Context: an optimization exercise on an open-source flow, tuned for small area and a short achievable clock period. The choices shown serve that exercise and are no tape-out recipe.
RTL that was checked went through simulation tests only; none was proved equivalent to the original.
The series may have gaps, and a smaller design here may also do less where the tests do not look.
The RTL of runs 1 to 6 was laid out without a check of its function.

--- flow/run.sh ---
#!/bin/bash
# synth_recipe.tcl (not shown) runs the flow's synth.tcl, then flattens the netlist and writes it again
# the make line also repeats each setting of config.mk as NAME=value (left out here)
make -C /OpenROAD-flow-scripts/flow DESIGN_CONFIG=/design/flow/config.mk WORK_HOME=/design/flow/orfs CLKGATE_MAP_FILE= SYNTH_SCRIPT=/design/flow/synth_recipe.tcl finish
--- flow/config.mk ---
export PLATFORM = sky130hd
export DESIGN_NAME = axis_eth_fcs
export DESIGN_NICKNAME = axis_eth_fcs
export VERILOG_FILES = /design/flow/design.v
export SDC_FILE = /design/flow/constraint.sdc
export NUM_CORES = 4
export LEC_CHECK = 0
export CAP_MARGIN = 20
export CORE_MARGIN = 2
export CORE_UTILIZATION = 40
export SETUP_SLACK_MARGIN = 0.3
export SLEW_MARGIN = 20
--- flow/constraint.sdc ---
create_clock -name core_clock -period 16.0 [get_ports {clk}]
set_input_delay 3.2000 -clock core_clock [delete_from_list [all_inputs] [get_ports {clk}]]
set_output_delay 3.2000 -clock core_clock [all_outputs]
set_load 0.01 [all_outputs]
--- flow/design.v ---
function [31:0] crc_serial;
  input [31:0] crc;
  input        data;
begin
  crc_serial[0] = crc[1];
  crc_serial[1] = crc[2];
  crc_serial[2] = crc[3];
  crc_serial[3] = crc[4];
  crc_serial[4] = crc[5];
  crc_serial[5] = crc[0] ^ crc[6] ^ data;
  crc_serial[6] = crc[7];
  crc_serial[7] = crc[8];
  crc_serial[8] = crc[0] ^ crc[9] ^ data;
  crc_serial[9] = crc[0] ^ crc[10] ^ data;
  crc_serial[10] = crc[11];
  crc_serial[11] = crc[12];
  crc_serial[12] = crc[13];
  crc_serial[13] = crc[14];
  crc_serial[14] = crc[15];
  crc_serial[15] = crc[0] ^ crc[16] ^ data;
  crc_serial[16] = crc[17];
  crc_serial[17] = crc[18];
  crc_serial[18] = crc[19];
  crc_serial[19] = crc[0] ^ crc[20] ^ data;
  crc_serial[20] = crc[0] ^ crc[21] ^ data;
  crc_serial[21] = crc[0] ^ crc[22] ^ data;
  crc_serial[22] = crc[23];
  crc_serial[23] = crc[0] ^ crc[24] ^ data;
  crc_serial[24] = crc[0] ^ crc[25] ^ data;
  crc_serial[25] = crc[26];
  crc_serial[26] = crc[0] ^ crc[27] ^ data;
  crc_serial[27] = crc[0] ^ crc[28] ^ data;
  crc_serial[28] = crc[29];
  crc_serial[29] = crc[0] ^ crc[30] ^ data;
  crc_serial[30] = crc[0] ^ crc[31] ^ data;
  crc_serial[31] = crc[0] ^ data;
end
endfunction
function [31:0] crc_iteration;
  input [7:0] iters;
  input [31:0] crc;
  input [127:0] data;
  integer i;
begin
  crc_iteration = crc;
  for(i=0;i<iters;i=i+1) begin
    crc_iteration = crc_serial(crc_iteration, data[i]);
  end
end
endfunction
`timescale 1ns / 1ps
module eth_crc_8
(
    input  wire [7:0] data_in,
    input  wire [31:0] crc_state,
    output wire [31:0] crc_next
);
function [31:0] crc_serial;
  input [31:0] crc;
  input        data;
begin
  crc_serial[0] = crc[1];
  crc_serial[1] = crc[2];
  crc_serial[2] = crc[3];
  crc_serial[3] = crc[4];
  crc_serial[4] = crc[5];
  crc_serial[5] = crc[0] ^ crc[6] ^ data;
  crc_serial[6] = crc[7];
  crc_serial[7] = crc[8];
  crc_serial[8] = crc[0] ^ crc[9] ^ data;
  crc_serial[9] = crc[0] ^ crc[10] ^ data;
  crc_serial[10] = crc[11];
  crc_serial[11] = crc[12];
  crc_serial[12] = crc[13];
  crc_serial[13] = crc[14];
  crc_serial[14] = crc[15];
  crc_serial[15] = crc[0] ^ crc[16] ^ data;
  crc_serial[16] = crc[17];
  crc_serial[17] = crc[18];
  crc_serial[18] = crc[19];
  crc_serial[19] = crc[0] ^ crc[20] ^ data;
  crc_serial[20] = crc[0] ^ crc[21] ^ data;
  crc_serial[21] = crc[0] ^ crc[22] ^ data;
  crc_serial[22] = crc[23];
  crc_serial[23] = crc[0] ^ crc[24] ^ data;
  crc_serial[24] = crc[0] ^ crc[25] ^ data;
  crc_serial[25] = crc[26];
  crc_serial[26] = crc[0] ^ crc[27] ^ data;
  crc_serial[27] = crc[0] ^ crc[28] ^ data;
  crc_serial[28] = crc[29];
  crc_serial[29] = crc[0] ^ crc[30] ^ data;
  crc_serial[30] = crc[0] ^ crc[31] ^ data;
  crc_serial[31] = crc[0] ^ data;
end
endfunction
function [31:0] crc_iteration;
  input [7:0] iters;
  input [31:0] crc;
  input [127:0] data;
  integer i;
begin
  crc_iteration = crc;
  for(i=0;i<iters;i=i+1) begin
    crc_iteration = crc_serial(crc_iteration, data[i]);
  end
end
endfunction
assign crc_next = crc_iteration( 8, crc_state, { 120'h0, data_in} );
endmodule
module eth_crc_16
(
    input  wire [15:0] data_in,
    input  wire [31:0] crc_state,
    output wire [31:0] crc_next
);
function [31:0] crc_serial;
  input [31:0] crc;
  input        data;
begin
  crc_serial[0] = crc[1];
  crc_serial[1] = crc[2];
  crc_serial[2] = crc[3];
  crc_serial[3] = crc[4];
  crc_serial[4] = crc[5];
  crc_serial[5] = crc[0] ^ crc[6] ^ data;
  crc_serial[6] = crc[7];
  crc_serial[7] = crc[8];
  crc_serial[8] = crc[0] ^ crc[9] ^ data;
  crc_serial[9] = crc[0] ^ crc[10] ^ data;
  crc_serial[10] = crc[11];
  crc_serial[11] = crc[12];
  crc_serial[12] = crc[13];
  crc_serial[13] = crc[14];
  crc_serial[14] = crc[15];
  crc_serial[15] = crc[0] ^ crc[16] ^ data;
  crc_serial[16] = crc[17];
  crc_serial[17] = crc[18];
  crc_serial[18] = crc[19];
  crc_serial[19] = crc[0] ^ crc[20] ^ data;
  crc_serial[20] = crc[0] ^ crc[21] ^ data;
  crc_serial[21] = crc[0] ^ crc[22] ^ data;
  crc_serial[22] = crc[23];
  crc_serial[23] = crc[0] ^ crc[24] ^ data;
  crc_serial[24] = crc[0] ^ crc[25] ^ data;
  crc_serial[25] = crc[26];
  crc_serial[26] = crc[0] ^ crc[27] ^ data;
  crc_serial[27] = crc[0] ^ crc[28] ^ data;
  crc_serial[28] = crc[29];
  crc_serial[29] = crc[0] ^ crc[30] ^ data;
  crc_serial[30] = crc[0] ^ crc[31] ^ data;
  crc_serial[31] = crc[0] ^ data;
end
endfunction
function [31:0] crc_iteration;
  input [7:0] iters;
  input [31:0] crc;
  input [127:0] data;
  integer i;
begin
  crc_iteration = crc;
  for(i=0;i<iters;i=i+1) begin
    crc_iteration = crc_serial(crc_iteration, data[i]);
  end
end
endfunction
assign crc_next = crc_iteration( 16, crc_state, { 112'h0, data_in} );
endmodule
module eth_crc_24
(
    input  wire [23:0] data_in,
    input  wire [31:0] crc_state,
    output wire [31:0] crc_next
);
function [31:0] crc_serial;
  input [31:0] crc;
  input        data;
begin
  crc_serial[0] = crc[1];
  crc_serial[1] = crc[2];
  crc_serial[2] = crc[3];
  crc_serial[3] = crc[4];
  crc_serial[4] = crc[5];
  crc_serial[5] = crc[0] ^ crc[6] ^ data;
  crc_serial[6] = crc[7];
  crc_serial[7] = crc[8];
  crc_serial[8] = crc[0] ^ crc[9] ^ data;
  crc_serial[9] = crc[0] ^ crc[10] ^ data;
  crc_serial[10] = crc[11];
  crc_serial[11] = crc[12];
  crc_serial[12] = crc[13];
  crc_serial[13] = crc[14];
  crc_serial[14] = crc[15];
  crc_serial[15] = crc[0] ^ crc[16] ^ data;
  crc_serial[16] = crc[17];
  crc_serial[17] = crc[18];
  crc_serial[18] = crc[19];
  crc_serial[19] = crc[0] ^ crc[20] ^ data;
  crc_serial[20] = crc[0] ^ crc[21] ^ data;
  crc_serial[21] = crc[0] ^ crc[22] ^ data;
  crc_serial[22] = crc[23];
  crc_serial[23] = crc[0] ^ crc[24] ^ data;
  crc_serial[24] = crc[0] ^ crc[25] ^ data;
  crc_serial[25] = crc[26];
  crc_serial[26] = crc[0] ^ crc[27] ^ data;
  crc_serial[27] = crc[0] ^ crc[28] ^ data;
  crc_serial[28] = crc[29];
  crc_serial[29] = crc[0] ^ crc[30] ^ data;
  crc_serial[30] = crc[0] ^ crc[31] ^ data;
  crc_serial[31] = crc[0] ^ data;
end
endfunction
function [31:0] crc_iteration;
  input [7:0] iters;
  input [31:0] crc;
  input [127:0] data;
  integer i;
begin
  crc_iteration = crc;
  for(i=0;i<iters;i=i+1) begin
    crc_iteration = crc_serial(crc_iteration, data[i]);
  end
end
endfunction
assign crc_next = crc_iteration( 24, crc_state, { 104'h0, data_in} );
endmodule
module eth_crc_32
(
    input  wire [31:0] data_in,
    input  wire [31:0] crc_state,
    output wire [31:0] crc_next
);
function [31:0] crc_serial;
  input [31:0] crc;
  input        data;
begin
  crc_serial[0] = crc[1];
  crc_serial[1] = crc[2];
  crc_serial[2] = crc[3];
  crc_serial[3] = crc[4];
  crc_serial[4] = crc[5];
  crc_serial[5] = crc[0] ^ crc[6] ^ data;
  crc_serial[6] = crc[7];
  crc_serial[7] = crc[8];
  crc_serial[8] = crc[0] ^ crc[9] ^ data;
  crc_serial[9] = crc[0] ^ crc[10] ^ data;
  crc_serial[10] = crc[11];
  crc_serial[11] = crc[12];
  crc_serial[12] = crc[13];
  crc_serial[13] = crc[14];
  crc_serial[14] = crc[15];
  crc_serial[15] = crc[0] ^ crc[16] ^ data;
  crc_serial[16] = crc[17];
  crc_serial[17] = crc[18];
  crc_serial[18] = crc[19];
  crc_serial[19] = crc[0] ^ crc[20] ^ data;
  crc_serial[20] = crc[0] ^ crc[21] ^ data;
  crc_serial[21] = crc[0] ^ crc[22] ^ data;
  crc_serial[22] = crc[23];
  crc_serial[23] = crc[0] ^ crc[24] ^ data;
  crc_serial[24] = crc[0] ^ crc[25] ^ data;
  crc_serial[25] = crc[26];
  crc_serial[26] = crc[0] ^ crc[27] ^ data;
  crc_serial[27] = crc[0] ^ crc[28] ^ data;
  crc_serial[28] = crc[29];
  crc_serial[29] = crc[0] ^ crc[30] ^ data;
  crc_serial[30] = crc[0] ^ crc[31] ^ data;
  crc_serial[31] = crc[0] ^ data;
end
endfunction
function [31:0] crc_iteration;
  input [7:0] iters;
  input [31:0] crc;
  input [127:0] data;
  integer i;
begin
  crc_iteration = crc;
  for(i=0;i<iters;i=i+1) begin
    crc_iteration = crc_serial(crc_iteration, data[i]);
  end
end
endfunction
assign crc_next = crc_iteration( 32, crc_state, { 96'h0, data_in} );
endmodule
module eth_crc_40
(
    input  wire [39:0] data_in,
    input  wire [31:0] crc_state,
    output wire [31:0] crc_next
);
function [31:0] crc_serial;
  input [31:0] crc;
  input        data;
begin
  crc_serial[0] = crc[1];
  crc_serial[1] = crc[2];
  crc_serial[2] = crc[3];
  crc_serial[3] = crc[4];
  crc_serial[4] = crc[5];
  crc_serial[5] = crc[0] ^ crc[6] ^ data;
  crc_serial[6] = crc[7];
  crc_serial[7] = crc[8];
  crc_serial[8] = crc[0] ^ crc[9] ^ data;
  crc_serial[9] = crc[0] ^ crc[10] ^ data;
  crc_serial[10] = crc[11];
  crc_serial[11] = crc[12];
  crc_serial[12] = crc[13];
  crc_serial[13] = crc[14];
  crc_serial[14] = crc[15];
  crc_serial[15] = crc[0] ^ crc[16] ^ data;
  crc_serial[16] = crc[17];
  crc_serial[17] = crc[18];
  crc_serial[18] = crc[19];
  crc_serial[19] = crc[0] ^ crc[20] ^ data;
  crc_serial[20] = crc[0] ^ crc[21] ^ data;
  crc_serial[21] = crc[0] ^ crc[22] ^ data;
  crc_serial[22] = crc[23];
  crc_serial[23] = crc[0] ^ crc[24] ^ data;
  crc_serial[24] = crc[0] ^ crc[25] ^ data;
  crc_serial[25] = crc[26];
  crc_serial[26] = crc[0] ^ crc[27] ^ data;
  crc_serial[27] = crc[0] ^ crc[28] ^ data;
  crc_serial[28] = crc[29];
  crc_serial[29] = crc[0] ^ crc[30] ^ data;
  crc_serial[30] = crc[0] ^ crc[31] ^ data;
  crc_serial[31] = crc[0] ^ data;
end
endfunction
function [31:0] crc_iteration;
  input [7:0] iters;
  input [31:0] crc;
  input [127:0] data;
  integer i;
begin
  crc_iteration = crc;
  for(i=0;i<iters;i=i+1) begin
    crc_iteration = crc_serial(crc_iteration, data[i]);
  end
end
endfunction
assign crc_next = crc_iteration( 40, crc_state, { 88'h0, data_in} );
endmodule
module eth_crc_48
(
    input  wire [47:0] data_in,
    input  wire [31:0] crc_state,
    output wire [31:0] crc_next
);
function [31:0] crc_serial;
  input [31:0] crc;
  input        data;
begin
  crc_serial[0] = crc[1];
  crc_serial[1] = crc[2];
  crc_serial[2] = crc[3];
  crc_serial[3] = crc[4];
  crc_serial[4] = crc[5];
  crc_serial[5] = crc[0] ^ crc[6] ^ data;
  crc_serial[6] = crc[7];
  crc_serial[7] = crc[8];
  crc_serial[8] = crc[0] ^ crc[9] ^ data;
  crc_serial[9] = crc[0] ^ crc[10] ^ data;
  crc_serial[10] = crc[11];
  crc_serial[11] = crc[12];
  crc_serial[12] = crc[13];
  crc_serial[13] = crc[14];
  crc_serial[14] = crc[15];
  crc_serial[15] = crc[0] ^ crc[16] ^ data;
  crc_serial[16] = crc[17];
  crc_serial[17] = crc[18];
  crc_serial[18] = crc[19];
  crc_serial[19] = crc[0] ^ crc[20] ^ data;
  crc_serial[20] = crc[0] ^ crc[21] ^ data;
  crc_serial[21] = crc[0] ^ crc[22] ^ data;
  crc_serial[22] = crc[23];
  crc_serial[23] = crc[0] ^ crc[24] ^ data;
  crc_serial[24] = crc[0] ^ crc[25] ^ data;
  crc_serial[25] = crc[26];
  crc_serial[26] = crc[0] ^ crc[27] ^ data;
  crc_serial[27] = crc[0] ^ crc[28] ^ data;
  crc_serial[28] = crc[29];
  crc_serial[29] = crc[0] ^ crc[30] ^ data;
  crc_serial[30] = crc[0] ^ crc[31] ^ data;
  crc_serial[31] = crc[0] ^ data;
end
endfunction
function [31:0] crc_iteration;
  input [7:0] iters;
  input [31:0] crc;
  input [127:0] data;
  integer i;
begin
  crc_iteration = crc;
  for(i=0;i<iters;i=i+1) begin
    crc_iteration = crc_serial(crc_iteration, data[i]);
  end
end
endfunction
assign crc_next = crc_iteration( 48, crc_state, { 80'h0, data_in} );
endmodule
module eth_crc_56
(
    input  wire [55:0] data_in,
    input  wire [31:0] crc_state,
    output wire [31:0] crc_next
);
function [31:0] crc_serial;
  input [31:0] crc;
  input        data;
begin
  crc_serial[0] = crc[1];
  crc_serial[1] = crc[2];
  crc_serial[2] = crc[3];
  crc_serial[3] = crc[4];
  crc_serial[4] = crc[5];
  crc_serial[5] = crc[0] ^ crc[6] ^ data;
  crc_serial[6] = crc[7];
  crc_serial[7] = crc[8];
  crc_serial[8] = crc[0] ^ crc[9] ^ data;
  crc_serial[9] = crc[0] ^ crc[10] ^ data;
  crc_serial[10] = crc[11];
  crc_serial[11] = crc[12];
  crc_serial[12] = crc[13];
  crc_serial[13] = crc[14];
  crc_serial[14] = crc[15];
  crc_serial[15] = crc[0] ^ crc[16] ^ data;
  crc_serial[16] = crc[17];
  crc_serial[17] = crc[18];
  crc_serial[18] = crc[19];
  crc_serial[19] = crc[0] ^ crc[20] ^ data;
  crc_serial[20] = crc[0] ^ crc[21] ^ data;
  crc_serial[21] = crc[0] ^ crc[22] ^ data;
  crc_serial[22] = crc[23];
  crc_serial[23] = crc[0] ^ crc[24] ^ data;
  crc_serial[24] = crc[0] ^ crc[25] ^ data;
  crc_serial[25] = crc[26];
  crc_serial[26] = crc[0] ^ crc[27] ^ data;
  crc_serial[27] = crc[0] ^ crc[28] ^ data;
  crc_serial[28] = crc[29];
  crc_serial[29] = crc[0] ^ crc[30] ^ data;
  crc_serial[30] = crc[0] ^ crc[31] ^ data;
  crc_serial[31] = crc[0] ^ data;
end
endfunction
function [31:0] crc_iteration;
  input [7:0] iters;
  input [31:0] crc;
  input [127:0] data;
  integer i;
begin
  crc_iteration = crc;
  for(i=0;i<iters;i=i+1) begin
    crc_iteration = crc_serial(crc_iteration, data[i]);
  end
end
endfunction
assign crc_next = crc_iteration( 56, crc_state, { 72'h0, data_in} );
endmodule
module eth_crc_64
(
    input  wire [63:0] data_in,
    input  wire [31:0] crc_state,
    output wire [31:0] crc_next
);
function [31:0] crc_serial;
  input [31:0] crc;
  input        data;
begin
  crc_serial[0] = crc[1];
  crc_serial[1] = crc[2];
  crc_serial[2] = crc[3];
  crc_serial[3] = crc[4];
  crc_serial[4] = crc[5];
  crc_serial[5] = crc[0] ^ crc[6] ^ data;
  crc_serial[6] = crc[7];
  crc_serial[7] = crc[8];
  crc_serial[8] = crc[0] ^ crc[9] ^ data;
  crc_serial[9] = crc[0] ^ crc[10] ^ data;
  crc_serial[10] = crc[11];
  crc_serial[11] = crc[12];
  crc_serial[12] = crc[13];
  crc_serial[13] = crc[14];
  crc_serial[14] = crc[15];
  crc_serial[15] = crc[0] ^ crc[16] ^ data;
  crc_serial[16] = crc[17];
  crc_serial[17] = crc[18];
  crc_serial[18] = crc[19];
  crc_serial[19] = crc[0] ^ crc[20] ^ data;
  crc_serial[20] = crc[0] ^ crc[21] ^ data;
  crc_serial[21] = crc[0] ^ crc[22] ^ data;
  crc_serial[22] = crc[23];
  crc_serial[23] = crc[0] ^ crc[24] ^ data;
  crc_serial[24] = crc[0] ^ crc[25] ^ data;
  crc_serial[25] = crc[26];
  crc_serial[26] = crc[0] ^ crc[27] ^ data;
  crc_serial[27] = crc[0] ^ crc[28] ^ data;
  crc_serial[28] = crc[29];
  crc_serial[29] = crc[0] ^ crc[30] ^ data;
  crc_serial[30] = crc[0] ^ crc[31] ^ data;
  crc_serial[31] = crc[0] ^ data;
end
endfunction
function [31:0] crc_iteration;
  input [7:0] iters;
  input [31:0] crc;
  input [127:0] data;
  integer i;
begin
  crc_iteration = crc;
  for(i=0;i<iters;i=i+1) begin
    crc_iteration = crc_serial(crc_iteration, data[i]);
  end
end
endfunction
assign crc_next = crc_iteration( 64, crc_state, { 64'h0, data_in} );
endmodule
module eth_crc_72
(
    input  wire [71:0] data_in,
    input  wire [31:0] crc_state,
    output wire [31:0] crc_next
);
function [31:0] crc_serial;
  input [31:0] crc;
  input        data;
begin
  crc_serial[0] = crc[1];
  crc_serial[1] = crc[2];
  crc_serial[2] = crc[3];
  crc_serial[3] = crc[4];
  crc_serial[4] = crc[5];
  crc_serial[5] = crc[0] ^ crc[6] ^ data;
  crc_serial[6] = crc[7];
  crc_serial[7] = crc[8];
  crc_serial[8] = crc[0] ^ crc[9] ^ data;
  crc_serial[9] = crc[0] ^ crc[10] ^ data;
  crc_serial[10] = crc[11];
  crc_serial[11] = crc[12];
  crc_serial[12] = crc[13];
  crc_serial[13] = crc[14];
  crc_serial[14] = crc[15];
  crc_serial[15] = crc[0] ^ crc[16] ^ data;
  crc_serial[16] = crc[17];
  crc_serial[17] = crc[18];
  crc_serial[18] = crc[19];
  crc_serial[19] = crc[0] ^ crc[20] ^ data;
  crc_serial[20] = crc[0] ^ crc[21] ^ data;
  crc_serial[21] = crc[0] ^ crc[22] ^ data;
  crc_serial[22] = crc[23];
  crc_serial[23] = crc[0] ^ crc[24] ^ data;
  crc_serial[24] = crc[0] ^ crc[25] ^ data;
  crc_serial[25] = crc[26];
  crc_serial[26] = crc[0] ^ crc[27] ^ data;
  crc_serial[27] = crc[0] ^ crc[28] ^ data;
  crc_serial[28] = crc[29];
  crc_serial[29] = crc[0] ^ crc[30] ^ data;
  crc_serial[30] = crc[0] ^ crc[31] ^ data;
  crc_serial[31] = crc[0] ^ data;
end
endfunction
function [31:0] crc_iteration;
  input [7:0] iters;
  input [31:0] crc;
  input [127:0] data;
  integer i;
begin
  crc_iteration = crc;
  for(i=0;i<iters;i=i+1) begin
    crc_iteration = crc_serial(crc_iteration, data[i]);
  end
end
endfunction
assign crc_next = crc_iteration( 72, crc_state, { 56'h0, data_in} );
endmodule
module eth_crc_80
(
    input  wire [79:0] data_in,
    input  wire [31:0] crc_state,
    output wire [31:0] crc_next
);
function [31:0] crc_serial;
  input [31:0] crc;
  input        data;
begin
  crc_serial[0] = crc[1];
  crc_serial[1] = crc[2];
  crc_serial[2] = crc[3];
  crc_serial[3] = crc[4];
  crc_serial[4] = crc[5];
  crc_serial[5] = crc[0] ^ crc[6] ^ data;
  crc_serial[6] = crc[7];
  crc_serial[7] = crc[8];
  crc_serial[8] = crc[0] ^ crc[9] ^ data;
  crc_serial[9] = crc[0] ^ crc[10] ^ data;
  crc_serial[10] = crc[11];
  crc_serial[11] = crc[12];
  crc_serial[12] = crc[13];
  crc_serial[13] = crc[14];
  crc_serial[14] = crc[15];
  crc_serial[15] = crc[0] ^ crc[16] ^ data;
  crc_serial[16] = crc[17];
  crc_serial[17] = crc[18];
  crc_serial[18] = crc[19];
  crc_serial[19] = crc[0] ^ crc[20] ^ data;
  crc_serial[20] = crc[0] ^ crc[21] ^ data;
  crc_serial[21] = crc[0] ^ crc[22] ^ data;
  crc_serial[22] = crc[23];
  crc_serial[23] = crc[0] ^ crc[24] ^ data;
  crc_serial[24] = crc[0] ^ crc[25] ^ data;
  crc_serial[25] = crc[26];
  crc_serial[26] = crc[0] ^ crc[27] ^ data;
  crc_serial[27] = crc[0] ^ crc[28] ^ data;
  crc_serial[28] = crc[29];
  crc_serial[29] = crc[0] ^ crc[30] ^ data;
  crc_serial[30] = crc[0] ^ crc[31] ^ data;
  crc_serial[31] = crc[0] ^ data;
end
endfunction
function [31:0] crc_iteration;
  input [7:0] iters;
  input [31:0] crc;
  input [127:0] data;
  integer i;
begin
  crc_iteration = crc;
  for(i=0;i<iters;i=i+1) begin
    crc_iteration = crc_serial(crc_iteration, data[i]);
  end
end
endfunction
assign crc_next = crc_iteration( 80, crc_state, { 48'h0, data_in} );
endmodule
module eth_crc_88
(
    input  wire [87:0] data_in,
    input  wire [31:0] crc_state,
    output wire [31:0] crc_next
);
function [31:0] crc_serial;
  input [31:0] crc;
  input        data;
begin
  crc_serial[0] = crc[1];
  crc_serial[1] = crc[2];
  crc_serial[2] = crc[3];
  crc_serial[3] = crc[4];
  crc_serial[4] = crc[5];
  crc_serial[5] = crc[0] ^ crc[6] ^ data;
  crc_serial[6] = crc[7];
  crc_serial[7] = crc[8];
  crc_serial[8] = crc[0] ^ crc[9] ^ data;
  crc_serial[9] = crc[0] ^ crc[10] ^ data;
  crc_serial[10] = crc[11];
  crc_serial[11] = crc[12];
  crc_serial[12] = crc[13];
  crc_serial[13] = crc[14];
  crc_serial[14] = crc[15];
  crc_serial[15] = crc[0] ^ crc[16] ^ data;
  crc_serial[16] = crc[17];
  crc_serial[17] = crc[18];
  crc_serial[18] = crc[19];
  crc_serial[19] = crc[0] ^ crc[20] ^ data;
  crc_serial[20] = crc[0] ^ crc[21] ^ data;
  crc_serial[21] = crc[0] ^ crc[22] ^ data;
  crc_serial[22] = crc[23];
  crc_serial[23] = crc[0] ^ crc[24] ^ data;
  crc_serial[24] = crc[0] ^ crc[25] ^ data;
  crc_serial[25] = crc[26];
  crc_serial[26] = crc[0] ^ crc[27] ^ data;
  crc_serial[27] = crc[0] ^ crc[28] ^ data;
  crc_serial[28] = crc[29];
  crc_serial[29] = crc[0] ^ crc[30] ^ data;
  crc_serial[30] = crc[0] ^ crc[31] ^ data;
  crc_serial[31] = crc[0] ^ data;
end
endfunction
function [31:0] crc_iteration;
  input [7:0] iters;
  input [31:0] crc;
  input [127:0] data;
  integer i;
begin
  crc_iteration = crc;
  for(i=0;i<iters;i=i+1) begin
    crc_iteration = crc_serial(crc_iteration, data[i]);
  end
end
endfunction
assign crc_next = crc_iteration( 88, crc_state, { 40'h0, data_in} );
endmodule
module eth_crc_96
(
    input  wire [95:0] data_in,
    input  wire [31:0] crc_state,
    output wire [31:0] crc_next
);
function [31:0] crc_serial;
  input [31:0] crc;
  input        data;
begin
  crc_serial[0] = crc[1];
  crc_serial[1] = crc[2];
  crc_serial[2] = crc[3];
  crc_serial[3] = crc[4];
  crc_serial[4] = crc[5];
  crc_serial[5] = crc[0] ^ crc[6] ^ data;
  crc_serial[6] = crc[7];
  crc_serial[7] = crc[8];
  crc_serial[8] = crc[0] ^ crc[9] ^ data;
  crc_serial[9] = crc[0] ^ crc[10] ^ data;
  crc_serial[10] = crc[11];
  crc_serial[11] = crc[12];
  crc_serial[12] = crc[13];
  crc_serial[13] = crc[14];
  crc_serial[14] = crc[15];
  crc_serial[15] = crc[0] ^ crc[16] ^ data;
  crc_serial[16] = crc[17];
  crc_serial[17] = crc[18];
  crc_serial[18] = crc[19];
  crc_serial[19] = crc[0] ^ crc[20] ^ data;
  crc_serial[20] = crc[0] ^ crc[21] ^ data;
  crc_serial[21] = crc[0] ^ crc[22] ^ data;
  crc_serial[22] = crc[23];
  crc_serial[23] = crc[0] ^ crc[24] ^ data;
  crc_serial[24] = crc[0] ^ crc[25] ^ data;
  crc_serial[25] = crc[26];
  crc_serial[26] = crc[0] ^ crc[27] ^ data;
  crc_serial[27] = crc[0] ^ crc[28] ^ data;
  crc_serial[28] = crc[29];
  crc_serial[29] = crc[0] ^ crc[30] ^ data;
  crc_serial[30] = crc[0] ^ crc[31] ^ data;
  crc_serial[31] = crc[0] ^ data;
end
endfunction
function [31:0] crc_iteration;
  input [7:0] iters;
  input [31:0] crc;
  input [127:0] data;
  integer i;
begin
  crc_iteration = crc;
  for(i=0;i<iters;i=i+1) begin
    crc_iteration = crc_serial(crc_iteration, data[i]);
  end
end
endfunction
assign crc_next = crc_iteration( 96, crc_state, { 32'h0, data_in} );
endmodule
module eth_crc_104
(
    input  wire [103:0] data_in,
    input  wire [31:0] crc_state,
    output wire [31:0] crc_next
);
function [31:0] crc_serial;
  input [31:0] crc;
  input        data;
begin
  crc_serial[0] = crc[1];
  crc_serial[1] = crc[2];
  crc_serial[2] = crc[3];
  crc_serial[3] = crc[4];
  crc_serial[4] = crc[5];
  crc_serial[5] = crc[0] ^ crc[6] ^ data;
  crc_serial[6] = crc[7];
  crc_serial[7] = crc[8];
  crc_serial[8] = crc[0] ^ crc[9] ^ data;
  crc_serial[9] = crc[0] ^ crc[10] ^ data;
  crc_serial[10] = crc[11];
  crc_serial[11] = crc[12];
  crc_serial[12] = crc[13];
  crc_serial[13] = crc[14];
  crc_serial[14] = crc[15];
  crc_serial[15] = crc[0] ^ crc[16] ^ data;
  crc_serial[16] = crc[17];
  crc_serial[17] = crc[18];
  crc_serial[18] = crc[19];
  crc_serial[19] = crc[0] ^ crc[20] ^ data;
  crc_serial[20] = crc[0] ^ crc[21] ^ data;
  crc_serial[21] = crc[0] ^ crc[22] ^ data;
  crc_serial[22] = crc[23];
  crc_serial[23] = crc[0] ^ crc[24] ^ data;
  crc_serial[24] = crc[0] ^ crc[25] ^ data;
  crc_serial[25] = crc[26];
  crc_serial[26] = crc[0] ^ crc[27] ^ data;
  crc_serial[27] = crc[0] ^ crc[28] ^ data;
  crc_serial[28] = crc[29];
  crc_serial[29] = crc[0] ^ crc[30] ^ data;
  crc_serial[30] = crc[0] ^ crc[31] ^ data;
  crc_serial[31] = crc[0] ^ data;
end
endfunction
function [31:0] crc_iteration;
  input [7:0] iters;
  input [31:0] crc;
  input [127:0] data;
  integer i;
begin
  crc_iteration = crc;
  for(i=0;i<iters;i=i+1) begin
    crc_iteration = crc_serial(crc_iteration, data[i]);
  end
end
endfunction
assign crc_next = crc_iteration( 104, crc_state, { 24'h0, data_in} );
endmodule
module eth_crc_112
(
    input  wire [111:0] data_in,
    input  wire [31:0] crc_state,
    output wire [31:0] crc_next
);
function [31:0] crc_serial;
  input [31:0] crc;
  input        data;
begin
  crc_serial[0] = crc[1];
  crc_serial[1] = crc[2];
  crc_serial[2] = crc[3];
  crc_serial[3] = crc[4];
  crc_serial[4] = crc[5];
  crc_serial[5] = crc[0] ^ crc[6] ^ data;
  crc_serial[6] = crc[7];
  crc_serial[7] = crc[8];
  crc_serial[8] = crc[0] ^ crc[9] ^ data;
  crc_serial[9] = crc[0] ^ crc[10] ^ data;
  crc_serial[10] = crc[11];
  crc_serial[11] = crc[12];
  crc_serial[12] = crc[13];
  crc_serial[13] = crc[14];
  crc_serial[14] = crc[15];
  crc_serial[15] = crc[0] ^ crc[16] ^ data;
  crc_serial[16] = crc[17];
  crc_serial[17] = crc[18];
  crc_serial[18] = crc[19];
  crc_serial[19] = crc[0] ^ crc[20] ^ data;
  crc_serial[20] = crc[0] ^ crc[21] ^ data;
  crc_serial[21] = crc[0] ^ crc[22] ^ data;
  crc_serial[22] = crc[23];
  crc_serial[23] = crc[0] ^ crc[24] ^ data;
  crc_serial[24] = crc[0] ^ crc[25] ^ data;
  crc_serial[25] = crc[26];
  crc_serial[26] = crc[0] ^ crc[27] ^ data;
  crc_serial[27] = crc[0] ^ crc[28] ^ data;
  crc_serial[28] = crc[29];
  crc_serial[29] = crc[0] ^ crc[30] ^ data;
  crc_serial[30] = crc[0] ^ crc[31] ^ data;
  crc_serial[31] = crc[0] ^ data;
end
endfunction
function [31:0] crc_iteration;
  input [7:0] iters;
  input [31:0] crc;
  input [127:0] data;
  integer i;
begin
  crc_iteration = crc;
  for(i=0;i<iters;i=i+1) begin
    crc_iteration = crc_serial(crc_iteration, data[i]);
  end
end
endfunction
assign crc_next = crc_iteration( 112, crc_state, { 16'h0, data_in} );
endmodule
module eth_crc_120
(
    input  wire [119:0] data_in,
    input  wire [31:0] crc_state,
    output wire [31:0] crc_next
);
function [31:0] crc_serial;
  input [31:0] crc;
  input        data;
begin
  crc_serial[0] = crc[1];
  crc_serial[1] = crc[2];
  crc_serial[2] = crc[3];
  crc_serial[3] = crc[4];
  crc_serial[4] = crc[5];
  crc_serial[5] = crc[0] ^ crc[6] ^ data;
  crc_serial[6] = crc[7];
  crc_serial[7] = crc[8];
  crc_serial[8] = crc[0] ^ crc[9] ^ data;
  crc_serial[9] = crc[0] ^ crc[10] ^ data;
  crc_serial[10] = crc[11];
  crc_serial[11] = crc[12];
  crc_serial[12] = crc[13];
  crc_serial[13] = crc[14];
  crc_serial[14] = crc[15];
  crc_serial[15] = crc[0] ^ crc[16] ^ data;
  crc_serial[16] = crc[17];
  crc_serial[17] = crc[18];
  crc_serial[18] = crc[19];
  crc_serial[19] = crc[0] ^ crc[20] ^ data;
  crc_serial[20] = crc[0] ^ crc[21] ^ data;
  crc_serial[21] = crc[0] ^ crc[22] ^ data;
  crc_serial[22] = crc[23];
  crc_serial[23] = crc[0] ^ crc[24] ^ data;
  crc_serial[24] = crc[0] ^ crc[25] ^ data;
  crc_serial[25] = crc[26];
  crc_serial[26] = crc[0] ^ crc[27] ^ data;
  crc_serial[27] = crc[0] ^ crc[28] ^ data;
  crc_serial[28] = crc[29];
  crc_serial[29] = crc[0] ^ crc[30] ^ data;
  crc_serial[30] = crc[0] ^ crc[31] ^ data;
  crc_serial[31] = crc[0] ^ data;
end
endfunction
function [31:0] crc_iteration;
  input [7:0] iters;
  input [31:0] crc;
  input [127:0] data;
  integer i;
begin
  crc_iteration = crc;
  for(i=0;i<iters;i=i+1) begin
    crc_iteration = crc_serial(crc_iteration, data[i]);
  end
end
endfunction
assign crc_next = crc_iteration( 120, crc_state, { 8'h0, data_in} );
endmodule
module eth_crc_128
(
    input  wire [127:0] data_in,
    input  wire [31:0] crc_state,
    output wire [31:0] crc_next
);
function [31:0] crc_serial;
  input [31:0] crc;
  input        data;
begin
  crc_serial[0] = crc[1];
  crc_serial[1] = crc[2];
  crc_serial[2] = crc[3];
  crc_serial[3] = crc[4];
  crc_serial[4] = crc[5];
  crc_serial[5] = crc[0] ^ crc[6] ^ data;
  crc_serial[6] = crc[7];
  crc_serial[7] = crc[8];
  crc_serial[8] = crc[0] ^ crc[9] ^ data;
  crc_serial[9] = crc[0] ^ crc[10] ^ data;
  crc_serial[10] = crc[11];
  crc_serial[11] = crc[12];
  crc_serial[12] = crc[13];
  crc_serial[13] = crc[14];
  crc_serial[14] = crc[15];
  crc_serial[15] = crc[0] ^ crc[16] ^ data;
  crc_serial[16] = crc[17];
  crc_serial[17] = crc[18];
  crc_serial[18] = crc[19];
  crc_serial[19] = crc[0] ^ crc[20] ^ data;
  crc_serial[20] = crc[0] ^ crc[21] ^ data;
  crc_serial[21] = crc[0] ^ crc[22] ^ data;
  crc_serial[22] = crc[23];
  crc_serial[23] = crc[0] ^ crc[24] ^ data;
  crc_serial[24] = crc[0] ^ crc[25] ^ data;
  crc_serial[25] = crc[26];
  crc_serial[26] = crc[0] ^ crc[27] ^ data;
  crc_serial[27] = crc[0] ^ crc[28] ^ data;
  crc_serial[28] = crc[29];
  crc_serial[29] = crc[0] ^ crc[30] ^ data;
  crc_serial[30] = crc[0] ^ crc[31] ^ data;
  crc_serial[31] = crc[0] ^ data;
end
endfunction
function [31:0] crc_iteration;
  input [7:0] iters;
  input [31:0] crc;
  input [127:0] data;
  integer i;
begin
  crc_iteration = crc;
  for(i=0;i<iters;i=i+1) begin
    crc_iteration = crc_serial(crc_iteration, data[i]);
  end
end
endfunction
assign crc_next = crc_iteration( 128, crc_state,  data_in );
endmodule
module axis_eth_fcs
(
    input  wire        clk,
    input  wire        rst,
    input  wire [127:0]  input_axis_tdata,
    input  wire [15:0]   input_axis_tstrb,
    input  wire          input_axis_tvalid,
    output wire          input_axis_tready,
    input  wire          input_axis_tlast,
    output wire [31:0] output_fcs,
    output wire        output_fcs_valid
);
reg [31:0] crc_state;
reg [31:0] fcs_reg;
reg fcs_valid_reg;
wire [31:0] crc_next;
wire [31:0] crc_next_array [15:0];
assign input_axis_tready = 1;
assign output_fcs = fcs_reg;
assign output_fcs_valid = fcs_valid_reg;
always @(posedge clk or posedge rst) begin
    if (rst) begin
        crc_state <= 32'hFFFFFFFF;
        fcs_reg <= 0;
        fcs_valid_reg <= 0;
    end else begin
        fcs_valid_reg <= 0;
        if (input_axis_tvalid) begin
            if (input_axis_tlast) begin
                crc_state <= 32'hFFFFFFFF;
                fcs_reg <= ~crc_next;
                fcs_valid_reg <= 1;
            end else begin
                crc_state <= crc_next;
            end
        end
    end
end
eth_crc_8 eth_crc_8_inst (
    .data_in(input_axis_tdata[7:0]),
    .crc_state(crc_state),
    .crc_next(crc_next_array[0])
);
eth_crc_16 eth_crc_16_inst (
    .data_in(input_axis_tdata[15:0]),
    .crc_state(crc_state),
    .crc_next(crc_next_array[1])
);
eth_crc_24 eth_crc_24_inst (
    .data_in(input_axis_tdata[23:0]),
    .crc_state(crc_state),
    .crc_next(crc_next_array[2])
);
eth_crc_32 eth_crc_32_inst (
    .data_in(input_axis_tdata[31:0]),
    .crc_state(crc_state),
    .crc_next(crc_next_array[3])
);
eth_crc_40 eth_crc_40_inst (
    .data_in(input_axis_tdata[39:0]),
    .crc_state(crc_state),
    .crc_next(crc_next_array[4])
);
eth_crc_48 eth_crc_48_inst (
    .data_in(input_axis_tdata[47:0]),
    .crc_state(crc_state),
    .crc_next(crc_next_array[5])
);
eth_crc_56 eth_crc_56_inst (
    .data_in(input_axis_tdata[55:0]),
    .crc_state(crc_state),
    .crc_next(crc_next_array[6])
);
eth_crc_64 eth_crc_64_inst (
    .data_in(input_axis_tdata[63:0]),
    .crc_state(crc_state),
    .crc_next(crc_next_array[7])
);
eth_crc_72 eth_crc_72_inst (
    .data_in(input_axis_tdata[71:0]),
    .crc_state(crc_state),
    .crc_next(crc_next_array[8])
);
eth_crc_80 eth_crc_80_inst (
    .data_in(input_axis_tdata[79:0]),
    .crc_state(crc_state),
    .crc_next(crc_next_array[9])
);
eth_crc_88 eth_crc_88_inst (
    .data_in(input_axis_tdata[87:0]),
    .crc_state(crc_state),
    .crc_next(crc_next_array[10])
);
eth_crc_96 eth_crc_96_inst (
    .data_in(input_axis_tdata[95:0]),
    .crc_state(crc_state),
    .crc_next(crc_next_array[11])
);
eth_crc_104 eth_crc_104_inst (
    .data_in(input_axis_tdata[103:0]),
    .crc_state(crc_state),
    .crc_next(crc_next_array[12])
);
eth_crc_112 eth_crc_112_inst (
    .data_in(input_axis_tdata[111:0]),
    .crc_state(crc_state),
    .crc_next(crc_next_array[13])
);
eth_crc_120 eth_crc_120_inst (
    .data_in(input_axis_tdata[119:0]),
    .crc_state(crc_state),
    .crc_next(crc_next_array[14])
);
eth_crc_128 eth_crc_128_inst (
    .data_in(input_axis_tdata),
    .crc_state(crc_state),
    .crc_next(crc_next_array[15])
);
assign crc_next = input_axis_tstrb == 16'h0001 ? crc_next_array[0] :
                  input_axis_tstrb == 16'h0003 ? crc_next_array[1] :
                  input_axis_tstrb == 16'h0007 ? crc_next_array[2] :
                  input_axis_tstrb == 16'h000F ? crc_next_array[3] :
                  input_axis_tstrb == 16'h001F ? crc_next_array[4] :
                  input_axis_tstrb == 16'h003F ? crc_next_array[5] :
                  input_axis_tstrb == 16'h007F ? crc_next_array[6] :
                  input_axis_tstrb == 16'h00FF ? crc_next_array[7] :
                  input_axis_tstrb == 16'h01FF ? crc_next_array[8] :
                  input_axis_tstrb == 16'h03FF ? crc_next_array[9] :
                  input_axis_tstrb == 16'h07FF ? crc_next_array[10] :
                  input_axis_tstrb == 16'h0FFF ? crc_next_array[11] :
                  input_axis_tstrb == 16'h1FFF ? crc_next_array[12] :
                  input_axis_tstrb == 16'h3FFF ? crc_next_array[13] :
                  input_axis_tstrb == 16'h7FFF ? crc_next_array[14] :
                  input_axis_tstrb == 16'hFFFF ? crc_next_array[15] :
                  32'h0;
endmodule
Run 1, worst path highlighted:
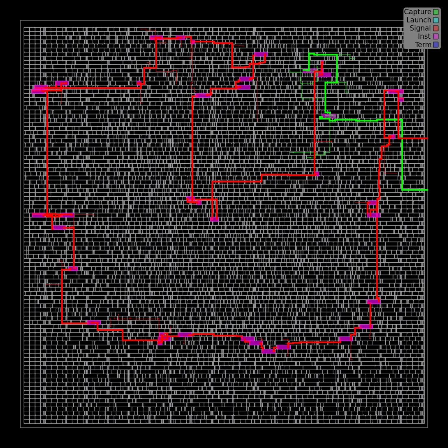
final cell count without fillers: 4,171
PnR worst setup slack: 0.520 ns
min cycle time layout: 15.48 ns
Core Util, Final: 52.3%

Run 1, routed metal, one color a layer:
Scale bar: 100 um.
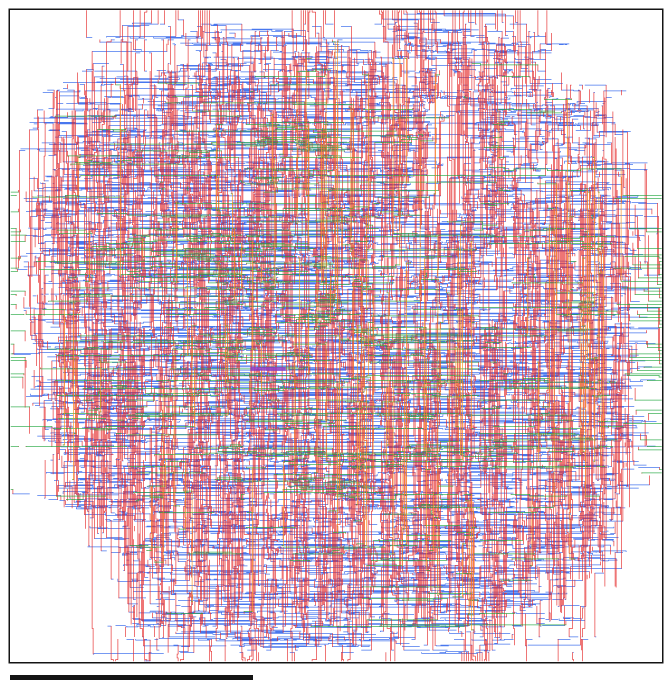
Key: M2 = red [wire length 60.8 mm]; M3 = green [wire length 10,600 um]; M5 = purple [wire length 12.9 um]; M1 = blue [wire length 53.8 mm]; M4 = orange [wire length 5,880 um]
total length of routed wires: 131,000 um
total via count in the routed design: 24,102

==> run notes, run 1 <==
ROUTING
--------------------------------------------------------------------------------
Wirelength per Cell                                                      31.4 um
Initial detailed-routing violation count                                   3,205
Met2 Wirelength                                                        60,800 um
Residual antenna-violating net count after detailed routing                    0
Routed length on met1                                                  53,800 um
Highest routing layer actually used                                         met5
Vias per cell                                                               5.78
First drt pass iteration count                                                 7
DRC violation count after routing                                              0
Routed wire length on met3                                             10,600 um

FINAL LAYOUT
--------------------------------------------------------------------------------
Leading cell types in the layout, fill and taps excluded            xnor2_1 (712), buf_4 (543), xor2_1 (268)
Clock distribution area overhead in the final layout                      0.913%
Clock buffers                                                                 10
Final Instance Area                                                  0.0360 mm^2
Top cell category                                                   multi-input gates
Area grow syn2layout                                                       28.9%
Fraction of final layout cells with drive strength greater than 1          30.1%
Proportion of final cell area spent on non-clock buffers                   16.6%
Diode insertion count for antenna repair                                       0
Final sequential cell count                                                   65
Signal buffers                                                               728
Commonest non-fill, non-tap cell in the layout                           xnor2_1
Multi-input gate share of the layout cell area                             74.4%
Multi-input combinational cell count                                       2,408

CLOCK TREE
--------------------------------------------------------------------------------
Number of buffers added by the clock tree synthesis step                       9
Maximum clock path buffer count                                                2
CTS clock-pin slew for the worst setup and hold paths                    0.06 ns
Post-CTS setup buffers                                                        11
Number of H-tree levels                                                        3
Number of resized instances in the post-cts repair step                       63
Clock sink total                                                              65
Cts hold-fix bufs                                                              0
Clock tree from TritonCTS                                                    yes

YOSYS
--------------------------------------------------------------------------------
Register bit count reported by yosys                                          65
Adder and majority cell fraction of the synthesized area                      0%
Count of flip-flops with a built-in enable after synthesis                     0
Cell count after synthesis                                                 2,612
Async SR Flop Fraction                                                      100%
Post-synthesis simple-gate area fraction                                   4.50%
Post-Synth XOR/XNOR Area                                                   75.1%
Count of distinct cell types in the synthesized netlist                       74
Synthesized-area fraction occupied by ao, oa, aoi and oai cells            11.7%
Mux contribution to synthesized area                                      0.510%
Biggest area consumer among synthesized cells                            xnor2_1
Main combinational cell family by area after synthesis              XOR/XNOR gates
Area of the mapped netlist                                           0.0280 mm^2
Register area share after synthesis                                        5.96%

DIE
--------------------------------------------------------------------------------
Initial standard-cell utilization of the core                              40.6%
Placeable Area                                                       0.0689 mm^2
Standard-cell row count                                                       96
Tapcell count                                                                931
Horiz. Die Dim                                                            268 um
Die outline height                                                        268 um

CRITICAL PATH
--------------------------------------------------------------------------------
Critical path origin                                                input_axis_tdata[4]
Worst path arrival time                                                 15.74 ns
CP Launch Type                                                         input pin
Slowest Stage Delay on Critical Path                                     0.54 ns
Worst setup path class                                                    in2reg
Worst-path fanout max                                                          8
Cell with the most instances on the worst path                           xnor3_2

GLOBAL ROUTE
--------------------------------------------------------------------------------
Largest net degree at the start of global routing                             66
Wire length of the first global-routing pass                          183,000 um
Overall routing resource usage                                             35.7%
Aggregate global routing overflow                                              0
Antenna violations before repair                                               1
Via count of the first global-routing pass                                24,011
Global route hottest layer                                                  met2
GR met2 Demand/Resource                                                    58.2%

TIMING
--------------------------------------------------------------------------------
Number of failing hold endpoints at the final stage                            0
Unrepaired setup endpoints after global routing                             true
Slew @ Worst Pin                                                         1.05 ns
Final period util                                                          96.7%
Highest clock rate                                                    0.0646 GHz
Fin Setup TNS                                                               0 ns
Skew final                                                            0.00842 ns
Hold_ws                                                                 0.477 ns

MIN PATH
--------------------------------------------------------------------------------
Hold Path Class                                                          reg2reg
Hold path start                                                     crc_state[12]

JOB
--------------------------------------------------------------------------------
Maximum Capacitance Violations                                                 0

PLACED DESIGN
--------------------------------------------------------------------------------
Instance area at placement                                           0.0340 mm^2
Port buffer count                                                            180

OUTCOME
--------------------------------------------------------------------------------
Result of the run                               no timing/DRC/antenna violations

Run 1, met3 routing:
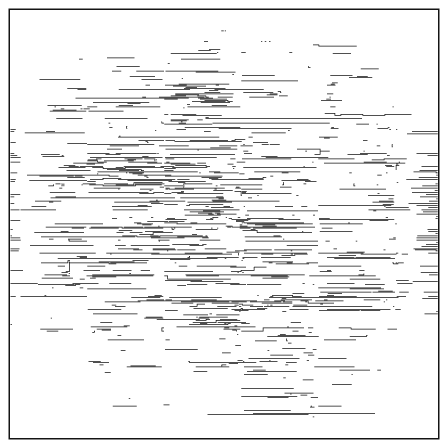
The longest straight run is 99.8 um. The layer carries 10,600 um of wire.
fraction of met3 tracks used by global routing: 4.01%

run 1: critical path, delay by kind of cell:
family	cells	cell delay, ns
buf+inv	7	1.72
simple gates	2	0.14
compound gates	3	0.73
xor+xnor	26	9.93
run 1: final timing paths:
| kind | end | cells after the start |
|---|---|---|
| max | fcs_reg[15] | 38 |
| min | crc_state[12] | 2 |
| max reg2reg | fcs_reg[15] | 37 |
| min reg2reg | crc_state[12] | 2 |
| max in group asynchronous | fcs_reg[31] | 3 |
| min in group asynchronous | fcs_valid_reg | 3 |
run 1: synthesized netlist by cell type, types with 19 or more instances:
| cell | n |
|---|---|
| a21oi_1 | 139 |
| a211oi_1 | 28 |
| xor2_1 | 290 |
| dfrtp_1 | 33 |
| inv_1 | 20 |
| xnor3_1 | 293 |
| nor2_1 | 115 |
| xnor2_4 | 31 |
| clkbuf_1 | 81 |
| xnor2_1 | 778 |
| xnor2_2 | 52 |
| a221oi_1 | 39 |
| nor3_1 | 19 |
| o221ai_1 | 36 |
| dfstp_2 | 32 |
| o21ai_0 | 133 |
| o211ai_1 | 20 |
| xnor3_2 | 44 |
| nand2_1 | 112 |
| xor2_2 | 28 |
| xor3_1 | 52 |
--- run 2 (changed files replaced; the others as in run 1) ---
removed: flow/run.sh
==> flow/design.v <==
`timescale 1ns / 1ps
module axis_eth_fcs
(
    input  wire        clk,
    input  wire        rst,
    input  wire [127:0]  input_axis_tdata,
    input  wire [15:0]   input_axis_tstrb,
    input  wire          input_axis_tvalid,
    output wire          input_axis_tready,
    input  wire          input_axis_tlast,
    output wire [31:0] output_fcs,
    output wire        output_fcs_valid
);
reg [31:0] crc_raw;
reg crc_pad;
reg crc_restart;
reg fcs_valid_reg;
wire [15:0] s = input_axis_tstrb;
wire [31:0] u1;
wire p32 = crc_raw[27] ^ crc_raw[29];
wire p33 = crc_raw[28] ^ crc_raw[30];
wire p34 = crc_raw[25] ^ crc_raw[31];
wire p35 = crc_raw[26] ^ p33;
wire p36 = crc_raw[24] ^ p32;
wire p37 = p34 ^ p36;
wire p38 = crc_raw[26] ^ crc_raw[31];
wire p39 = p32 ^ p38;
wire p40 = crc_raw[24] ^ crc_raw[27];
wire p41 = crc_raw[24] ^ p35;
wire p42 = crc_raw[25] ^ p35;
wire p43 = crc_raw[27] ^ p33;
wire p44 = crc_raw[28] ^ crc_raw[29];
wire p45 = p34 ^ p35;
wire p46 = crc_raw[26] ^ crc_raw[30];
wire p47 = crc_raw[30] ^ p32;
wire p48 = crc_raw[28] ^ p40;
assign u1[0] = p37;
assign u1[1] = p42;
assign u1[2] = p39;
assign u1[3] = p43;
assign u1[4] = crc_raw[31] ^ p44;
assign u1[5] = crc_raw[29] ^ crc_raw[30];
assign u1[6] = crc_raw[25] ^ crc_raw[30] ^ p36;
assign u1[7] = p45;
assign u1[8] = crc_raw[0] ^ p39;
assign u1[9] = crc_raw[1] ^ crc_raw[24] ^ crc_raw[29] ^ p33 ^ p34;
assign u1[10] = crc_raw[2] ^ p40 ^ p46;
assign u1[11] = crc_raw[3] ^ crc_raw[27] ^ crc_raw[28] ^ p34;
assign u1[12] = crc_raw[4] ^ crc_raw[26] ^ p44;
assign u1[13] = crc_raw[5] ^ p47;
assign u1[14] = crc_raw[6] ^ crc_raw[31] ^ p33;
assign u1[15] = crc_raw[7] ^ crc_raw[29] ^ crc_raw[31];
assign u1[16] = crc_raw[8] ^ crc_raw[30] ^ p37;
assign u1[17] = crc_raw[9] ^ p45;
assign u1[18] = crc_raw[10] ^ p39;
assign u1[19] = crc_raw[11] ^ p43;
assign u1[20] = crc_raw[12] ^ crc_raw[25] ^ p48;
assign u1[21] = crc_raw[13] ^ p38 ^ p48;
assign u1[22] = crc_raw[14] ^ crc_raw[24] ^ crc_raw[28] ^ crc_raw[31];
assign u1[23] = crc_raw[15] ^ crc_raw[25] ^ crc_raw[29];
assign u1[24] = crc_raw[16] ^ p37 ^ p46;
assign u1[25] = crc_raw[17] ^ crc_raw[29] ^ p41;
assign u1[26] = crc_raw[18] ^ p34 ^ p47;
assign u1[27] = crc_raw[19] ^ p36 ^ p42;
assign u1[28] = crc_raw[20] ^ p41;
assign u1[29] = crc_raw[21] ^ p32 ^ p34;
assign u1[30] = crc_raw[22] ^ p35 ^ p37;
assign u1[31] = crc_raw[23] ^ p41;
wire [31:0] crc = crc_pad ? u1 : crc_raw;
assign input_axis_tready = 1'b1;
assign output_fcs = ~crc;
assign output_fcs_valid = fcs_valid_reg;
wire [31:0] c = crc | {32{crc_restart}};
wire [7:0] sh;
assign sh[0] = s[14];
genvar i, v;
generate
    for (i = 1; i < 8; i = i + 1) begin : shdec
        assign sh[i] = s[14-2*i] & ~s[16-2*i];
    end
endgenerate
wire pad = ~s[1] | (s[2] & ~s[3]) | (s[4] & ~s[5]) | (s[6] & ~s[7]) |
           (s[8] & ~s[9]) | (s[10] & ~s[11]) | (s[12] & ~s[13]) | (s[14] & ~s[15]);
wire [127:0] dm;
generate
    for (i = 0; i < 16; i = i + 1) begin : mask
        if (i % 2 == 0) begin : keep
            assign dm[8*i +: 8] = input_axis_tdata[8*i +: 8];
        end else begin : zero
            assign dm[8*i +: 8] = input_axis_tdata[8*i +: 8] & {8{s[i]}};
        end
    end
endgenerate
wire [127:0] x0 = dm ^ {96'h0, c};
wire [127:0] w;
generate
    for (v = 0; v < 8; v = v + 1) begin : win
        wire [16*(v+1)-1:0] terms;
        for (i = 0; i <= v; i = i + 1) begin : term
            assign terms[16*i +: 16] = x0[16*(v-i) +: 16] & {16{sh[i]}};
        end
        for (i = 0; i < 16; i = i + 1) begin : bitor
            wire [v:0] col;
            genvar t;
            for (t = 0; t <= v; t = t + 1) begin : c
                assign col[t] = terms[16*t + i];
            end
            assign w[16*v + i] = |col;
        end
    end
endgenerate
wire [31:0] ovf = {16'h0, c[31:16] & {16{sh[7]}}};
wire [31:0] t;
wire x128 = w[5] ^ w[14];
wire x129 = w[29] ^ w[75];
wire x130 = w[33] ^ w[103];
wire x131 = w[6] ^ w[44];
wire x132 = w[7] ^ w[36];
wire x133 = w[8] ^ w[37];
wire x134 = w[47] ^ w[67];
wire x135 = w[3] ^ w[76];
wire x136 = w[4] ^ w[77];
wire x137 = w[10] ^ w[96];
wire x138 = w[12] ^ w[98];
wire x139 = w[22] ^ x128;
wire x140 = w[24] ^ w[80];
wire x141 = w[30] ^ w[68];
wire x142 = w[48] ^ w[69];
wire x143 = w[11] ^ w[32];
wire x144 = w[23] ^ w[71];
wire x145 = w[2] ^ w[118];
wire x146 = w[15] ^ w[27];
wire x147 = w[17] ^ w[70];
wire x148 = w[18] ^ w[45];
wire x149 = w[46] ^ w[99];
wire x150 = w[83] ^ x130;
wire x151 = w[16] ^ w[28];
wire x152 = w[34] ^ w[35];
wire x153 = w[57] ^ x131;
wire x154 = w[20] ^ x135;
wire x155 = w[72] ^ w[101];
wire x156 = w[21] ^ x136;
wire x157 = w[38] ^ w[39];
wire x158 = w[25] ^ w[41];
wire x159 = w[31] ^ w[74];
wire x160 = w[43] ^ w[119];
wire x161 = w[49] ^ w[122];
wire x162 = w[56] ^ w[73];
wire x163 = w[78] ^ w[100];
wire x164 = w[13] ^ w[26];
wire x165 = w[50] ^ w[123];
wire x166 = w[95] ^ w[120];
wire x167 = w[19] ^ x129;
wire x168 = w[51] ^ w[124];
wire x169 = w[52] ^ w[125];
wire x170 = w[94] ^ x133;
wire x171 = w[53] ^ w[126];
wire x172 = w[79] ^ x132;
wire x173 = w[54] ^ w[127];
wire x174 = w[40] ^ w[110];
wire x175 = w[0] ^ w[9];
wire x176 = w[102] ^ x140;
wire x177 = x137 ^ x139;
wire x178 = w[1] ^ w[85];
wire x179 = w[62] ^ w[82];
wire x180 = w[104] ^ x142;
wire x181 = w[58] ^ w[114];
wire x182 = w[59] ^ w[115];
wire x183 = w[61] ^ w[84];
wire x184 = w[63] ^ w[65];
wire x185 = w[81] ^ x141;
wire x186 = w[97] ^ x143;
wire x187 = w[112] ^ x162;
wire x188 = w[42] ^ w[92];
wire x189 = w[64] ^ w[66];
wire x190 = w[105] ^ x152;
wire x191 = w[113] ^ x153;
wire x192 = w[86] ^ w[106];
wire x193 = w[87] ^ w[107];
wire x194 = w[88] ^ w[108];
wire x195 = w[60] ^ w[89];
wire x196 = w[109] ^ x157;
wire x197 = w[90] ^ w[117];
wire x198 = w[116] ^ x134;
wire x199 = x138 ^ x144;
wire x200 = w[93] ^ x164;
wire x201 = w[121] ^ x147;
wire x202 = w[91] ^ w[111];
wire x203 = w[55] ^ x150;
wire x204 = x146 ^ x160;
wire x205 = x151 ^ x166;
wire x206 = x149 ^ x156;
wire x207 = x155 ^ x173;
wire x208 = x169 ^ x191;
wire x209 = x148 ^ x174;
wire x210 = x171 ^ x181;
wire x211 = x145 ^ x170;
wire x212 = x158 ^ x163;
wire x213 = w[100] ^ x179;
wire x214 = x159 ^ x165;
wire x215 = x183 ^ x188;
wire x216 = x128 ^ x154;
wire x217 = x167 ^ x192;
wire x218 = x184 ^ x190;
wire x219 = x150 ^ x182;
wire x220 = w[48] ^ x178;
wire x221 = w[66] ^ x196;
wire x222 = x172 ^ x177;
wire x223 = w[40] ^ x176;
wire x224 = x168 ^ x187;
wire x225 = w[94] ^ x198;
wire x226 = x129 ^ x161;
wire x227 = x186 ^ x204;
wire x228 = w[15] ^ x189;
wire x229 = w[19] ^ x130;
wire x230 = w[25] ^ w[47];
wire x231 = w[56] ^ x199;
wire x232 = x180 ^ x205;
wire x233 = w[16] ^ x201;
wire x234 = w[57] ^ x200;
wire x235 = w[18] ^ w[58];
wire x236 = w[29] ^ x175;
wire x237 = w[65] ^ x194;
wire x238 = x171 ^ x193;
wire x239 = w[23] ^ w[67];
wire x240 = w[52] ^ x220;
wire x241 = w[86] ^ x195;
wire x242 = w[32] ^ w[69];
wire x243 = w[53] ^ w[70];
wire x244 = w[22] ^ x197;
wire x245 = w[72] ^ w[76];
wire x246 = w[46] ^ w[89];
wire x247 = w[62] ^ w[121];
wire x248 = w[77] ^ x185;
wire x249 = x202 ^ x207;
wire x250 = w[111] ^ x223;
wire x251 = w[42] ^ x211;
wire x252 = w[7] ^ w[74];
wire x253 = w[8] ^ x182;
wire x254 = w[1] ^ x159;
wire x255 = w[60] ^ x203;
wire x256 = x177 ^ x212;
wire x257 = w[2] ^ x228;
wire x258 = w[4] ^ w[79];
wire x259 = w[101] ^ x230;
wire x260 = x178 ^ x231;
wire x261 = x214 ^ x232;
wire x262 = w[27] ^ w[96];
wire x263 = w[31] ^ x134;
wire x264 = w[33] ^ x155;
wire x265 = w[43] ^ x180;
wire x266 = w[45] ^ w[120];
wire x267 = w[49] ^ x168;
wire x268 = w[83] ^ x149;
wire x269 = x213 ^ x262;
wire x270 = x216 ^ x217;
wire x271 = w[12] ^ x206;
wire x272 = w[13] ^ x170;
wire x273 = w[28] ^ w[97];
wire x274 = w[50] ^ x169;
wire x275 = w[71] ^ w[102];
wire x276 = x131 ^ x163;
wire x277 = x193 ^ x272;
wire x278 = w[6] ^ x139;
wire x279 = w[38] ^ x156;
wire x280 = w[51] ^ x238;
wire x281 = w[59] ^ w[98];
wire x282 = w[106] ^ x161;
wire x283 = w[20] ^ w[78];
wire x284 = w[61] ^ x165;
wire x285 = w[73] ^ x240;
wire x286 = w[80] ^ x167;
wire x287 = x221 ^ x241;
wire x288 = x286 ^ x287;
wire x289 = w[21] ^ w[91];
wire x290 = w[87] ^ x160;
wire x291 = w[90] ^ w[108];
wire x292 = w[116] ^ x243;
wire x293 = w[11] ^ w[35];
wire x294 = w[30] ^ x147;
wire x295 = w[41] ^ x172;
wire x296 = w[54] ^ x208;
wire x297 = w[88] ^ x166;
wire x298 = x133 ^ x140;
wire x299 = x134 ^ x144;
wire x300 = w[93] ^ x210;
wire x301 = x132 ^ x209;
wire x302 = w[17] ^ w[92];
wire x303 = w[105] ^ x143;
wire x304 = x244 ^ x303;
wire x305 = w[9] ^ w[15];
wire x306 = w[68] ^ w[99];
wire x307 = w[81] ^ w[103];
wire x308 = w[125] ^ x194;
wire x309 = w[126] ^ x195;
wire x310 = x224 ^ x251;
wire x311 = x173 ^ x248;
wire x312 = w[7] ^ w[95];
wire x313 = w[14] ^ x225;
wire x314 = w[121] ^ x179;
wire x315 = w[3] ^ w[34];
wire x316 = w[44] ^ w[104];
wire x317 = x138 ^ x145;
wire x318 = x148 ^ x149;
wire x319 = x175 ^ x176;
wire x320 = x183 ^ x227;
wire x321 = x185 ^ x255;
wire x322 = x187 ^ x256;
wire x323 = w[10] ^ w[63];
wire x324 = w[75] ^ x215;
wire x325 = w[117] ^ x190;
wire x326 = w[119] ^ x135;
wire x327 = x164 ^ x229;
wire x328 = x185 ^ x259;
wire x329 = x191 ^ x213;
wire x330 = x258 ^ x261;
wire x331 = w[64] ^ x181;
wire x332 = w[85] ^ x218;
wire x333 = x132 ^ x266;
wire x334 = x136 ^ x270;
wire x335 = x233 ^ x265;
wire x336 = x234 ^ x264;
wire x337 = x263 ^ x331;
wire x338 = x267 ^ x268;
wire x339 = w[32] ^ x146;
wire x340 = w[48] ^ w[119];
wire x341 = w[73] ^ w[84];
wire x342 = x161 ^ x192;
wire x343 = x189 ^ x216;
wire x344 = x201 ^ x273;
wire x345 = x218 ^ x274;
wire x346 = x219 ^ x235;
wire x347 = x271 ^ x340;
wire x348 = x277 ^ x346;
wire x349 = w[82] ^ w[84];
wire x350 = x148 ^ x152;
wire x351 = x163 ^ x282;
wire x352 = x198 ^ x278;
wire x353 = x236 ^ x237;
wire x354 = x279 ^ x352;
wire x355 = x280 ^ x281;
wire x356 = w[6] ^ x222;
wire x357 = w[102] ^ w[104];
wire x358 = w[107] ^ x141;
wire x359 = x133 ^ x239;
wire x360 = x283 ^ x356;
wire x361 = x284 ^ x358;
wire x362 = x288 ^ x359;
wire x363 = w[27] ^ w[112];
wire x364 = w[45] ^ x151;
wire x365 = w[78] ^ x129;
wire x366 = x131 ^ x158;
wire x367 = x154 ^ x174;
wire x368 = x168 ^ x242;
wire x369 = x222 ^ x289;
wire x370 = x291 ^ x292;
wire x371 = x174 ^ x296;
wire x372 = x196 ^ x202;
wire x373 = x206 ^ x236;
wire x374 = x215 ^ x245;
wire x375 = x257 ^ x293;
wire x376 = x294 ^ x297;
wire x377 = x299 ^ x376;
wire x378 = w[43] ^ x157;
wire x379 = w[55] ^ x246;
wire x380 = w[107] ^ x199;
wire x381 = w[118] ^ x188;
wire x382 = x247 ^ x300;
wire x383 = w[3] ^ w[113];
wire x384 = w[28] ^ w[65];
wire x385 = w[118] ^ x138;
wire x386 = x219 ^ x249;
wire x387 = x269 ^ x383;
wire x388 = w[4] ^ w[114];
wire x389 = w[13] ^ x137;
wire x390 = w[35] ^ x276;
wire x391 = w[87] ^ x260;
wire x392 = w[93] ^ w[122];
wire x393 = x145 ^ x302;
wire x394 = x154 ^ x159;
wire x395 = x304 ^ x392;
wire x396 = x388 ^ x394;
wire x397 = w[24] ^ w[34];
wire x398 = w[39] ^ w[55];
wire x399 = x186 ^ x239;
wire x400 = w[49] ^ x154;
wire x401 = w[124] ^ x138;
wire x402 = x141 ^ x175;
wire x403 = x146 ^ x212;
wire x404 = w[23] ^ w[113];
wire x405 = w[42] ^ x197;
wire x406 = w[50] ^ x306;
wire x407 = w[59] ^ x308;
wire x408 = x156 ^ x158;
wire x409 = x234 ^ x305;
wire x410 = x254 ^ x405;
wire x411 = w[26] ^ w[39];
wire x412 = w[109] ^ x226;
wire x413 = w[11] ^ w[22];
wire x414 = w[81] ^ w[127];
wire x415 = x413 ^ x414;
wire x416 = w[19] ^ x310;
wire x417 = w[111] ^ w[115];
wire x418 = w[120] ^ x184;
wire x419 = x203 ^ x252;
wire x420 = x417 ^ x418;
wire x421 = x419 ^ x420;
wire x422 = w[8] ^ x224;
wire x423 = w[17] ^ w[83];
wire x424 = w[5] ^ w[99];
wire x425 = w[30] ^ w[79];
wire x426 = x205 ^ x252;
wire x427 = x210 ^ x245;
wire x428 = x250 ^ x424;
wire x429 = w[0] ^ w[26];
wire x430 = w[46] ^ x214;
wire x431 = w[76] ^ x253;
wire x432 = w[80] ^ w[122];
wire x433 = w[109] ^ x311;
wire x434 = w[63] ^ w[110];
wire x435 = w[123] ^ x144;
wire x436 = w[20] ^ x312;
wire x437 = w[41] ^ x242;
wire x438 = w[0] ^ x153;
wire x439 = w[24] ^ x290;
wire x440 = w[64] ^ x165;
wire x441 = w[96] ^ x309;
wire x442 = w[16] ^ w[21];
wire x443 = w[5] ^ x197;
wire x444 = w[14] ^ w[98];
wire x445 = x137 ^ x142;
wire x446 = x314 ^ x444;
wire x447 = x445 ^ x446;
wire x448 = w[90] ^ x142;
assign t[0] = w[62] ^ w[91] ^ x147 ^ x184 ^ x225 ^ x226 ^ x254 ^ x315 ^ x316 ^ x317 ^ x318 ^ x319 ^ x320 ^ x321 ^ x322;
assign t[1] = x186 ^ x257 ^ x260 ^ x318 ^ x323 ^ x324 ^ x325 ^ x326 ^ x327 ^ x328 ^ x329 ^ x330;
assign t[2] = x143 ^ x176 ^ x269 ^ x317 ^ x332 ^ x333 ^ x334 ^ x335 ^ x336 ^ x337 ^ x338;
assign t[3] = w[36] ^ x275 ^ x276 ^ x328 ^ x339 ^ x341 ^ x342 ^ x343 ^ x344 ^ x345 ^ x347 ^ x348;
assign t[4] = w[37] ^ w[60] ^ w[85] ^ x155 ^ x172 ^ x228 ^ x261 ^ x275 ^ x327 ^ x349 ^ x350 ^ x351 ^ x353 ^ x354 ^ x355;
assign t[5] = w[103] ^ x207 ^ x233 ^ x237 ^ x285 ^ x325 ^ x338 ^ x339 ^ x357 ^ x360 ^ x361 ^ x362;
assign t[6] = w[1] ^ x170 ^ x192 ^ x195 ^ x221 ^ x231 ^ x268 ^ x290 ^ x345 ^ x363 ^ x364 ^ x365 ^ x366 ^ x367 ^ x368 ^ x369 ^ x370;
assign t[7] = w[33] ^ w[45] ^ w[100] ^ w[106] ^ x164 ^ x244 ^ x273 ^ x280 ^ x295 ^ x298 ^ x371 ^ x372 ^ x373 ^ x374 ^ x375 ^ x377;
assign t[8] = w[16] ^ x248 ^ x249 ^ x256 ^ x263 ^ x285 ^ x298 ^ x301 ^ x315 ^ x353 ^ x363 ^ x378 ^ x379 ^ x380 ^ x381 ^ x382;
assign t[9] = w[40] ^ x180 ^ x200 ^ x215 ^ x258 ^ x278 ^ x350 ^ x362 ^ x370 ^ x384 ^ x385 ^ x386 ^ x387;
assign t[10] = w[54] ^ w[75] ^ x221 ^ x229 ^ x259 ^ x301 ^ x384 ^ x389 ^ x390 ^ x391 ^ x393 ^ x395 ^ x396;
assign t[11] = w[66] ^ w[88] ^ w[115] ^ w[123] ^ x202 ^ x209 ^ x211 ^ x270 ^ x295 ^ x336 ^ x347 ^ x357 ^ x397 ^ x398 ^ x399;
assign t[12] = w[58] ^ w[119] ^ x166 ^ x187 ^ x188 ^ x190 ^ x229 ^ x246 ^ x250 ^ x277 ^ x354 ^ x400 ^ x401 ^ x402 ^ x403;
assign t[13] = w[47] ^ w[101] ^ w[106] ^ w[112] ^ w[121] ^ x152 ^ x232 ^ x307 ^ x360 ^ x378 ^ x404 ^ x406 ^ x407 ^ x408 ^ x409 ^ x410;
assign t[14] = w[51] ^ w[82] ^ w[105] ^ w[107] ^ x146 ^ x181 ^ x186 ^ x223 ^ x251 ^ x309 ^ x335 ^ x369 ^ x390 ^ x404 ^ x411 ^ x412;
assign t[15] = w[38] ^ w[52] ^ w[92] ^ w[95] ^ w[97] ^ w[101] ^ w[105] ^ w[114] ^ x135 ^ x151 ^ x172 ^ x175 ^ x199 ^ x204 ^ x209 ^ x219 ^ x282 ^ x284 ^ x291 ^ x294 ^ x298 ^ x366 ^ x415;
assign t[16] = w[3] ^ w[72] ^ w[75] ^ w[82] ^ x136 ^ x139 ^ x151 ^ x196 ^ x200 ^ x227 ^ x243 ^ x299 ^ x351 ^ x361 ^ x416 ^ x421;
assign t[17] = w[9] ^ w[68] ^ w[84] ^ w[94] ^ w[108] ^ w[116] ^ x157 ^ x204 ^ x247 ^ x264 ^ x330 ^ x343 ^ x365 ^ x371 ^ x380 ^ x397 ^ x422 ^ x423;
assign t[18] = w[67] ^ w[108] ^ w[117] ^ x148 ^ x201 ^ x208 ^ x305 ^ x332 ^ x341 ^ x368 ^ x389 ^ x398 ^ x408 ^ x412 ^ x425 ^ x426 ^ x427 ^ x428;
assign t[19] = w[6] ^ w[42] ^ w[71] ^ w[85] ^ w[97] ^ w[118] ^ x130 ^ x169 ^ x189 ^ x210 ^ x217 ^ x233 ^ x293 ^ x301 ^ x322 ^ x429 ^ x430 ^ x431 ^ x432 ^ x433;
assign t[20] = w[25] ^ w[26] ^ w[29] ^ w[45] ^ w[69] ^ w[70] ^ w[77] ^ w[86] ^ x176 ^ x183 ^ x222 ^ x238 ^ x306 ^ x329 ^ x386 ^ x400 ^ x416 ^ x434 ^ x435;
assign t[21] = w[18] ^ w[33] ^ w[61] ^ w[124] ^ x177 ^ x208 ^ x211 ^ x226 ^ x237 ^ x249 ^ x279 ^ x302 ^ x337 ^ x391 ^ x406 ^ x429 ^ x436 ^ x437;
assign t[22] = w[13] ^ w[23] ^ w[51] ^ w[56] ^ w[88] ^ w[125] ^ x158 ^ x161 ^ x253 ^ x265 ^ x288 ^ x289 ^ x300 ^ x307 ^ x312 ^ x313 ^ x323 ^ x374 ^ x385 ^ x423 ^ x430 ^ x438;
assign t[23] = w[39] ^ w[58] ^ w[70] ^ w[99] ^ x179 ^ x209 ^ x267 ^ x285 ^ x304 ^ x311 ^ x313 ^ x316 ^ x324 ^ x409 ^ x431 ^ x436 ^ x439 ^ x440 ^ x441;
assign t[24] = w[34] ^ w[53] ^ w[77] ^ w[127] ^ x178 ^ x180 ^ x217 ^ x235 ^ x274 ^ x281 ^ x307 ^ x326 ^ x349 ^ x377 ^ x395 ^ x422 ^ x428 ^ x442;
assign t[25] = w[0] ^ w[10] ^ w[72] ^ w[102] ^ x162 ^ x198 ^ x218 ^ x220 ^ x266 ^ x296 ^ x314 ^ x320 ^ x334 ^ x355 ^ x379 ^ x432 ^ x435;
assign t[26] = w[24] ^ w[47] ^ w[63] ^ w[74] ^ w[123] ^ x151 ^ x162 ^ x173 ^ x193 ^ x194 ^ x206 ^ x240 ^ x247 ^ x283 ^ x321 ^ x333 ^ x342 ^ x375 ^ x401 ^ x427 ^ x438 ^ x443;
assign t[27] = w[112] ^ w[124] ^ x153 ^ x227 ^ x241 ^ x292 ^ x295 ^ x308 ^ x319 ^ x348 ^ x433 ^ x440 ^ x442 ^ x447;
assign t[28] = w[38] ^ w[54] ^ w[91] ^ w[109] ^ w[110] ^ w[126] ^ x134 ^ x141 ^ x167 ^ x235 ^ x246 ^ x275 ^ x310 ^ x387 ^ x407 ^ x426 ^ x437 ^ x439 ^ x443;
assign t[29] = w[8] ^ w[59] ^ w[127] ^ x155 ^ x160 ^ x167 ^ x203 ^ x208 ^ x230 ^ x297 ^ x344 ^ x372 ^ x381 ^ x396 ^ x402 ^ x434 ^ x441 ^ x448;
assign t[30] = w[64] ^ w[68] ^ w[71] ^ w[89] ^ x140 ^ x271 ^ x313 ^ x367 ^ x382 ^ x393 ^ x403 ^ x411 ^ x415 ^ x421 ^ x448;
assign t[31] = w[17] ^ w[43] ^ w[44] ^ w[61] ^ w[73] ^ w[95] ^ x145 ^ x189 ^ x200 ^ x207 ^ x250 ^ x253 ^ x255 ^ x364 ^ x373 ^ x399 ^ x410 ^ x425 ^ x447;
always @(posedge clk or posedge rst) begin
    if (rst) begin
        crc_restart <= 1'b1;
        fcs_valid_reg <= 1'b0;
    end else begin
        fcs_valid_reg <= input_axis_tvalid & input_axis_tlast;
        if (input_axis_tvalid) begin
            crc_restart <= input_axis_tlast;
        end
    end
end
always @(posedge clk) begin
    if (input_axis_tvalid) begin
        crc_raw <= t ^ ovf;
        crc_pad <= pad;
    end
end
endmodule
==> flow/flow/run.sh <==
#!/bin/bash
set -euo pipefail
cd "$(dirname "$0")/.."
if [[ -f flow/extra.mk ]]; then cat flow/extra.mk >> config.mk; fi
mapfile -t ARGS < <(grep -v '^\s*$' flow/args.txt)
bash standard.sh synth > flow_synth.log 2>&1
bash standard.sh "${ARGS[@]}" finish > flow_finish.log 2>&1
==> flow/flow/args.txt <==
SETUP_SLACK_MARGIN=9.25
BUFFER_PORTS_ARGS=-buffer_cell sky130_fd_sc_hd__buf_2
==> flow/flow/extra.mk <==
export DONT_USE_CELLS += sky130_fd_sc_hd__xor3_1 sky130_fd_sc_hd__xor3_2 sky130_fd_sc_hd__xor3_4 sky130_fd_sc_hd__xnor3_1 sky130_fd_sc_hd__xnor3_2 sky130_fd_sc_hd__xnor3_4
==> flow/standard.sh <==
#!/bin/bash
# synth_recipe.tcl (not shown) runs the flow's synth.tcl, then flattens the netlist and writes it again
# the make line also repeats each setting of config.mk as NAME=value (left out here)
make -C /OpenROAD-flow-scripts/flow DESIGN_CONFIG=/design/flow/config.mk WORK_HOME=/design/flow/orfs CLKGATE_MAP_FILE= SYNTH_SCRIPT=/design/flow/synth_recipe.tcl "${@:-finish}"
==> flow/config.mk <==
export PLATFORM = sky130hd
export DESIGN_NAME = axis_eth_fcs
export DESIGN_NICKNAME = axis_eth_fcs
export VERILOG_FILES = /design/flow/design.v
export SDC_FILE = /design/flow/constraint.sdc
export NUM_CORES = 4
export LEC_CHECK = 0
export CAP_MARGIN = 20
export CORE_MARGIN = 2
export CORE_UTILIZATION = 40
export SETUP_SLACK_MARGIN = 0.3
export SLEW_MARGIN = 20
export DONT_USE_CELLS += sky130_fd_sc_hd__xor3_1 sky130_fd_sc_hd__xor3_2 sky130_fd_sc_hd__xor3_4 sky130_fd_sc_hd__xnor3_1 sky130_fd_sc_hd__xnor3_2 sky130_fd_sc_hd__xnor3_4
Run 2, worst path highlighted:
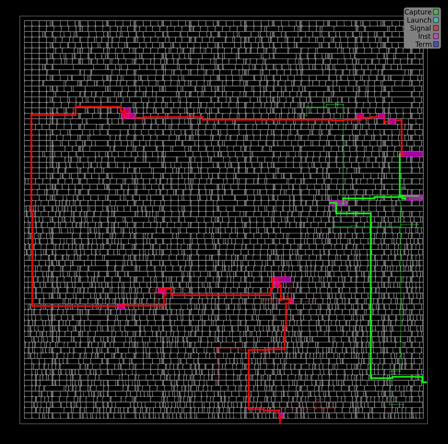
PnR worst setup slack: 8.87 ns
Core Util, Final: 51.6%
Fin Setup TNS: 0 ns

Run 2, sizing map:
Scale bar: 50 um.
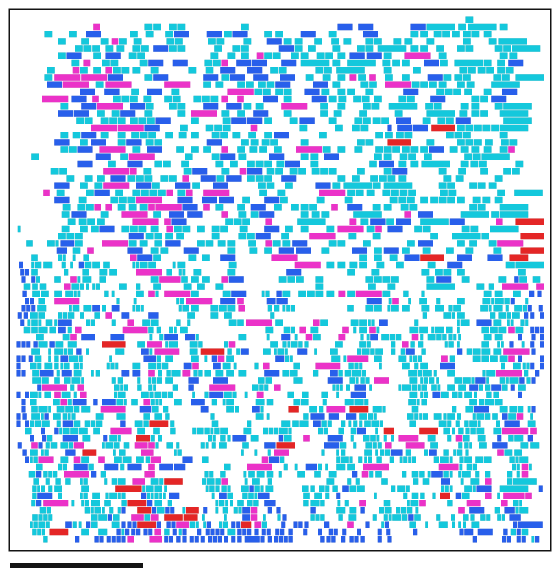
Key: x6 and larger = red [cells 28, share 1.3%]; x1 and smaller = cyan [cells 1,593, share 71%]; x3 and x4 = magenta [cells 177, share 7.9%]; x2 = blue [cells 431, share 19%]
Signal buffers: 300
Final Instance Area: 0.0204 mm^2
area grow syn2layout: 28.1%

Run 2, met3 routing:
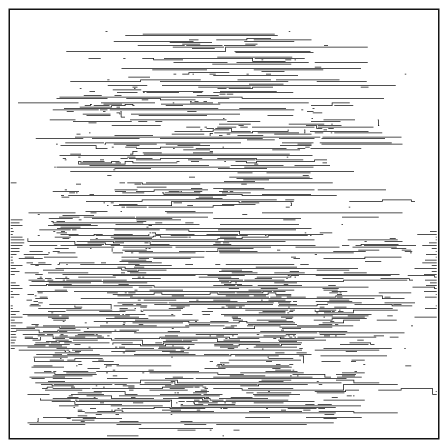
The layer holds 16% of the routed length. The wires run mostly horizontal. The longest straight run is 160 um. 586 nets have wire on it. The layer carries 16,400 um of wire.
total via count in the routed design: 18,687
fraction of met3 tracks used by global routing: 17.0%

==> run 2 against run 1 <==
Compared with the run above: global-route usage increased by 13 points; die area fell by 42%; area after synthesis decreased by 43%; routed wire length shrank 20%; clock skew shrank 0.0015 ns; cell count is 34% lower; maximum frequency grew 120%; still clean; sequential cell count shrank 30.
==> run notes, run 2 <==
DIE
----------------------------------------------------------------------------------
Standard-cell row count                                                         73
Horiz. Die Dim                                                              204 um
Initial standard-cell utilization of the core                                40.3%
Die area                                                               0.0414 mm^2
Number of I/O pins                                                             182
Die outline height                                                          204 um
Tapcell count                                                                  525
Placeable Area                                                         0.0395 mm^2

TIMING
----------------------------------------------------------------------------------
Unrepaired setup endpoints after global routing                              false
Worst-case headroom to the max-slew limit                                    18.4%
Skew final                                                              0.00692 ns
Finish-stage setup viols                                                         0
Final max-slew violation count                                                   0
Highest clock rate                                                       0.140 GHz
Final period util                                                            44.6%
Slew @ Worst Pin                                                           1.22 ns
Number of failing hold endpoints at the final stage                              0
Min cycle time layout                                                      7.13 ns

YOSYS
----------------------------------------------------------------------------------
Area of the mapped netlist                                             0.0159 mm^2
Post-Synthesis Mean Instance Area                                        7.73 um^2
Async SR Flop Fraction                                                       5.71%
Commonest cells post-synth                                            xnor2_1 (688), xor2_1 (198), nand2_1 (147)
Count of distinct cell types in the synthesized netlist                         87
Most frequent cell after synthesis                                         xnor2_1
Count of flip-flops with a built-in enable after synthesis                      33
Post-synthesis simple-gate area fraction                                     13.1%
Adder and majority cell fraction of the synthesized area                        0%
Synthesized-area fraction occupied by ao, oa, aoi and oai cells              21.6%
Commonest register cell after synthesis                                   edfxtp_1
Synthesized netlist net count                                                2,209
Biggest area contributors in the synthesized netlist                  xnor2_1 (38%), xor2_1 (11%), edfxtp_1 (6.2%)
Biggest area consumer among synthesized cells                              xnor2_1
Mux contribution to synthesized area                                         2.76%
Main combinational cell family by area after synthesis                XOR/XNOR gates
Cell count after synthesis                                                   2,061
Post-Synth XOR/XNOR Area                                                     52.0%
Area share of the largest cell type after synthesis                          37.8%
Register area share after synthesis                                          6.54%
Count of synthesis-stage warnings from yosys                                     1
Register bit count reported by yosys                                            35

MIN PATH
----------------------------------------------------------------------------------
Worst hold endpoint                                                    crc_restart
Hold path start                                                        crc_restart
Worst hold path cell count                                                       3
Hold Path Class                                                            reg2reg

JOB
----------------------------------------------------------------------------------
Maximum Capacitance Violations                                                   0

ROUTING
----------------------------------------------------------------------------------
Residual antenna-violating net count after detailed routing                      0
First drt pass iteration count                                                   9
Initial detailed-routing violation count                                     3,456
Total length of routed wires                                            105,000 um
Wirelength per Cell                                                        38.1 um
Vias per cell                                                                 6.78
DRC violation count after routing                                                0

CRITICAL PATH
----------------------------------------------------------------------------------
Element type at the critical path end                                     register
Cell chain of the critical path                                       buf_2, nand2_1, or3_1, mux2i_4, nor3_1, o21ai_0, xor2_1, xor2_1, xnor2_1, xnor2_1, xnor2_1, xnor2_1, xnor2_1
CP Launch Type                                                           input pin
Critical path origin                                                  input_axis_tstrb[1]
Largest delay share family, worst path                                XOR/XNOR gates
Worst setup path class                                                      in2reg
Worst path arrival time                                                    7.18 ns
Cell with the most instances on the worst path                             xnor2_1
Crit path depth                                                                 13
Worst setup path endpoint                                              crc_raw[18]
Launching point of the worst reg2reg path                              crc_raw[24]
Cell depth of the worst flop-to-flop path                                       14
CP max stage cell                                                           xor2_1
Setup slack of the worst register-to-register path                         9.72 ns
Worst-path fanout max                                                           12
Critical path buffers and inverters                                              1
End of the worst register-to-register path                             crc_raw[26]
Required time at the endpoint of the critical path                        16.05 ns
Slowest Stage Delay on Critical Path                                       0.73 ns

GLOBAL ROUTE
----------------------------------------------------------------------------------
Via count of the first global-routing pass                                  17,371
Overall routing resource usage                                               49.1%
Aggregate global routing overflow                                                0
Wire length of the first global-routing pass                            141,000 um
Antenna violations before repair                                                 1
Largest net degree at the start of global routing                               72

FINAL LAYOUT
----------------------------------------------------------------------------------
Sequential Area                                                       0.00104 mm^2
Leading cell types in the layout, fill and taps excluded              xnor2_1 (569), buf_2 (177), xor2_1 (151)
Multi-input combinational cell count                                         1,869
# nets final                                                                 2,376
Register bank with the most flops                                          crc_raw
Multi-input gate share of the layout cell area                               80.5%
Proportion of final cell area spent on non-clock buffers                     10.0%
Inverters, non-clock                                                            17
Area taken by multi-input logic gates                                  0.0164 mm^2
Final sequential cell count                                                     35
Sequential share of cell area                                                5.11%
Diode insertion count for antenna repair                                         1
Flip-flop count of the largest register, all copies and words added             32
Final-layout fill cell count                                                 3,813
Clock buffers                                                                    5
Fraction of final layout cells with drive strength greater than 1            28.5%
Clock distribution area overhead in the final layout                        0.828%
Top cell category                                                     multi-input gates
Commonest non-fill, non-tap cell in the layout                             xnor2_1

CLOCK TREE
----------------------------------------------------------------------------------
CTS root buf                                                             clkbuf_16
Clock insertion delay at the later pin of the skew report                  0.30 ns
Number of H-tree levels                                                          2
CTS clock-pin slew for the worst setup and hold paths                      0.07 ns
Number of buffers added by the clock tree synthesis step                         5
Maximum clock path buffer count                                                  2
Clock sink total                                                                35
Clock tree from TritonCTS                                                      yes

PLACED DESIGN
----------------------------------------------------------------------------------
Routability cong.                                                             1.11
Post-DP HPWL                                                             84,200 um
Port buffer count                                                              180
Setup slack at placement                                                   7.17 ns

OUTCOME
----------------------------------------------------------------------------------
Result of the run                                 no timing/DRC/antenna violations

==> run 2: cell types whose count changed in the layout (fill, tap and decap cells not counted), sizes merged, moves of 36 or more <==
cell | previous run | this run
xor2 | 326 | 204
xnor3 | 338 | 0
nand3 | 9 | 45
xnor2 | 861 | 710
buf | 549 | 296
a21oi | 139 | 95
xor3 | 67 | 0
a22oi | 10 | 57
o21ai | 136 | 61
clkdlybuf4s50 | 176 | 0
==> run 2: metrics by stage <==
step	std cells	hold WS, ns	cell area, um^2	util [%]
floorplan	2061	1.27	15900	-
global placement	2695	1.04	17500	44.3
detailed placement	2696	1.06	17500	44.4
CTS	2723	1.07	19200	48.5
global route	2754	1.16	20400	51.6
finish	2755	1.09	20400	51.6
==> run 2: timing repair <==
item,4_1_cts,5_1_grt
endpoints found under the setup margin,32,33
gates resized for setup,191,147
hold buffers,0,0
pin swaps,10,26
buffers inserted,19,29
cloned,0,2
==> run 2: layer usage <==
layer / routed length (um) / vias up / track usage, %
li1: - / 7511 / -
met2: 41700 / 1796 / 70.8
met1: 39800 / 8957 / 65.0
met3: 16400 / 421 / 17.0
met5: 155 / - / 3.69
met4: 6860 / 2 / 22.5
==> run 3: changes to the inputs <==
==> flow/flow/args.txt (replaced) <==
SETUP_SLACK_MARGIN=8.75
BUFFER_PORTS_ARGS=-buffer_cell sky130_fd_sc_hd__buf_2
Run 3, routed metal, one color a layer:
Scale bar: 50 um.
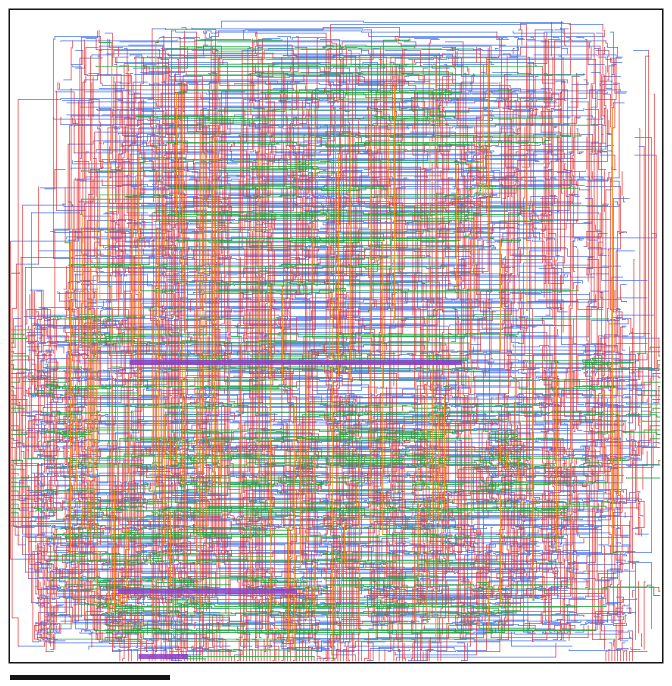
Key: M5 = purple [wire length 170 um]; M1 = blue [wire length 39.7 mm]; M2 = red [wire length 41.4 mm]; M3 = green [wire length 16,200 um]; M4 = orange [wire length 6,030 um]
total length of routed wires: 103,000 um
Wirelength per Cell: 38.0 um
overall routing resource usage: 48.7%
total via count in the routed design: 18,220

Run 3, worst path highlighted:
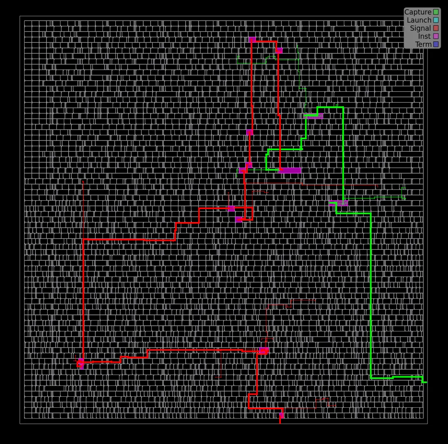
final cell count without fillers: 2,719
Core Util, Final: 46.9%

Run 3, clock wires, drivers and flops:
Scale bar: 50 um.
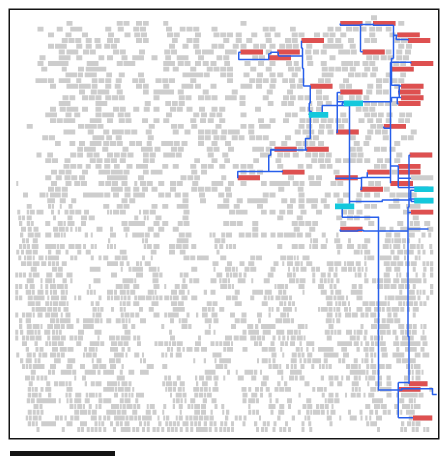
Key: clock-net drivers = cyan [count 5]; flip-flops = red [count 35]; clock wires = blue [length 893 um]
There are 6 routed clock nets.
skew final: 0.00789 ns
clock insertion delay at the later pin of the skew report: 0.30 ns

==> run 3 against run 2 <==
Compared with the run above: die area unchanged; global-route usage shrank 0.40 points; final area decreased by 9.1%; clock skew is 0.00098 ns higher.
==> run notes, run 3 <==
TIMING
----------------------------------------------------------------------------------
PnR worst setup slack                                                      8.65 ns
Final max-slew violation count                                                   0
Final period util                                                            45.9%
Highest clock rate                                                       0.136 GHz
Unrepaired setup endpoints after global routing                               true
Min cycle time layout                                                      7.35 ns
Hold_ws                                                                    1.10 ns
Number of failing hold endpoints at the final stage                              0

CRITICAL PATH
----------------------------------------------------------------------------------
Critical path origin                                                  input_axis_tstrb[1]
Worst setup path endpoint                                              crc_raw[26]
Critical path buffers and inverters                                              1
Cell depth of the worst flop-to-flop path                                       14
Cell chain of the critical path                                       buf_2, nand2_1, xnor2_1, o22ai_1, nor2_1, xnor2_1, xnor2_1, xor2_1, xnor2_1, xnor2_1, xnor2_1, xnor2_1
Cell with the most instances on the worst path                             xnor2_1
Worst setup path class                                                      in2reg
End of the worst register-to-register path                             crc_raw[24]
CP Launch Type                                                           input pin
Worst-path fanout max                                                           12
Setup slack of the worst register-to-register path                         9.37 ns
Slowest Stage Delay on Critical Path                                       0.79 ns
Worst path arrival time                                                    7.45 ns
Required time at the endpoint of the critical path                        16.10 ns
CP max stage cell                                                          xnor2_1

ROUTING
----------------------------------------------------------------------------------
Vias per cell                                                                 6.70
Highest routing layer actually used                                           met5
Met2 Wirelength                                                          41,400 um
DRC violation count after routing                                                0
Residual antenna-violating net count after detailed routing                      0
Routed wire length on met3                                               16,200 um
Initial detailed-routing violation count                                     3,615

CLOCK TREE
----------------------------------------------------------------------------------
Maximum clock path buffer count                                                  2
Clock tree from TritonCTS                                                      yes
Number of H-tree levels                                                          2
CTS clock-pin slew for the worst setup and hold paths                      0.07 ns
Cts hold-fix bufs                                                                0

YOSYS
----------------------------------------------------------------------------------
Biggest area consumer among synthesized cells                              xnor2_1
Synthesized-area fraction occupied by ao, oa, aoi and oai cells              21.6%
Register area share after synthesis                                          6.54%
Mux contribution to synthesized area                                         2.76%
Count of flip-flops with a built-in enable after synthesis                      33
Main combinational cell family by area after synthesis                XOR/XNOR gates
Async SR Flop Fraction                                                       5.71%
Area share of the largest cell type after synthesis                          37.8%
Commonest register cell after synthesis                                   edfxtp_1
Commonest cells post-synth                                            xnor2_1 (688), xor2_1 (198), nand2_1 (147)
Adder and majority cell fraction of the synthesized area                        0%
Post-Synth XOR/XNOR Area                                                     52.0%
Register bit count reported by yosys                                            35
Count of synthesis-stage warnings from yosys                                     1
Most frequent cell after synthesis                                         xnor2_1
Post-synthesis simple-gate area fraction                                     13.1%
Cell count after synthesis                                                   2,061

GLOBAL ROUTE
----------------------------------------------------------------------------------
Antenna violations before repair                                                 2
GR met2 Demand/Resource                                                      70.9%
Via count of the first global-routing pass                                  16,946
Aggregate global routing overflow                                                0
Global routing usage on met1                                                 64.5%
Largest net degree at the start of global routing                               72
Global route hottest layer                                                    met2

FINAL LAYOUT
----------------------------------------------------------------------------------
Fraction of final layout cells with drive strength greater than 1            20.3%
Diode insertion count for antenna repair                                         0
Flip-flop count of the largest register, all copies and words added             32
Register bank with the most flops                                          crc_raw
Commonest non-fill, non-tap cell in the layout                             xnor2_1
# nets final                                                                 2,341

PLACED DESIGN
----------------------------------------------------------------------------------
Setup slack at placement                                                   7.17 ns
Post-DP HPWL                                                             84,200 um
Routability cong.                                                             1.11
Number of cells after detailed placement                                     2,696

DIE
----------------------------------------------------------------------------------
Initial standard-cell utilization of the core                                40.3%
Die area                                                               0.0414 mm^2
Number of I/O pins                                                             182
Die outline height                                                          204 um
Standard-cell row count                                                         73

OUTCOME
----------------------------------------------------------------------------------
Result of the run                                 no timing/DRC/antenna violations

JOB
----------------------------------------------------------------------------------
Maximum Capacitance Violations                                                   0

MIN PATH
----------------------------------------------------------------------------------
Hold Path Class                                                            reg2reg

-- run 3: cell counts after synthesis --
Identical to the previous run, type by type.
-- run 3: what timing repair did --
item / CTS / global route
cloned: 0 / 0
endpoints found under the hold margin: 0 / 0
gates resized for setup: 50 / 58
pin swaps: 4 / 5
buffers inserted: 5 / 9
endpoints found under the setup margin: 32 / 31
-- run 3: worst min-delay path by stage --
| stage | endpoint | cells after the start |
|---|---|---|
| 5_1_grt | crc_restart | 3 |
| 4_1_cts | crc_restart | 3 |
| 6_report | crc_restart | 3 |
| 3_3_place_gp | crc_restart | 3 |
| 3_5_place_dp | crc_restart | 3 |
| 2_1_floorplan | crc_restart | 5 |
-- run 3: layout make-up --
class	instances	area (um^2)
repair buffers	265	1620
clock buffers	5	125
inverters	17	65.1
multi-input cells	1869	15000
fillers	3987	21000
clock inverters	3	43.8
flip-flops and latches	35	1040
well taps	525	657
==> run 4: changes to the inputs <==
--- a/flow/flow/run.sh
+++ b/flow/flow/run.sh
@@ -6,2 +6,7 @@
 bash standard.sh synth > flow_synth.log 2>&1
+RES=orfs/results/${FLOW_PLATFORM}/axis_eth_fcs/base
+cp $RES/1_2_yosys.v flow_1_2_yosys_standard.v
+LIB=$(ls ${FLOW_HOME}/platforms/${FLOW_PLATFORM}/lib/sky130_fd_sc_hd__tt_025C_1v80.lib)
+python3 flow/downsize.py $RES/1_2_yosys.v $LIB > flow_downsize.log 2>&1
+touch $RES/1_2_yosys.v
 bash standard.sh "${ARGS[@]}" finish > flow_finish.log 2>&1
==> flow/flow/args.txt (replaced) <==
SETUP_SLACK_MARGIN=9.0
BUFFER_PORTS_ARGS=-buffer_cell sky130_fd_sc_hd__buf_2
==> flow/flow/downsize.py (new file) <==
#!/usr/bin/env python3
"""Set every combinational cell of a synthesized netlist to its smallest
drive strength (_1, or _0 where the platform has no _1 ... as listed in the
liberty file); flip-flops keep their cells. The timing repair later sizes up
what the constraints need."""
import re, sys
net, lib = sys.argv[1], sys.argv[2]
cells = set(re.findall(r'^\s*cell\s*\(\s*"?(sky130_fd_sc_hd__\w+?)"?\s*\)', open(lib).read(), re.M))
dont = set(sys.argv[3:])
def smallest(name):
    m = re.match(r'(sky130_fd_sc_hd__[a-z0-9]+?)_(\d+)$', name)
    if not m:
        return name
    base = m.group(1)
    if re.match(r'sky130_fd_sc_hd__(e?df|sdf|dl|conb|tap|fill|decap|clk)', base):
        return name
    for d in ("1", "0"):
        cand = "%s_%s" % (base, d)
        if cand in cells and cand not in dont:
            if int(d) < int(m.group(2)):
                return cand
            return name
    return name
src = open(net).read()
n = [0]
def sub(mo):
    new = smallest(mo.group(1))
    if new != mo.group(1):
        n[0] += 1
    return new + mo.group(2)
out = re.sub(r'\b(sky130_fd_sc_hd__\w+)(\s+[\\\w])', sub, src)
open(net, "w").write(out)
print("downsized", n[0], "cells")
Run 4, routed metal, one color a layer:
Scale bar: 50 um.
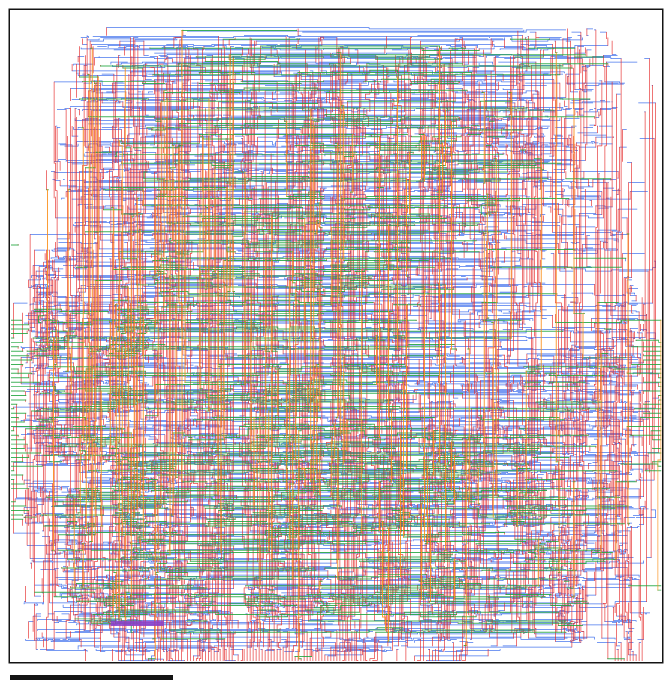
Key: M4 = orange [wire length 7,050 um]; M1 = blue [wire length 38.1 mm]; M2 = red [wire length 38.3 mm]; M5 = purple [wire length 14.7 um]; M3 = green [wire length 15,700 um]
overall routing resource usage: 47.3%
total length of routed wires: 99,100 um
Wirelength per Cell: 36.4 um

Run 4, worst path highlighted:
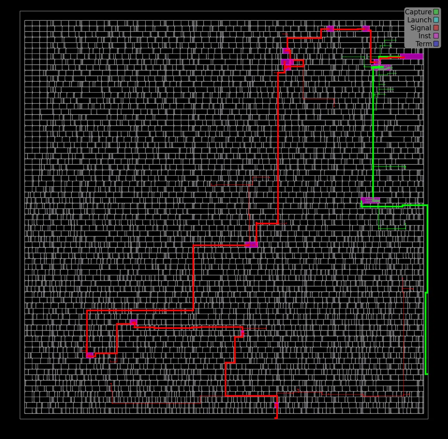
min cycle time layout: 7.10 ns
Core Util, Final: 50.1%
final cell count without fillers: 2,726
PnR worst setup slack: 8.90 ns

Run 4, clock wires, drivers and flops:
Scale bar: 50 um.
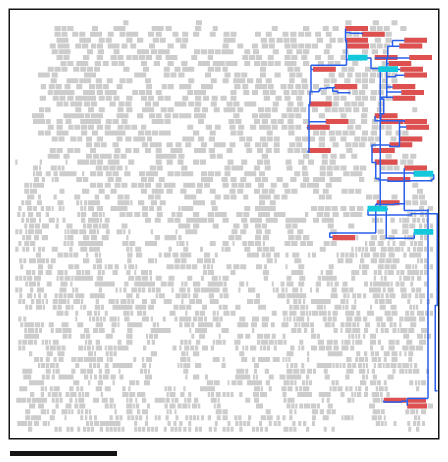
Key: clock-net drivers = cyan [count 5]; clock wires = blue [length 782 um]; flip-flops = red [count 35]
There are 6 routed clock nets.
skew final: 0.0125 ns

==> run 4 against run 3 <==
Compared with the run above: register-to-register slack better by 0.02 ns; sequential cell count unchanged; maximum frequency up 3.4%; area after synthesis down 3.1%; sequential share of layout area down 0.12 points; highest routed layer unchanged; largest cell class unchanged; via count about the same; critical path type unchanged; first-iteration DRC count down 8.6%; still clean on timing, DRC and antenna; critical path depth down 1; worst setup slack better by 0.24 ns.
==> run notes, run 4 <==
CLOCK TREE
----------------------------------------------------------------------------------
Number of buffers added by the clock tree synthesis step                         5
CTS clock-pin slew for the worst setup and hold paths                      0.07 ns
Clock sink total                                                                35
Maximum clock path buffer count                                                  2
CTS root buf                                                             clkbuf_16
Cts hold-fix bufs                                                                0
Clock tree from TritonCTS                                                      yes
Post-CTS setup buffers                                                          18
Number of resized instances in the post-cts repair step                        116
Clock insertion delay at the later pin of the skew report                  0.30 ns
Number of H-tree levels                                                          2

PLACED DESIGN
----------------------------------------------------------------------------------
Setup slack at placement                                                   6.84 ns
Port buffer count                                                              180
Number of cells after detailed placement                                     2,693
Post-DP HPWL                                                             80,500 um
Routability cong.                                                             1.13
Instance area at placement                                             0.0172 mm^2

CRITICAL PATH
----------------------------------------------------------------------------------
Worst setup path class                                                      in2reg
End of the worst register-to-register path                             crc_raw[14]
Cell depth of the worst flop-to-flop path                                       15
Launching point of the worst reg2reg path                              crc_raw[27]
Worst-path fanout max                                                           12
CP max stage cell                                                         o221ai_1
Cell with the most instances on the worst path                             xnor2_1
Cell chain of the critical path                                       buf_2, nand2_1, xnor2_1, o221ai_1, xor2_2, xnor2_2, xnor2_1, xnor2_1, xor2_1, xnor2_1, xnor2_1
Required time at the endpoint of the critical path                        16.04 ns
Critical path buffers and inverters                                              1
Slowest Stage Delay on Critical Path                                       1.12 ns
Worst path arrival time                                                    7.14 ns
Largest delay share family, worst path                                XOR/XNOR gates
Setup slack of the worst register-to-register path                         9.39 ns
Element type at the critical path end                                     register
CP Launch Type                                                           input pin

GLOBAL ROUTE
----------------------------------------------------------------------------------
Fraction of met3 tracks used by global routing                               16.8%
Global route hottest layer                                                    met2
Wire length of the first global-routing pass                            134,000 um
Via count of the first global-routing pass                                  16,781
Antenna violations before repair                                                 2
Global routing usage on met1                                                 63.4%
GR met2 Demand/Resource                                                      65.7%
Aggregate global routing overflow                                                0
Largest net degree at the start of global routing                               71

YOSYS
----------------------------------------------------------------------------------
Cell count after synthesis                                                   2,061
Count of synthesis-stage warnings from yosys                                     1
Area of the mapped netlist                                             0.0154 mm^2
Synthesized netlist net count                                                2,209
Post-Synthesis Mean Instance Area                                        7.49 um^2

FINAL LAYOUT
----------------------------------------------------------------------------------
Area grow syn2layout                                                         22.8%
Fraction of final layout cells with drive strength greater than 1            21.0%
Final Instance Area                                                    0.0190 mm^2
Register bank with the most flops                                          crc_raw
# nets final                                                                 2,361
Flip-flop count of the largest register, all copies and words added             32
Leading cell types in the layout, fill and taps excluded              xnor2_1 (635), buf_2 (178), xor2_1 (174)
Commonest non-fill, non-tap cell in the layout                             xnor2_1

OUTCOME
----------------------------------------------------------------------------------
Result of the run                                 no timing/DRC/antenna violations

MIN PATH
----------------------------------------------------------------------------------
Worst hold path cell count                                                       4
Worst hold endpoint                                                    crc_restart
Hold path start                                                        crc_restart
Hold Path Class                                                            reg2reg

ROUTING
----------------------------------------------------------------------------------
Residual antenna-violating net count after detailed routing                      0
Vias per cell                                                                 6.68
First drt pass iteration count                                                  10
Initial detailed-routing violation count                                     3,305
Total via count in the routed design                                        18,204
DRC violation count after routing                                                0

DIE
----------------------------------------------------------------------------------
Die area                                                               0.0402 mm^2
Placeable Area                                                         0.0378 mm^2
Number of I/O pins                                                             182
Initial standard-cell utilization of the core                                40.8%
Die outline height                                                          200 um
Standard-cell row count                                                         71
Horiz. Die Dim                                                              200 um

TIMING
----------------------------------------------------------------------------------
Fin Setup TNS                                                                 0 ns
Highest clock rate                                                       0.141 GHz
Unrepaired setup endpoints after global routing                               true
Final max-slew violation count                                                   0
Number of failing hold endpoints at the final stage                              0
Hold_ws                                                                    1.38 ns
Final period util                                                            44.4%
Finish-stage setup viols                                                         0
Slew @ Worst Pin                                                           1.35 ns
Worst-case headroom to the max-slew limit                                    10.2%

JOB
----------------------------------------------------------------------------------
Maximum Capacitance Violations                                                   0

-- run 4: layout make-up --
type | count | area [um^2]
flip-flops and latches | 35 | 1040
inverters | 17 | 67.6
fillers | 3825 | 18900
multi-input cells | 1869 | 15200
diodes | 1 | 2.50
clock buffers | 6 | 129
clock inverters | 2 | 12.5
repair buffers | 285 | 1910
well taps | 511 | 639
-- run 4: per-layer routing --
layer | routed length, um | vias to the layer above
li1 | - | 7473
met1 | 38100 | 8669
met2 | 38300 | 1682
met3 | 15700 | 378
met4 | 7050 | 2
met5 | 14 | -
-- run 4: how the worst max path moves through the flow --
| stage | start | endpoint | slack (ns) | cells after the start |
|---|---|---|---|---|
| after detailed placement | input_axis_tstrb[14] | crc_raw[25] | 6.84 | 17 |
| after floorplan | input_axis_tstrb[12] | crc_raw[8] | 9.06 | 14 |
| after global routing | input_axis_tstrb[12] | crc_raw[23] | 8.92 | 16 |
| after global placement | input_axis_tstrb[14] | crc_raw[25] | 6.77 | 17 |
| after CTS | input_axis_tstrb[3] | crc_raw[28] | 8.91 | 13 |
| final | input_axis_tstrb[1] | crc_raw[22] | 8.90 | 11 |
==> run 5: changes to the inputs <==
--- a/flow/design.v
+++ b/flow/design.v
@@ -73,19 +73,19 @@
 wire [31:0] c = crc | {32{crc_restart}};
-wire [7:0] sh;
-assign sh[0] = s[14];
-genvar i, v;
-generate
-    for (i = 1; i < 8; i = i + 1) begin : shdec
-        assign sh[i] = s[14-2*i] & ~s[16-2*i];
-    end
-endgenerate
-wire pad = ~s[1] | (s[2] & ~s[3]) | (s[4] & ~s[5]) | (s[6] & ~s[7]) |
-           (s[8] & ~s[9]) | (s[10] & ~s[11]) | (s[12] & ~s[13]) | (s[14] & ~s[15]);
+wire [3:0] sw;
+assign sw[0] = s[12];
+assign sw[1] = s[8] & ~s[12];
+assign sw[2] = s[4] & ~s[8];
+assign sw[3] = ~s[4];
+wire pad0 = ~s[1] | (s[2] & ~s[3]) | (s[4] & ~s[5]) | (s[6] & ~s[7]) |
+            (s[8] & ~s[9]) | (s[10] & ~s[11]) | (s[12] & ~s[13]) | (s[14] & ~s[15]);
+wire pad1 = ~s[1] | (s[1] & ~s[2]) | (s[4] & ~s[5]) | (s[5] & ~s[6]) |
+            (s[8] & ~s[9]) | (s[9] & ~s[10]) | (s[12] & ~s[13]) | (s[13] & ~s[14]);
 wire [127:0] dm;
+genvar b;
 generate
-    for (i = 0; i < 16; i = i + 1) begin : mask
-        if (i % 2 == 0) begin : keep
-            assign dm[8*i +: 8] = input_axis_tdata[8*i +: 8];
+    for (b = 0; b < 16; b = b + 1) begin : mask
+        if (b % 2 == 0) begin : keep
+            assign dm[8*b +: 8] = input_axis_tdata[8*b +: 8];
         end else begin : zero
-            assign dm[8*i +: 8] = input_axis_tdata[8*i +: 8] & {8{s[i]}};
+            assign dm[8*b +: 8] = input_axis_tdata[8*b +: 8] & {8{s[b]}};
         end
@@ -94,20 +94,12 @@
 wire [127:0] x0 = dm ^ {96'h0, c};
-wire [127:0] w;
-generate
-    for (v = 0; v < 8; v = v + 1) begin : win
-        wire [16*(v+1)-1:0] terms;
-        for (i = 0; i <= v; i = i + 1) begin : term
-            assign terms[16*i +: 16] = x0[16*(v-i) +: 16] & {16{sh[i]}};
-        end
-        for (i = 0; i < 16; i = i + 1) begin : bitor
-            wire [v:0] col;
-            genvar t;
-            for (t = 0; t <= v; t = t + 1) begin : c
-                assign col[t] = terms[16*t + i];
-            end
-            assign w[16*v + i] = |col;
-        end
-    end
-endgenerate
-wire [31:0] ovf = {16'h0, c[31:16] & {16{sh[7]}}};
+wire [127:0] y;
+assign y[31:0]   = x0[31:0] & {32{sw[0]}};
+assign y[63:32]  = (x0[63:32] & {32{sw[0]}}) | (x0[31:0] & {32{sw[1]}});
+assign y[95:64]  = (x0[95:64] & {32{sw[0]}}) | (x0[63:32] & {32{sw[1]}}) |
+                   (x0[31:0] & {32{sw[2]}});
+assign y[127:96] = (x0[127:96] & {32{sw[0]}}) | (x0[95:64] & {32{sw[1]}}) |
+                   (x0[63:32] & {32{sw[2]}}) | (x0[31:0] & {32{sw[3]}});
+wire h = pad1;
+wire [127:0] w = h ? {y[111:0], 16'h0} : y;
+wire [31:0] ovf = {16'h0, c[31:16] & {16{~s[2]}}};
 wire [31:0] t;
@@ -480,3 +472,3 @@
         crc_raw <= t ^ ovf;
-        crc_pad <= pad;
+        crc_pad <= pad0;
     end
==> flow/flow/args.txt (replaced) <==
SETUP_SLACK_MARGIN=9.5
BUFFER_PORTS_ARGS=-buffer_cell sky130_fd_sc_hd__buf_2
Run 5, worst path highlighted:
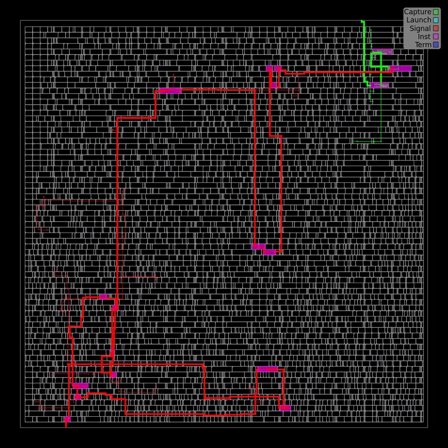
final cell count without fillers: 2,890
min cycle time layout: 6.62 ns
Core Util, Final: 62.0%

Run 5, sizing map:
Scale bar: 50 um.
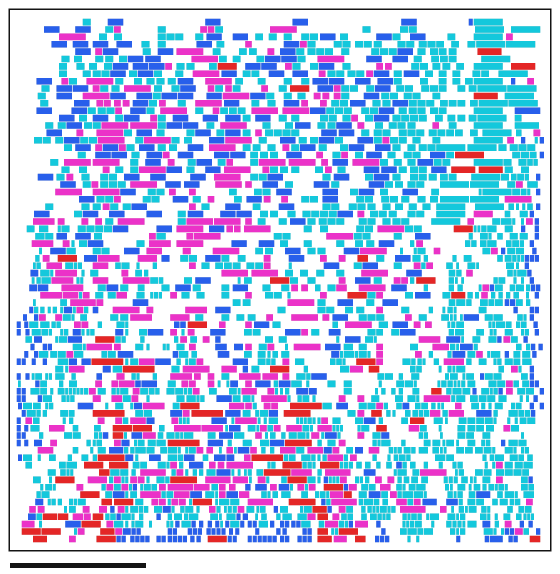
Key: x6 and larger = red [cells 71, share 3.0%]; x1 and smaller = cyan [cells 1,475, share 62%]; x3 and x4 = magenta [cells 372, share 16%]; x2 = blue [cells 460, share 19%]
PnR worst setup slack: 9.38 ns
Final Instance Area: 0.0233 mm^2
area grow syn2layout: 53.2%
Signal buffers: 457

Run 5, met3 routing:
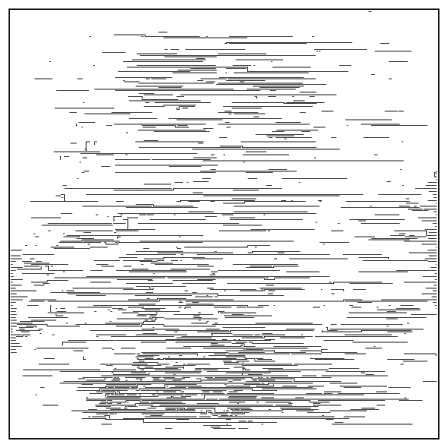
The layer carries 12,500 um of wire. The layer holds 13% of the routed length. The longest straight run is 129 um. The wires run mostly horizontal.
total via count in the routed design: 18,416
total length of routed wires: 96,100 um
fraction of met3 tracks used by global routing: 11.4%

==> run 5 against run 4 <==
Compared with the run above: worst setup slack improved by 0.49 ns; via count rose by 1.2%; die area fell by 1.5%; clock skew fell by 0.0086 ns; non-clock buffer count rose by 172; clock-buffer cell count fell by 1; final area rose by 23%; sequential cell count did not move; critical path depth rose by 5; critical path type unchanged.
==> run notes, run 5 <==
OUTCOME
--------------------------------------------------------------------------------
Result of the run                               no timing/DRC/antenna violations

FINAL LAYOUT
--------------------------------------------------------------------------------
Sequential share of cell area                                              4.48%
Leading cell types in the layout, fill and taps excluded            xnor2_1 (484), buf_4 (226), buf_2 (170)
Sequential Area                                                     0.00104 mm^2
Final-layout fill cell count                                               3,299
Inverters, non-clock                                                          14
Clock distribution area overhead in the final layout                      0.704%
# nets final                                                               2,525
Final sequential cell count                                                   35
Multi-input gate share of the layout cell area                             75.7%
Clock buffers                                                                  5
Top cell category                                                   multi-input gates
Area taken by multi-input logic gates                                0.0176 mm^2
Multi-input combinational cell count                                       1,864
Fraction of final layout cells with drive strength greater than 1          38.0%

CRITICAL PATH
--------------------------------------------------------------------------------
Cell depth of the worst flop-to-flop path                                     16
Element type at the critical path end                                   register
Cell with the most instances on the worst path                           xnor2_1
Cell chain of the critical path                                     buf_4, nand2b_4, o2111ai_4, buf_4, buf_12, or2_4, buf_4, o21ai_0, buf_4, xor2_4, xnor2_1, xnor2_1, xnor2_2, xnor2_1, xnor2_1, xnor2_1
CP Launch Type                                                         input pin
Largest delay share family, worst path                              XOR/XNOR gates
CP max stage cell                                                         xor2_4
Launching point of the worst reg2reg path                            crc_restart
Worst-path fanout max                                                         15
End of the worst register-to-register path                           crc_raw[15]
Worst setup path endpoint                                            crc_raw[29]
Slowest Stage Delay on Critical Path                                     0.35 ns
Required time at the endpoint of the critical path                      16.06 ns
Worst setup path class                                                    in2reg
Worst path arrival time                                                  6.68 ns
Crit path depth                                                               16
Setup slack of the worst register-to-register path                       9.93 ns

MIN PATH
--------------------------------------------------------------------------------
Hold Path Class                                                          reg2reg
Worst hold path cell count                                                     4
Worst hold endpoint                                                  crc_restart
Hold path start                                                      crc_restart

GLOBAL ROUTE
--------------------------------------------------------------------------------
Largest net degree at the start of global routing                             70
Via count of the first global-routing pass                                17,022
Antenna violations before repair                                               1
Overall routing resource usage                                             47.6%
Wire length of the first global-routing pass                          130,000 um
Aggregate global routing overflow                                              0

TIMING
--------------------------------------------------------------------------------
Final max-slew violation count                                                 0
Hold_ws                                                                  1.34 ns
Highest clock rate                                                     0.151 GHz
Fin Setup TNS                                                               0 ns
Skew final                                                            0.00393 ns
Number of failing hold endpoints at the final stage                            0
Slew @ Worst Pin                                                         1.12 ns
Worst-case headroom to the max-slew limit                                  25.1%
Finish-stage setup viols                                                       0
Final period util                                                          41.4%
Unrepaired setup endpoints after global routing                             true

CLOCK TREE
--------------------------------------------------------------------------------
Clock sink total                                                              35
Maximum clock path buffer count                                                2
Number of buffers added by the clock tree synthesis step                       5
CTS clock-pin slew for the worst setup and hold paths                    0.05 ns
Clock tree from TritonCTS                                                    yes
CTS root buf                                                           clkbuf_16
Cts hold-fix bufs                                                              0
Clock insertion delay at the later pin of the skew report                0.27 ns
Number of H-tree levels                                                        2

PLACED DESIGN
--------------------------------------------------------------------------------
Post-DP HPWL                                                           74,900 um
Instance area at placement                                           0.0170 mm^2
Routability cong.                                                           1.06
Number of cells after detailed placement                                   2,673

ROUTING
--------------------------------------------------------------------------------
First drt pass iteration count                                                14
Initial detailed-routing violation count                                   3,126
Wirelength per Cell                                                      33.3 um
Residual antenna-violating net count after detailed routing                    0
DRC violation count after routing                                              0

DIE
--------------------------------------------------------------------------------
Horiz. Die Dim                                                            199 um
Standard-cell row count                                                       71
Die area                                                             0.0396 mm^2
Initial standard-cell utilization of the core                              40.5%
Placeable Area                                                       0.0376 mm^2
Number of I/O pins                                                           182

JOB
--------------------------------------------------------------------------------
Maximum Capacitance Violations                                                 0

YOSYS
--------------------------------------------------------------------------------
Cell count after synthesis                                                 2,033
Synthesized netlist net count                                              2,181

==> run 5: changes by cell type in the layout (fill, tap and decap cells not counted), sizes merged, moves of 20 or more <==
cell | before | now
buf | 278 | 450
nor2 | 101 | 124
xnor2 | 710 | 675
o21ai | 61 | 95
nor3 | 44 | 21
xor2 | 204 | 224
mux2i | 33 | 60
a221oi | 36 | 7
a22oi | 57 | 31
==> run 5: routing by layer <==
layer / global-route usage, % / part of all wire (%) / up-vias
li1: - / - / 7672
met1: 59.8 / 37 / 8800
met2: 72.5 / 41 / 1505
met3: 11.4 / 13 / 439
met4: 31.3 / 9.5 / 0
met5: 0 / 0 / -
==> run 5: worst reg2reg max path, delay by kind of cell, from the launching register on <==
kind | cells | cell delay [ns]
simple gates | 3 | 0.88
xor+xnor | 8 | 1.99
flops | 1 | 0.52
compound gates | 3 | 1.74
buf+inv | 2 | 0.69
==> run 5: what timing repair did <==
item / CTS / global route
setup endpoints to repair: 33 / 33
pin swaps: 90 / 109
buffers inserted: 104 / 91
gates cloned: 13 / 0
gates resized for setup: 426 / 212
==> run 6: changes to the inputs <==
==> flow/flow/args.txt (replaced) <==
SETUP_SLACK_MARGIN=9.25
BUFFER_PORTS_ARGS=-buffer_cell sky130_fd_sc_hd__buf_2
Run 6, sizing map:
Scale bar: 50 um.
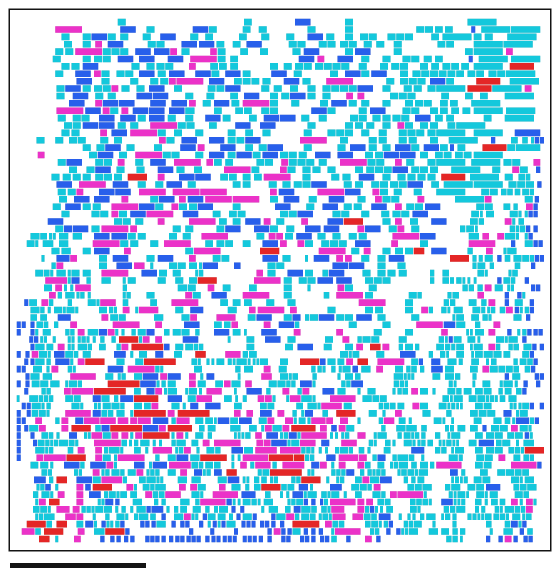
Key: x1 and smaller = cyan [cells 1,561, share 67%]; x2 = blue [cells 425, share 18%]; x6 and larger = red [cells 48, share 2.1%]; x3 and x4 = magenta [cells 292, share 13%]
area grow syn2layout: 43.7%
PnR worst setup slack: 9.13 ns
Final Instance Area: 0.0218 mm^2

Run 6, clock wires, drivers and flops:
Scale bar: 50 um.
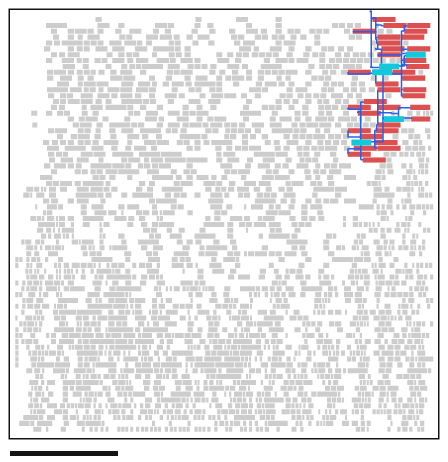
Key: clock wires = blue [length 352 um]; flip-flops = red [count 35]; clock-net drivers = cyan [count 5]
Position of the flops: north-east. There are 6 routed clock nets.
clock insertion delay at the later pin of the skew report: 0.27 ns
skew final: 0.00381 ns

Run 6, met3 routing:
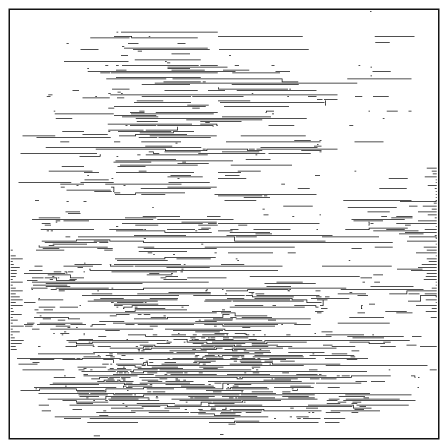
The layer carries 12,200 um of wire. 549 nets have wire on it. The wires run mostly horizontal.
total length of routed wires: 95,800 um
fraction of met3 tracks used by global routing: 11.2%
total via count in the routed design: 18,089

==> run 6 against run 5 <==
Compared with the run above: sequential share of layout area increased by 0.30 points; synthesized cell count unchanged; register-to-register slack improved by 0.38 ns; clock skew about the same; core utilization decreased by 3.8 points; clock-buffer cell count unchanged; area after synthesis unchanged; critical endpoint is now crc_raw[25]; die area unchanged; via count decreased by 1.8%; critical path depth decreased by 1; final area decreased by 6.2%.
==> run notes, run 6 <==
OUTCOME
----------------------------------------------------------------------------------
Result of the run                                 no timing/DRC/antenna violations

GLOBAL ROUTE
----------------------------------------------------------------------------------
Global routing usage on met1                                                 59.1%
Via count of the first global-routing pass                                  16,658
Wire length of the first global-routing pass                            129,000 um
Global route hottest layer                                                    met2
Antenna violations before repair                                                 1
Aggregate global routing overflow                                                0
Overall routing resource usage                                               47.0%
Largest net degree at the start of global routing                               76
GR met2 Demand/Resource                                                      71.4%

CLOCK TREE
----------------------------------------------------------------------------------
Number of resized instances in the post-cts repair step                        331
CTS root buf                                                             clkbuf_16
Maximum clock path buffer count                                                  2
Cts hold-fix bufs                                                                0
Number of buffers added by the clock tree synthesis step                         5
CTS clock-pin slew for the worst setup and hold paths                      0.05 ns
Clock sink total                                                                35
Clock tree from TritonCTS                                                      yes
Post-CTS setup buffers                                                          91
Number of H-tree levels                                                          2

CRITICAL PATH
----------------------------------------------------------------------------------
Cell with the most instances on the worst path                             xnor2_1
Launching point of the worst reg2reg path                              crc_raw[27]
Largest delay share family, worst path                                XOR/XNOR gates
End of the worst register-to-register path                             crc_raw[26]
Required time at the endpoint of the critical path                        16.00 ns
Setup slack of the worst register-to-register path                        10.31 ns
Element type at the critical path end                                     register
Worst setup path endpoint                                              crc_raw[25]
CP Launch Type                                                           input pin
Cell depth of the worst flop-to-flop path                                       14
CP max stage cell                                                         o211ai_1
Worst-path fanout max                                                           10
Cell chain of the critical path                                       clkbuf_4, inv_2, o2111ai_4, nor2_4, buf_12, buf_16, o211ai_1, a21oi_2, buf_4, xnor2_4, xnor2_1, xnor2_2, xnor2_1, xnor2_2, xnor2_1
Critical path origin                                                  input_axis_tstrb[5]
Slowest Stage Delay on Critical Path                                       0.46 ns
Crit path depth                                                                 15

JOB
----------------------------------------------------------------------------------
Maximum Capacitance Violations                                                   0

YOSYS
----------------------------------------------------------------------------------
Area of the mapped netlist                                             0.0152 mm^2
Synthesized netlist net count                                                2,181
Post-Synthesis Mean Instance Area                                        7.48 um^2
Cell count after synthesis                                                   2,033
Count of synthesis-stage warnings from yosys                                     1

DIE
----------------------------------------------------------------------------------
Initial standard-cell utilization of the core                                40.5%
Standard-cell row count                                                         71
Placeable Area                                                         0.0376 mm^2
Die area                                                               0.0396 mm^2
Horiz. Die Dim                                                              199 um
Die outline height                                                          199 um

FINAL LAYOUT
----------------------------------------------------------------------------------
Core Util, Final                                                             58.1%
Leading cell types in the layout, fill and taps excluded              xnor2_1 (515), buf_4 (184), buf_2 (172)
Fraction of final layout cells with drive strength greater than 1            32.9%
Commonest non-fill, non-tap cell in the layout                             xnor2_1
Final-layout fill cell count                                                 3,461
Area taken by multi-input logic gates                                  0.0168 mm^2
# nets final                                                                 2,473
Sequential Area                                                       0.00104 mm^2
Diode insertion count for antenna repair                                         0
Register bank with the most flops                                          crc_raw
Flip-flop count of the largest register, all copies and words added             32

TIMING
----------------------------------------------------------------------------------
Highest clock rate                                                       0.146 GHz
Unrepaired setup endpoints after global routing                               true
Final max-slew violation count                                                   0
Slew @ Worst Pin                                                           1.05 ns
Final period util                                                            42.9%
Min cycle time layout                                                      6.87 ns
Number of failing hold endpoints at the final stage                              0

PLACED DESIGN
----------------------------------------------------------------------------------
Post-DP HPWL                                                             74,800 um
Instance area at placement                                             0.0170 mm^2
Port buffer count                                                              179
Routability cong.                                                             1.08

ROUTING
----------------------------------------------------------------------------------
Wirelength per Cell                                                        33.8 um
Vias per cell                                                                 6.38
First drt pass iteration count                                                  10
Highest routing layer actually used                                           met5
Routed length on met1                                                    35,500 um
DRC violation count after routing                                                0
Initial detailed-routing violation count                                     2,695
Routed wire length on met3                                               12,200 um
Met2 Wirelength                                                          39,100 um

MIN PATH
----------------------------------------------------------------------------------
Hold Path Class                                                            reg2reg
Worst hold endpoint                                                    crc_restart
Worst hold path cell count                                                       4

==> run 6: metrics by stage <==
stage | setup WS (ns) | instances | hold WS (ns)
after floorplan | 9.26 | 2033 | 1.40
after global placement | 5.94 | 2674 | 1.23
after detailed placement | 5.97 | 2674 | 1.27
after CTS | 9.23 | 2786 | 1.29
after global routing | 9.18 | 2837 | 1.37
final | 9.13 | 2837 | 1.32
==> run 6: area by class of cell <==
class                   count  share of cell area [%]
repair buffers            403                    14.6
clock inverters             3                  0.0687
multi-input cells        1866                    76.8
inverters                  14                   0.275
flip-flops and latches     35                    4.77
well taps                 511                    2.93
clock buffers               5                   0.573
==> run 7: changes to the inputs <==
--- a/flow/design.v
+++ b/flow/design.v
@@ -14,3 +14,3 @@
 reg [31:0] crc_raw;
-reg crc_pad;
+reg [1:0] crc_pad;
 reg crc_restart;
@@ -18,3 +18,4 @@
 wire [15:0] s = input_axis_tstrb;
-wire [31:0] u1;
+wire [31:0] crc;
+wire [31:0] u1, u2, u3;
 wire p32 = crc_raw[27] ^ crc_raw[29];
@@ -68,3 +69,157 @@
 assign u1[31] = crc_raw[23] ^ p41;
-wire [31:0] crc = crc_pad ? u1 : crc_raw;
+wire q32 = crc_raw[19] ^ crc_raw[21];
+wire q33 = crc_raw[20] ^ crc_raw[22];
+wire q34 = crc_raw[17] ^ crc_raw[23];
+wire q35 = crc_raw[18] ^ crc_raw[24];
+wire q36 = crc_raw[16] ^ crc_raw[28];
+wire q37 = crc_raw[25] ^ crc_raw[27];
+wire q38 = crc_raw[26] ^ crc_raw[29];
+wire q39 = crc_raw[30] ^ q32;
+wire q40 = crc_raw[31] ^ q33;
+wire q41 = crc_raw[24] ^ crc_raw[30];
+wire q42 = q34 ^ q39;
+wire q43 = crc_raw[25] ^ q35;
+wire q44 = crc_raw[23] ^ crc_raw[29];
+wire q45 = crc_raw[19] ^ crc_raw[26];
+wire q46 = crc_raw[28] ^ q40;
+wire q47 = crc_raw[20] ^ crc_raw[31];
+wire q48 = crc_raw[22] ^ crc_raw[31];
+wire q49 = crc_raw[24] ^ crc_raw[27];
+wire q50 = q36 ^ q40;
+wire q51 = crc_raw[16] ^ q35;
+wire q52 = q32 ^ q34;
+wire q53 = q36 ^ q37;
+wire q54 = crc_raw[17] ^ crc_raw[28];
+wire q55 = q35 ^ q38;
+wire q56 = q37 ^ q39;
+wire q57 = q41 ^ q45;
+wire q58 = crc_raw[21] ^ q37;
+wire q59 = crc_raw[17] ^ q36;
+wire q60 = crc_raw[30] ^ q34;
+wire q61 = crc_raw[21] ^ q49;
+wire q62 = crc_raw[27] ^ crc_raw[29];
+wire q63 = crc_raw[19] ^ crc_raw[20];
+wire q64 = crc_raw[25] ^ q63;
+wire q65 = crc_raw[16] ^ q42;
+wire q66 = crc_raw[23] ^ q38;
+wire q67 = crc_raw[18] ^ q38;
+wire q68 = q40 ^ q51;
+assign u2[0] = q52 ^ q53;
+assign u2[1] = q33 ^ q54 ^ q55;
+assign u2[2] = crc_raw[18] ^ q44 ^ q56;
+assign u2[3] = q46 ^ q57;
+assign u2[4] = q44 ^ q47 ^ q58;
+assign u2[5] = crc_raw[21] ^ crc_raw[22] ^ crc_raw[26] ^ crc_raw[28] ^ q41;
+assign u2[6] = crc_raw[29] ^ q32 ^ q48 ^ q59;
+assign u2[7] = crc_raw[18] ^ crc_raw[29] ^ q33 ^ q60;
+assign u2[8] = crc_raw[23] ^ crc_raw[31] ^ q35 ^ q39;
+assign u2[9] = q34 ^ q50 ^ q61;
+assign u2[10] = crc_raw[19] ^ crc_raw[22] ^ q51 ^ q62;
+assign u2[11] = crc_raw[28] ^ q60 ^ q64;
+assign u2[12] = crc_raw[21] ^ q47 ^ q55;
+assign u2[13] = crc_raw[22] ^ q56;
+assign u2[14] = crc_raw[23] ^ crc_raw[26] ^ q46;
+assign u2[15] = q44 ^ q61;
+assign u2[16] = crc_raw[0] ^ crc_raw[22] ^ q49 ^ q65;
+assign u2[17] = crc_raw[1] ^ q34 ^ q43 ^ q46;
+assign u2[18] = crc_raw[2] ^ q32 ^ q43 ^ q66;
+assign u2[19] = crc_raw[3] ^ q33 ^ q37 ^ q57;
+assign u2[20] = crc_raw[4] ^ crc_raw[16] ^ crc_raw[17] ^ q45 ^ q47;
+assign u2[21] = crc_raw[5] ^ crc_raw[18] ^ crc_raw[23] ^ q36 ^ q64;
+assign u2[22] = crc_raw[6] ^ crc_raw[20] ^ crc_raw[24] ^ q53 ^ q66;
+assign u2[23] = crc_raw[7] ^ q38 ^ q41 ^ q54 ^ q58;
+assign u2[24] = crc_raw[8] ^ q48 ^ q65 ^ q67;
+assign u2[25] = crc_raw[9] ^ crc_raw[21] ^ crc_raw[30] ^ q43 ^ q50;
+assign u2[26] = crc_raw[10] ^ crc_raw[25] ^ q38 ^ q48 ^ q52;
+assign u2[27] = crc_raw[11] ^ crc_raw[26] ^ q33 ^ q39 ^ q43 ^ q59;
+assign u2[28] = crc_raw[12] ^ q50 ^ q67;
+assign u2[29] = crc_raw[13] ^ q42 ^ q62;
+assign u2[30] = crc_raw[14] ^ q37 ^ q42 ^ q68;
+assign u2[31] = crc_raw[15] ^ crc_raw[26] ^ crc_raw[27] ^ q68;
+wire r32 = crc_raw[13] ^ crc_raw[31];
+wire r33 = crc_raw[12] ^ crc_raw[14];
+wire r34 = crc_raw[11] ^ crc_raw[15];
+wire r35 = crc_raw[16] ^ crc_raw[25];
+wire r36 = crc_raw[21] ^ crc_raw[24];
+wire r37 = crc_raw[10] ^ crc_raw[26];
+wire r38 = crc_raw[8] ^ crc_raw[9];
+wire r39 = crc_raw[17] ^ crc_raw[19];
+wire r40 = crc_raw[18] ^ crc_raw[20];
+wire r41 = crc_raw[22] ^ crc_raw[29];
+wire r42 = crc_raw[23] ^ r33;
+wire r43 = r32 ^ r38;
+wire r44 = crc_raw[27] ^ r35;
+wire r45 = crc_raw[12] ^ crc_raw[30];
+wire r46 = crc_raw[13] ^ r34;
+wire r47 = crc_raw[22] ^ r37;
+wire r48 = crc_raw[21] ^ crc_raw[28];
+wire r49 = crc_raw[16] ^ crc_raw[27];
+wire r50 = crc_raw[15] ^ r36;
+wire r51 = crc_raw[17] ^ crc_raw[20];
+wire r52 = crc_raw[18] ^ crc_raw[23];
+wire r53 = crc_raw[30] ^ r42;
+wire r54 = crc_raw[20] ^ r43;
+wire r55 = crc_raw[24] ^ r39;
+wire r56 = crc_raw[26] ^ r34;
+wire r57 = r33 ^ r44;
+wire r58 = crc_raw[11] ^ r41;
+wire r59 = crc_raw[14] ^ r32;
+wire r60 = crc_raw[28] ^ r42;
+wire r61 = crc_raw[8] ^ crc_raw[29];
+wire r62 = r35 ^ r53;
+wire r63 = crc_raw[9] ^ r40;
+wire r64 = r39 ^ r48;
+wire r65 = r46 ^ r47;
+wire r66 = r40 ^ r49;
+wire r67 = crc_raw[28] ^ r39;
+wire r68 = r45 ^ r50;
+wire r69 = crc_raw[11] ^ crc_raw[14];
+wire r70 = crc_raw[25] ^ crc_raw[30];
+wire r71 = r36 ^ r70;
+wire r72 = crc_raw[15] ^ r60;
+wire r73 = crc_raw[16] ^ crc_raw[19];
+wire r74 = crc_raw[31] ^ r61;
+wire r75 = crc_raw[9] ^ crc_raw[27];
+wire r76 = r34 ^ r41;
+wire r77 = r45 ^ r51;
+wire r78 = crc_raw[10] ^ r52;
+wire r79 = crc_raw[14] ^ r43;
+wire r80 = crc_raw[17] ^ crc_raw[28];
+wire r81 = crc_raw[8] ^ r62;
+wire r82 = r41 ^ r46;
+assign u3[0] = r54 ^ r55 ^ r56;
+assign u3[1] = crc_raw[10] ^ crc_raw[21] ^ r57 ^ r63;
+assign u3[2] = r64 ^ r65;
+assign u3[3] = r42 ^ r58 ^ r66;
+assign u3[4] = crc_raw[13] ^ crc_raw[23] ^ r67 ^ r68;
+assign u3[5] = crc_raw[24] ^ r35 ^ r40 ^ r41 ^ r59;
+assign u3[6] = crc_raw[23] ^ r54 ^ r69 ^ r71;
+assign u3[7] = crc_raw[9] ^ crc_raw[25] ^ crc_raw[31] ^ r33 ^ r47 ^ r50;
+assign u3[8] = crc_raw[23] ^ r44 ^ r65;
+assign u3[9] = crc_raw[19] ^ r49 ^ r54 ^ r72;
+assign u3[10] = r37 ^ r48 ^ r69 ^ r73 ^ r74;
+assign u3[11] = r75 ^ r76 ^ r77;
+assign u3[12] = crc_raw[16] ^ r32 ^ r45 ^ r48 ^ r78;
+assign u3[13] = r55 ^ r58 ^ r59;
+assign u3[14] = crc_raw[15] ^ crc_raw[25] ^ r40 ^ r53;
+assign u3[15] = crc_raw[26] ^ r32 ^ r50 ^ r73;
+assign u3[16] = crc_raw[19] ^ crc_raw[22] ^ crc_raw[24] ^ r44 ^ r56 ^ r79;
+assign u3[17] = crc_raw[9] ^ r37 ^ r44 ^ r51 ^ r72;
+assign u3[18] = crc_raw[18] ^ crc_raw[29] ^ r36 ^ r37 ^ r46 ^ r49 ^ r80;
+assign u3[19] = crc_raw[18] ^ crc_raw[30] ^ r57 ^ r58 ^ r67;
+assign u3[20] = crc_raw[11] ^ crc_raw[24] ^ crc_raw[28] ^ crc_raw[29] ^ r38 ^ r45 ^ r52;
+assign u3[21] = crc_raw[25] ^ r34 ^ r37 ^ r61 ^ r77;
+assign u3[22] = crc_raw[8] ^ r39 ^ r66 ^ r68;
+assign u3[23] = crc_raw[22] ^ r32 ^ r35 ^ r63 ^ r64;
+assign u3[24] = crc_raw[0] ^ r36 ^ r76 ^ r78 ^ r79;
+assign u3[25] = crc_raw[1] ^ r32 ^ r47 ^ r51 ^ r81;
+assign u3[26] = crc_raw[2] ^ crc_raw[17] ^ r36 ^ r52 ^ r56 ^ r59 ^ r75;
+assign u3[27] = crc_raw[3] ^ crc_raw[11] ^ r40 ^ r43 ^ r47 ^ r57 ^ r80;
+assign u3[28] = crc_raw[4] ^ crc_raw[10] ^ crc_raw[27] ^ r36 ^ r40 ^ r60 ^ r74;
+assign u3[29] = crc_raw[5] ^ crc_raw[9] ^ crc_raw[19] ^ crc_raw[28] ^ r71 ^ r82;
+assign u3[30] = crc_raw[6] ^ crc_raw[10] ^ r38 ^ r55 ^ r62 ^ r82;
+assign u3[31] = crc_raw[7] ^ crc_raw[10] ^ crc_raw[18] ^ crc_raw[19] ^ r81;
+assign crc = crc_pad == 2'd0 ? crc_raw :
+             crc_pad == 2'd1 ? u1 :
+             crc_pad == 2'd2 ? u2 : u3;
 assign input_axis_tready = 1'b1;
@@ -86,3 +241,3 @@
     for (b = 0; b < 16; b = b + 1) begin : mask
-        if (b % 2 == 0) begin : keep
+        if (b % 4 == 0) begin : keep
             assign dm[8*b +: 8] = input_axis_tdata[8*b +: 8];
@@ -94,12 +249,9 @@
 wire [127:0] x0 = dm ^ {96'h0, c};
-wire [127:0] y;
-assign y[31:0]   = x0[31:0] & {32{sw[0]}};
-assign y[63:32]  = (x0[63:32] & {32{sw[0]}}) | (x0[31:0] & {32{sw[1]}});
-assign y[95:64]  = (x0[95:64] & {32{sw[0]}}) | (x0[63:32] & {32{sw[1]}}) |
+wire [127:0] w;
+assign w[31:0]   = x0[31:0] & {32{sw[0]}};
+assign w[63:32]  = (x0[63:32] & {32{sw[0]}}) | (x0[31:0] & {32{sw[1]}});
+assign w[95:64]  = (x0[95:64] & {32{sw[0]}}) | (x0[63:32] & {32{sw[1]}}) |
                    (x0[31:0] & {32{sw[2]}});
-assign y[127:96] = (x0[127:96] & {32{sw[0]}}) | (x0[95:64] & {32{sw[1]}}) |
+assign w[127:96] = (x0[127:96] & {32{sw[0]}}) | (x0[95:64] & {32{sw[1]}}) |
                    (x0[63:32] & {32{sw[2]}}) | (x0[31:0] & {32{sw[3]}});
-wire h = pad1;
-wire [127:0] w = h ? {y[111:0], 16'h0} : y;
-wire [31:0] ovf = {16'h0, c[31:16] & {16{~s[2]}}};
 wire [31:0] t;
@@ -471,4 +623,4 @@
     if (input_axis_tvalid) begin
-        crc_raw <= t ^ ovf;
-        crc_pad <= pad0;
+        crc_raw <= t;
+        crc_pad <= {pad1, pad0};
     end
==> flow/flow/run.sh (replaced) <==
#!/bin/bash
set -euo pipefail
cd "$(dirname "$0")/.."
if [[ -f flow/extra.mk ]]; then cat flow/extra.mk >> config.mk; fi
mapfile -t ARGS < <(grep -v '^\s*$' flow/args.txt)
bash standard.sh synth > flow_synth.log 2>&1
bash standard.sh "${ARGS[@]}" finish > flow_finish.log 2>&1
==> flow/flow/args.txt (replaced) <==
SETUP_SLACK_MARGIN=9.75
BUFFER_PORTS_ARGS=-buffer_cell sky130_fd_sc_hd__buf_2
removed: flow/flow/downsize.py
Run 7, met3 routing:
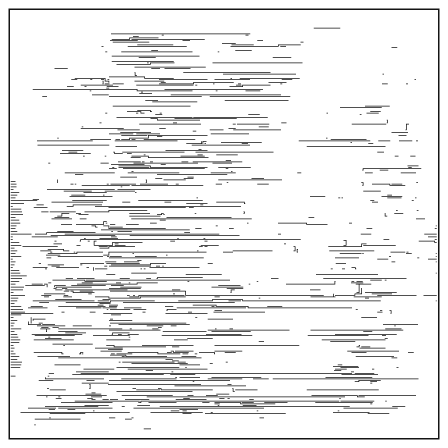
The wires run mostly horizontal. 487 nets have wire on it. The longest straight run is 132 um. The layer holds 9.5% of the routed length. The layer carries 9,400 um of wire.
fraction of met3 tracks used by global routing: 7.80%
total length of routed wires: 98,600 um
total via count in the routed design: 17,319

Run 7, sizing map:
Scale bar: 50 um.
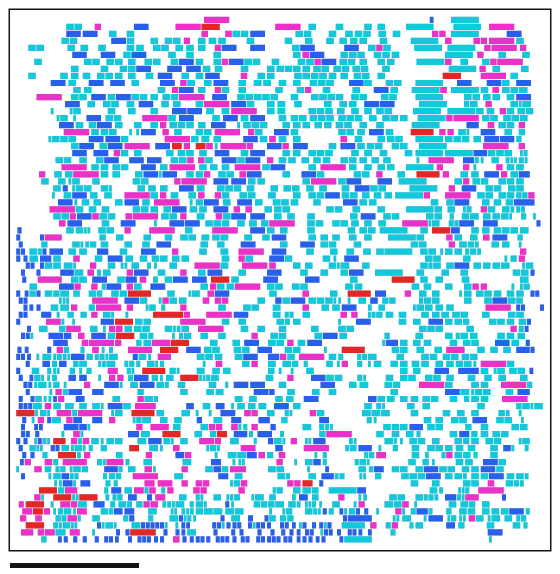
Key: x3 and x4 = magenta [cells 279, share 12%]; x1 and smaller = cyan [cells 1,570, share 68%]; x6 and larger = red [cells 34, share 1.5%]; x2 = blue [cells 431, share 19%]
area grow syn2layout: 32.7%
PnR worst setup slack: 9.70 ns
Signal buffers: 386

Run 7, worst path highlighted:
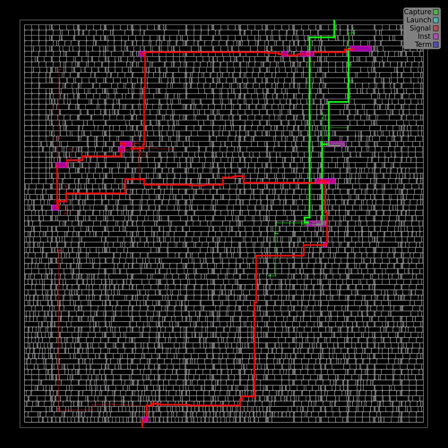
final cell count without fillers: 2,854
Core Util, Final: 53.5%
min cycle time layout: 6.30 ns

==> run 7 against run 6 <==
Compared with the run above: worst setup slack gained 0.56 ns.
==> run notes, run 7 <==
DIE
----------------------------------------------------------------------------------
Standard-cell row count                                                         75
Die outline height                                                          209 um
Number of I/O pins                                                             182
Horiz. Die Dim                                                              209 um
Placeable Area                                                         0.0418 mm^2
Die area                                                               0.0437 mm^2
Initial standard-cell utilization of the core                                40.3%

CRITICAL PATH
----------------------------------------------------------------------------------
Element type at the critical path end                                     register
Required time at the endpoint of the critical path                        16.03 ns
Worst setup path endpoint                                              crc_raw[16]
CP Launch Type                                                           input pin
Slowest Stage Delay on Critical Path                                       0.48 ns
End of the worst register-to-register path                             crc_raw[21]
Launching point of the worst reg2reg path                              crc_raw[28]
Largest delay share family, worst path                                XOR/XNOR gates
Cell depth of the worst flop-to-flop path                                       16
CP max stage cell                                                           a22o_1
Cell with the most instances on the worst path                             xnor2_1
Worst-path fanout max                                                           11
Setup slack of the worst register-to-register path                        10.32 ns
Cell chain of the critical path                                       clkbuf_4, nand2_1, xnor2_4, a22o_1, xor2_2, xnor2_1, xnor2_2, xnor2_1, xnor2_1, xnor2_1, xnor2_1
Worst setup path class                                                      in2reg
Worst path arrival time                                                    6.33 ns
Crit path depth                                                                 11
Critical path buffers and inverters                                              1
Critical path origin                                                  input_axis_tstrb[2]

PLACED DESIGN
----------------------------------------------------------------------------------
Port buffer count                                                              179
Routability cong.                                                             1.12
Number of cells after detailed placement                                     2,712
Setup slack at placement                                                   7.69 ns
Post-DP HPWL                                                             80,300 um
Instance area at placement                                             0.0186 mm^2

TIMING
----------------------------------------------------------------------------------
Finish-stage setup viols                                                         0
Number of failing hold endpoints at the final stage                              0
Final period util                                                            39.4%
Highest clock rate                                                       0.159 GHz
Unrepaired setup endpoints after global routing                               true
Worst-case headroom to the max-slew limit                                    28.9%
Fin Setup TNS                                                                 0 ns
Slew @ Worst Pin                                                           1.07 ns
Skew final                                                               0.0105 ns
Final max-slew violation count                                                   0
Hold_ws                                                                   0.997 ns

FINAL LAYOUT
----------------------------------------------------------------------------------
Flip-flop count of the largest register, all copies and words added             32
Commonest non-fill, non-tap cell in the layout                             xnor2_1
Register bank with the most flops                                          crc_raw
Leading cell types in the layout, fill and taps excluded              xnor2_1 (767), xor2_1 (206), buf_4 (182)
Final Instance Area                                                    0.0223 mm^2
Final-layout fill cell count                                                 3,975
# nets final                                                                 2,461
Fraction of final layout cells with drive strength greater than 1            32.2%

GLOBAL ROUTE
----------------------------------------------------------------------------------
Via count of the first global-routing pass                                  16,472
Overall routing resource usage                                               43.7%
Wire length of the first global-routing pass                            132,000 um
Aggregate global routing overflow                                                0
Largest net degree at the start of global routing                               60
Antenna violations before repair                                                 3

YOSYS
----------------------------------------------------------------------------------
Count of distinct cell types in the synthesized netlist                         79
Commonest register cell after synthesis                                   edfxtp_1
Synthesized netlist net count                                                2,174
Area share of the largest cell type after synthesis                          47.1%
Area of the mapped netlist                                             0.0168 mm^2
Post-Synthesis Mean Instance Area                                        8.31 um^2
Register bit count reported by yosys                                            36
Most frequent cell after synthesis                                         xnor2_1
Count of flip-flops with a built-in enable after synthesis                      34
Biggest area contributors in the synthesized netlist                  xnor2_1 (47%), xor2_1 (13%), edfxtp_1 (6.1%)
Cell count after synthesis                                                   2,026
Commonest cells post-synth                                            xnor2_1 (905), xor2_1 (254), nand2_1 (157)
Async SR Flop Fraction                                                       5.56%
Count of synthesis-stage warnings from yosys                                     1
Biggest area consumer among synthesized cells                              xnor2_1
Register area share after synthesis                                          6.37%

MIN PATH
----------------------------------------------------------------------------------
Worst hold endpoint                                                    crc_restart
Hold path start                                                        crc_restart
Worst hold path cell count                                                       2
Hold Path Class                                                            reg2reg

CLOCK TREE
----------------------------------------------------------------------------------
CTS clock-pin slew for the worst setup and hold paths                      0.06 ns
CTS root buf                                                             clkbuf_16
Clock insertion delay at the later pin of the skew report                  0.29 ns
Maximum clock path buffer count                                                  2
Clock tree from TritonCTS                                                      yes
Cts hold-fix bufs                                                                0
Number of buffers added by the clock tree synthesis step                         5
Clock sink total                                                                36
Number of H-tree levels                                                          2

ROUTING
----------------------------------------------------------------------------------
Vias per cell                                                                 6.07
Wirelength per Cell                                                        34.5 um
First drt pass iteration count                                                  12
DRC violation count after routing                                                0
Residual antenna-violating net count after detailed routing                      0
Initial detailed-routing violation count                                     2,180

JOB
----------------------------------------------------------------------------------
Maximum Capacitance Violations                                                   0

OUTCOME
----------------------------------------------------------------------------------
Result of the run                                 no timing/DRC/antenna violations

run 7: layout make-up:
class                      instances  area (um^2)  area share, %
multi-input combinational       1866        17600           78.7
timing repair buffer             386         2790           12.5
sequential                        36         1070           4.80
tap                              539          674           3.02
clock buffer                       6          129          0.577
inverter                          18         73.8          0.330
clock inverter                     2         11.3         0.0504
antenna                            1         2.50         0.0112
run 7: cells by family after synthesis:
group           Yosys count  synth area share [%]
other cells               1                0.0223
xor+xnor               1206                  65.4
flops                    36                  6.37
compound gates          289                  13.0
simple gates            327                  8.73
buf+inv                 124                  3.60
mux                      43                  2.79
run 7: layer usage:
layer	vias to the layer above	global-route usage (%)	wire length, um
met1	8375	52.8	36200
met5	-	0	0
li1	7275	-	-
met3	410	7.80	9400
met2	1259	69.2	43000
met4	0	33.7	9910
run 7: repair_timing:
item,CTS,global route
pin swaps,49,46
setup endpoints to repair,50,41
setup buffers,79,50
gates cloned,1,3
resized for setup,269,96
==> run 8: changes to the inputs <==
==> flow/flow/args.txt (replaced) <==
SETUP_SLACK_MARGIN=9.5
BUFFER_PORTS_ARGS=-buffer_cell sky130_fd_sc_hd__buf_2
CORE_UTILIZATION=48
Run 8, met3 routing:
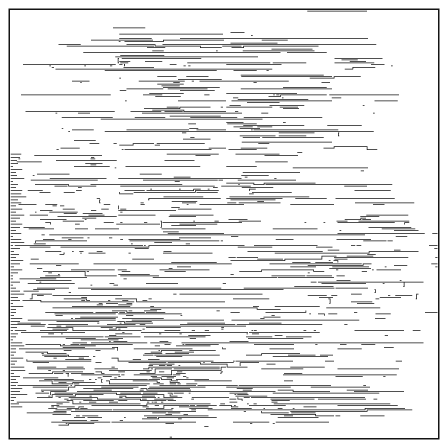
559 nets have wire on it. The longest straight run is 141 um. The layer holds 13% of the routed length.
fraction of met3 tracks used by global routing: 11.5%
total via count in the routed design: 17,306

Run 8, clock wires, drivers and flops:
Scale bar: 50 um.
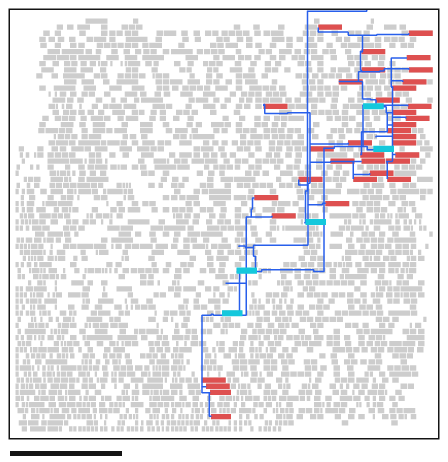
Key: clock wires = blue [length 904 um]; clock-net drivers = cyan [count 5]; flip-flops = red [count 36]
There are 6 routed clock nets.
clock insertion delay at the later pin of the skew report: 0.31 ns
skew final: 0.0181 ns

Run 8, routed metal, one color a layer:
Scale bar: 50 um.
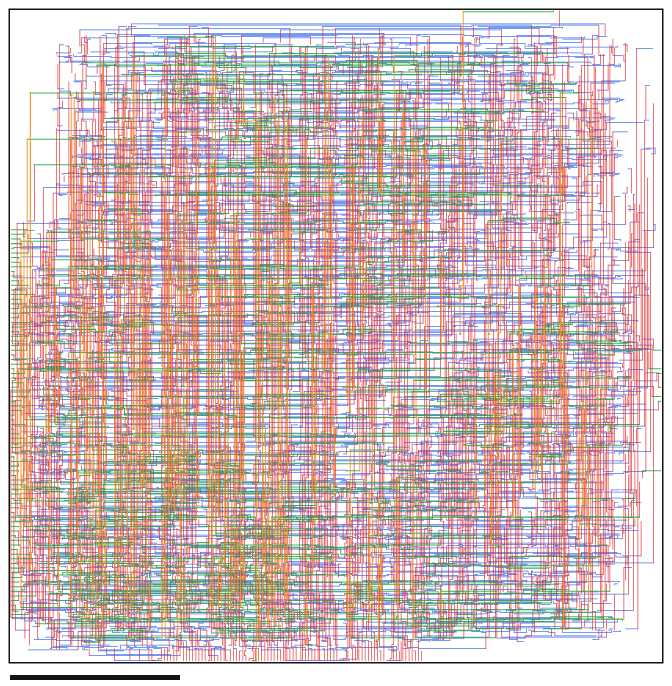
Key: M3 = green [wire length 11,700 um]; M2 = red [wire length 37.9 mm]; M1 = blue [wire length 34.5 mm]; M4 = orange [wire length 8,540 um]
total length of routed wires: 92,600 um
overall routing resource usage: 50.0%
Wirelength per Cell: 34.2 um

==> run 8 against run 7 <==
Compared with the run above: still clean; register-to-register slack worse by 0.48 ns; final area down 6.4%; non-clock buffer count down 62; sequential cell count unchanged; area after synthesis unchanged; clock-buffer cell count down 1; first-iteration DRC count up 29%; critical path type unchanged.
==> run notes, run 8 <==
TIMING
----------------------------------------------------------------------------------
Highest clock rate                                                       0.151 GHz
Finish-stage setup viols                                                         0
Final period util                                                            41.3%
Slew @ Worst Pin                                                           1.31 ns
Min cycle time layout                                                      6.60 ns
Fin Setup TNS                                                                 0 ns
Unrepaired setup endpoints after global routing                               true
PnR worst setup slack                                                      9.40 ns
Final max-slew violation count                                                   0
Hold_ws                                                                    1.38 ns
Worst-case headroom to the max-slew limit                                    12.5%
Number of failing hold endpoints at the final stage                              0

CRITICAL PATH
----------------------------------------------------------------------------------
Cell depth of the worst flop-to-flop path                                       16
CP Launch Type                                                           input pin
Worst path arrival time                                                    6.67 ns
Element type at the critical path end                                     register
Critical path origin                                                  input_axis_tstrb[8]
Worst-path fanout max                                                            8
Launching point of the worst reg2reg path                              crc_raw[18]
Worst setup path endpoint                                              crc_raw[30]
Setup slack of the worst register-to-register path                         9.84 ns
End of the worst register-to-register path                             crc_raw[16]
Required time at the endpoint of the critical path                        16.07 ns
Worst setup path class                                                      in2reg

PLACED DESIGN
----------------------------------------------------------------------------------
Routability cong.                                                             1.14
Port buffer count                                                              179
Number of cells after detailed placement                                     2,622
Instance area at placement                                             0.0183 mm^2
Setup slack at placement                                                   7.25 ns
Post-DP HPWL                                                             75,200 um

DIE
----------------------------------------------------------------------------------
Number of I/O pins                                                             182
Standard-cell row count                                                         68
Tapcell count                                                                  455
Die outline height                                                          191 um
Placeable Area                                                         0.0345 mm^2
Initial standard-cell utilization of the core                                48.7%
Horiz. Die Dim                                                              191 um
Die area                                                               0.0366 mm^2

ROUTING
----------------------------------------------------------------------------------
First drt pass iteration count                                                   8
Residual antenna-violating net count after detailed routing                      0
Initial detailed-routing violation count                                     2,816
Vias per cell                                                                 6.39
DRC violation count after routing                                                0

YOSYS
----------------------------------------------------------------------------------
Area share of the largest cell type after synthesis                          47.1%
Register area share after synthesis                                          6.37%
Commonest cells post-synth                                            xnor2_1 (905), xor2_1 (254), nand2_1 (157)
Async SR Flop Fraction                                                       5.56%
Commonest register cell after synthesis                                   edfxtp_1
Count of synthesis-stage warnings from yosys                                     1
Most frequent cell after synthesis                                         xnor2_1
Biggest area contributors in the synthesized netlist                  xnor2_1 (47%), xor2_1 (13%), edfxtp_1 (6.1%)
Area of the mapped netlist                                             0.0168 mm^2
Count of flip-flops with a built-in enable after synthesis                      34
Synthesized netlist net count                                                2,174
Post-Synthesis Mean Instance Area                                        8.31 um^2
Biggest area consumer among synthesized cells                              xnor2_1
Cell count after synthesis                                                   2,026
Register bit count reported by yosys                                            36
Count of distinct cell types in the synthesized netlist                         79

CLOCK TREE
----------------------------------------------------------------------------------
Maximum clock path buffer count                                                  2
Number of buffers added by the clock tree synthesis step                         5
CTS clock-pin slew for the worst setup and hold paths                      0.07 ns
Clock tree from TritonCTS                                                      yes
Clock sink total                                                                36
Number of H-tree levels                                                          2
Cts hold-fix bufs                                                                0
CTS root buf                                                             clkbuf_16

FINAL LAYOUT
----------------------------------------------------------------------------------
Final cell count without fillers                                             2,707
Clock buffers                                                                    5
Diode insertion count for antenna repair                                         0
Clock distribution area overhead in the final layout                        0.688%
Fraction of final layout cells with drive strength greater than 1            27.1%
Register bank with the most flops                                          crc_raw
Area grow syn2layout                                                         24.3%
# nets final                                                                 2,399
Final-layout fill cell count                                                 3,123
Multi-input gate share of the layout cell area                               80.5%
Commonest non-fill, non-tap cell in the layout                             xnor2_1
Proportion of final cell area spent on non-clock buffers                     10.6%
Sequential share of cell area                                                5.13%
Sequential Area                                                       0.00107 mm^2
Top cell category                                                     multi-input gates
Area taken by multi-input logic gates                                  0.0168 mm^2
Core Util, Final                                                             60.6%
Final sequential cell count                                                     36
Flip-flop count of the largest register, all copies and words added             32
Inverters, non-clock                                                            18
Leading cell types in the layout, fill and taps excluded              xnor2_1 (804), xor2_1 (216), buf_2 (177)
Signal buffers                                                                 324
Final Instance Area                                                    0.0209 mm^2
Multi-input combinational cell count                                         1,866

MIN PATH
----------------------------------------------------------------------------------
Hold path start                                                        crc_restart
Worst hold endpoint                                                    crc_restart
Worst hold path cell count                                                       3
Hold Path Class                                                            reg2reg

OUTCOME
----------------------------------------------------------------------------------
Result of the run                                 no timing/DRC/antenna violations

GLOBAL ROUTE
----------------------------------------------------------------------------------
Aggregate global routing overflow                                                0
Antenna violations before repair                                                 0
Wire length of the first global-routing pass                            127,000 um
Via count of the first global-routing pass                                  16,298
Largest net degree at the start of global routing                               59

JOB
----------------------------------------------------------------------------------
Maximum Capacitance Violations                                                   0

==> run 8: metal layers <==
| layer | wire length [um] | global-route usage (%) | vias up |
|---|---|---|---|
| li1 | - | - | 7140 |
| met1 | 34500 | 64.1 | 8206 |
| met2 | 37900 | 74.3 | 1532 |
| met3 | 11700 | 11.5 | 428 |
| met4 | 8540 | 34.1 | 0 |
| met5 | 0 | 0 | - |
==> run 8: critical path: stages <==
cell and delay [ns]:
buf_2 0.19, nor2b_4 0.19, buf_4 0.16, and2_1 0.26, a22o_1 0.24, a21oi_2 0.22, o21ai_0 0.14, mux2_4 0.38
xnor2_2 0.18, xor2_1 0.18, xnor2_1 0.31, xnor2_1 0.24, xnor2_2 0.11, buf_4 0.18, xnor2_1 0.23, xnor2_1 0.17
xnor2_1 0.08
==> run 8: cell families (layout without fill, tap and decap cells) <==
family	Yosys count	in the layout	synth area share, %
xor+xnor	1206	1206	65.4
simple gates	327	327	8.73
compound gates	289	289	13.0
buf+inv	124	350	3.60
mux	43	43	2.79
flops	36	36	6.37
other cells	1	1	0.0223
==> run 8: repair_timing <==
action                     in CTS  in global routing
gates resized for setup       186                 80
buffers inserted               44                 30
pin swaps                      20                 17
gates cloned                    1                  1
setup endpoints to repair      38                 41
==> run 9: changes to the inputs <==
==> flow/flow/args.txt (replaced) <==
SETUP_SLACK_MARGIN=8.75
BUFFER_PORTS_ARGS=-buffer_cell sky130_fd_sc_hd__buf_2
Run 9, sizing map:
Scale bar: 50 um.
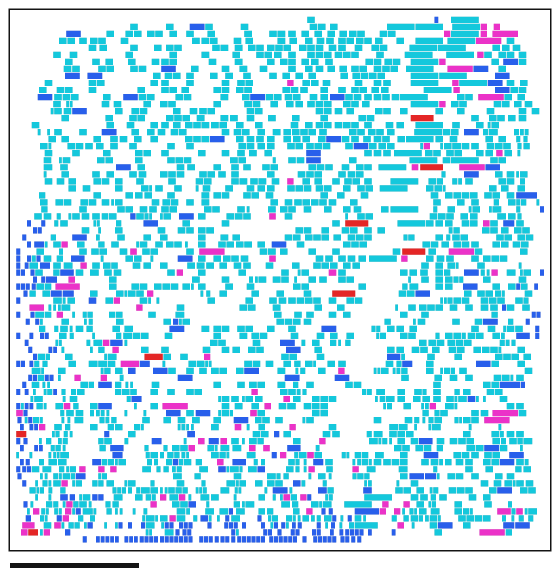
Key: x6 and larger = red [cells 8, share 0.37%]; x3 and x4 = magenta [cells 96, share 4.4%]; x1 and smaller = cyan [cells 1,793, share 82%]; x2 = blue [cells 290, share 13%]
PnR worst setup slack: 8.80 ns
area grow syn2layout: 12.4%
Signal buffers: 259
Final Instance Area: 0.0189 mm^2

Run 9, routed metal, one color a layer:
Scale bar: 50 um.
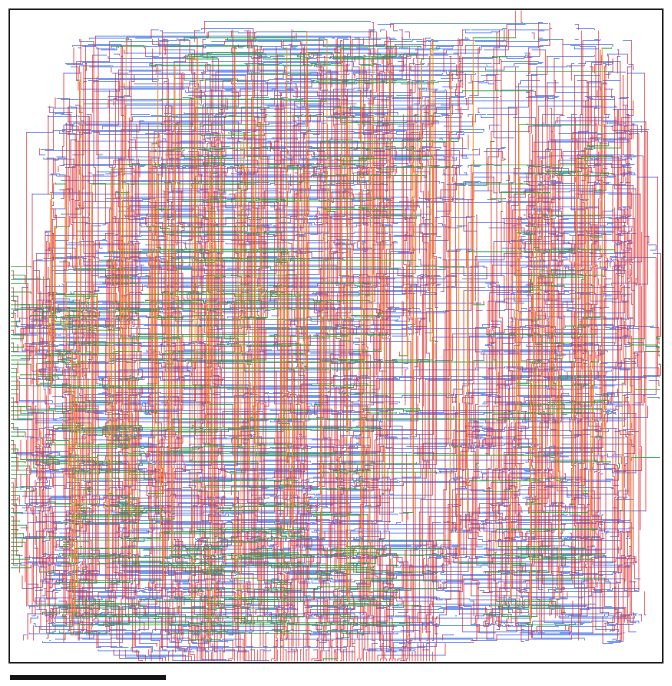
Key: M2 = red [wire length 43.2 mm]; M3 = green [wire length 8,100 um]; M4 = orange [wire length 8,370 um]; M1 = blue [wire length 36.0 mm]
total length of routed wires: 95,700 um
overall routing resource usage: 42.9%

Run 9, clock wires, drivers and flops:
Scale bar: 50 um.
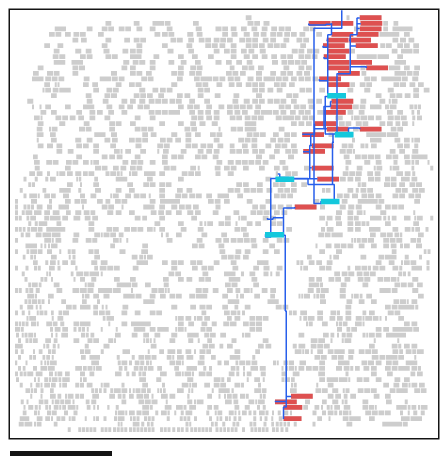
Key: clock wires = blue [length 608 um]; clock-net drivers = cyan [count 5]; flip-flops = red [count 36]
There are 6 routed clock nets. Position of the flops: a column on the right.
clock insertion delay at the later pin of the skew report: 0.29 ns
skew final: 0.00859 ns

==> run 9 against run 8 <==
Compared with the run above: still clean on timing, DRC and antenna; area after synthesis unchanged; register-to-register slack got worse by 0.95 ns; clock skew shrank 0.0096 ns; final area shrank 9.5%; non-clock buffer count decreased by 65; worst setup slack lost 0.60 ns; sequential cell count unchanged; critical path depth is 3 lower; die area grew 20%; critical path type unchanged.
==> run notes, run 9 <==
OUTCOME
----------------------------------------------------------------------------------
Result of the run                                 no timing/DRC/antenna violations

GLOBAL ROUTE
----------------------------------------------------------------------------------
Antenna violations before repair                                                 0
Fraction of met3 tracks used by global routing                               6.22%
Global route hottest layer                                                    met2
Via count of the first global-routing pass                                  15,787
Global routing usage on met1                                                 51.8%
Largest net degree at the start of global routing                               51

ROUTING
----------------------------------------------------------------------------------
Highest routing layer actually used                                           met4
Routed wire length on met3                                                 8100 um
First drt pass iteration count                                                   7
Residual antenna-violating net count after detailed routing                      0
DRC violation count after routing                                                0
Total via count in the routed design                                        16,291
Wirelength per Cell                                                        35.1 um

PLACED DESIGN
----------------------------------------------------------------------------------
Port buffer count                                                              179
Routability cong.                                                             1.11
Setup slack at placement                                                   7.70 ns
Number of cells after detailed placement                                     2,710
Post-DP HPWL                                                             81,300 um
Instance area at placement                                             0.0185 mm^2

MIN PATH
----------------------------------------------------------------------------------
Hold Path Class                                                            reg2reg

TIMING
----------------------------------------------------------------------------------
Highest clock rate                                                       0.139 GHz
Number of failing hold endpoints at the final stage                              0
Fin Setup TNS                                                                 0 ns
Worst-case headroom to the max-slew limit                                    15.9%
Slew @ Worst Pin                                                           1.26 ns
Finish-stage setup viols                                                         0
Final max-slew violation count                                                   0
Final period util                                                            45.0%

CRITICAL PATH
----------------------------------------------------------------------------------
CP Launch Type                                                           input pin
Cell chain of the critical path                                       buf_4, inv_1, nor2_2, buf_6, and2_1, nand2_1, o211ai_1, xor2_2, xnor2_1, xnor2_1, xnor2_1, xnor2_1, xnor2_1, xnor2_1
Worst path arrival time                                                    7.23 ns
Largest delay share family, worst path                                XOR/XNOR gates
Element type at the critical path end                                     register
Required time at the endpoint of the critical path                        16.02 ns
Cell with the most instances on the worst path                             xnor2_1
Critical path buffers and inverters                                              3
Worst setup path class                                                      in2reg
Slowest Stage Delay on Critical Path                                       0.53 ns
CP max stage cell                                                         o211ai_1
Worst-path fanout max                                                           39

FINAL LAYOUT
----------------------------------------------------------------------------------
Diode insertion count for antenna repair                                         0
Final sequential cell count                                                     36
Top cell category                                                     multi-input gates
Multi-input gate share of the layout cell area                               81.6%
Core Util, Final                                                             45.3%
Sequential share of cell area                                                5.67%
Flip-flop count of the largest register, all copies and words added             32
Final cell count without fillers                                             2,726
Area taken by multi-input logic gates                                  0.0154 mm^2
Fraction of final layout cells with drive strength greater than 1            18.0%
Commonest non-fill, non-tap cell in the layout                             xnor2_1
Multi-input combinational cell count                                         1,866
Inverters, non-clock                                                            18
Clock buffers                                                                    7
Leading cell types in the layout, fill and taps excluded              xnor2_1 (892), xor2_1 (247), buf_2 (177)
Sequential Area                                                       0.00107 mm^2

YOSYS
----------------------------------------------------------------------------------
Post-synthesis simple-gate area fraction                                     8.73%
Adder and majority cell fraction of the synthesized area                        0%
Post-Synth XOR/XNOR Area                                                     65.4%
Main combinational cell family by area after synthesis                XOR/XNOR gates
Synthesized-area fraction occupied by ao, oa, aoi and oai cells              13.0%
Register bit count reported by yosys                                            36
Commonest register cell after synthesis                                   edfxtp_1
Area share of the largest cell type after synthesis                          47.1%
Async SR Flop Fraction                                                       5.56%
Cell count after synthesis                                                   2,026
Synthesized netlist net count                                                2,174
Count of flip-flops with a built-in enable after synthesis                      34
Area of the mapped netlist                                             0.0168 mm^2
Biggest area contributors in the synthesized netlist                  xnor2_1 (47%), xor2_1 (13%), edfxtp_1 (6.1%)
Most frequent cell after synthesis                                         xnor2_1
Count of synthesis-stage warnings from yosys                                     1
Register area share after synthesis                                          6.37%
Post-Synthesis Mean Instance Area                                        8.31 um^2
Count of distinct cell types in the synthesized netlist                         79
Commonest cells post-synth                                            xnor2_1 (905), xor2_1 (254), nand2_1 (157)

DIE
----------------------------------------------------------------------------------
Tapcell count                                                                  539
Standard-cell row count                                                         75
Die area                                                               0.0437 mm^2
Number of I/O pins                                                             182
Die outline height                                                          209 um
Placeable Area                                                         0.0418 mm^2
Initial standard-cell utilization of the core                                40.3%

CLOCK TREE
----------------------------------------------------------------------------------
Clock sink total                                                                36
Clock tree from TritonCTS                                                      yes
Maximum clock path buffer count                                                  2
Number of H-tree levels                                                          2
Number of buffers added by the clock tree synthesis step                         5

[run 9: cell counts after synthesis]
No cell type changed its count.
[run 9: cells by family after synthesis]
kind of cell    count (synthesis)
compound gates                289
flops                          36
other cells                     1
buf+inv                       124
simple gates                  327
xor+xnor                     1206
mux                            43
[run 9: worst paths after layout]
check	from	endpoint	slack, ns	cells past startpoint
worst min register to register	crc_restart	crc_restart	1.37	4
worst min-delay path	crc_restart	crc_restart	1.37	4
max in group asynchronous	rst	crc_restart	13.05	2
worst max-delay path	input_axis_tstrb[4]	crc_raw[27]	8.80	14
worst max register to register	crc_raw[30]	crc_raw[13]	8.89	14
min in group asynchronous	rst	fcs_valid_reg	2.75	2
[run 9: what timing repair did]
item / in CTS / in global routing
resized for setup: 18 / 27
pin swaps: 0 / 2
setup endpoints to repair: 32 / 30
setup buffers: 1 / 7
==> run 10: changes to the inputs <==
==> flow/flow/args.txt (replaced) <==
SETUP_SLACK_MARGIN=9.25
BUFFER_PORTS_ARGS=-buffer_cell sky130_fd_sc_hd__buf_2
PLACE_DENSITY=0.75
Run 10, routed metal, one color a layer:
Scale bar: 50 um.
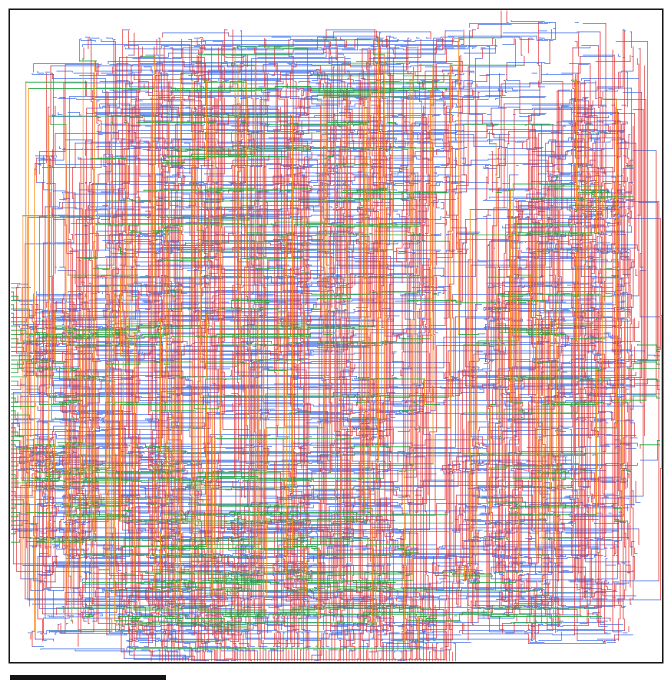
Key: M2 = red [wire length 43.6 mm]; M4 = orange [wire length 10,400 um]; M3 = green [wire length 9,470 um]; M1 = blue [wire length 35.0 mm]
overall routing resource usage: 44.1%
total length of routed wires: 98,500 um
total via count in the routed design: 16,835
Wirelength per Cell: 35.5 um

Run 10, met3 routing:
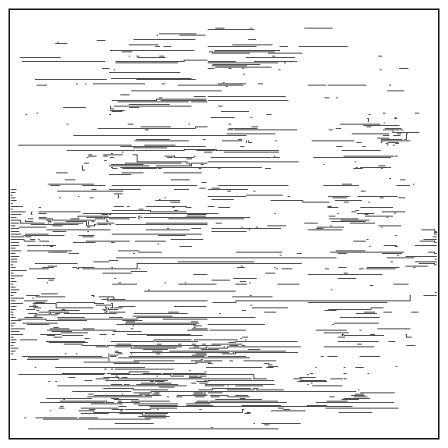
The layer holds 9.6% of the routed length. The longest straight run is 107 um. The layer carries 9,470 um of wire. 496 nets have wire on it.
fraction of met3 tracks used by global routing: 8.07%

Run 10, sizing map:
Scale bar: 50 um.
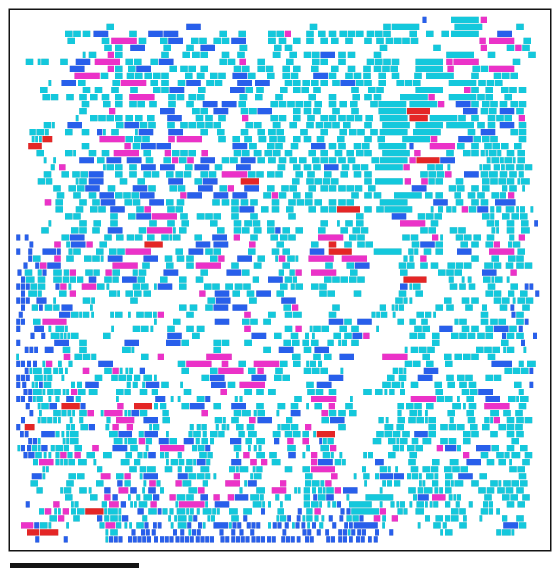
Key: x1 and smaller = cyan [cells 1,666, share 75%]; x6 and larger = red [cells 18, share 0.81%]; x2 = blue [cells 385, share 17%]; x3 and x4 = magenta [cells 166, share 7.4%]
Signal buffers: 307
area grow syn2layout: 22.1%
Final Instance Area: 0.0206 mm^2
PnR worst setup slack: 9.20 ns

==> run 10 against run 9 <==
Compared with the run above: still clean on timing, DRC and antenna; area after synthesis unchanged; clock skew increased by 0.0012 ns; routed wire length increased by 2.9%; critical endpoint is now crc_raw[22]; largest cell class unchanged.
==> run notes, run 10 <==
CRITICAL PATH
----------------------------------------------------------------------------------
Worst path arrival time                                                    6.84 ns
Cell chain of the critical path                                       buf_2, buf_8, buf_12, and2_2, a221oi_2, xor2_1, xnor2_1, xnor2_1, xnor2_1, xnor2_1, xnor2_1, xnor2_1
Largest delay share family, worst path                                XOR/XNOR gates
Setup slack of the worst register-to-register path                         9.89 ns
Critical path origin                                                  input_axis_tstrb[12]
Slowest Stage Delay on Critical Path                                       0.78 ns
Worst setup path endpoint                                              crc_raw[22]
Cell depth of the worst flop-to-flop path                                       15
Critical path buffers and inverters                                              3
CP Launch Type                                                           input pin
Crit path depth                                                                 12
CP max stage cell                                                         a221oi_2
End of the worst register-to-register path                             crc_raw[26]
Worst-path fanout max                                                           56
Launching point of the worst reg2reg path                              crc_raw[15]
Required time at the endpoint of the critical path                        16.03 ns
Element type at the critical path end                                     register
Cell with the most instances on the worst path                             xnor2_1
Worst setup path class                                                      in2reg

MIN PATH
----------------------------------------------------------------------------------
Hold path start                                                        crc_restart
Worst hold endpoint                                                    crc_restart
Worst hold path cell count                                                       4
Hold Path Class                                                            reg2reg

GLOBAL ROUTE
----------------------------------------------------------------------------------
Aggregate global routing overflow                                                0
Largest net degree at the start of global routing                               57
Via count of the first global-routing pass                                  16,124
Global route hottest layer                                                    met2
Antenna violations before repair                                                 0
GR met2 Demand/Resource                                                      71.5%
Global routing usage on met1                                                 51.0%
Wire length of the first global-routing pass                            132,000 um

YOSYS
----------------------------------------------------------------------------------
Main combinational cell family by area after synthesis                XOR/XNOR gates
Count of flip-flops with a built-in enable after synthesis                      34
Biggest area contributors in the synthesized netlist                  xnor2_1 (47%), xor2_1 (13%), edfxtp_1 (6.1%)
Async SR Flop Fraction                                                       5.56%
Count of synthesis-stage warnings from yosys                                     1
Commonest register cell after synthesis                                   edfxtp_1
Most frequent cell after synthesis                                         xnor2_1
Post-Synth XOR/XNOR Area                                                     65.4%
Synthesized netlist net count                                                2,174
Post-synthesis simple-gate area fraction                                     8.73%
Synthesized-area fraction occupied by ao, oa, aoi and oai cells              13.0%
Register area share after synthesis                                          6.37%
Post-Synthesis Mean Instance Area                                        8.31 um^2
Adder and majority cell fraction of the synthesized area                        0%
Area share of the largest cell type after synthesis                          47.1%
Count of distinct cell types in the synthesized netlist                         79
Commonest cells post-synth                                            xnor2_1 (905), xor2_1 (254), nand2_1 (157)
Biggest area consumer among synthesized cells                              xnor2_1
Area of the mapped netlist                                             0.0168 mm^2
Register bit count reported by yosys                                            36
Mux contribution to synthesized area                                         2.79%
Cell count after synthesis                                                   2,026

FINAL LAYOUT
----------------------------------------------------------------------------------
Flip-flop count of the largest register, all copies and words added             32
Final-layout fill cell count                                                 4,097
Final cell count without fillers                                             2,774
Commonest non-fill, non-tap cell in the layout                             xnor2_1
Area taken by multi-input logic gates                                  0.0166 mm^2
# nets final                                                                 2,382
Leading cell types in the layout, fill and taps excluded              xnor2_1 (813), xor2_1 (220), buf_2 (179)
Diode insertion count for antenna repair                                         0
Fraction of final layout cells with drive strength greater than 1            25.5%
Register bank with the most flops                                          crc_raw
Sequential Area                                                       0.00107 mm^2

CLOCK TREE
----------------------------------------------------------------------------------
Number of resized instances in the post-cts repair step                        174
CTS clock-pin slew for the worst setup and hold paths                      0.06 ns
Number of buffers added by the clock tree synthesis step                         5
Post-CTS setup buffers                                                          37
Cts hold-fix bufs                                                                0
Clock sink total                                                                36
CTS root buf                                                             clkbuf_16
Clock tree from TritonCTS                                                      yes
Number of H-tree levels                                                          2
Maximum clock path buffer count                                                  2
Clock insertion delay at the later pin of the skew report                  0.29 ns

ROUTING
----------------------------------------------------------------------------------
Highest routing layer actually used                                           met4
Met2 Wirelength                                                          43,600 um
First drt pass iteration count                                                   8
Routed length on met1                                                    35,000 um
Initial detailed-routing violation count                                     2,252
Routed wire length on met3                                                 9470 um
Vias per cell                                                                 6.07
DRC violation count after routing                                                0
Residual antenna-violating net count after detailed routing                      0

TIMING
----------------------------------------------------------------------------------
Slew @ Worst Pin                                                           1.16 ns
Fin Setup TNS                                                                 0 ns
Final period util                                                            42.5%
Final max-slew violation count                                                   0
Min cycle time layout                                                      6.80 ns
Skew final                                                              0.00983 ns
Worst-case headroom to the max-slew limit                                    22.2%
Number of failing hold endpoints at the final stage                              0
Finish-stage setup viols                                                         0
Unrepaired setup endpoints after global routing                               true
Highest clock rate                                                       0.147 GHz

DIE
----------------------------------------------------------------------------------
Die outline height                                                          209 um
Placeable Area                                                         0.0418 mm^2
Initial standard-cell utilization of the core                                40.3%
Die area                                                               0.0437 mm^2
Horiz. Die Dim                                                              209 um
Number of I/O pins                                                             182
Standard-cell row count                                                         75

PLACED DESIGN
----------------------------------------------------------------------------------
Routability cong.                                                             1.13
Post-DP HPWL                                                             82,100 um
Number of cells after detailed placement                                     2,721
Port buffer count                                                              179

JOB
----------------------------------------------------------------------------------
Maximum Capacitance Violations                                                   0

OUTCOME
----------------------------------------------------------------------------------
Result of the run                                 no timing/DRC/antenna violations

## run 10: cell counts after synthesis
No cell type changed its count.
## run 10: tightest hold or removal path: cells and delay by family, from the launching register on
kind,cells,cell delay [ns]
buffers and inverters,3,0.74
DFF,1,0.36
AOI/OAI and AO/OA,1,0.12
## run 10: layout make-up
cell class / instances / area share (%)
sequential: 36 / 5.22
tap: 539 / 3.28
timing repair buffer: 307 / 9.56
clock buffer: 5 / 0.609
inverter: 18 / 0.329
clock inverter: 3 / 0.0852
multi-input combinational: 1866 / 80.9
## run 10: per-stage QoR
| step | utilization [%] | cell area, um^2 | setup WS, ns | hold slack, ns |
|---|---|---|---|---|
| global placement | 44.4 | 18500 | 7.64 | 1.21 |
| global route | 49.2 | 20600 | 9.21 | 1.28 |
| finish | 49.2 | 20600 | 9.20 | 1.27 |
| floorplan | - | 16800 | 9.41 | 0.849 |
| detailed placement | 44.4 | 18500 | 7.64 | 1.21 |
| CTS | 48.3 | 20200 | 9.14 | 1.23 |
## run 10: cells by family after synthesis
| family | count (synthesis) |
|---|---|
| buf+inv | 124 |
| mux | 43 |
| simple gates | 327 |
| other cells | 1 |
| xor+xnor | 1206 |
| flops | 36 |
| compound gates | 289 |
==> run 11: changes to the inputs <==
==> flow/flow/args.txt (replaced) <==
SETUP_SLACK_MARGIN=9.25
BUFFER_PORTS_ARGS=-buffer_cell sky130_fd_sc_hd__buf_2
RECOVER_POWER=100
Run 11, clock wires, drivers and flops:
Scale bar: 50 um.
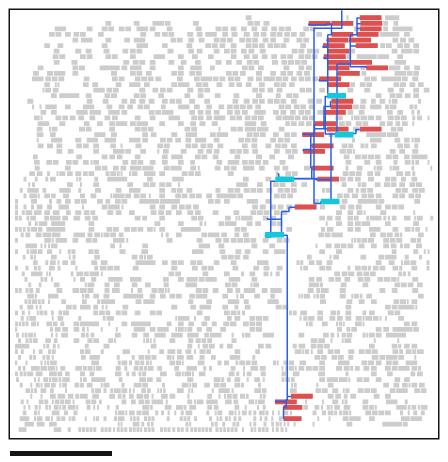
Key: flip-flops = red [count 36]; clock-net drivers = cyan [count 5]; clock wires = blue [length 612 um]
There are 6 routed clock nets.
skew final: 0.00960 ns

Run 11, worst path highlighted:
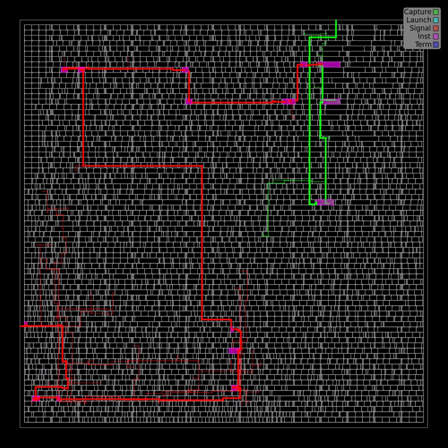
PnR worst setup slack: 6.48 ns
final cell count without fillers: 2,756

Run 11, routed metal, one color a layer:
Scale bar: 50 um.
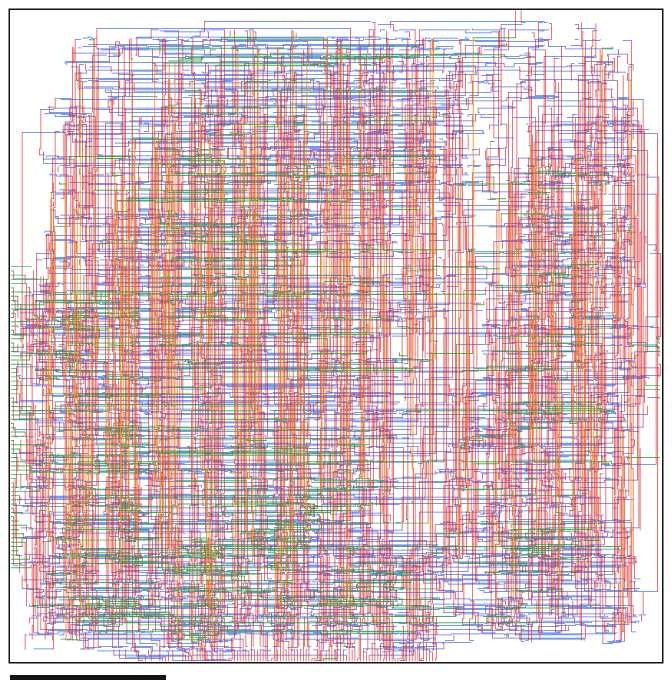
Key: M3 = green [wire length 8,580 um]; M1 = blue [wire length 35.9 mm]; M2 = red [wire length 43.2 mm]; M4 = orange [wire length 9,030 um]
total via count in the routed design: 16,561
Wirelength per Cell: 35.1 um

==> run 11 against run 10 <==
Compared with the run above: now fails the layout checks on max-capacitance violations, max-slew violations; worst setup slack got worse by 2.7 ns; clock-buffer cell count up 2; clock skew about the same; register-to-register slack lost 2.3 ns; highest routed layer unchanged; hold slack improved by 0.089 ns; critical path depth up 2; synthesized cell count did not move; maximum frequency decreased by 29%; non-clock buffer count fell by 18; sequential cell count did not move.
==> run notes, run 11 <==
OUTCOME
----------------------------------------------------------------------------------
Result of the run                                                     finished with violations
Blocking Checks                                                       max-capacitance violations, max-slew violations

TIMING
----------------------------------------------------------------------------------
Worst-case headroom to the max-slew limit                                   -34.1%
Final max-slew violation count                                                 119
Min cycle time layout                                                      9.52 ns
Finish-stage setup viols                                                         0
Slew @ Worst Pin                                                           2.01 ns
Unrepaired setup endpoints after global routing                               true
Fin Setup TNS                                                                 0 ns
Final period util                                                            59.5%
Hold_ws                                                                    1.36 ns
Highest clock rate                                                       0.105 GHz
Number of failing hold endpoints at the final stage                              0

FINAL LAYOUT
----------------------------------------------------------------------------------
Core Util, Final                                                             47.4%
Area grow syn2layout                                                         17.5%
Clock buffers                                                                    7
Top cell category                                                     multi-input gates
Commonest non-fill, non-tap cell in the layout                             xnor2_1
Fraction of final layout cells with drive strength greater than 1            20.9%
Diode insertion count for antenna repair                                         0
Flip-flop count of the largest register, all copies and words added             32
Final sequential cell count                                                     36
Proportion of final cell area spent on non-clock buffers                     8.81%
Inverters, non-clock                                                            18
Clock distribution area overhead in the final layout                        0.715%
Register bank with the most flops                                          crc_raw
Multi-input gate share of the layout cell area                               81.3%
Sequential share of cell area                                                5.42%
Final-layout fill cell count                                                 4,209
Area taken by multi-input logic gates                                  0.0161 mm^2
Leading cell types in the layout, fill and taps excluded              xnor2_1 (849), xor2_1 (228), nand2_1 (157)
Multi-input combinational cell count                                         1,866
Sequential Area                                                       0.00107 mm^2
Signal buffers                                                                 289
Final Instance Area                                                    0.0198 mm^2
# nets final                                                                 2,364

CRITICAL PATH
----------------------------------------------------------------------------------
Worst path arrival time                                                    9.54 ns
Worst setup path class                                                      in2reg
Setup slack of the worst register-to-register path                         7.62 ns
Critical path origin                                                  input_axis_tstrb[4]
Element type at the critical path end                                     register
Required time at the endpoint of the critical path                        16.03 ns
Cell depth of the worst flop-to-flop path                                       17
Launching point of the worst reg2reg path                               crc_pad[0]
CP Launch Type                                                           input pin
Worst-path fanout max                                                           26
Worst setup path endpoint                                               crc_raw[9]
End of the worst register-to-register path                             crc_raw[27]

DIE
----------------------------------------------------------------------------------
Tapcell count                                                                  539
Die outline height                                                          209 um
Number of I/O pins                                                             182
Standard-cell row count                                                         75
Horiz. Die Dim                                                              209 um
Placeable Area                                                         0.0418 mm^2
Initial standard-cell utilization of the core                                40.3%
Die area                                                               0.0437 mm^2

YOSYS
----------------------------------------------------------------------------------
Biggest area contributors in the synthesized netlist                  xnor2_1 (47%), xor2_1 (13%), edfxtp_1 (6.1%)
Synthesized netlist net count                                                2,174
Async SR Flop Fraction                                                       5.56%
Count of synthesis-stage warnings from yosys                                     1
Area of the mapped netlist                                             0.0168 mm^2
Area share of the largest cell type after synthesis                          47.1%
Count of flip-flops with a built-in enable after synthesis                      34
Register bit count reported by yosys                                            36
Most frequent cell after synthesis                                         xnor2_1
Count of distinct cell types in the synthesized netlist                         79
Commonest register cell after synthesis                                   edfxtp_1
Post-Synthesis Mean Instance Area                                        8.31 um^2
Register area share after synthesis                                          6.37%
Cell count after synthesis                                                   2,026
Commonest cells post-synth                                            xnor2_1 (905), xor2_1 (254), nand2_1 (157)
Biggest area consumer among synthesized cells                              xnor2_1

ROUTING
----------------------------------------------------------------------------------
Total length of routed wires                                             96,700 um
DRC violation count after routing                                                0
First drt pass iteration count                                                   9
Residual antenna-violating net count after detailed routing                      0
Initial detailed-routing violation count                                     2,034
Vias per cell                                                                 6.01

JOB
----------------------------------------------------------------------------------
Maximum Capacitance Violations                                                   4

CLOCK TREE
----------------------------------------------------------------------------------
Cts hold-fix bufs                                                                0
Clock tree from TritonCTS                                                      yes
CTS root buf                                                             clkbuf_16
Number of H-tree levels                                                          2
Maximum clock path buffer count                                                  2
CTS clock-pin slew for the worst setup and hold paths                      0.06 ns
Number of buffers added by the clock tree synthesis step                         5
Clock sink total                                                                36
Clock insertion delay at the later pin of the skew report                  0.29 ns

PLACED DESIGN
----------------------------------------------------------------------------------
Number of cells after detailed placement                                     2,710
Post-DP HPWL                                                             81,300 um
Port buffer count                                                              179
Setup slack at placement                                                   7.70 ns
Routability cong.                                                             1.11
Instance area at placement                                             0.0185 mm^2

GLOBAL ROUTE
----------------------------------------------------------------------------------
Aggregate global routing overflow                                                0
Overall routing resource usage                                               43.2%
Via count of the first global-routing pass                                  16,011
Antenna violations before repair                                                 0
Largest net degree at the start of global routing                               51
Wire length of the first global-routing pass                            130,000 um

MIN PATH
----------------------------------------------------------------------------------
Worst hold endpoint                                                    crc_restart
Hold path start                                                        crc_restart
Worst hold path cell count                                                       4
Hold Path Class                                                            reg2reg

## run 11: cell counts after synthesis
No cell type changed its count.
## run 11: repair_timing
action / 4_1_cts / 5_1_grt
pin swaps: 9 / 8
gates resized for setup: 95 / 69
endpoints found under the setup margin: 38 / 36
buffers inserted: 22 / 16
## run 11: worst max-delay path: stages
cell and delay [ns]:
clkbuf_1 0.67, inv_1 0.29, clkbuf_1 1.37, nand2_1 0.90, o211ai_1 0.49, a311oi_2 0.07
clkbuf_1 0.41, xnor2_1 0.60, xnor2_1 0.36, xnor2_1 0.24, xnor2_1 0.46, xnor2_1 0.15
xnor2_1 0.23, xnor2_1 0.09
## run 11: routing by layer
layer	GRT usage (%)	share of wire, %	wire length, um
met1	51.9	37	35900
met2	70.3	45	43200
met3	6.37	8.9	8580
met4	31.4	9.3	9030
met5	0	0	0
## run 11: kinds of logic (layout without fill, tap and decap cells)
family                    after synthesis  after routing  synth area share, %
DFF                                    36             36                 6.37
other                                   1              1               0.0223
AOI/OAI and AO/OA                     289            289                 13.0
and+or+nand+nor                       327            327                 8.73
muxes                                  43             43                 2.79
xor gates and xnor gates             1206           1206                 65.4
buffers and inverters                 124            315                 3.60
==> run 12: changes to the inputs <==
==> flow/flow/args.txt (replaced) <==
SETUP_SLACK_MARGIN=9.25
BUFFER_PORTS_ARGS=-buffer_cell sky130_fd_sc_hd__buf_2
Run 12, routed metal, one color a layer:
Scale bar: 50 um.
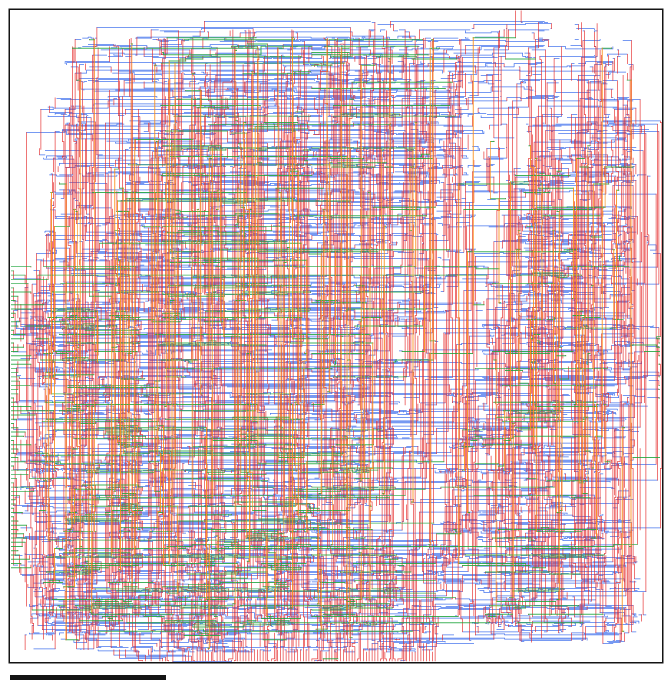
Key: M1 = blue [wire length 35.3 mm]; M2 = red [wire length 43.1 mm]; M3 = green [wire length 8,920 um]; M4 = orange [wire length 9,150 um]
total via count in the routed design: 16,558
total length of routed wires: 96,500 um
Wirelength per Cell: 35.0 um
overall routing resource usage: 43.2%

Run 12, sizing map:
Scale bar: 50 um.
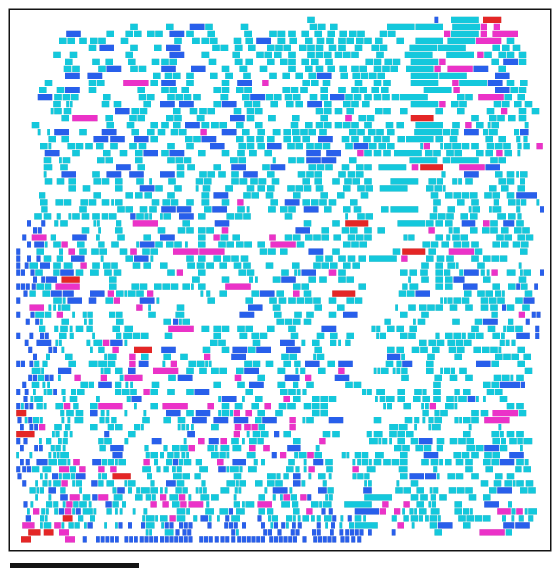
Key: x3 and x4 = magenta [cells 136, share 6.1%]; x1 and smaller = cyan [cells 1,701, share 77%]; x2 = blue [cells 365, share 16%]; x6 and larger = red [cells 15, share 0.68%]
PnR worst setup slack: 9.29 ns
area grow syn2layout: 18.7%

Run 12, met3 routing:
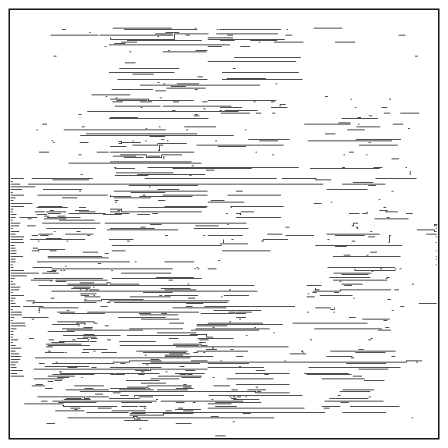
447 nets have wire on it. The longest straight run is 144 um.
fraction of met3 tracks used by global routing: 6.37%

==> run 12 against run 11 <==
Compared with the run above: the run now finishes clean; synthesized cell count stayed put; core utilization is 0.49 points higher; clock skew is 0.00060 ns higher; first-iteration DRC count is 2.3% lower; worst setup slack better by 2.8 ns; final area is 1.0% higher; hold slack worse by 0.011 ns; clock-buffer cell count stayed put; critical path type unchanged; highest routed layer unchanged.
==> run notes, run 12 <==
GLOBAL ROUTE
----------------------------------------------------------------------------------
Largest net degree at the start of global routing                               51
Aggregate global routing overflow                                                0
Global route hottest layer                                                    met2
Wire length of the first global-routing pass                            130,000 um
GR met2 Demand/Resource                                                      70.3%
Global routing usage on met1                                                 51.9%
Via count of the first global-routing pass                                  16,011
Antenna violations before repair                                                 0

FINAL LAYOUT
----------------------------------------------------------------------------------
Core Util, Final                                                             47.9%
Commonest non-fill, non-tap cell in the layout                             xnor2_1
Multi-input gate share of the layout cell area                               81.2%
Inverters, non-clock                                                            18
Final cell count without fillers                                             2,756
Final sequential cell count                                                     36
Sequential Area                                                       0.00107 mm^2
Register bank with the most flops                                          crc_raw
Signal buffers                                                                 289
Sequential share of cell area                                                5.36%
Clock distribution area overhead in the final layout                        0.707%
Leading cell types in the layout, fill and taps excluded              xnor2_1 (836), xor2_1 (228), buf_2 (177)
Fraction of final layout cells with drive strength greater than 1            23.3%
# nets final                                                                 2,364
Multi-input combinational cell count                                         1,866
Diode insertion count for antenna repair                                         0
Proportion of final cell area spent on non-clock buffers                     9.06%
Clock buffers                                                                    7
Top cell category                                                     multi-input gates
Flip-flop count of the largest register, all copies and words added             32

ROUTING
----------------------------------------------------------------------------------
Residual antenna-violating net count after detailed routing                      0
Initial detailed-routing violation count                                     1,988
Vias per cell                                                                 6.01
Routed length on met1                                                    35,300 um
Met2 Wirelength                                                          43,100 um
Highest routing layer actually used                                           met4
First drt pass iteration count                                                   9
DRC violation count after routing                                                0
Routed wire length on met3                                                 8920 um

PLACED DESIGN
----------------------------------------------------------------------------------
Port buffer count                                                              179
Routability cong.                                                             1.11
Number of cells after detailed placement                                     2,710
Post-DP HPWL                                                             81,300 um
Setup slack at placement                                                   7.70 ns
Instance area at placement                                             0.0185 mm^2

MIN PATH
----------------------------------------------------------------------------------
Hold Path Class                                                            reg2reg
Worst hold path cell count                                                       4
Worst hold endpoint                                                    crc_restart
Hold path start                                                        crc_restart

TIMING
----------------------------------------------------------------------------------
Finish-stage setup viols                                                         0
Highest clock rate                                                       0.149 GHz
Min cycle time layout                                                      6.71 ns
Number of failing hold endpoints at the final stage                              0
Unrepaired setup endpoints after global routing                               true
Hold_ws                                                                    1.35 ns
Worst-case headroom to the max-slew limit                                    8.76%
Skew final                                                               0.0102 ns
Slew @ Worst Pin                                                           1.37 ns
Fin Setup TNS                                                                 0 ns
Final period util                                                            41.9%

CRITICAL PATH
----------------------------------------------------------------------------------
Required time at the endpoint of the critical path                        16.03 ns
Worst setup path class                                                      in2reg
Worst path arrival time                                                    6.74 ns
Launching point of the worst reg2reg path                              crc_raw[20]
End of the worst register-to-register path                             crc_raw[27]
Setup slack of the worst register-to-register path                         9.72 ns
CP Launch Type                                                           input pin
Worst-path fanout max                                                           11
Element type at the critical path end                                     register
Cell depth of the worst flop-to-flop path                                       15

YOSYS
----------------------------------------------------------------------------------
Count of synthesis-stage warnings from yosys                                     1
Synthesized netlist net count                                                2,174
Most frequent cell after synthesis                                         xnor2_1
Commonest register cell after synthesis                                   edfxtp_1
Biggest area consumer among synthesized cells                              xnor2_1
Register bit count reported by yosys                                            36
Count of distinct cell types in the synthesized netlist                         79
Count of flip-flops with a built-in enable after synthesis                      34
Register area share after synthesis                                          6.37%
Area of the mapped netlist                                             0.0168 mm^2
Commonest cells post-synth                                            xnor2_1 (905), xor2_1 (254), nand2_1 (157)
Post-Synthesis Mean Instance Area                                        8.31 um^2
Biggest area contributors in the synthesized netlist                  xnor2_1 (47%), xor2_1 (13%), edfxtp_1 (6.1%)

DIE
----------------------------------------------------------------------------------
Die area                                                               0.0437 mm^2
Standard-cell row count                                                         75
Placeable Area                                                         0.0418 mm^2
Die outline height                                                          209 um
Horiz. Die Dim                                                              209 um
Number of I/O pins                                                             182
Initial standard-cell utilization of the core                                40.3%
Tapcell count                                                                  539

CLOCK TREE
----------------------------------------------------------------------------------
CTS root buf                                                             clkbuf_16
Cts hold-fix bufs                                                                0
Number of resized instances in the post-cts repair step                         95
Number of buffers added by the clock tree synthesis step                         5
CTS clock-pin slew for the worst setup and hold paths                      0.06 ns
Number of H-tree levels                                                          2
Post-CTS setup buffers                                                          22
Maximum clock path buffer count                                                  2
Clock sink total                                                                36
Clock tree from TritonCTS                                                      yes

OUTCOME
----------------------------------------------------------------------------------
Result of the run                                 no timing/DRC/antenna violations

## run 12: cells by family (layout without fill, tap and decap cells)
group	count (synthesis)	count (layout)	share of synthesized area, %
XOR/XNOR	1206	1206	65.4
multiplexers	43	43	2.79
other	1	1	0.0223
buffers and inverters	124	315	3.60
AO/OA/AOI/OAI	289	289	13.0
flip-flops	36	36	6.37
AND/OR/NAND/NOR	327	327	8.73
## run 12: worst max path at each step
stage	cells past startpoint	end	from
after detailed placement	13	crc_raw[28]	input_axis_tstrb[4]
after global routing	15	crc_raw[26]	input_axis_tstrb[12]
after CTS	15	crc_raw[28]	input_axis_tstrb[4]
after global placement	13	crc_raw[28]	input_axis_tstrb[4]
after floorplan	14	crc_raw[16]	input_axis_tstrb[8]
final	11	crc_raw[22]	input_axis_tstrb[2]
## run 12: critical path, stage by stage
cell and delay [ns]:
buf_2 0.34, nand2_1 0.14, xnor2_1 0.79, a22o_1 0.47, xor2_2 0.40, xor2_1 0.35
xnor2_1 0.18, xnor2_2 0.34, xor2_1 0.23, xnor2_1 0.17, xnor2_1 0.12
==> run 13: changes to the inputs <==
==> flow/flow/args.txt (replaced) <==
SETUP_SLACK_MARGIN=9.25
BUFFER_PORTS_ARGS=-buffer_cell sky130_fd_sc_hd__buf_1
Run 13, clock wires, drivers and flops:
Scale bar: 50 um.
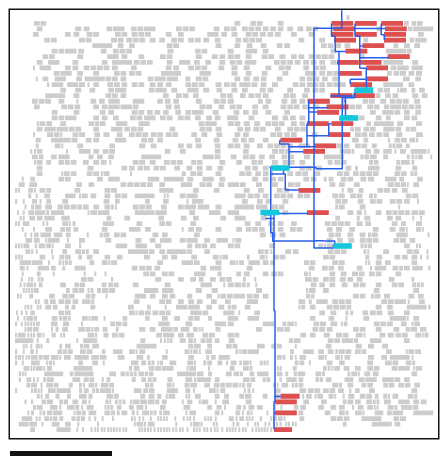
Key: clock-net drivers = cyan [count 5]; clock wires = blue [length 707 um]; flip-flops = red [count 36]
There are 6 routed clock nets.
skew final: 0.00874 ns
clock insertion delay at the later pin of the skew report: 0.30 ns

Run 13, worst path highlighted:
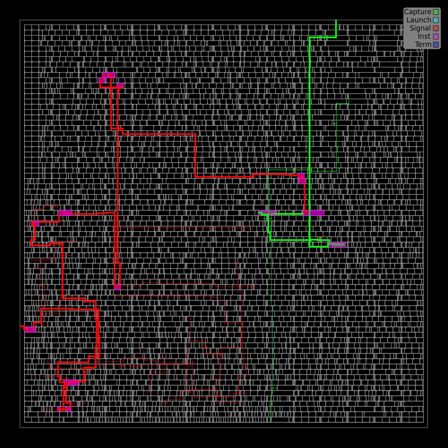
min cycle time layout: 6.82 ns
Core Util, Final: 47.5%

Run 13, met3 routing:
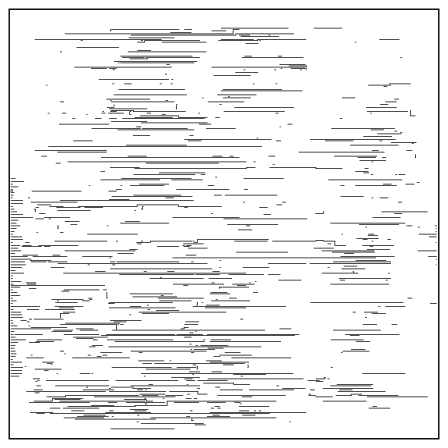
The layer carries 8,550 um of wire. The longest straight run is 107 um. The wires run mostly horizontal. The layer holds 8.8% of the routed length. 433 nets have wire on it.
total via count in the routed design: 16,573
fraction of met3 tracks used by global routing: 7.06%
total length of routed wires: 97,700 um

==> run 13 against run 12 <==
Compared with the run above: cell count is essentially flat; largest cell class unchanged; non-clock buffer count shrank 1; still clean; highest routed layer unchanged.
==> run notes, run 13 <==
OUTCOME
--------------------------------------------------------------------------------
Result of the run                               no timing/DRC/antenna violations

CRITICAL PATH
--------------------------------------------------------------------------------
CP Launch Type                                                         input pin
End of the worst register-to-register path                           crc_raw[27]
Worst path arrival time                                                  6.87 ns
Worst setup path class                                                    in2reg

FINAL LAYOUT
--------------------------------------------------------------------------------
Commonest non-fill, non-tap cell in the layout                           xnor2_1
Leading cell types in the layout, fill and taps excluded            xnor2_1 (843), xor2_1 (225), buf_1 (174)
# nets final                                                               2,363
Register bank with the most flops                                        crc_raw
Final Instance Area                                                  0.0198 mm^2
Area grow syn2layout                                                       17.9%
Final cell count without fillers                                           2,757
Fraction of final layout cells with drive strength greater than 1          15.3%

ROUTING
--------------------------------------------------------------------------------
Initial detailed-routing violation count                                   2,081
Residual antenna-violating net count after detailed routing                    0
First drt pass iteration count                                                 6

CLOCK TREE
--------------------------------------------------------------------------------
Number of buffers added by the clock tree synthesis step                       5
CTS clock-pin slew for the worst setup and hold paths                    0.06 ns
Maximum clock path buffer count                                                2
Clock tree from TritonCTS                                                    yes
Number of H-tree levels                                                        2
Cts hold-fix bufs                                                              0

TIMING
--------------------------------------------------------------------------------
Highest clock rate                                                     0.147 GHz
Finish-stage setup viols                                                       0
Final period util                                                          42.6%
Slew @ Worst Pin                                                         1.13 ns
PnR worst setup slack                                                    9.18 ns
Unrepaired setup endpoints after global routing                             true
Number of failing hold endpoints at the final stage                            0
Fin Setup TNS                                                               0 ns

MIN PATH
--------------------------------------------------------------------------------
Hold path start                                                      crc_restart
Hold Path Class                                                          reg2reg

GLOBAL ROUTE
--------------------------------------------------------------------------------
Overall routing resource usage                                             44.0%
Wire length of the first global-routing pass                          132,000 um
Via count of the first global-routing pass                                15,876
Antenna violations before repair                                               1
Largest net degree at the start of global routing                             51

DIE
--------------------------------------------------------------------------------
Die area                                                             0.0437 mm^2
Placeable Area                                                       0.0418 mm^2
Standard-cell row count                                                       75

PLACED DESIGN
--------------------------------------------------------------------------------
Port buffer count                                                            179
Routability cong.                                                           1.09
Setup slack at placement                                                 7.21 ns
Post-DP HPWL                                                           81,800 um

YOSYS
--------------------------------------------------------------------------------
Register area share after synthesis                                        6.37%
Adder and majority cell fraction of the synthesized area                      0%
Count of distinct cell types in the synthesized netlist                       79
Biggest area consumer among synthesized cells                            xnor2_1
Count of flip-flops with a built-in enable after synthesis                    34
Area share of the largest cell type after synthesis                        47.1%
Cell count after synthesis                                                 2,026
Commonest register cell after synthesis                                 edfxtp_1
Count of synthesis-stage warnings from yosys                                   1
Post-synthesis simple-gate area fraction                                   8.73%

run 13: cell counts after synthesis:
No cell type changed its count.
run 13: layout make-up:
| class | instances | area [um^2] |
|---|---|---|
| diodes | 2 | 5.00 |
| clock buffers | 5 | 125 |
| clock inverters | 3 | 17.5 |
| fillers | 4184 | 21900 |
| inverters | 18 | 67.6 |
| multi-input cells | 1866 | 16300 |
| flip-flops and latches | 36 | 1070 |
| well taps | 539 | 674 |
| repair buffers | 288 | 1600 |
run 13: layer usage:
layer / global-route usage, % / wire [um] / part of all wire (%)
met5: 0 / 0 / 0
met4: 29.6 / 8490 / 8.7
met3: 7.06 / 8550 / 8.7
met2: 71.4 / 43800 / 45
met1: 53.7 / 36800 / 38
run 13: timing repair:
item | in CTS | in global routing
setup endpoints to repair | 33 | 32
setup buffers | 17 | 14
pin swaps | 4 | 15
gates resized for setup | 109 | 68
gates cloned | 0 | 0
run 13: critical path: stages:
cell and delay (ns):
buf_1 0.08, buf_6 0.28, inv_1 0.11, nor2_2 0.20, buf_12 0.27, a222oi_1 0.13, a21boi_4 0.23, xnor2_1 0.82
xnor2_1 0.23, xnor2_1 0.18, xnor2_1 0.14, xnor2_1 0.62, xnor2_1 0.16, xnor2_1 0.17
==> run 14: changes to the inputs <==
--- a/flow/flow/run.sh
+++ b/flow/flow/run.sh
@@ -6,2 +6,7 @@
 bash standard.sh synth > flow_synth.log 2>&1
+RES=orfs/results/${FLOW_PLATFORM}/axis_eth_fcs/base
+cp $RES/1_2_yosys.v flow_1_2_yosys_standard.v
+LIB=$(ls ${FLOW_HOME}/platforms/${FLOW_PLATFORM}/lib/sky130_fd_sc_hd__tt_025C_1v80.lib)
+python3 flow/downsize.py $RES/1_2_yosys.v $LIB > flow_downsize.log 2>&1
+touch $RES/1_2_yosys.v
 bash standard.sh "${ARGS[@]}" finish > flow_finish.log 2>&1
==> flow/flow/downsize.py (new file) <==
#!/usr/bin/env python3
"""Set every combinational cell of a synthesized netlist to its smallest
drive strength (_1, or _0 where the platform has no _1 ... as listed in the
liberty file); flip-flops keep their cells. The timing repair later sizes up
what the constraints need."""
import re, sys
net, lib = sys.argv[1], sys.argv[2]
cells = set(re.findall(r'^\s*cell\s*\(\s*"?(sky130_fd_sc_hd__\w+?)"?\s*\)', open(lib).read(), re.M))
dont = set(sys.argv[3:])
def smallest(name):
    m = re.match(r'(sky130_fd_sc_hd__[a-z0-9]+?)_(\d+)$', name)
    if not m:
        return name
    base = m.group(1)
    if re.match(r'sky130_fd_sc_hd__(e?df|sdf|dl|conb|tap|fill|decap|clk)', base):
        return name
    for d in ("1", "0"):
        cand = "%s_%s" % (base, d)
        if cand in cells and cand not in dont:
            if int(d) < int(m.group(2)):
                return cand
            return name
    return name
src = open(net).read()
n = [0]
def sub(mo):
    new = smallest(mo.group(1))
    if new != mo.group(1):
        n[0] += 1
    return new + mo.group(2)
out = re.sub(r'\b(sky130_fd_sc_hd__\w+)(\s+[\\\w])', sub, src)
open(net, "w").write(out)
print("downsized", n[0], "cells")
Run 14, worst path highlighted:
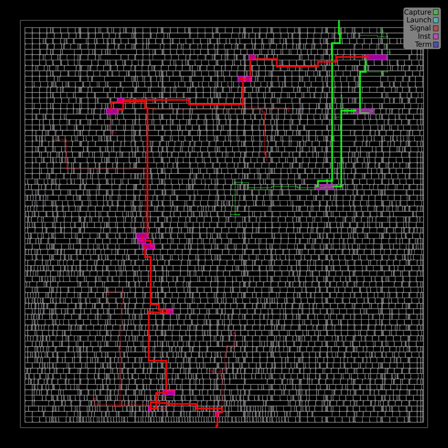
min cycle time layout: 6.78 ns
PnR worst setup slack: 9.22 ns
Core Util, Final: 49.9%

Run 14, clock wires, drivers and flops:
Scale bar: 50 um.
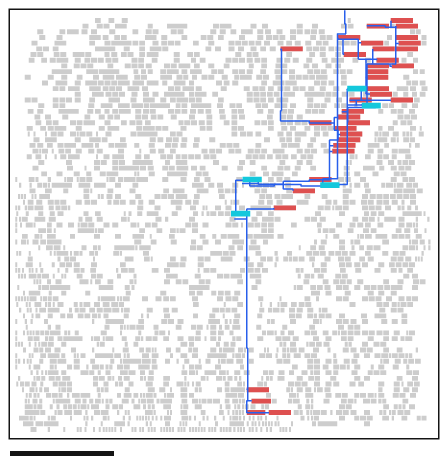
Key: flip-flops = red [count 36]; clock-net drivers = cyan [count 5]; clock wires = blue [length 706 um]
There are 6 routed clock nets.
skew final: 0.0121 ns

Run 14, routed metal, one color a layer:
Scale bar: 50 um.
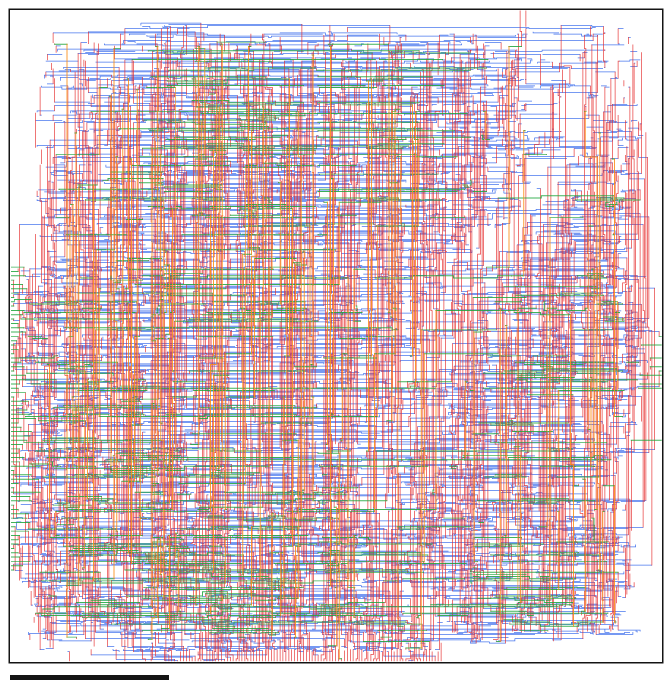
Key: M1 = blue [wire length 36.5 mm]; M4 = orange [wire length 8,490 um]; M3 = green [wire length 9,750 um]; M2 = red [wire length 40.8 mm]
total length of routed wires: 95,600 um
overall routing resource usage: 44.5%
total via count in the routed design: 16,862
Wirelength per Cell: 34.5 um

==> run 14 against run 13 <==
Compared with the run above: critical path depth shrank 2; register-to-register slack gained 0.13 ns; cell count grew 0.54%; clock skew grew 0.0034 ns; area after synthesis shrank 4.1%; first-iteration DRC count grew 23%; via count grew 1.7%; largest cell class unchanged; highest routed layer unchanged.
==> run notes, run 14 <==
YOSYS
----------------------------------------------------------------------------------
Post-Synthesis Mean Instance Area                                        7.97 um^2
Synthesized netlist net count                                                2,174
Count of synthesis-stage warnings from yosys                                     1
Area of the mapped netlist                                             0.0161 mm^2
Cell count after synthesis                                                   2,026

CRITICAL PATH
----------------------------------------------------------------------------------
Critical path buffers and inverters                                              1
Largest delay share family, worst path                                XOR/XNOR gates
CP max stage cell                                                          xnor2_2
Cell depth of the worst flop-to-flop path                                       13
Launching point of the worst reg2reg path                              crc_raw[21]
Element type at the critical path end                                     register
End of the worst register-to-register path                             crc_raw[13]
Slowest Stage Delay on Critical Path                                       0.53 ns
Worst path arrival time                                                    6.85 ns
Setup slack of the worst register-to-register path                         9.88 ns
Required time at the endpoint of the critical path                        16.07 ns
Worst-path fanout max                                                           12
Cell chain of the critical path                                       buf_2, nand2_1, xnor2_2, xnor2_1, xnor2_2, mux2i_1, xnor2_2, xnor2_1, xnor2_2, xor2_1, xnor2_1, xnor2_1
CP Launch Type                                                           input pin
Worst setup path class                                                      in2reg

PLACED DESIGN
----------------------------------------------------------------------------------
Port buffer count                                                              179
Routability cong.                                                             1.07
Instance area at placement                                             0.0178 mm^2
Post-DP HPWL                                                             78,400 um
Setup slack at placement                                                   7.41 ns
Number of cells after detailed placement                                     2,712

TIMING
----------------------------------------------------------------------------------
Slew @ Worst Pin                                                           1.26 ns
Finish-stage setup viols                                                         0
Final period util                                                            42.4%
Worst-case headroom to the max-slew limit                                    15.4%
Hold_ws                                                                    1.29 ns
Fin Setup TNS                                                                 0 ns
Number of failing hold endpoints at the final stage                              0
Unrepaired setup endpoints after global routing                               true
Final max-slew violation count                                                   0
Highest clock rate                                                       0.147 GHz

JOB
----------------------------------------------------------------------------------
Maximum Capacitance Violations                                                   0

FINAL LAYOUT
----------------------------------------------------------------------------------
Fraction of final layout cells with drive strength greater than 1            14.6%
Register bank with the most flops                                          crc_raw
Final cell count without fillers                                             2,772
Flip-flop count of the largest register, all copies and words added             32
Final Instance Area                                                    0.0199 mm^2
Final-layout fill cell count                                                 4,061
# nets final                                                                 2,394
Commonest non-fill, non-tap cell in the layout                             xnor2_1
Leading cell types in the layout, fill and taps excluded              xnor2_1 (854), xor2_1 (230), buf_1 (173)
Diode insertion count for antenna repair                                         0
Area grow syn2layout                                                         23.1%

CLOCK TREE
----------------------------------------------------------------------------------
Number of buffers added by the clock tree synthesis step                         5
CTS root buf                                                             clkbuf_16
Clock sink total                                                                36
Cts hold-fix bufs                                                                0
Clock tree from TritonCTS                                                      yes
CTS clock-pin slew for the worst setup and hold paths                      0.06 ns
Clock insertion delay at the later pin of the skew report                  0.30 ns
Number of resized instances in the post-cts repair step                        154
Post-CTS setup buffers                                                          19
Maximum clock path buffer count                                                  2
Number of H-tree levels                                                          2

MIN PATH
----------------------------------------------------------------------------------
Hold Path Class                                                            reg2reg
Worst hold endpoint                                                    crc_restart
Worst hold path cell count                                                       4

ROUTING
----------------------------------------------------------------------------------
DRC violation count after routing                                                0
Initial detailed-routing violation count                                     2,556
Residual antenna-violating net count after detailed routing                      0
Vias per cell                                                                 6.08
First drt pass iteration count                                                   6

GLOBAL ROUTE
----------------------------------------------------------------------------------
Aggregate global routing overflow                                                0
Antenna violations before repair                                                 1
Via count of the first global-routing pass                                  15,832
Largest net degree at the start of global routing                               54
Wire length of the first global-routing pass                            129,000 um

DIE
----------------------------------------------------------------------------------
Initial standard-cell utilization of the core                                40.5%
Placeable Area                                                         0.0398 mm^2
Number of I/O pins                                                             182
Die outline height                                                          205 um
Die area                                                               0.0420 mm^2
Standard-cell row count                                                         73
Horiz. Die Dim                                                              205 um

OUTCOME
----------------------------------------------------------------------------------
Result of the run                                 no timing/DRC/antenna violations

==> run 14: layer usage <==
layer	vias to the layer above	wire (um)	track usage [%]
li1	7136	-	-
met1	8134	36500	56.2
met2	1261	40800	70.1
met3	331	9750	7.03
met4	0	8490	29.2
met5	-	0	0
==> run 14: cell type report <==
| type | count | area, um^2 | share of cell area (%) |
|---|---|---|---|
| tap | 525 | 657 | 3.30 |
| clock inverter | 3 | 17.5 | 0.0881 |
| inverter | 18 | 71.3 | 0.359 |
| sequential | 36 | 1070 | 5.39 |
| timing repair buffer | 319 | 1870 | 9.43 |
| multi-input combinational | 1866 | 16100 | 80.8 |
| clock buffer | 5 | 125 | 0.629 |
==> run 14: worst max-delay path by stage <==
stage	start	end	slack, ns	depth (start not counted)
after floorplan	input_axis_tstrb[8]	crc_raw[16]	9.33	14
after global placement	input_axis_tstrb[12]	crc_raw[15]	7.43	14
after detailed placement	input_axis_tstrb[12]	crc_raw[15]	7.41	14
after CTS	input_axis_tstrb[4]	crc_raw[15]	9.16	17
after global routing	input_axis_tstrb[4]	crc_raw[19]	9.17	18
final	input_axis_tstrb[1]	crc_raw[13]	9.22	12
==> run 15: changes to the inputs <==
==> flow/flow/args.txt (replaced) <==
SETUP_SLACK_MARGIN=9.5
BUFFER_PORTS_ARGS=-buffer_cell sky130_fd_sc_hd__buf_2
Run 15, clock wires, drivers and flops:
Scale bar: 50 um.
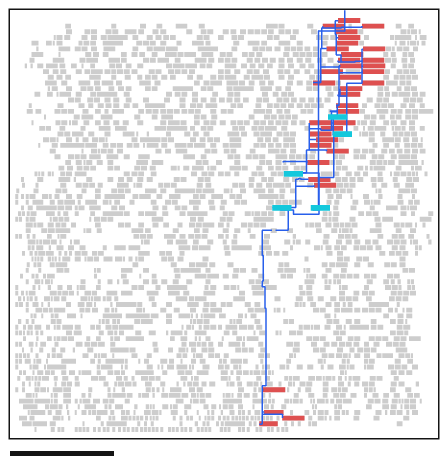
Key: flip-flops = red [count 36]; clock wires = blue [length 657 um]; clock-net drivers = cyan [count 5]
There are 6 routed clock nets.
skew final: 0.0134 ns
clock insertion delay at the later pin of the skew report: 0.29 ns

Run 15, met3 routing:
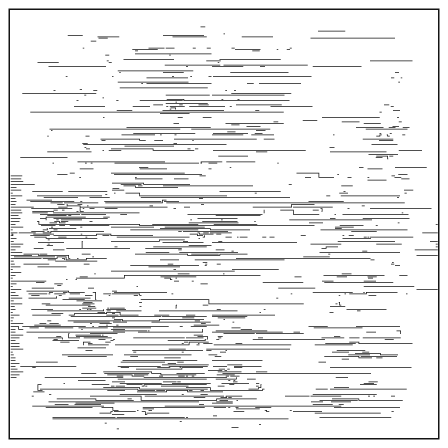
The layer holds 10% of the routed length. The layer carries 9,850 um of wire. 500 nets have wire on it. The longest straight run is 121 um.
total length of routed wires: 97,600 um
fraction of met3 tracks used by global routing: 7.83%

Run 15, routed metal, one color a layer:
Scale bar: 50 um.
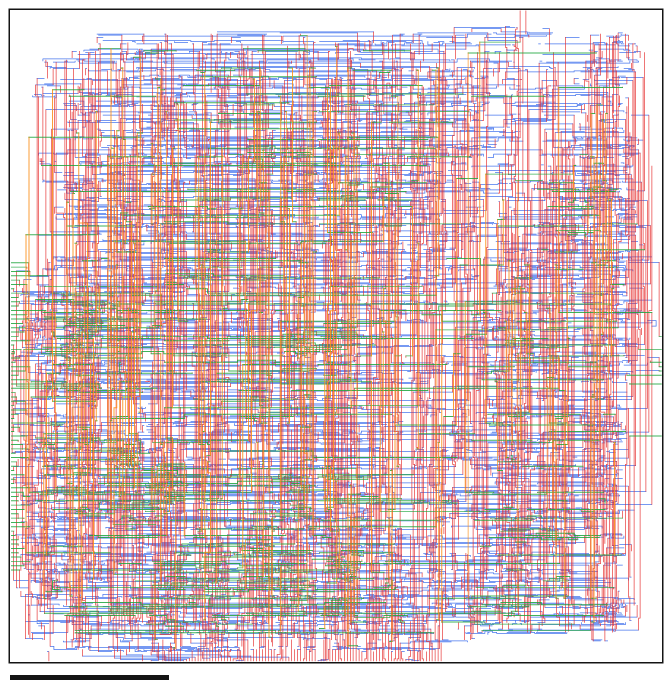
Key: M3 = green [wire length 9,850 um]; M1 = blue [wire length 35.4 mm]; M2 = red [wire length 42.3 mm]; M4 = orange [wire length 10,100 um]
Wirelength per Cell: 34.8 um
total via count in the routed design: 17,115
overall routing resource usage: 45.7%

==> run 15 against run 14 <==
Compared with the run above: now fails the layout checks on max-capacitance violations; maximum frequency is 4.2% higher; die area unchanged; worst setup slack better by 0.27 ns; first-iteration DRC count is 6.1% lower; register-to-register slack about the same; clock-buffer cell count stayed put.
==> run notes, run 15 <==
ROUTING
----------------------------------------------------------------------------------
Routed length on met1                                                    35,400 um
Routed wire length on met3                                                 9850 um
Initial detailed-routing violation count                                     2,400
First drt pass iteration count                                                   7
Highest routing layer actually used                                           met4
Residual antenna-violating net count after detailed routing                      0
DRC violation count after routing                                                0
Vias per cell                                                                 6.11
Met2 Wirelength                                                          42,300 um

OUTCOME
----------------------------------------------------------------------------------
Blocking Checks                                                       max-capacitance violations
Result of the run                                                     finished with violations

YOSYS
----------------------------------------------------------------------------------
Count of synthesis-stage warnings from yosys                                     1
Area of the mapped netlist                                             0.0161 mm^2
Synthesized netlist net count                                                2,174
Post-Synthesis Mean Instance Area                                        7.97 um^2
Cell count after synthesis                                                   2,026

CLOCK TREE
----------------------------------------------------------------------------------
CTS clock-pin slew for the worst setup and hold paths                      0.07 ns
Cts hold-fix bufs                                                                0
Number of H-tree levels                                                          2
Clock tree from TritonCTS                                                      yes
Number of buffers added by the clock tree synthesis step                         5
Maximum clock path buffer count                                                  2
Clock sink total                                                                36
CTS root buf                                                             clkbuf_16

FINAL LAYOUT
----------------------------------------------------------------------------------
Commonest non-fill, non-tap cell in the layout                             xnor2_1
Multi-input gate share of the layout cell area                               78.9%
Fraction of final layout cells with drive strength greater than 1            25.5%
Top cell category                                                     multi-input gates
Proportion of final cell area spent on non-clock buffers                     11.7%
Flip-flop count of the largest register, all copies and words added             32
Register bank with the most flops                                          crc_raw
Diode insertion count for antenna repair                                         1
Core Util, Final                                                             52.2%
# nets final                                                                 2,423
Clock buffers                                                                    5
Final Instance Area                                                    0.0208 mm^2
Final-layout fill cell count                                                 3,896
Sequential share of cell area                                                5.15%
Final sequential cell count                                                     36
Inverters, non-clock                                                            18
Area taken by multi-input logic gates                                  0.0164 mm^2
Final cell count without fillers                                             2,802
Area grow syn2layout                                                         28.8%
Signal buffers                                                                 348
Sequential Area                                                       0.00107 mm^2
Leading cell types in the layout, fill and taps excluded              xnor2_1 (829), xor2_1 (216), buf_2 (177)
Multi-input combinational cell count                                         1,866
Clock distribution area overhead in the final layout                        0.692%

DIE
----------------------------------------------------------------------------------
Placeable Area                                                         0.0398 mm^2
Die outline height                                                          205 um
Die area                                                               0.0420 mm^2
Number of I/O pins                                                             182
Standard-cell row count                                                         73
Initial standard-cell utilization of the core                                40.5%
Tapcell count                                                                  525
Horiz. Die Dim                                                              205 um

CRITICAL PATH
----------------------------------------------------------------------------------
Worst setup path class                                                      in2reg
Slowest Stage Delay on Critical Path                                       0.71 ns
CP max stage cell                                                        a2bb2oi_1
Cell with the most instances on the worst path                             xnor2_1
Critical path buffers and inverters                                              5
Cell chain of the critical path                                       buf_16, clkinvlp_4, buf_12, nand2_1, buf_12, buf_4, a2bb2oi_1, xnor2_1, xor2_1, xnor2_1, xnor2_1, xnor2_1, xnor2_1, xnor2_1
Worst path arrival time                                                    6.54 ns
Critical path origin                                                  input_axis_tstrb[12]
CP Launch Type                                                           input pin
Element type at the critical path end                                     register
Required time at the endpoint of the critical path                        16.03 ns
Launching point of the worst reg2reg path                              crc_raw[26]
Largest delay share family, worst path                                XOR/XNOR gates
Worst-path fanout max                                                           27

PLACED DESIGN
----------------------------------------------------------------------------------
Routability cong.                                                             1.11
Instance area at placement                                             0.0180 mm^2
Port buffer count                                                              179
Post-DP HPWL                                                             79,000 um
Setup slack at placement                                                   7.58 ns

GLOBAL ROUTE
----------------------------------------------------------------------------------
GR met2 Demand/Resource                                                      72.0%
Global routing usage on met1                                                 55.2%
Antenna violations before repair                                                 1
Global route hottest layer                                                    met2
Largest net degree at the start of global routing                               51
Wire length of the first global-routing pass                            132,000 um
Aggregate global routing overflow                                                0
Via count of the first global-routing pass                                  16,397

MIN PATH
----------------------------------------------------------------------------------
Hold path start                                                        crc_restart
Hold Path Class                                                            reg2reg

TIMING
----------------------------------------------------------------------------------
Finish-stage setup viols                                                         0
PnR worst setup slack                                                      9.49 ns
Min cycle time layout                                                      6.51 ns
Final max-slew violation count                                                   2
Number of failing hold endpoints at the final stage                              0
Fin Setup TNS                                                                 0 ns
Unrepaired setup endpoints after global routing                               true
Hold_ws                                                                    1.38 ns
Worst-case headroom to the max-slew limit                                   -1.01%
Slew @ Worst Pin                                                           1.51 ns
Final period util                                                            40.7%
Highest clock rate                                                       0.154 GHz

JOB
----------------------------------------------------------------------------------
Maximum Capacitance Violations                                                   1

## run 15: final timing paths
| kind | end | slack (ns) | cells after the start |
|---|---|---|---|
| worst min register to register | crc_restart | 1.38 | 3 |
| worst max register to register | crc_raw[21] | 9.88 | 17 |
| max in group asynchronous | crc_restart | 13.06 | 2 |
| worst max-delay path | crc_raw[25] | 9.49 | 14 |
| min in group asynchronous | fcs_valid_reg | 2.74 | 2 |
| worst min-delay path | crc_restart | 1.38 | 3 |
## run 15: worst min-delay path, cell delays in order (launching register included)
cell,delay (ns)
dfstp_2,0.36
buf_4,0.32
clkinv_1,0.52
o21bai_1,0.14
## run 15: what timing repair did
| item | in CTS | in global routing |
|---|---|---|
| resized for setup | 202 | 87 |
| setup buffers | 49 | 26 |
| gates cloned | 2 | 4 |
| pin swaps | 16 | 20 |
| setup endpoints to repair | 49 | 43 |
==> run 16: changes to the inputs <==
==> flow/flow/args.txt (replaced) <==
SETUP_SLACK_MARGIN=9.0
BUFFER_PORTS_ARGS=-buffer_cell sky130_fd_sc_hd__buf_2
Run 16, sizing map:
Scale bar: 50 um.
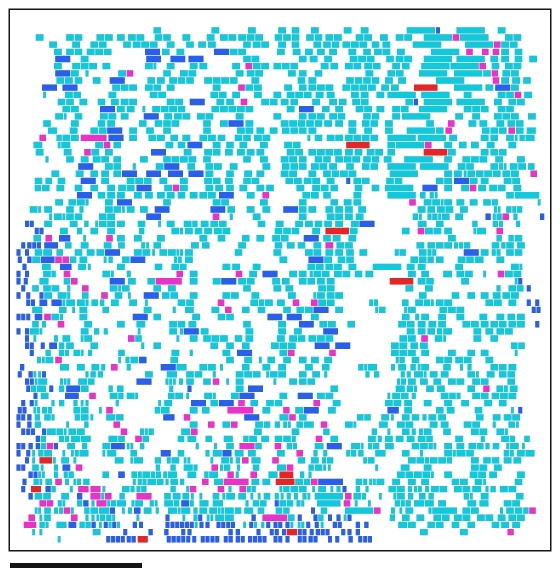
Key: x1 and smaller = cyan [cells 1,813, share 82%]; x2 = blue [cells 274, share 12%]; x3 and x4 = magenta [cells 109, share 4.9%]; x6 and larger = red [cells 11, share 0.50%]
Final Instance Area: 0.0190 mm^2
PnR worst setup slack: 8.96 ns
area grow syn2layout: 17.6%
Signal buffers: 279

Run 16, clock wires, drivers and flops:
Scale bar: 50 um.
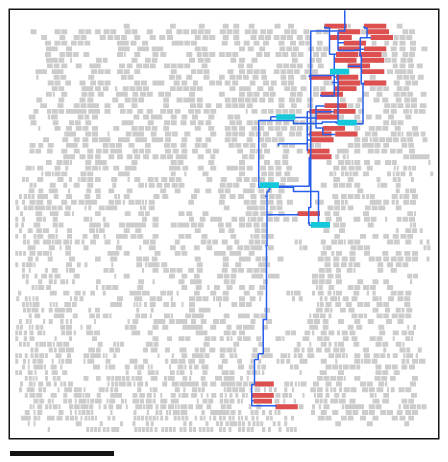
Key: clock wires = blue [length 696 um]; flip-flops = red [count 36]; clock-net drivers = cyan [count 5]
Position of the flops: a column on the right. There are 6 routed clock nets.
skew final: 0.0143 ns
clock insertion delay at the later pin of the skew report: 0.31 ns

Run 16, worst path highlighted:
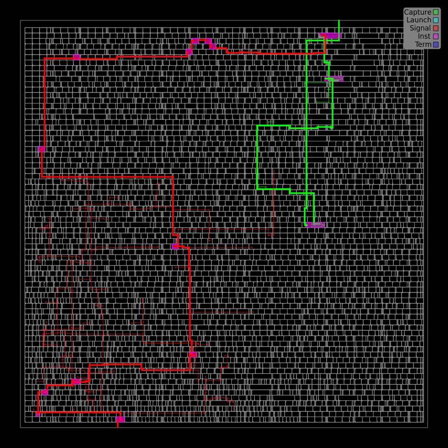
Core Util, Final: 47.7%
min cycle time layout: 7.04 ns
final cell count without fillers: 2,733

==> run 16 against run 15 <==
Compared with the run above: now clean on timing, DRC and antenna; critical path depth is 2 lower; core utilization is 4.5 points lower; via count decreased by 3.3%; synthesized cell count did not move; non-clock buffer count is 69 lower; worst setup slack lost 0.53 ns; register-to-register slack lost 0.53 ns; area after synthesis stayed put; routed wire length down 3.1%; largest cell class unchanged.
==> run notes, run 16 <==
OUTCOME
----------------------------------------------------------------------------------
Result of the run                                 no timing/DRC/antenna violations

DIE
----------------------------------------------------------------------------------
Number of I/O pins                                                             182
Horiz. Die Dim                                                              205 um
Placeable Area                                                         0.0398 mm^2
Initial standard-cell utilization of the core                                40.5%
Die area                                                               0.0420 mm^2
Standard-cell row count                                                         73
Die outline height                                                          205 um

CRITICAL PATH
----------------------------------------------------------------------------------
Slowest Stage Delay on Critical Path                                       0.94 ns
Cell depth of the worst flop-to-flop path                                       16
Critical path origin                                                  input_axis_tstrb[12]
Worst setup path endpoint                                               crc_raw[3]
Worst path arrival time                                                    7.10 ns
CP max stage cell                                                          xnor2_1
Cell chain of the critical path                                       buf_6, clkinv_1, buf_4, nand2_4, o2bb2a_1, xnor2_1, xnor2_1, xnor2_1, xnor2_1, xnor2_1, xnor2_1, xnor2_1
Cell with the most instances on the worst path                             xnor2_1
Worst-path fanout max                                                           34
Element type at the critical path end                                     register
Launching point of the worst reg2reg path                              crc_raw[30]
End of the worst register-to-register path                             crc_raw[22]
CP Launch Type                                                           input pin
Required time at the endpoint of the critical path                        16.06 ns
Setup slack of the worst register-to-register path                         9.35 ns
Worst setup path class                                                      in2reg

ROUTING
----------------------------------------------------------------------------------
First drt pass iteration count                                                   9
Total length of routed wires                                             94,600 um
DRC violation count after routing                                                0
Initial detailed-routing violation count                                     2,143
Total via count in the routed design                                        16,556
Wirelength per Cell                                                        34.6 um
Residual antenna-violating net count after detailed routing                      0
Vias per cell                                                                 6.06

PLACED DESIGN
----------------------------------------------------------------------------------
Setup slack at placement                                                   7.29 ns
Post-DP HPWL                                                             79,100 um
Instance area at placement                                             0.0179 mm^2
Port buffer count                                                              179
Number of cells after detailed placement                                     2,704
Routability cong.                                                             1.12

TIMING
----------------------------------------------------------------------------------
Fin Setup TNS                                                                 0 ns
Slew @ Worst Pin                                                           1.21 ns
Worst-case headroom to the max-slew limit                                    19.1%
Unrepaired setup endpoints after global routing                               true
Final max-slew violation count                                                   0
Number of failing hold endpoints at the final stage                              0
Hold_ws                                                                    1.39 ns
Highest clock rate                                                       0.142 GHz
Finish-stage setup viols                                                         0
Final period util                                                            44.0%

YOSYS
----------------------------------------------------------------------------------
Area of the mapped netlist                                             0.0161 mm^2
Count of synthesis-stage warnings from yosys                                     1
Cell count after synthesis                                                   2,026
Post-Synthesis Mean Instance Area                                        7.97 um^2
Synthesized netlist net count                                                2,174

GLOBAL ROUTE
----------------------------------------------------------------------------------
Largest net degree at the start of global routing                               63
Antenna violations before repair                                                 3
Via count of the first global-routing pass                                  15,866
Overall routing resource usage                                               44.5%
Wire length of the first global-routing pass                            128,000 um
Aggregate global routing overflow                                                0

MIN PATH
----------------------------------------------------------------------------------
Hold Path Class                                                            reg2reg
Worst hold endpoint                                                    crc_restart
Hold path start                                                        crc_restart
Worst hold path cell count                                                       3

CLOCK TREE
----------------------------------------------------------------------------------
Clock tree from TritonCTS                                                      yes
CTS clock-pin slew for the worst setup and hold paths                      0.07 ns
CTS root buf                                                             clkbuf_16
Clock sink total                                                                36
Number of H-tree levels                                                          2
Maximum clock path buffer count                                                  2
Number of buffers added by the clock tree synthesis step                         5

FINAL LAYOUT
----------------------------------------------------------------------------------
Register bank with the most flops                                          crc_raw
Flip-flop count of the largest register, all copies and words added             32
# nets final                                                                 2,354
Fraction of final layout cells with drive strength greater than 1            17.9%
Commonest non-fill, non-tap cell in the layout                             xnor2_1
Leading cell types in the layout, fill and taps excluded              xnor2_1 (899), xor2_1 (237), buf_2 (178)

JOB
----------------------------------------------------------------------------------
Maximum Capacitance Violations                                                   0

## run 16: final cells by class
type,instances,area (um^2)
Inverter,18,71.3
Timing Repair Buffer,279,1690
Clock inverter,3,18.8
Multi-Input combinational cell,1866,15400
Antenna cell,1,2.50
Fill cell,4118,20800
Tap cell,525,657
Clock buffer,5,125
Sequential cell,36,1070
## run 16: routing by layer
layer,routed length (um),global-route usage [%]
met4,9660,34.0
met1,34800,53.2
met3,8950,7.43
met2,41200,71.2
met5,0,0
## run 16: repair_timing
item                       4_1_cts  5_1_grt
setup buffers                   13        7
setup endpoints to repair       34       34
hold buffers                     0        0
gates resized for setup         70       51
cloned                           0        0
hold endpoints to repair         0        0
pin swaps                        7        3
## run 16: worst max-delay path, delay by kind of cell
kind,cells,cell delay (ns)
simple gates,1,0.28
xor+xnor,7,2.41
compound gates,1,0.54
buf+inv,3,0.65
==> run 17: changes to the inputs <==
==> flow/flow/args.txt (replaced) <==
SETUP_SLACK_MARGIN=9.25
BUFFER_PORTS_ARGS=-buffer_cell sky130_fd_sc_hd__buf_2
GPL_ROUTABILITY_DRIVEN=0
Run 17, routed metal, one color a layer:
Scale bar: 50 um.
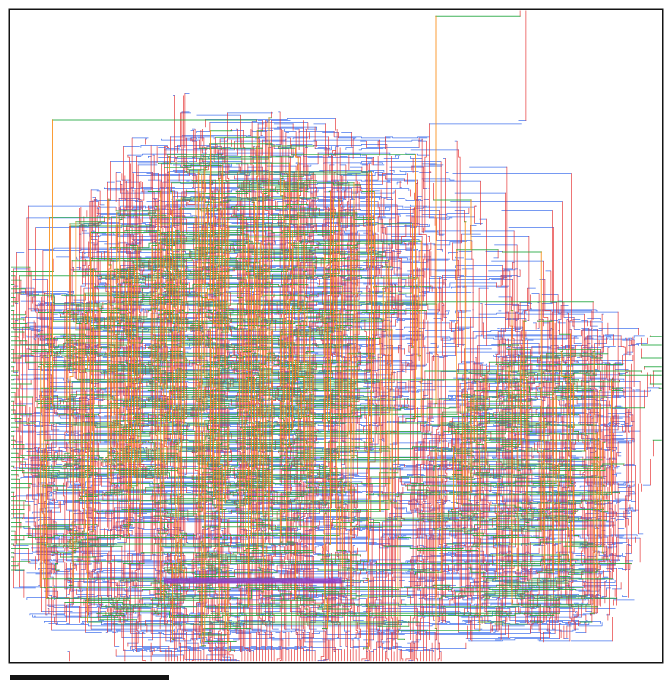
Key: M2 = red [wire length 32.4 mm]; M5 = purple [wire length 54.3 um]; M4 = orange [wire length 8,440 um]; M1 = blue [wire length 28.0 mm]; M3 = green [wire length 13,900 um]
total via count in the routed design: 17,146
total length of routed wires: 82,700 um
overall routing resource usage: 38.0%

Run 17, sizing map:
Scale bar: 50 um.
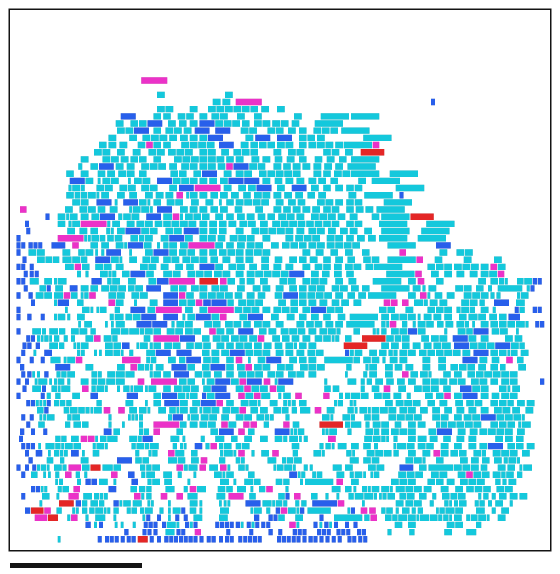
Key: x2 = blue [cells 296, share 13%]; x1 and smaller = cyan [cells 1,787, share 81%]; x3 and x4 = magenta [cells 107, share 4.9%]; x6 and larger = red [cells 11, share 0.50%]
Final Instance Area: 0.0192 mm^2
PnR worst setup slack: 8.87 ns
Signal buffers: 273
area grow syn2layout: 18.9%

Run 17, worst path highlighted:
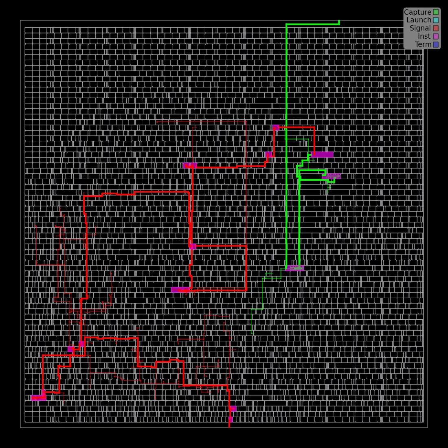
final cell count without fillers: 2,726
min cycle time layout: 7.13 ns
Core Util, Final: 48.2%

==> run 17 against run 16 <==
Compared with the run above: still clean on timing, DRC and antenna; critical path depth is 2 higher; global-route usage is 6.5 points lower; cell count is 0.26% lower; maximum frequency is 1.3% lower; worst setup slack worse by 0.093 ns; die area stayed put; non-clock buffer count is 6 lower; first-iteration DRC count is 46% higher; area after synthesis stayed put; critical endpoint is now crc_raw[22]; highest routed layer is now met5.
==> run notes, run 17 <==
OUTCOME
----------------------------------------------------------------------------------
Result of the run                                 no timing/DRC/antenna violations

YOSYS
----------------------------------------------------------------------------------
Cell count after synthesis                                                   2,026
Post-Synthesis Mean Instance Area                                        7.97 um^2
Area of the mapped netlist                                             0.0161 mm^2
Count of synthesis-stage warnings from yosys                                     1
Synthesized netlist net count                                                2,174

CRITICAL PATH
----------------------------------------------------------------------------------
End of the worst register-to-register path                             crc_raw[22]
Worst path arrival time                                                    7.16 ns
Cell depth of the worst flop-to-flop path                                       15
Cell with the most instances on the worst path                             xnor2_1
Worst-path fanout max                                                           39
Setup slack of the worst register-to-register path                         9.37 ns
Critical path buffers and inverters                                              5
Cell chain of the critical path                                       buf_2, buf_4, inv_1, nor2_2, clkbuf_8, a221oi_1, buf_4, xnor2_1, xnor2_2, xor2_1, xnor2_1, xnor2_1, xnor2_1, xnor2_1
Worst setup path class                                                      in2reg
Slowest Stage Delay on Critical Path                                       0.97 ns
CP Launch Type                                                           input pin
Required time at the endpoint of the critical path                        16.03 ns
Launching point of the worst reg2reg path                              crc_raw[28]
CP max stage cell                                                          xnor2_1
Element type at the critical path end                                     register
Largest delay share family, worst path                                XOR/XNOR gates

ROUTING
----------------------------------------------------------------------------------
Initial detailed-routing violation count                                     3,128
Met2 Wirelength                                                          32,400 um
Routed length on met1                                                    28,000 um
Wirelength per Cell                                                        30.3 um
Vias per cell                                                                 6.29
DRC violation count after routing                                                0
Routed wire length on met3                                               13,900 um
Highest routing layer actually used                                           met5
First drt pass iteration count                                                  11
Residual antenna-violating net count after detailed routing                      0

MIN PATH
----------------------------------------------------------------------------------
Hold Path Class                                                            reg2reg
Worst hold path cell count                                                       2
Worst hold endpoint                                                    crc_restart
Hold path start                                                        crc_restart

PLACED DESIGN
----------------------------------------------------------------------------------
Port buffer count                                                              179
Setup slack at placement                                                   6.81 ns
Instance area at placement                                             0.0178 mm^2
Post-DP HPWL                                                             64,600 um
Number of cells after detailed placement                                     2,685

CLOCK TREE
----------------------------------------------------------------------------------
Clock tree from TritonCTS                                                      yes
Cts hold-fix bufs                                                                0
Number of H-tree levels                                                          2
Clock sink total                                                                36
Number of buffers added by the clock tree synthesis step                         5
Clock insertion delay at the later pin of the skew report                  0.29 ns
Maximum clock path buffer count                                                  2
CTS clock-pin slew for the worst setup and hold paths                      0.06 ns
CTS root buf                                                             clkbuf_16

TIMING
----------------------------------------------------------------------------------
Number of failing hold endpoints at the final stage                              0
Final period util                                                            44.6%
Finish-stage setup viols                                                         0
Skew final                                                              0.00732 ns
Highest clock rate                                                       0.140 GHz
Fin Setup TNS                                                                 0 ns
Unrepaired setup endpoints after global routing                               true
Final max-slew violation count                                                   0
Worst-case headroom to the max-slew limit                                    6.96%
Hold_ws                                                                   0.912 ns
Slew @ Worst Pin                                                           1.38 ns

GLOBAL ROUTE
----------------------------------------------------------------------------------
Global route hottest layer                                                    met2
Global routing usage on met1                                                 45.5%
Fraction of met3 tracks used by global routing                               14.8%
GR met2 Demand/Resource                                                      55.0%
Wire length of the first global-routing pass                            114,000 um
Largest net degree at the start of global routing                               64
Via count of the first global-routing pass                                  15,926
Aggregate global routing overflow                                                0
Antenna violations before repair                                                 4

FINAL LAYOUT
----------------------------------------------------------------------------------
# nets final                                                                 2,348
Register bank with the most flops                                          crc_raw
Leading cell types in the layout, fill and taps excluded              xnor2_1 (875), xor2_1 (236), buf_2 (178)
Fraction of final layout cells with drive strength greater than 1            18.8%
Commonest non-fill, non-tap cell in the layout                             xnor2_1
Flip-flop count of the largest register, all copies and words added             32
Diode insertion count for antenna repair                                         0

DIE
----------------------------------------------------------------------------------
Standard-cell row count                                                         73
Placeable Area                                                         0.0398 mm^2
Number of I/O pins                                                             182
Die area                                                               0.0420 mm^2
Die outline height                                                          205 um
Horiz. Die Dim                                                              205 um
Initial standard-cell utilization of the core                                40.5%

JOB
----------------------------------------------------------------------------------
Maximum Capacitance Violations                                                   0

## run 17: cell types whose count changed in the layout (fill, tap and decap cells not counted), moves of 5 or more
cell	before	now
buf_4	95	88
xor2_4	0	5
xnor2_1	899	875
xnor2_2	45	65
a221oi_1	8	13
## run 17: repair_timing
item | 4_1_cts | 5_1_grt
setup buffers | 8 | 23
gates resized for setup | 74 | 79
pin swaps | 4 | 13
endpoints found under the setup margin | 38 | 41
hold endpoints to repair | 0 | 0
## run 17: layout make-up
type | instances | area [um^2]
fill | 3874 | 20600
multi-input combinational | 1866 | 15600
timing repair buffer | 273 | 1630
sequential | 36 | 1070
tap | 525 | 657
clock buffer | 5 | 125
inverter | 18 | 80.1
clock inverter | 3 | 18.8
## run 17: worst max path at each step
stage,start,end,slack (ns),cells after the start
after floorplan,input_axis_tstrb[8],crc_raw[16],9.33,14
after global placement,input_axis_tstrb[12],crc_raw[16],6.88,13
after detailed placement,input_axis_tstrb[12],crc_raw[16],6.81,13
after CTS,crc_raw[28],output_fcs[25],9.26,7
after global routing,input_axis_tstrb[4],crc_raw[22],8.84,14
final,input_axis_tstrb[4],crc_raw[22],8.87,14
==> run 18: changes to the inputs <==
==> flow/flow/args.txt (replaced) <==
SETUP_SLACK_MARGIN=9.25
BUFFER_PORTS_ARGS=-buffer_cell sky130_fd_sc_hd__buf_2
SLEW_MARGIN=0
CAP_MARGIN=0
Run 18, met3 routing:
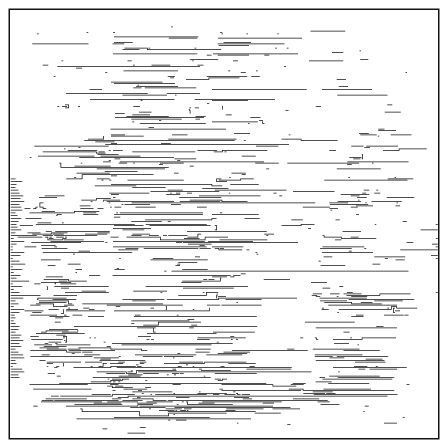
The wires run mostly horizontal. The layer carries 9,340 um of wire.
fraction of met3 tracks used by global routing: 8.29%
total via count in the routed design: 16,641
total length of routed wires: 94,900 um

Run 18, worst path highlighted:
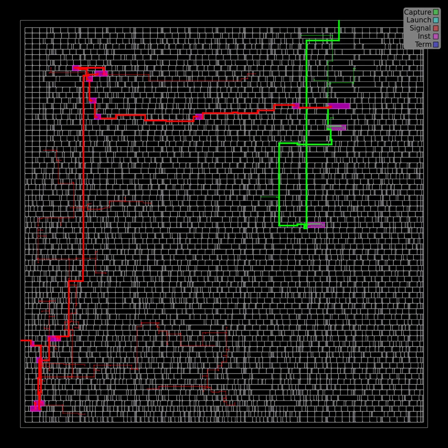
PnR worst setup slack: 9.22 ns
min cycle time layout: 6.78 ns
final cell count without fillers: 2,741
Core Util, Final: 48.9%

Run 18, routed metal, one color a layer:
Scale bar: 50 um.
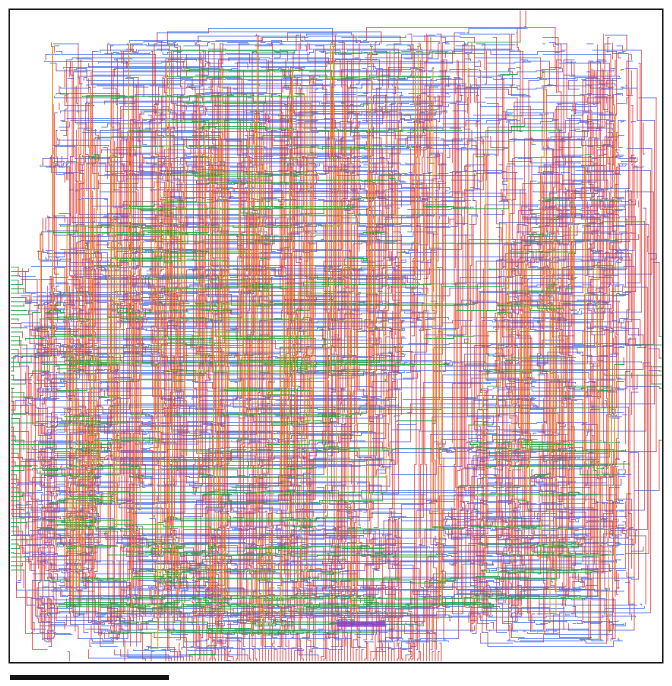
Key: M3 = green [wire length 9,340 um]; M2 = red [wire length 41.6 mm]; M4 = orange [wire length 9,450 um]; M5 = purple [wire length 13.8 um]; M1 = blue [wire length 34.5 mm]
Wirelength per Cell: 34.6 um
overall routing resource usage: 44.5%

==> run 18 against run 17 <==
Compared with the run above: hold slack gained 0.48 ns; area after synthesis stayed put; cell count increased by 0.55%; still clean.
==> run notes, run 18 <==
OUTCOME
----------------------------------------------------------------------------------
Result of the run                                 no timing/DRC/antenna violations

ROUTING
----------------------------------------------------------------------------------
Residual antenna-violating net count after detailed routing                      0
Met2 Wirelength                                                          41,600 um
Highest routing layer actually used                                           met5
First drt pass iteration count                                                  10
Routed wire length on met3                                                 9340 um
Vias per cell                                                                 6.07
Routed length on met1                                                    34,500 um
Initial detailed-routing violation count                                     2,150
DRC violation count after routing                                                0

TIMING
----------------------------------------------------------------------------------
Slew @ Worst Pin                                                           1.24 ns
Unrepaired setup endpoints after global routing                               true
Final max-slew violation count                                                   0
Highest clock rate                                                       0.147 GHz
Worst-case headroom to the max-slew limit                                    16.7%
Hold_ws                                                                    1.39 ns
Fin Setup TNS                                                                 0 ns
Final period util                                                            42.4%
Skew final                                                               0.0130 ns
Number of failing hold endpoints at the final stage                              0
Finish-stage setup viols                                                         0

CRITICAL PATH
----------------------------------------------------------------------------------
Element type at the critical path end                                     register
CP max stage cell                                                           xor2_2
CP Launch Type                                                           input pin
Required time at the endpoint of the critical path                        16.02 ns
Worst setup path class                                                      in2reg
Critical path buffers and inverters                                              2
Largest delay share family, worst path                                XOR/XNOR gates
Worst-path fanout max                                                           49
Slowest Stage Delay on Critical Path                                       0.55 ns
Cell with the most instances on the worst path                             xnor2_1
Cell depth of the worst flop-to-flop path                                       14
End of the worst register-to-register path                             crc_raw[18]
Launching point of the worst reg2reg path                               crc_pad[0]
Worst path arrival time                                                    6.81 ns
Cell chain of the critical path                                       buf_2, nor2b_4, clkbuf_8, and2_2, a222oi_1, o211ai_1, xor2_2, xnor2_1, xnor2_1, xnor2_1, xnor2_1, xnor2_1, xnor2_1
Setup slack of the worst register-to-register path                         9.51 ns

FINAL LAYOUT
----------------------------------------------------------------------------------
Inverters, non-clock                                                            18
Fraction of final layout cells with drive strength greater than 1            19.9%
Leading cell types in the layout, fill and taps excluded              xnor2_1 (873), xor2_1 (235), buf_2 (177)
Top cell category                                                     multi-input gates
Proportion of final cell area spent on non-clock buffers                     9.14%
Sequential Area                                                       0.00107 mm^2
Signal buffers                                                                 285
Clock distribution area overhead in the final layout                        0.739%
Diode insertion count for antenna repair                                         3
Clock buffers                                                                    5
Sequential share of cell area                                                5.51%
# nets final                                                                 2,360
Multi-input combinational cell count                                         1,866
Register bank with the most flops                                          crc_raw
Area grow syn2layout                                                         20.5%
Commonest non-fill, non-tap cell in the layout                             xnor2_1
Flip-flop count of the largest register, all copies and words added             32
Final Instance Area                                                    0.0195 mm^2
Final sequential cell count                                                     36
Area taken by multi-input logic gates                                  0.0157 mm^2
Final-layout fill cell count                                                 4,021
Multi-input gate share of the layout cell area                               80.8%

YOSYS
----------------------------------------------------------------------------------
Post-Synthesis Mean Instance Area                                        7.97 um^2
Cell count after synthesis                                                   2,026
Area of the mapped netlist                                             0.0161 mm^2
Synthesized netlist net count                                                2,174
Count of synthesis-stage warnings from yosys                                     1

DIE
----------------------------------------------------------------------------------
Die area                                                               0.0420 mm^2
Tapcell count                                                                  525
Number of I/O pins                                                             182
Placeable Area                                                         0.0398 mm^2
Standard-cell row count                                                         73
Die outline height                                                          205 um
Initial standard-cell utilization of the core                                40.5%
Horiz. Die Dim                                                              205 um

GLOBAL ROUTE
----------------------------------------------------------------------------------
Antenna violations before repair                                                 3
Wire length of the first global-routing pass                            128,000 um
Global routing usage on met1                                                 52.3%
Largest net degree at the start of global routing                               63
Global route hottest layer                                                    met2
GR met2 Demand/Resource                                                      71.4%
Aggregate global routing overflow                                                0
Via count of the first global-routing pass                                  15,917

CLOCK TREE
----------------------------------------------------------------------------------
CTS clock-pin slew for the worst setup and hold paths                      0.07 ns
Maximum clock path buffer count                                                  2
CTS root buf                                                             clkbuf_16
Clock insertion delay at the later pin of the skew report                  0.30 ns
Number of buffers added by the clock tree synthesis step                         5
Clock sink total                                                                36
Clock tree from TritonCTS                                                      yes
Number of H-tree levels                                                          2

PLACED DESIGN
----------------------------------------------------------------------------------
Instance area at placement                                             0.0179 mm^2
Post-DP HPWL                                                             79,200 um
Number of cells after detailed placement                                     2,703
Routability cong.                                                             1.12
Port buffer count                                                              179

MIN PATH
----------------------------------------------------------------------------------
Worst hold endpoint                                                    crc_restart
Hold path start                                                        crc_restart
Worst hold path cell count                                                       3
Hold Path Class                                                            reg2reg

JOB
----------------------------------------------------------------------------------
Maximum Capacitance Violations                                                   0

run 18: changes by cell type in the layout (fill, tap and decap cells not counted), sizes merged:
cell and delta:
buf +14, diode +3, clkbuf -2
run 18: through the flow:
stage               utilization (%)  setup WS (ns)
floorplan                         -           9.33
global placement               45.0           7.37
detailed placement             45.0           7.30
CTS                            47.7           9.24
global route                   48.9           9.14
finish                         48.9           9.22
run 18: repair_timing:
item | CTS | global route
hold buffers | 0 | 0
pin swaps | 9 | 8
setup endpoints to repair | 42 | 39
gates resized for setup | 122 | 61
setup buffers | 19 | 8
run 18: worst max path at each step:
stage,start,to
after floorplan,input_axis_tstrb[8],crc_raw[16]
after global placement,input_axis_tstrb[12],crc_raw[8]
after detailed placement,input_axis_tstrb[12],crc_raw[8]
after CTS,input_axis_tstrb[12],crc_raw[8]
after global routing,input_axis_tstrb[8],crc_raw[1]
final,input_axis_tstrb[8],crc_raw[27]
==> run 19: changes to the inputs <==
==> flow/flow/args.txt (replaced) <==
SETUP_SLACK_MARGIN=9.25
BUFFER_PORTS_ARGS=-buffer_cell sky130_fd_sc_hd__buf_2
Run 19, sizing map:
Scale bar: 50 um.
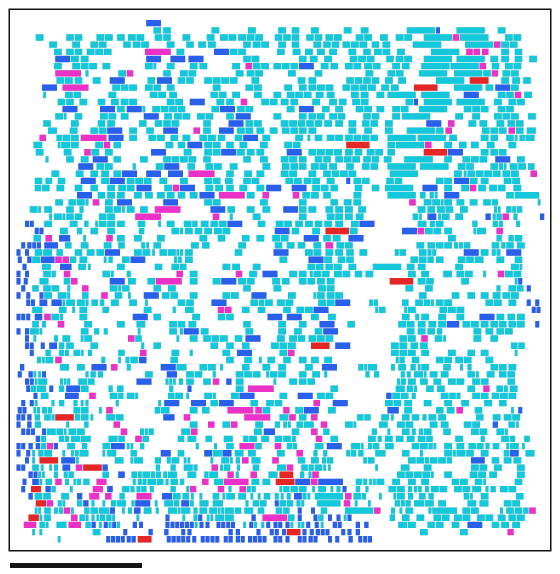
Key: x6 and larger = red [cells 17, share 0.77%]; x3 and x4 = magenta [cells 119, share 5.4%]; x1 and smaller = cyan [cells 1,756, share 79%]; x2 = blue [cells 321, share 15%]
PnR worst setup slack: 9.22 ns
Final Instance Area: 0.0196 mm^2

Run 19, clock wires, drivers and flops:
Scale bar: 50 um.
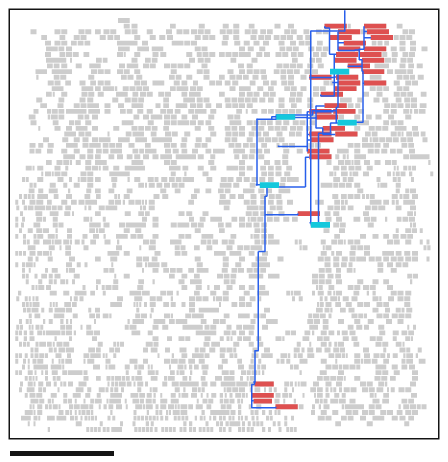
Key: clock-net drivers = cyan [count 5]; flip-flops = red [count 36]; clock wires = blue [length 702 um]
There are 6 routed clock nets. Position of the flops: a column on the right.
skew final: 0.0181 ns

Run 19, routed metal, one color a layer:
Scale bar: 50 um.
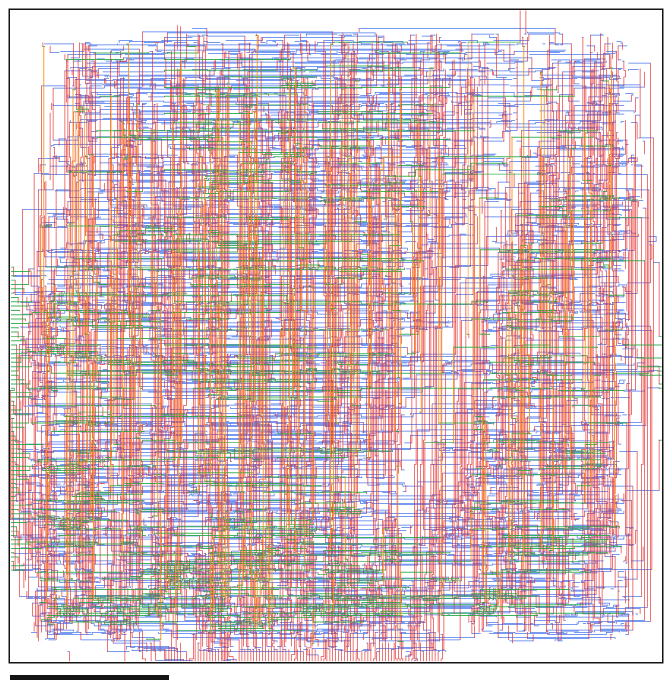
Key: M4 = orange [wire length 9,350 um]; M2 = red [wire length 41.8 mm]; M3 = green [wire length 9,390 um]; M1 = blue [wire length 34.4 mm]
Wirelength per Cell: 34.7 um
total via count in the routed design: 16,707
overall routing resource usage: 44.6%

==> run 19 against run 18 <==
Compared with the run above: still clean; critical path depth shrank 1; via count grew 0.40%; area after synthesis stayed put; maximum frequency is essentially flat; clock skew grew 0.0051 ns; routed wire length about the same; register-to-register slack better by 0.09 ns; first-iteration DRC count grew 4.1%; clock-buffer cell count unchanged; synthesized cell count did not move; critical endpoint is now crc_raw[13].
==> run notes, run 19 <==
OUTCOME
----------------------------------------------------------------------------------
Result of the run                                 no timing/DRC/antenna violations

CRITICAL PATH
----------------------------------------------------------------------------------
Cell chain of the critical path                                       buf_2, nand2_1, xnor2_1, xnor2_1, xnor2_1, mux2i_1, xnor2_2, xnor2_1, xnor2_2, xor2_1, xnor2_1, xnor2_1
Cell depth of the worst flop-to-flop path                                       15
CP max stage cell                                                          xnor2_1
Slowest Stage Delay on Critical Path                                       0.71 ns
Cell with the most instances on the worst path                             xnor2_1
Worst setup path class                                                      in2reg
Critical path buffers and inverters                                              1
Required time at the endpoint of the critical path                        16.03 ns
Largest delay share family, worst path                                XOR/XNOR gates
Worst path arrival time                                                    6.81 ns
Element type at the critical path end                                     register
CP Launch Type                                                           input pin
End of the worst register-to-register path                             crc_raw[30]
Launching point of the worst reg2reg path                              crc_raw[30]
Setup slack of the worst register-to-register path                         9.60 ns
Worst-path fanout max                                                           12

YOSYS
----------------------------------------------------------------------------------
Post-Synthesis Mean Instance Area                                        7.97 um^2
Cell count after synthesis                                                   2,026
Synthesized netlist net count                                                2,174
Area of the mapped netlist                                             0.0161 mm^2
Count of synthesis-stage warnings from yosys                                     1

GLOBAL ROUTE
----------------------------------------------------------------------------------
Largest net degree at the start of global routing                               63
Via count of the first global-routing pass                                  15,840
Antenna violations before repair                                                 3
Aggregate global routing overflow                                                0
Wire length of the first global-routing pass                            129,000 um

FINAL LAYOUT
----------------------------------------------------------------------------------
Top cell category                                                     multi-input gates
Multi-input gate share of the layout cell area                               80.9%
Multi-input combinational cell count                                         1,866
Final-layout fill cell count                                                 4,050
Register bank with the most flops                                          crc_raw
Leading cell types in the layout, fill and taps excluded              xnor2_1 (863), xor2_1 (232), buf_2 (178)
Fraction of final layout cells with drive strength greater than 1            20.7%
Final sequential cell count                                                     36
Area grow syn2layout                                                         21.2%
Sequential Area                                                       0.00107 mm^2
Signal buffers                                                                 285
Area taken by multi-input logic gates                                  0.0158 mm^2
Clock distribution area overhead in the final layout                        0.735%
Diode insertion count for antenna repair                                         0
Inverters, non-clock                                                            18
Commonest non-fill, non-tap cell in the layout                             xnor2_1
Clock buffers                                                                    5
Flip-flop count of the largest register, all copies and words added             32
# nets final                                                                 2,360
Proportion of final cell area spent on non-clock buffers                     9.15%
Sequential share of cell area                                                5.48%

ROUTING
----------------------------------------------------------------------------------
First drt pass iteration count                                                  10
Total length of routed wires                                             95,000 um
Initial detailed-routing violation count                                     2,239
DRC violation count after routing                                                0
Vias per cell                                                                 6.10
Residual antenna-violating net count after detailed routing                      0

TIMING
----------------------------------------------------------------------------------
Worst-case headroom to the max-slew limit                                    23.3%
Highest clock rate                                                       0.147 GHz
Number of failing hold endpoints at the final stage                              0
Min cycle time layout                                                      6.78 ns
Final period util                                                            42.4%
Finish-stage setup viols                                                         0
Unrepaired setup endpoints after global routing                               true
Fin Setup TNS                                                                 0 ns
Final max-slew violation count                                                   0
Slew @ Worst Pin                                                           1.14 ns
Hold_ws                                                                    1.38 ns

CLOCK TREE
----------------------------------------------------------------------------------
Number of buffers added by the clock tree synthesis step                         5
Maximum clock path buffer count                                                  2
Clock tree from TritonCTS                                                      yes
Post-CTS setup buffers                                                          17
CTS clock-pin slew for the worst setup and hold paths                      0.07 ns
CTS root buf                                                             clkbuf_16
Cts hold-fix bufs                                                                0
Number of H-tree levels                                                          2
Number of resized instances in the post-cts repair step                        117
Clock sink total                                                                36
Clock insertion delay at the later pin of the skew report                  0.31 ns

DIE
----------------------------------------------------------------------------------
Placeable Area                                                         0.0398 mm^2
Number of I/O pins                                                             182
Horiz. Die Dim                                                              205 um
Standard-cell row count                                                         73
Die outline height                                                          205 um
Initial standard-cell utilization of the core                                40.5%
Die area                                                               0.0420 mm^2
Tapcell count                                                                  525

MIN PATH
----------------------------------------------------------------------------------
Hold path start                                                        crc_restart
Hold Path Class                                                            reg2reg
Worst hold endpoint                                                    crc_restart
Worst hold path cell count                                                       3

PLACED DESIGN
----------------------------------------------------------------------------------
Port buffer count                                                              179
Setup slack at placement                                                   7.29 ns
Post-DP HPWL                                                             79,100 um
Routability cong.                                                             1.12
Instance area at placement                                             0.0179 mm^2

JOB
----------------------------------------------------------------------------------
Maximum Capacitance Violations                                                   0

==> run 19: worst max path at each step <==
stage / slack [ns] / cells after the start / startpoint / end
2_1_floorplan: 9.33 / 14 / input_axis_tstrb[8] / crc_raw[16]
3_3_place_gp: 7.37 / 17 / input_axis_tstrb[12] / crc_raw[8]
3_5_place_dp: 7.29 / 17 / input_axis_tstrb[12] / crc_raw[8]
4_1_cts: 9.15 / 17 / input_axis_tstrb[12] / crc_raw[8]
5_1_grt: 9.21 / 14 / input_axis_tstrb[8] / crc_raw[28]
6_report: 9.22 / 12 / input_axis_tstrb[1] / crc_raw[13]
==> run 19: through the flow <==
step,std cells,utilization [%]
4_1_cts,2729,47.5
3_3_place_gp,2703,45.0
6_report,2738,49.2
5_1_grt,2738,49.2
2_1_floorplan,2026,-
3_5_place_dp,2704,45.0
==> run 19: per-layer routing <==
layer  vias up  part of all wire (%)  global-route usage, %
met5         -                     0                      0
met4         0                   9.8                   33.8
met3       363                   9.9                   7.33
met2      1268                    44                   71.5
met1      8005                    36                   53.5
li1       7071                     -                      -

-- port drivers added, routing unchanged --
The results above use ideal ports. As a check the final layouts listed here were re-extracted and re-timed, cells and wires unchanged. Step 1: set_driving_cell puts a clkbuf_16 on clk and a buf_2 on each other input, an assumption about the parent block. Step 2, shift: input delay + t, output delay - t, t = (earliest + latest rising clock arrival at the registers) / 2. This alone moves slack from input paths to output paths. a / b / c = ideal ports / drivers / drivers and shift; a / b = the first two.
run	shift t [ns]	setup slack, ns	latest minus earliest clock arrival (ns)	worst data-port slew with drivers (ns)
run 1	0.373	0.520 / 0.522 / 0.149	0.009 / 0.008	0.07
run 2	0.345	8.870 / 8.898 / 8.554	0.007 / 0.007	0.10
run 3	0.344	8.654 / 8.636 / 8.292	0.007 / 0.008	0.08
run 4	0.334	8.895 / 8.807 / 8.473	0.012 / 0.013	0.22
run 5	0.297	9.382 / 9.251 / 8.954	0.004 / 0.004	0.22
run 6	0.296	9.135 / 8.966 / 8.670	0.004 / 0.004	0.24
run 7	0.331	9.697 / 9.713 / 9.382	0.011 / 0.011	0.15
run 8	0.348	9.396 / 9.418 / 9.070	0.018 / 0.019	0.06
run 9	0.325	8.795 / 8.813 / 8.488	0.008 / 0.009	0.07
run 10	0.332	9.199 / 9.181 / 8.866	0.010 / 0.010	0.05
run 11	0.326	6.483 / 6.505 / 6.179	0.010 / 0.010	0.07
run 12	0.326	9.288 / 9.302 / 8.976	0.010 / 0.010	0.07
run 13	0.343	9.180 / 9.203 / 8.861	0.009 / 0.009	0.07
run 14	0.333	9.220 / 9.220 / 8.887	0.013 / 0.013	0.08
run 15	0.329	9.491 / 9.306 / 8.977	0.014 / 0.014	0.23
run 16	0.344	8.960 / 8.975 / 8.631	0.015 / 0.014	0.07
run 17	0.336	8.867 / 8.892 / 8.556	0.007 / 0.007	0.07
run 18	0.337	9.217 / 9.182 / 8.903	0.013 / 0.013	0.07
run 19	0.342	9.216 / 9.227 / 8.892	0.018 / 0.018	0.07
The setup slack of run 15, which loses most, moves by -0.185 ns with the drivers and by -0.514 ns with both steps.
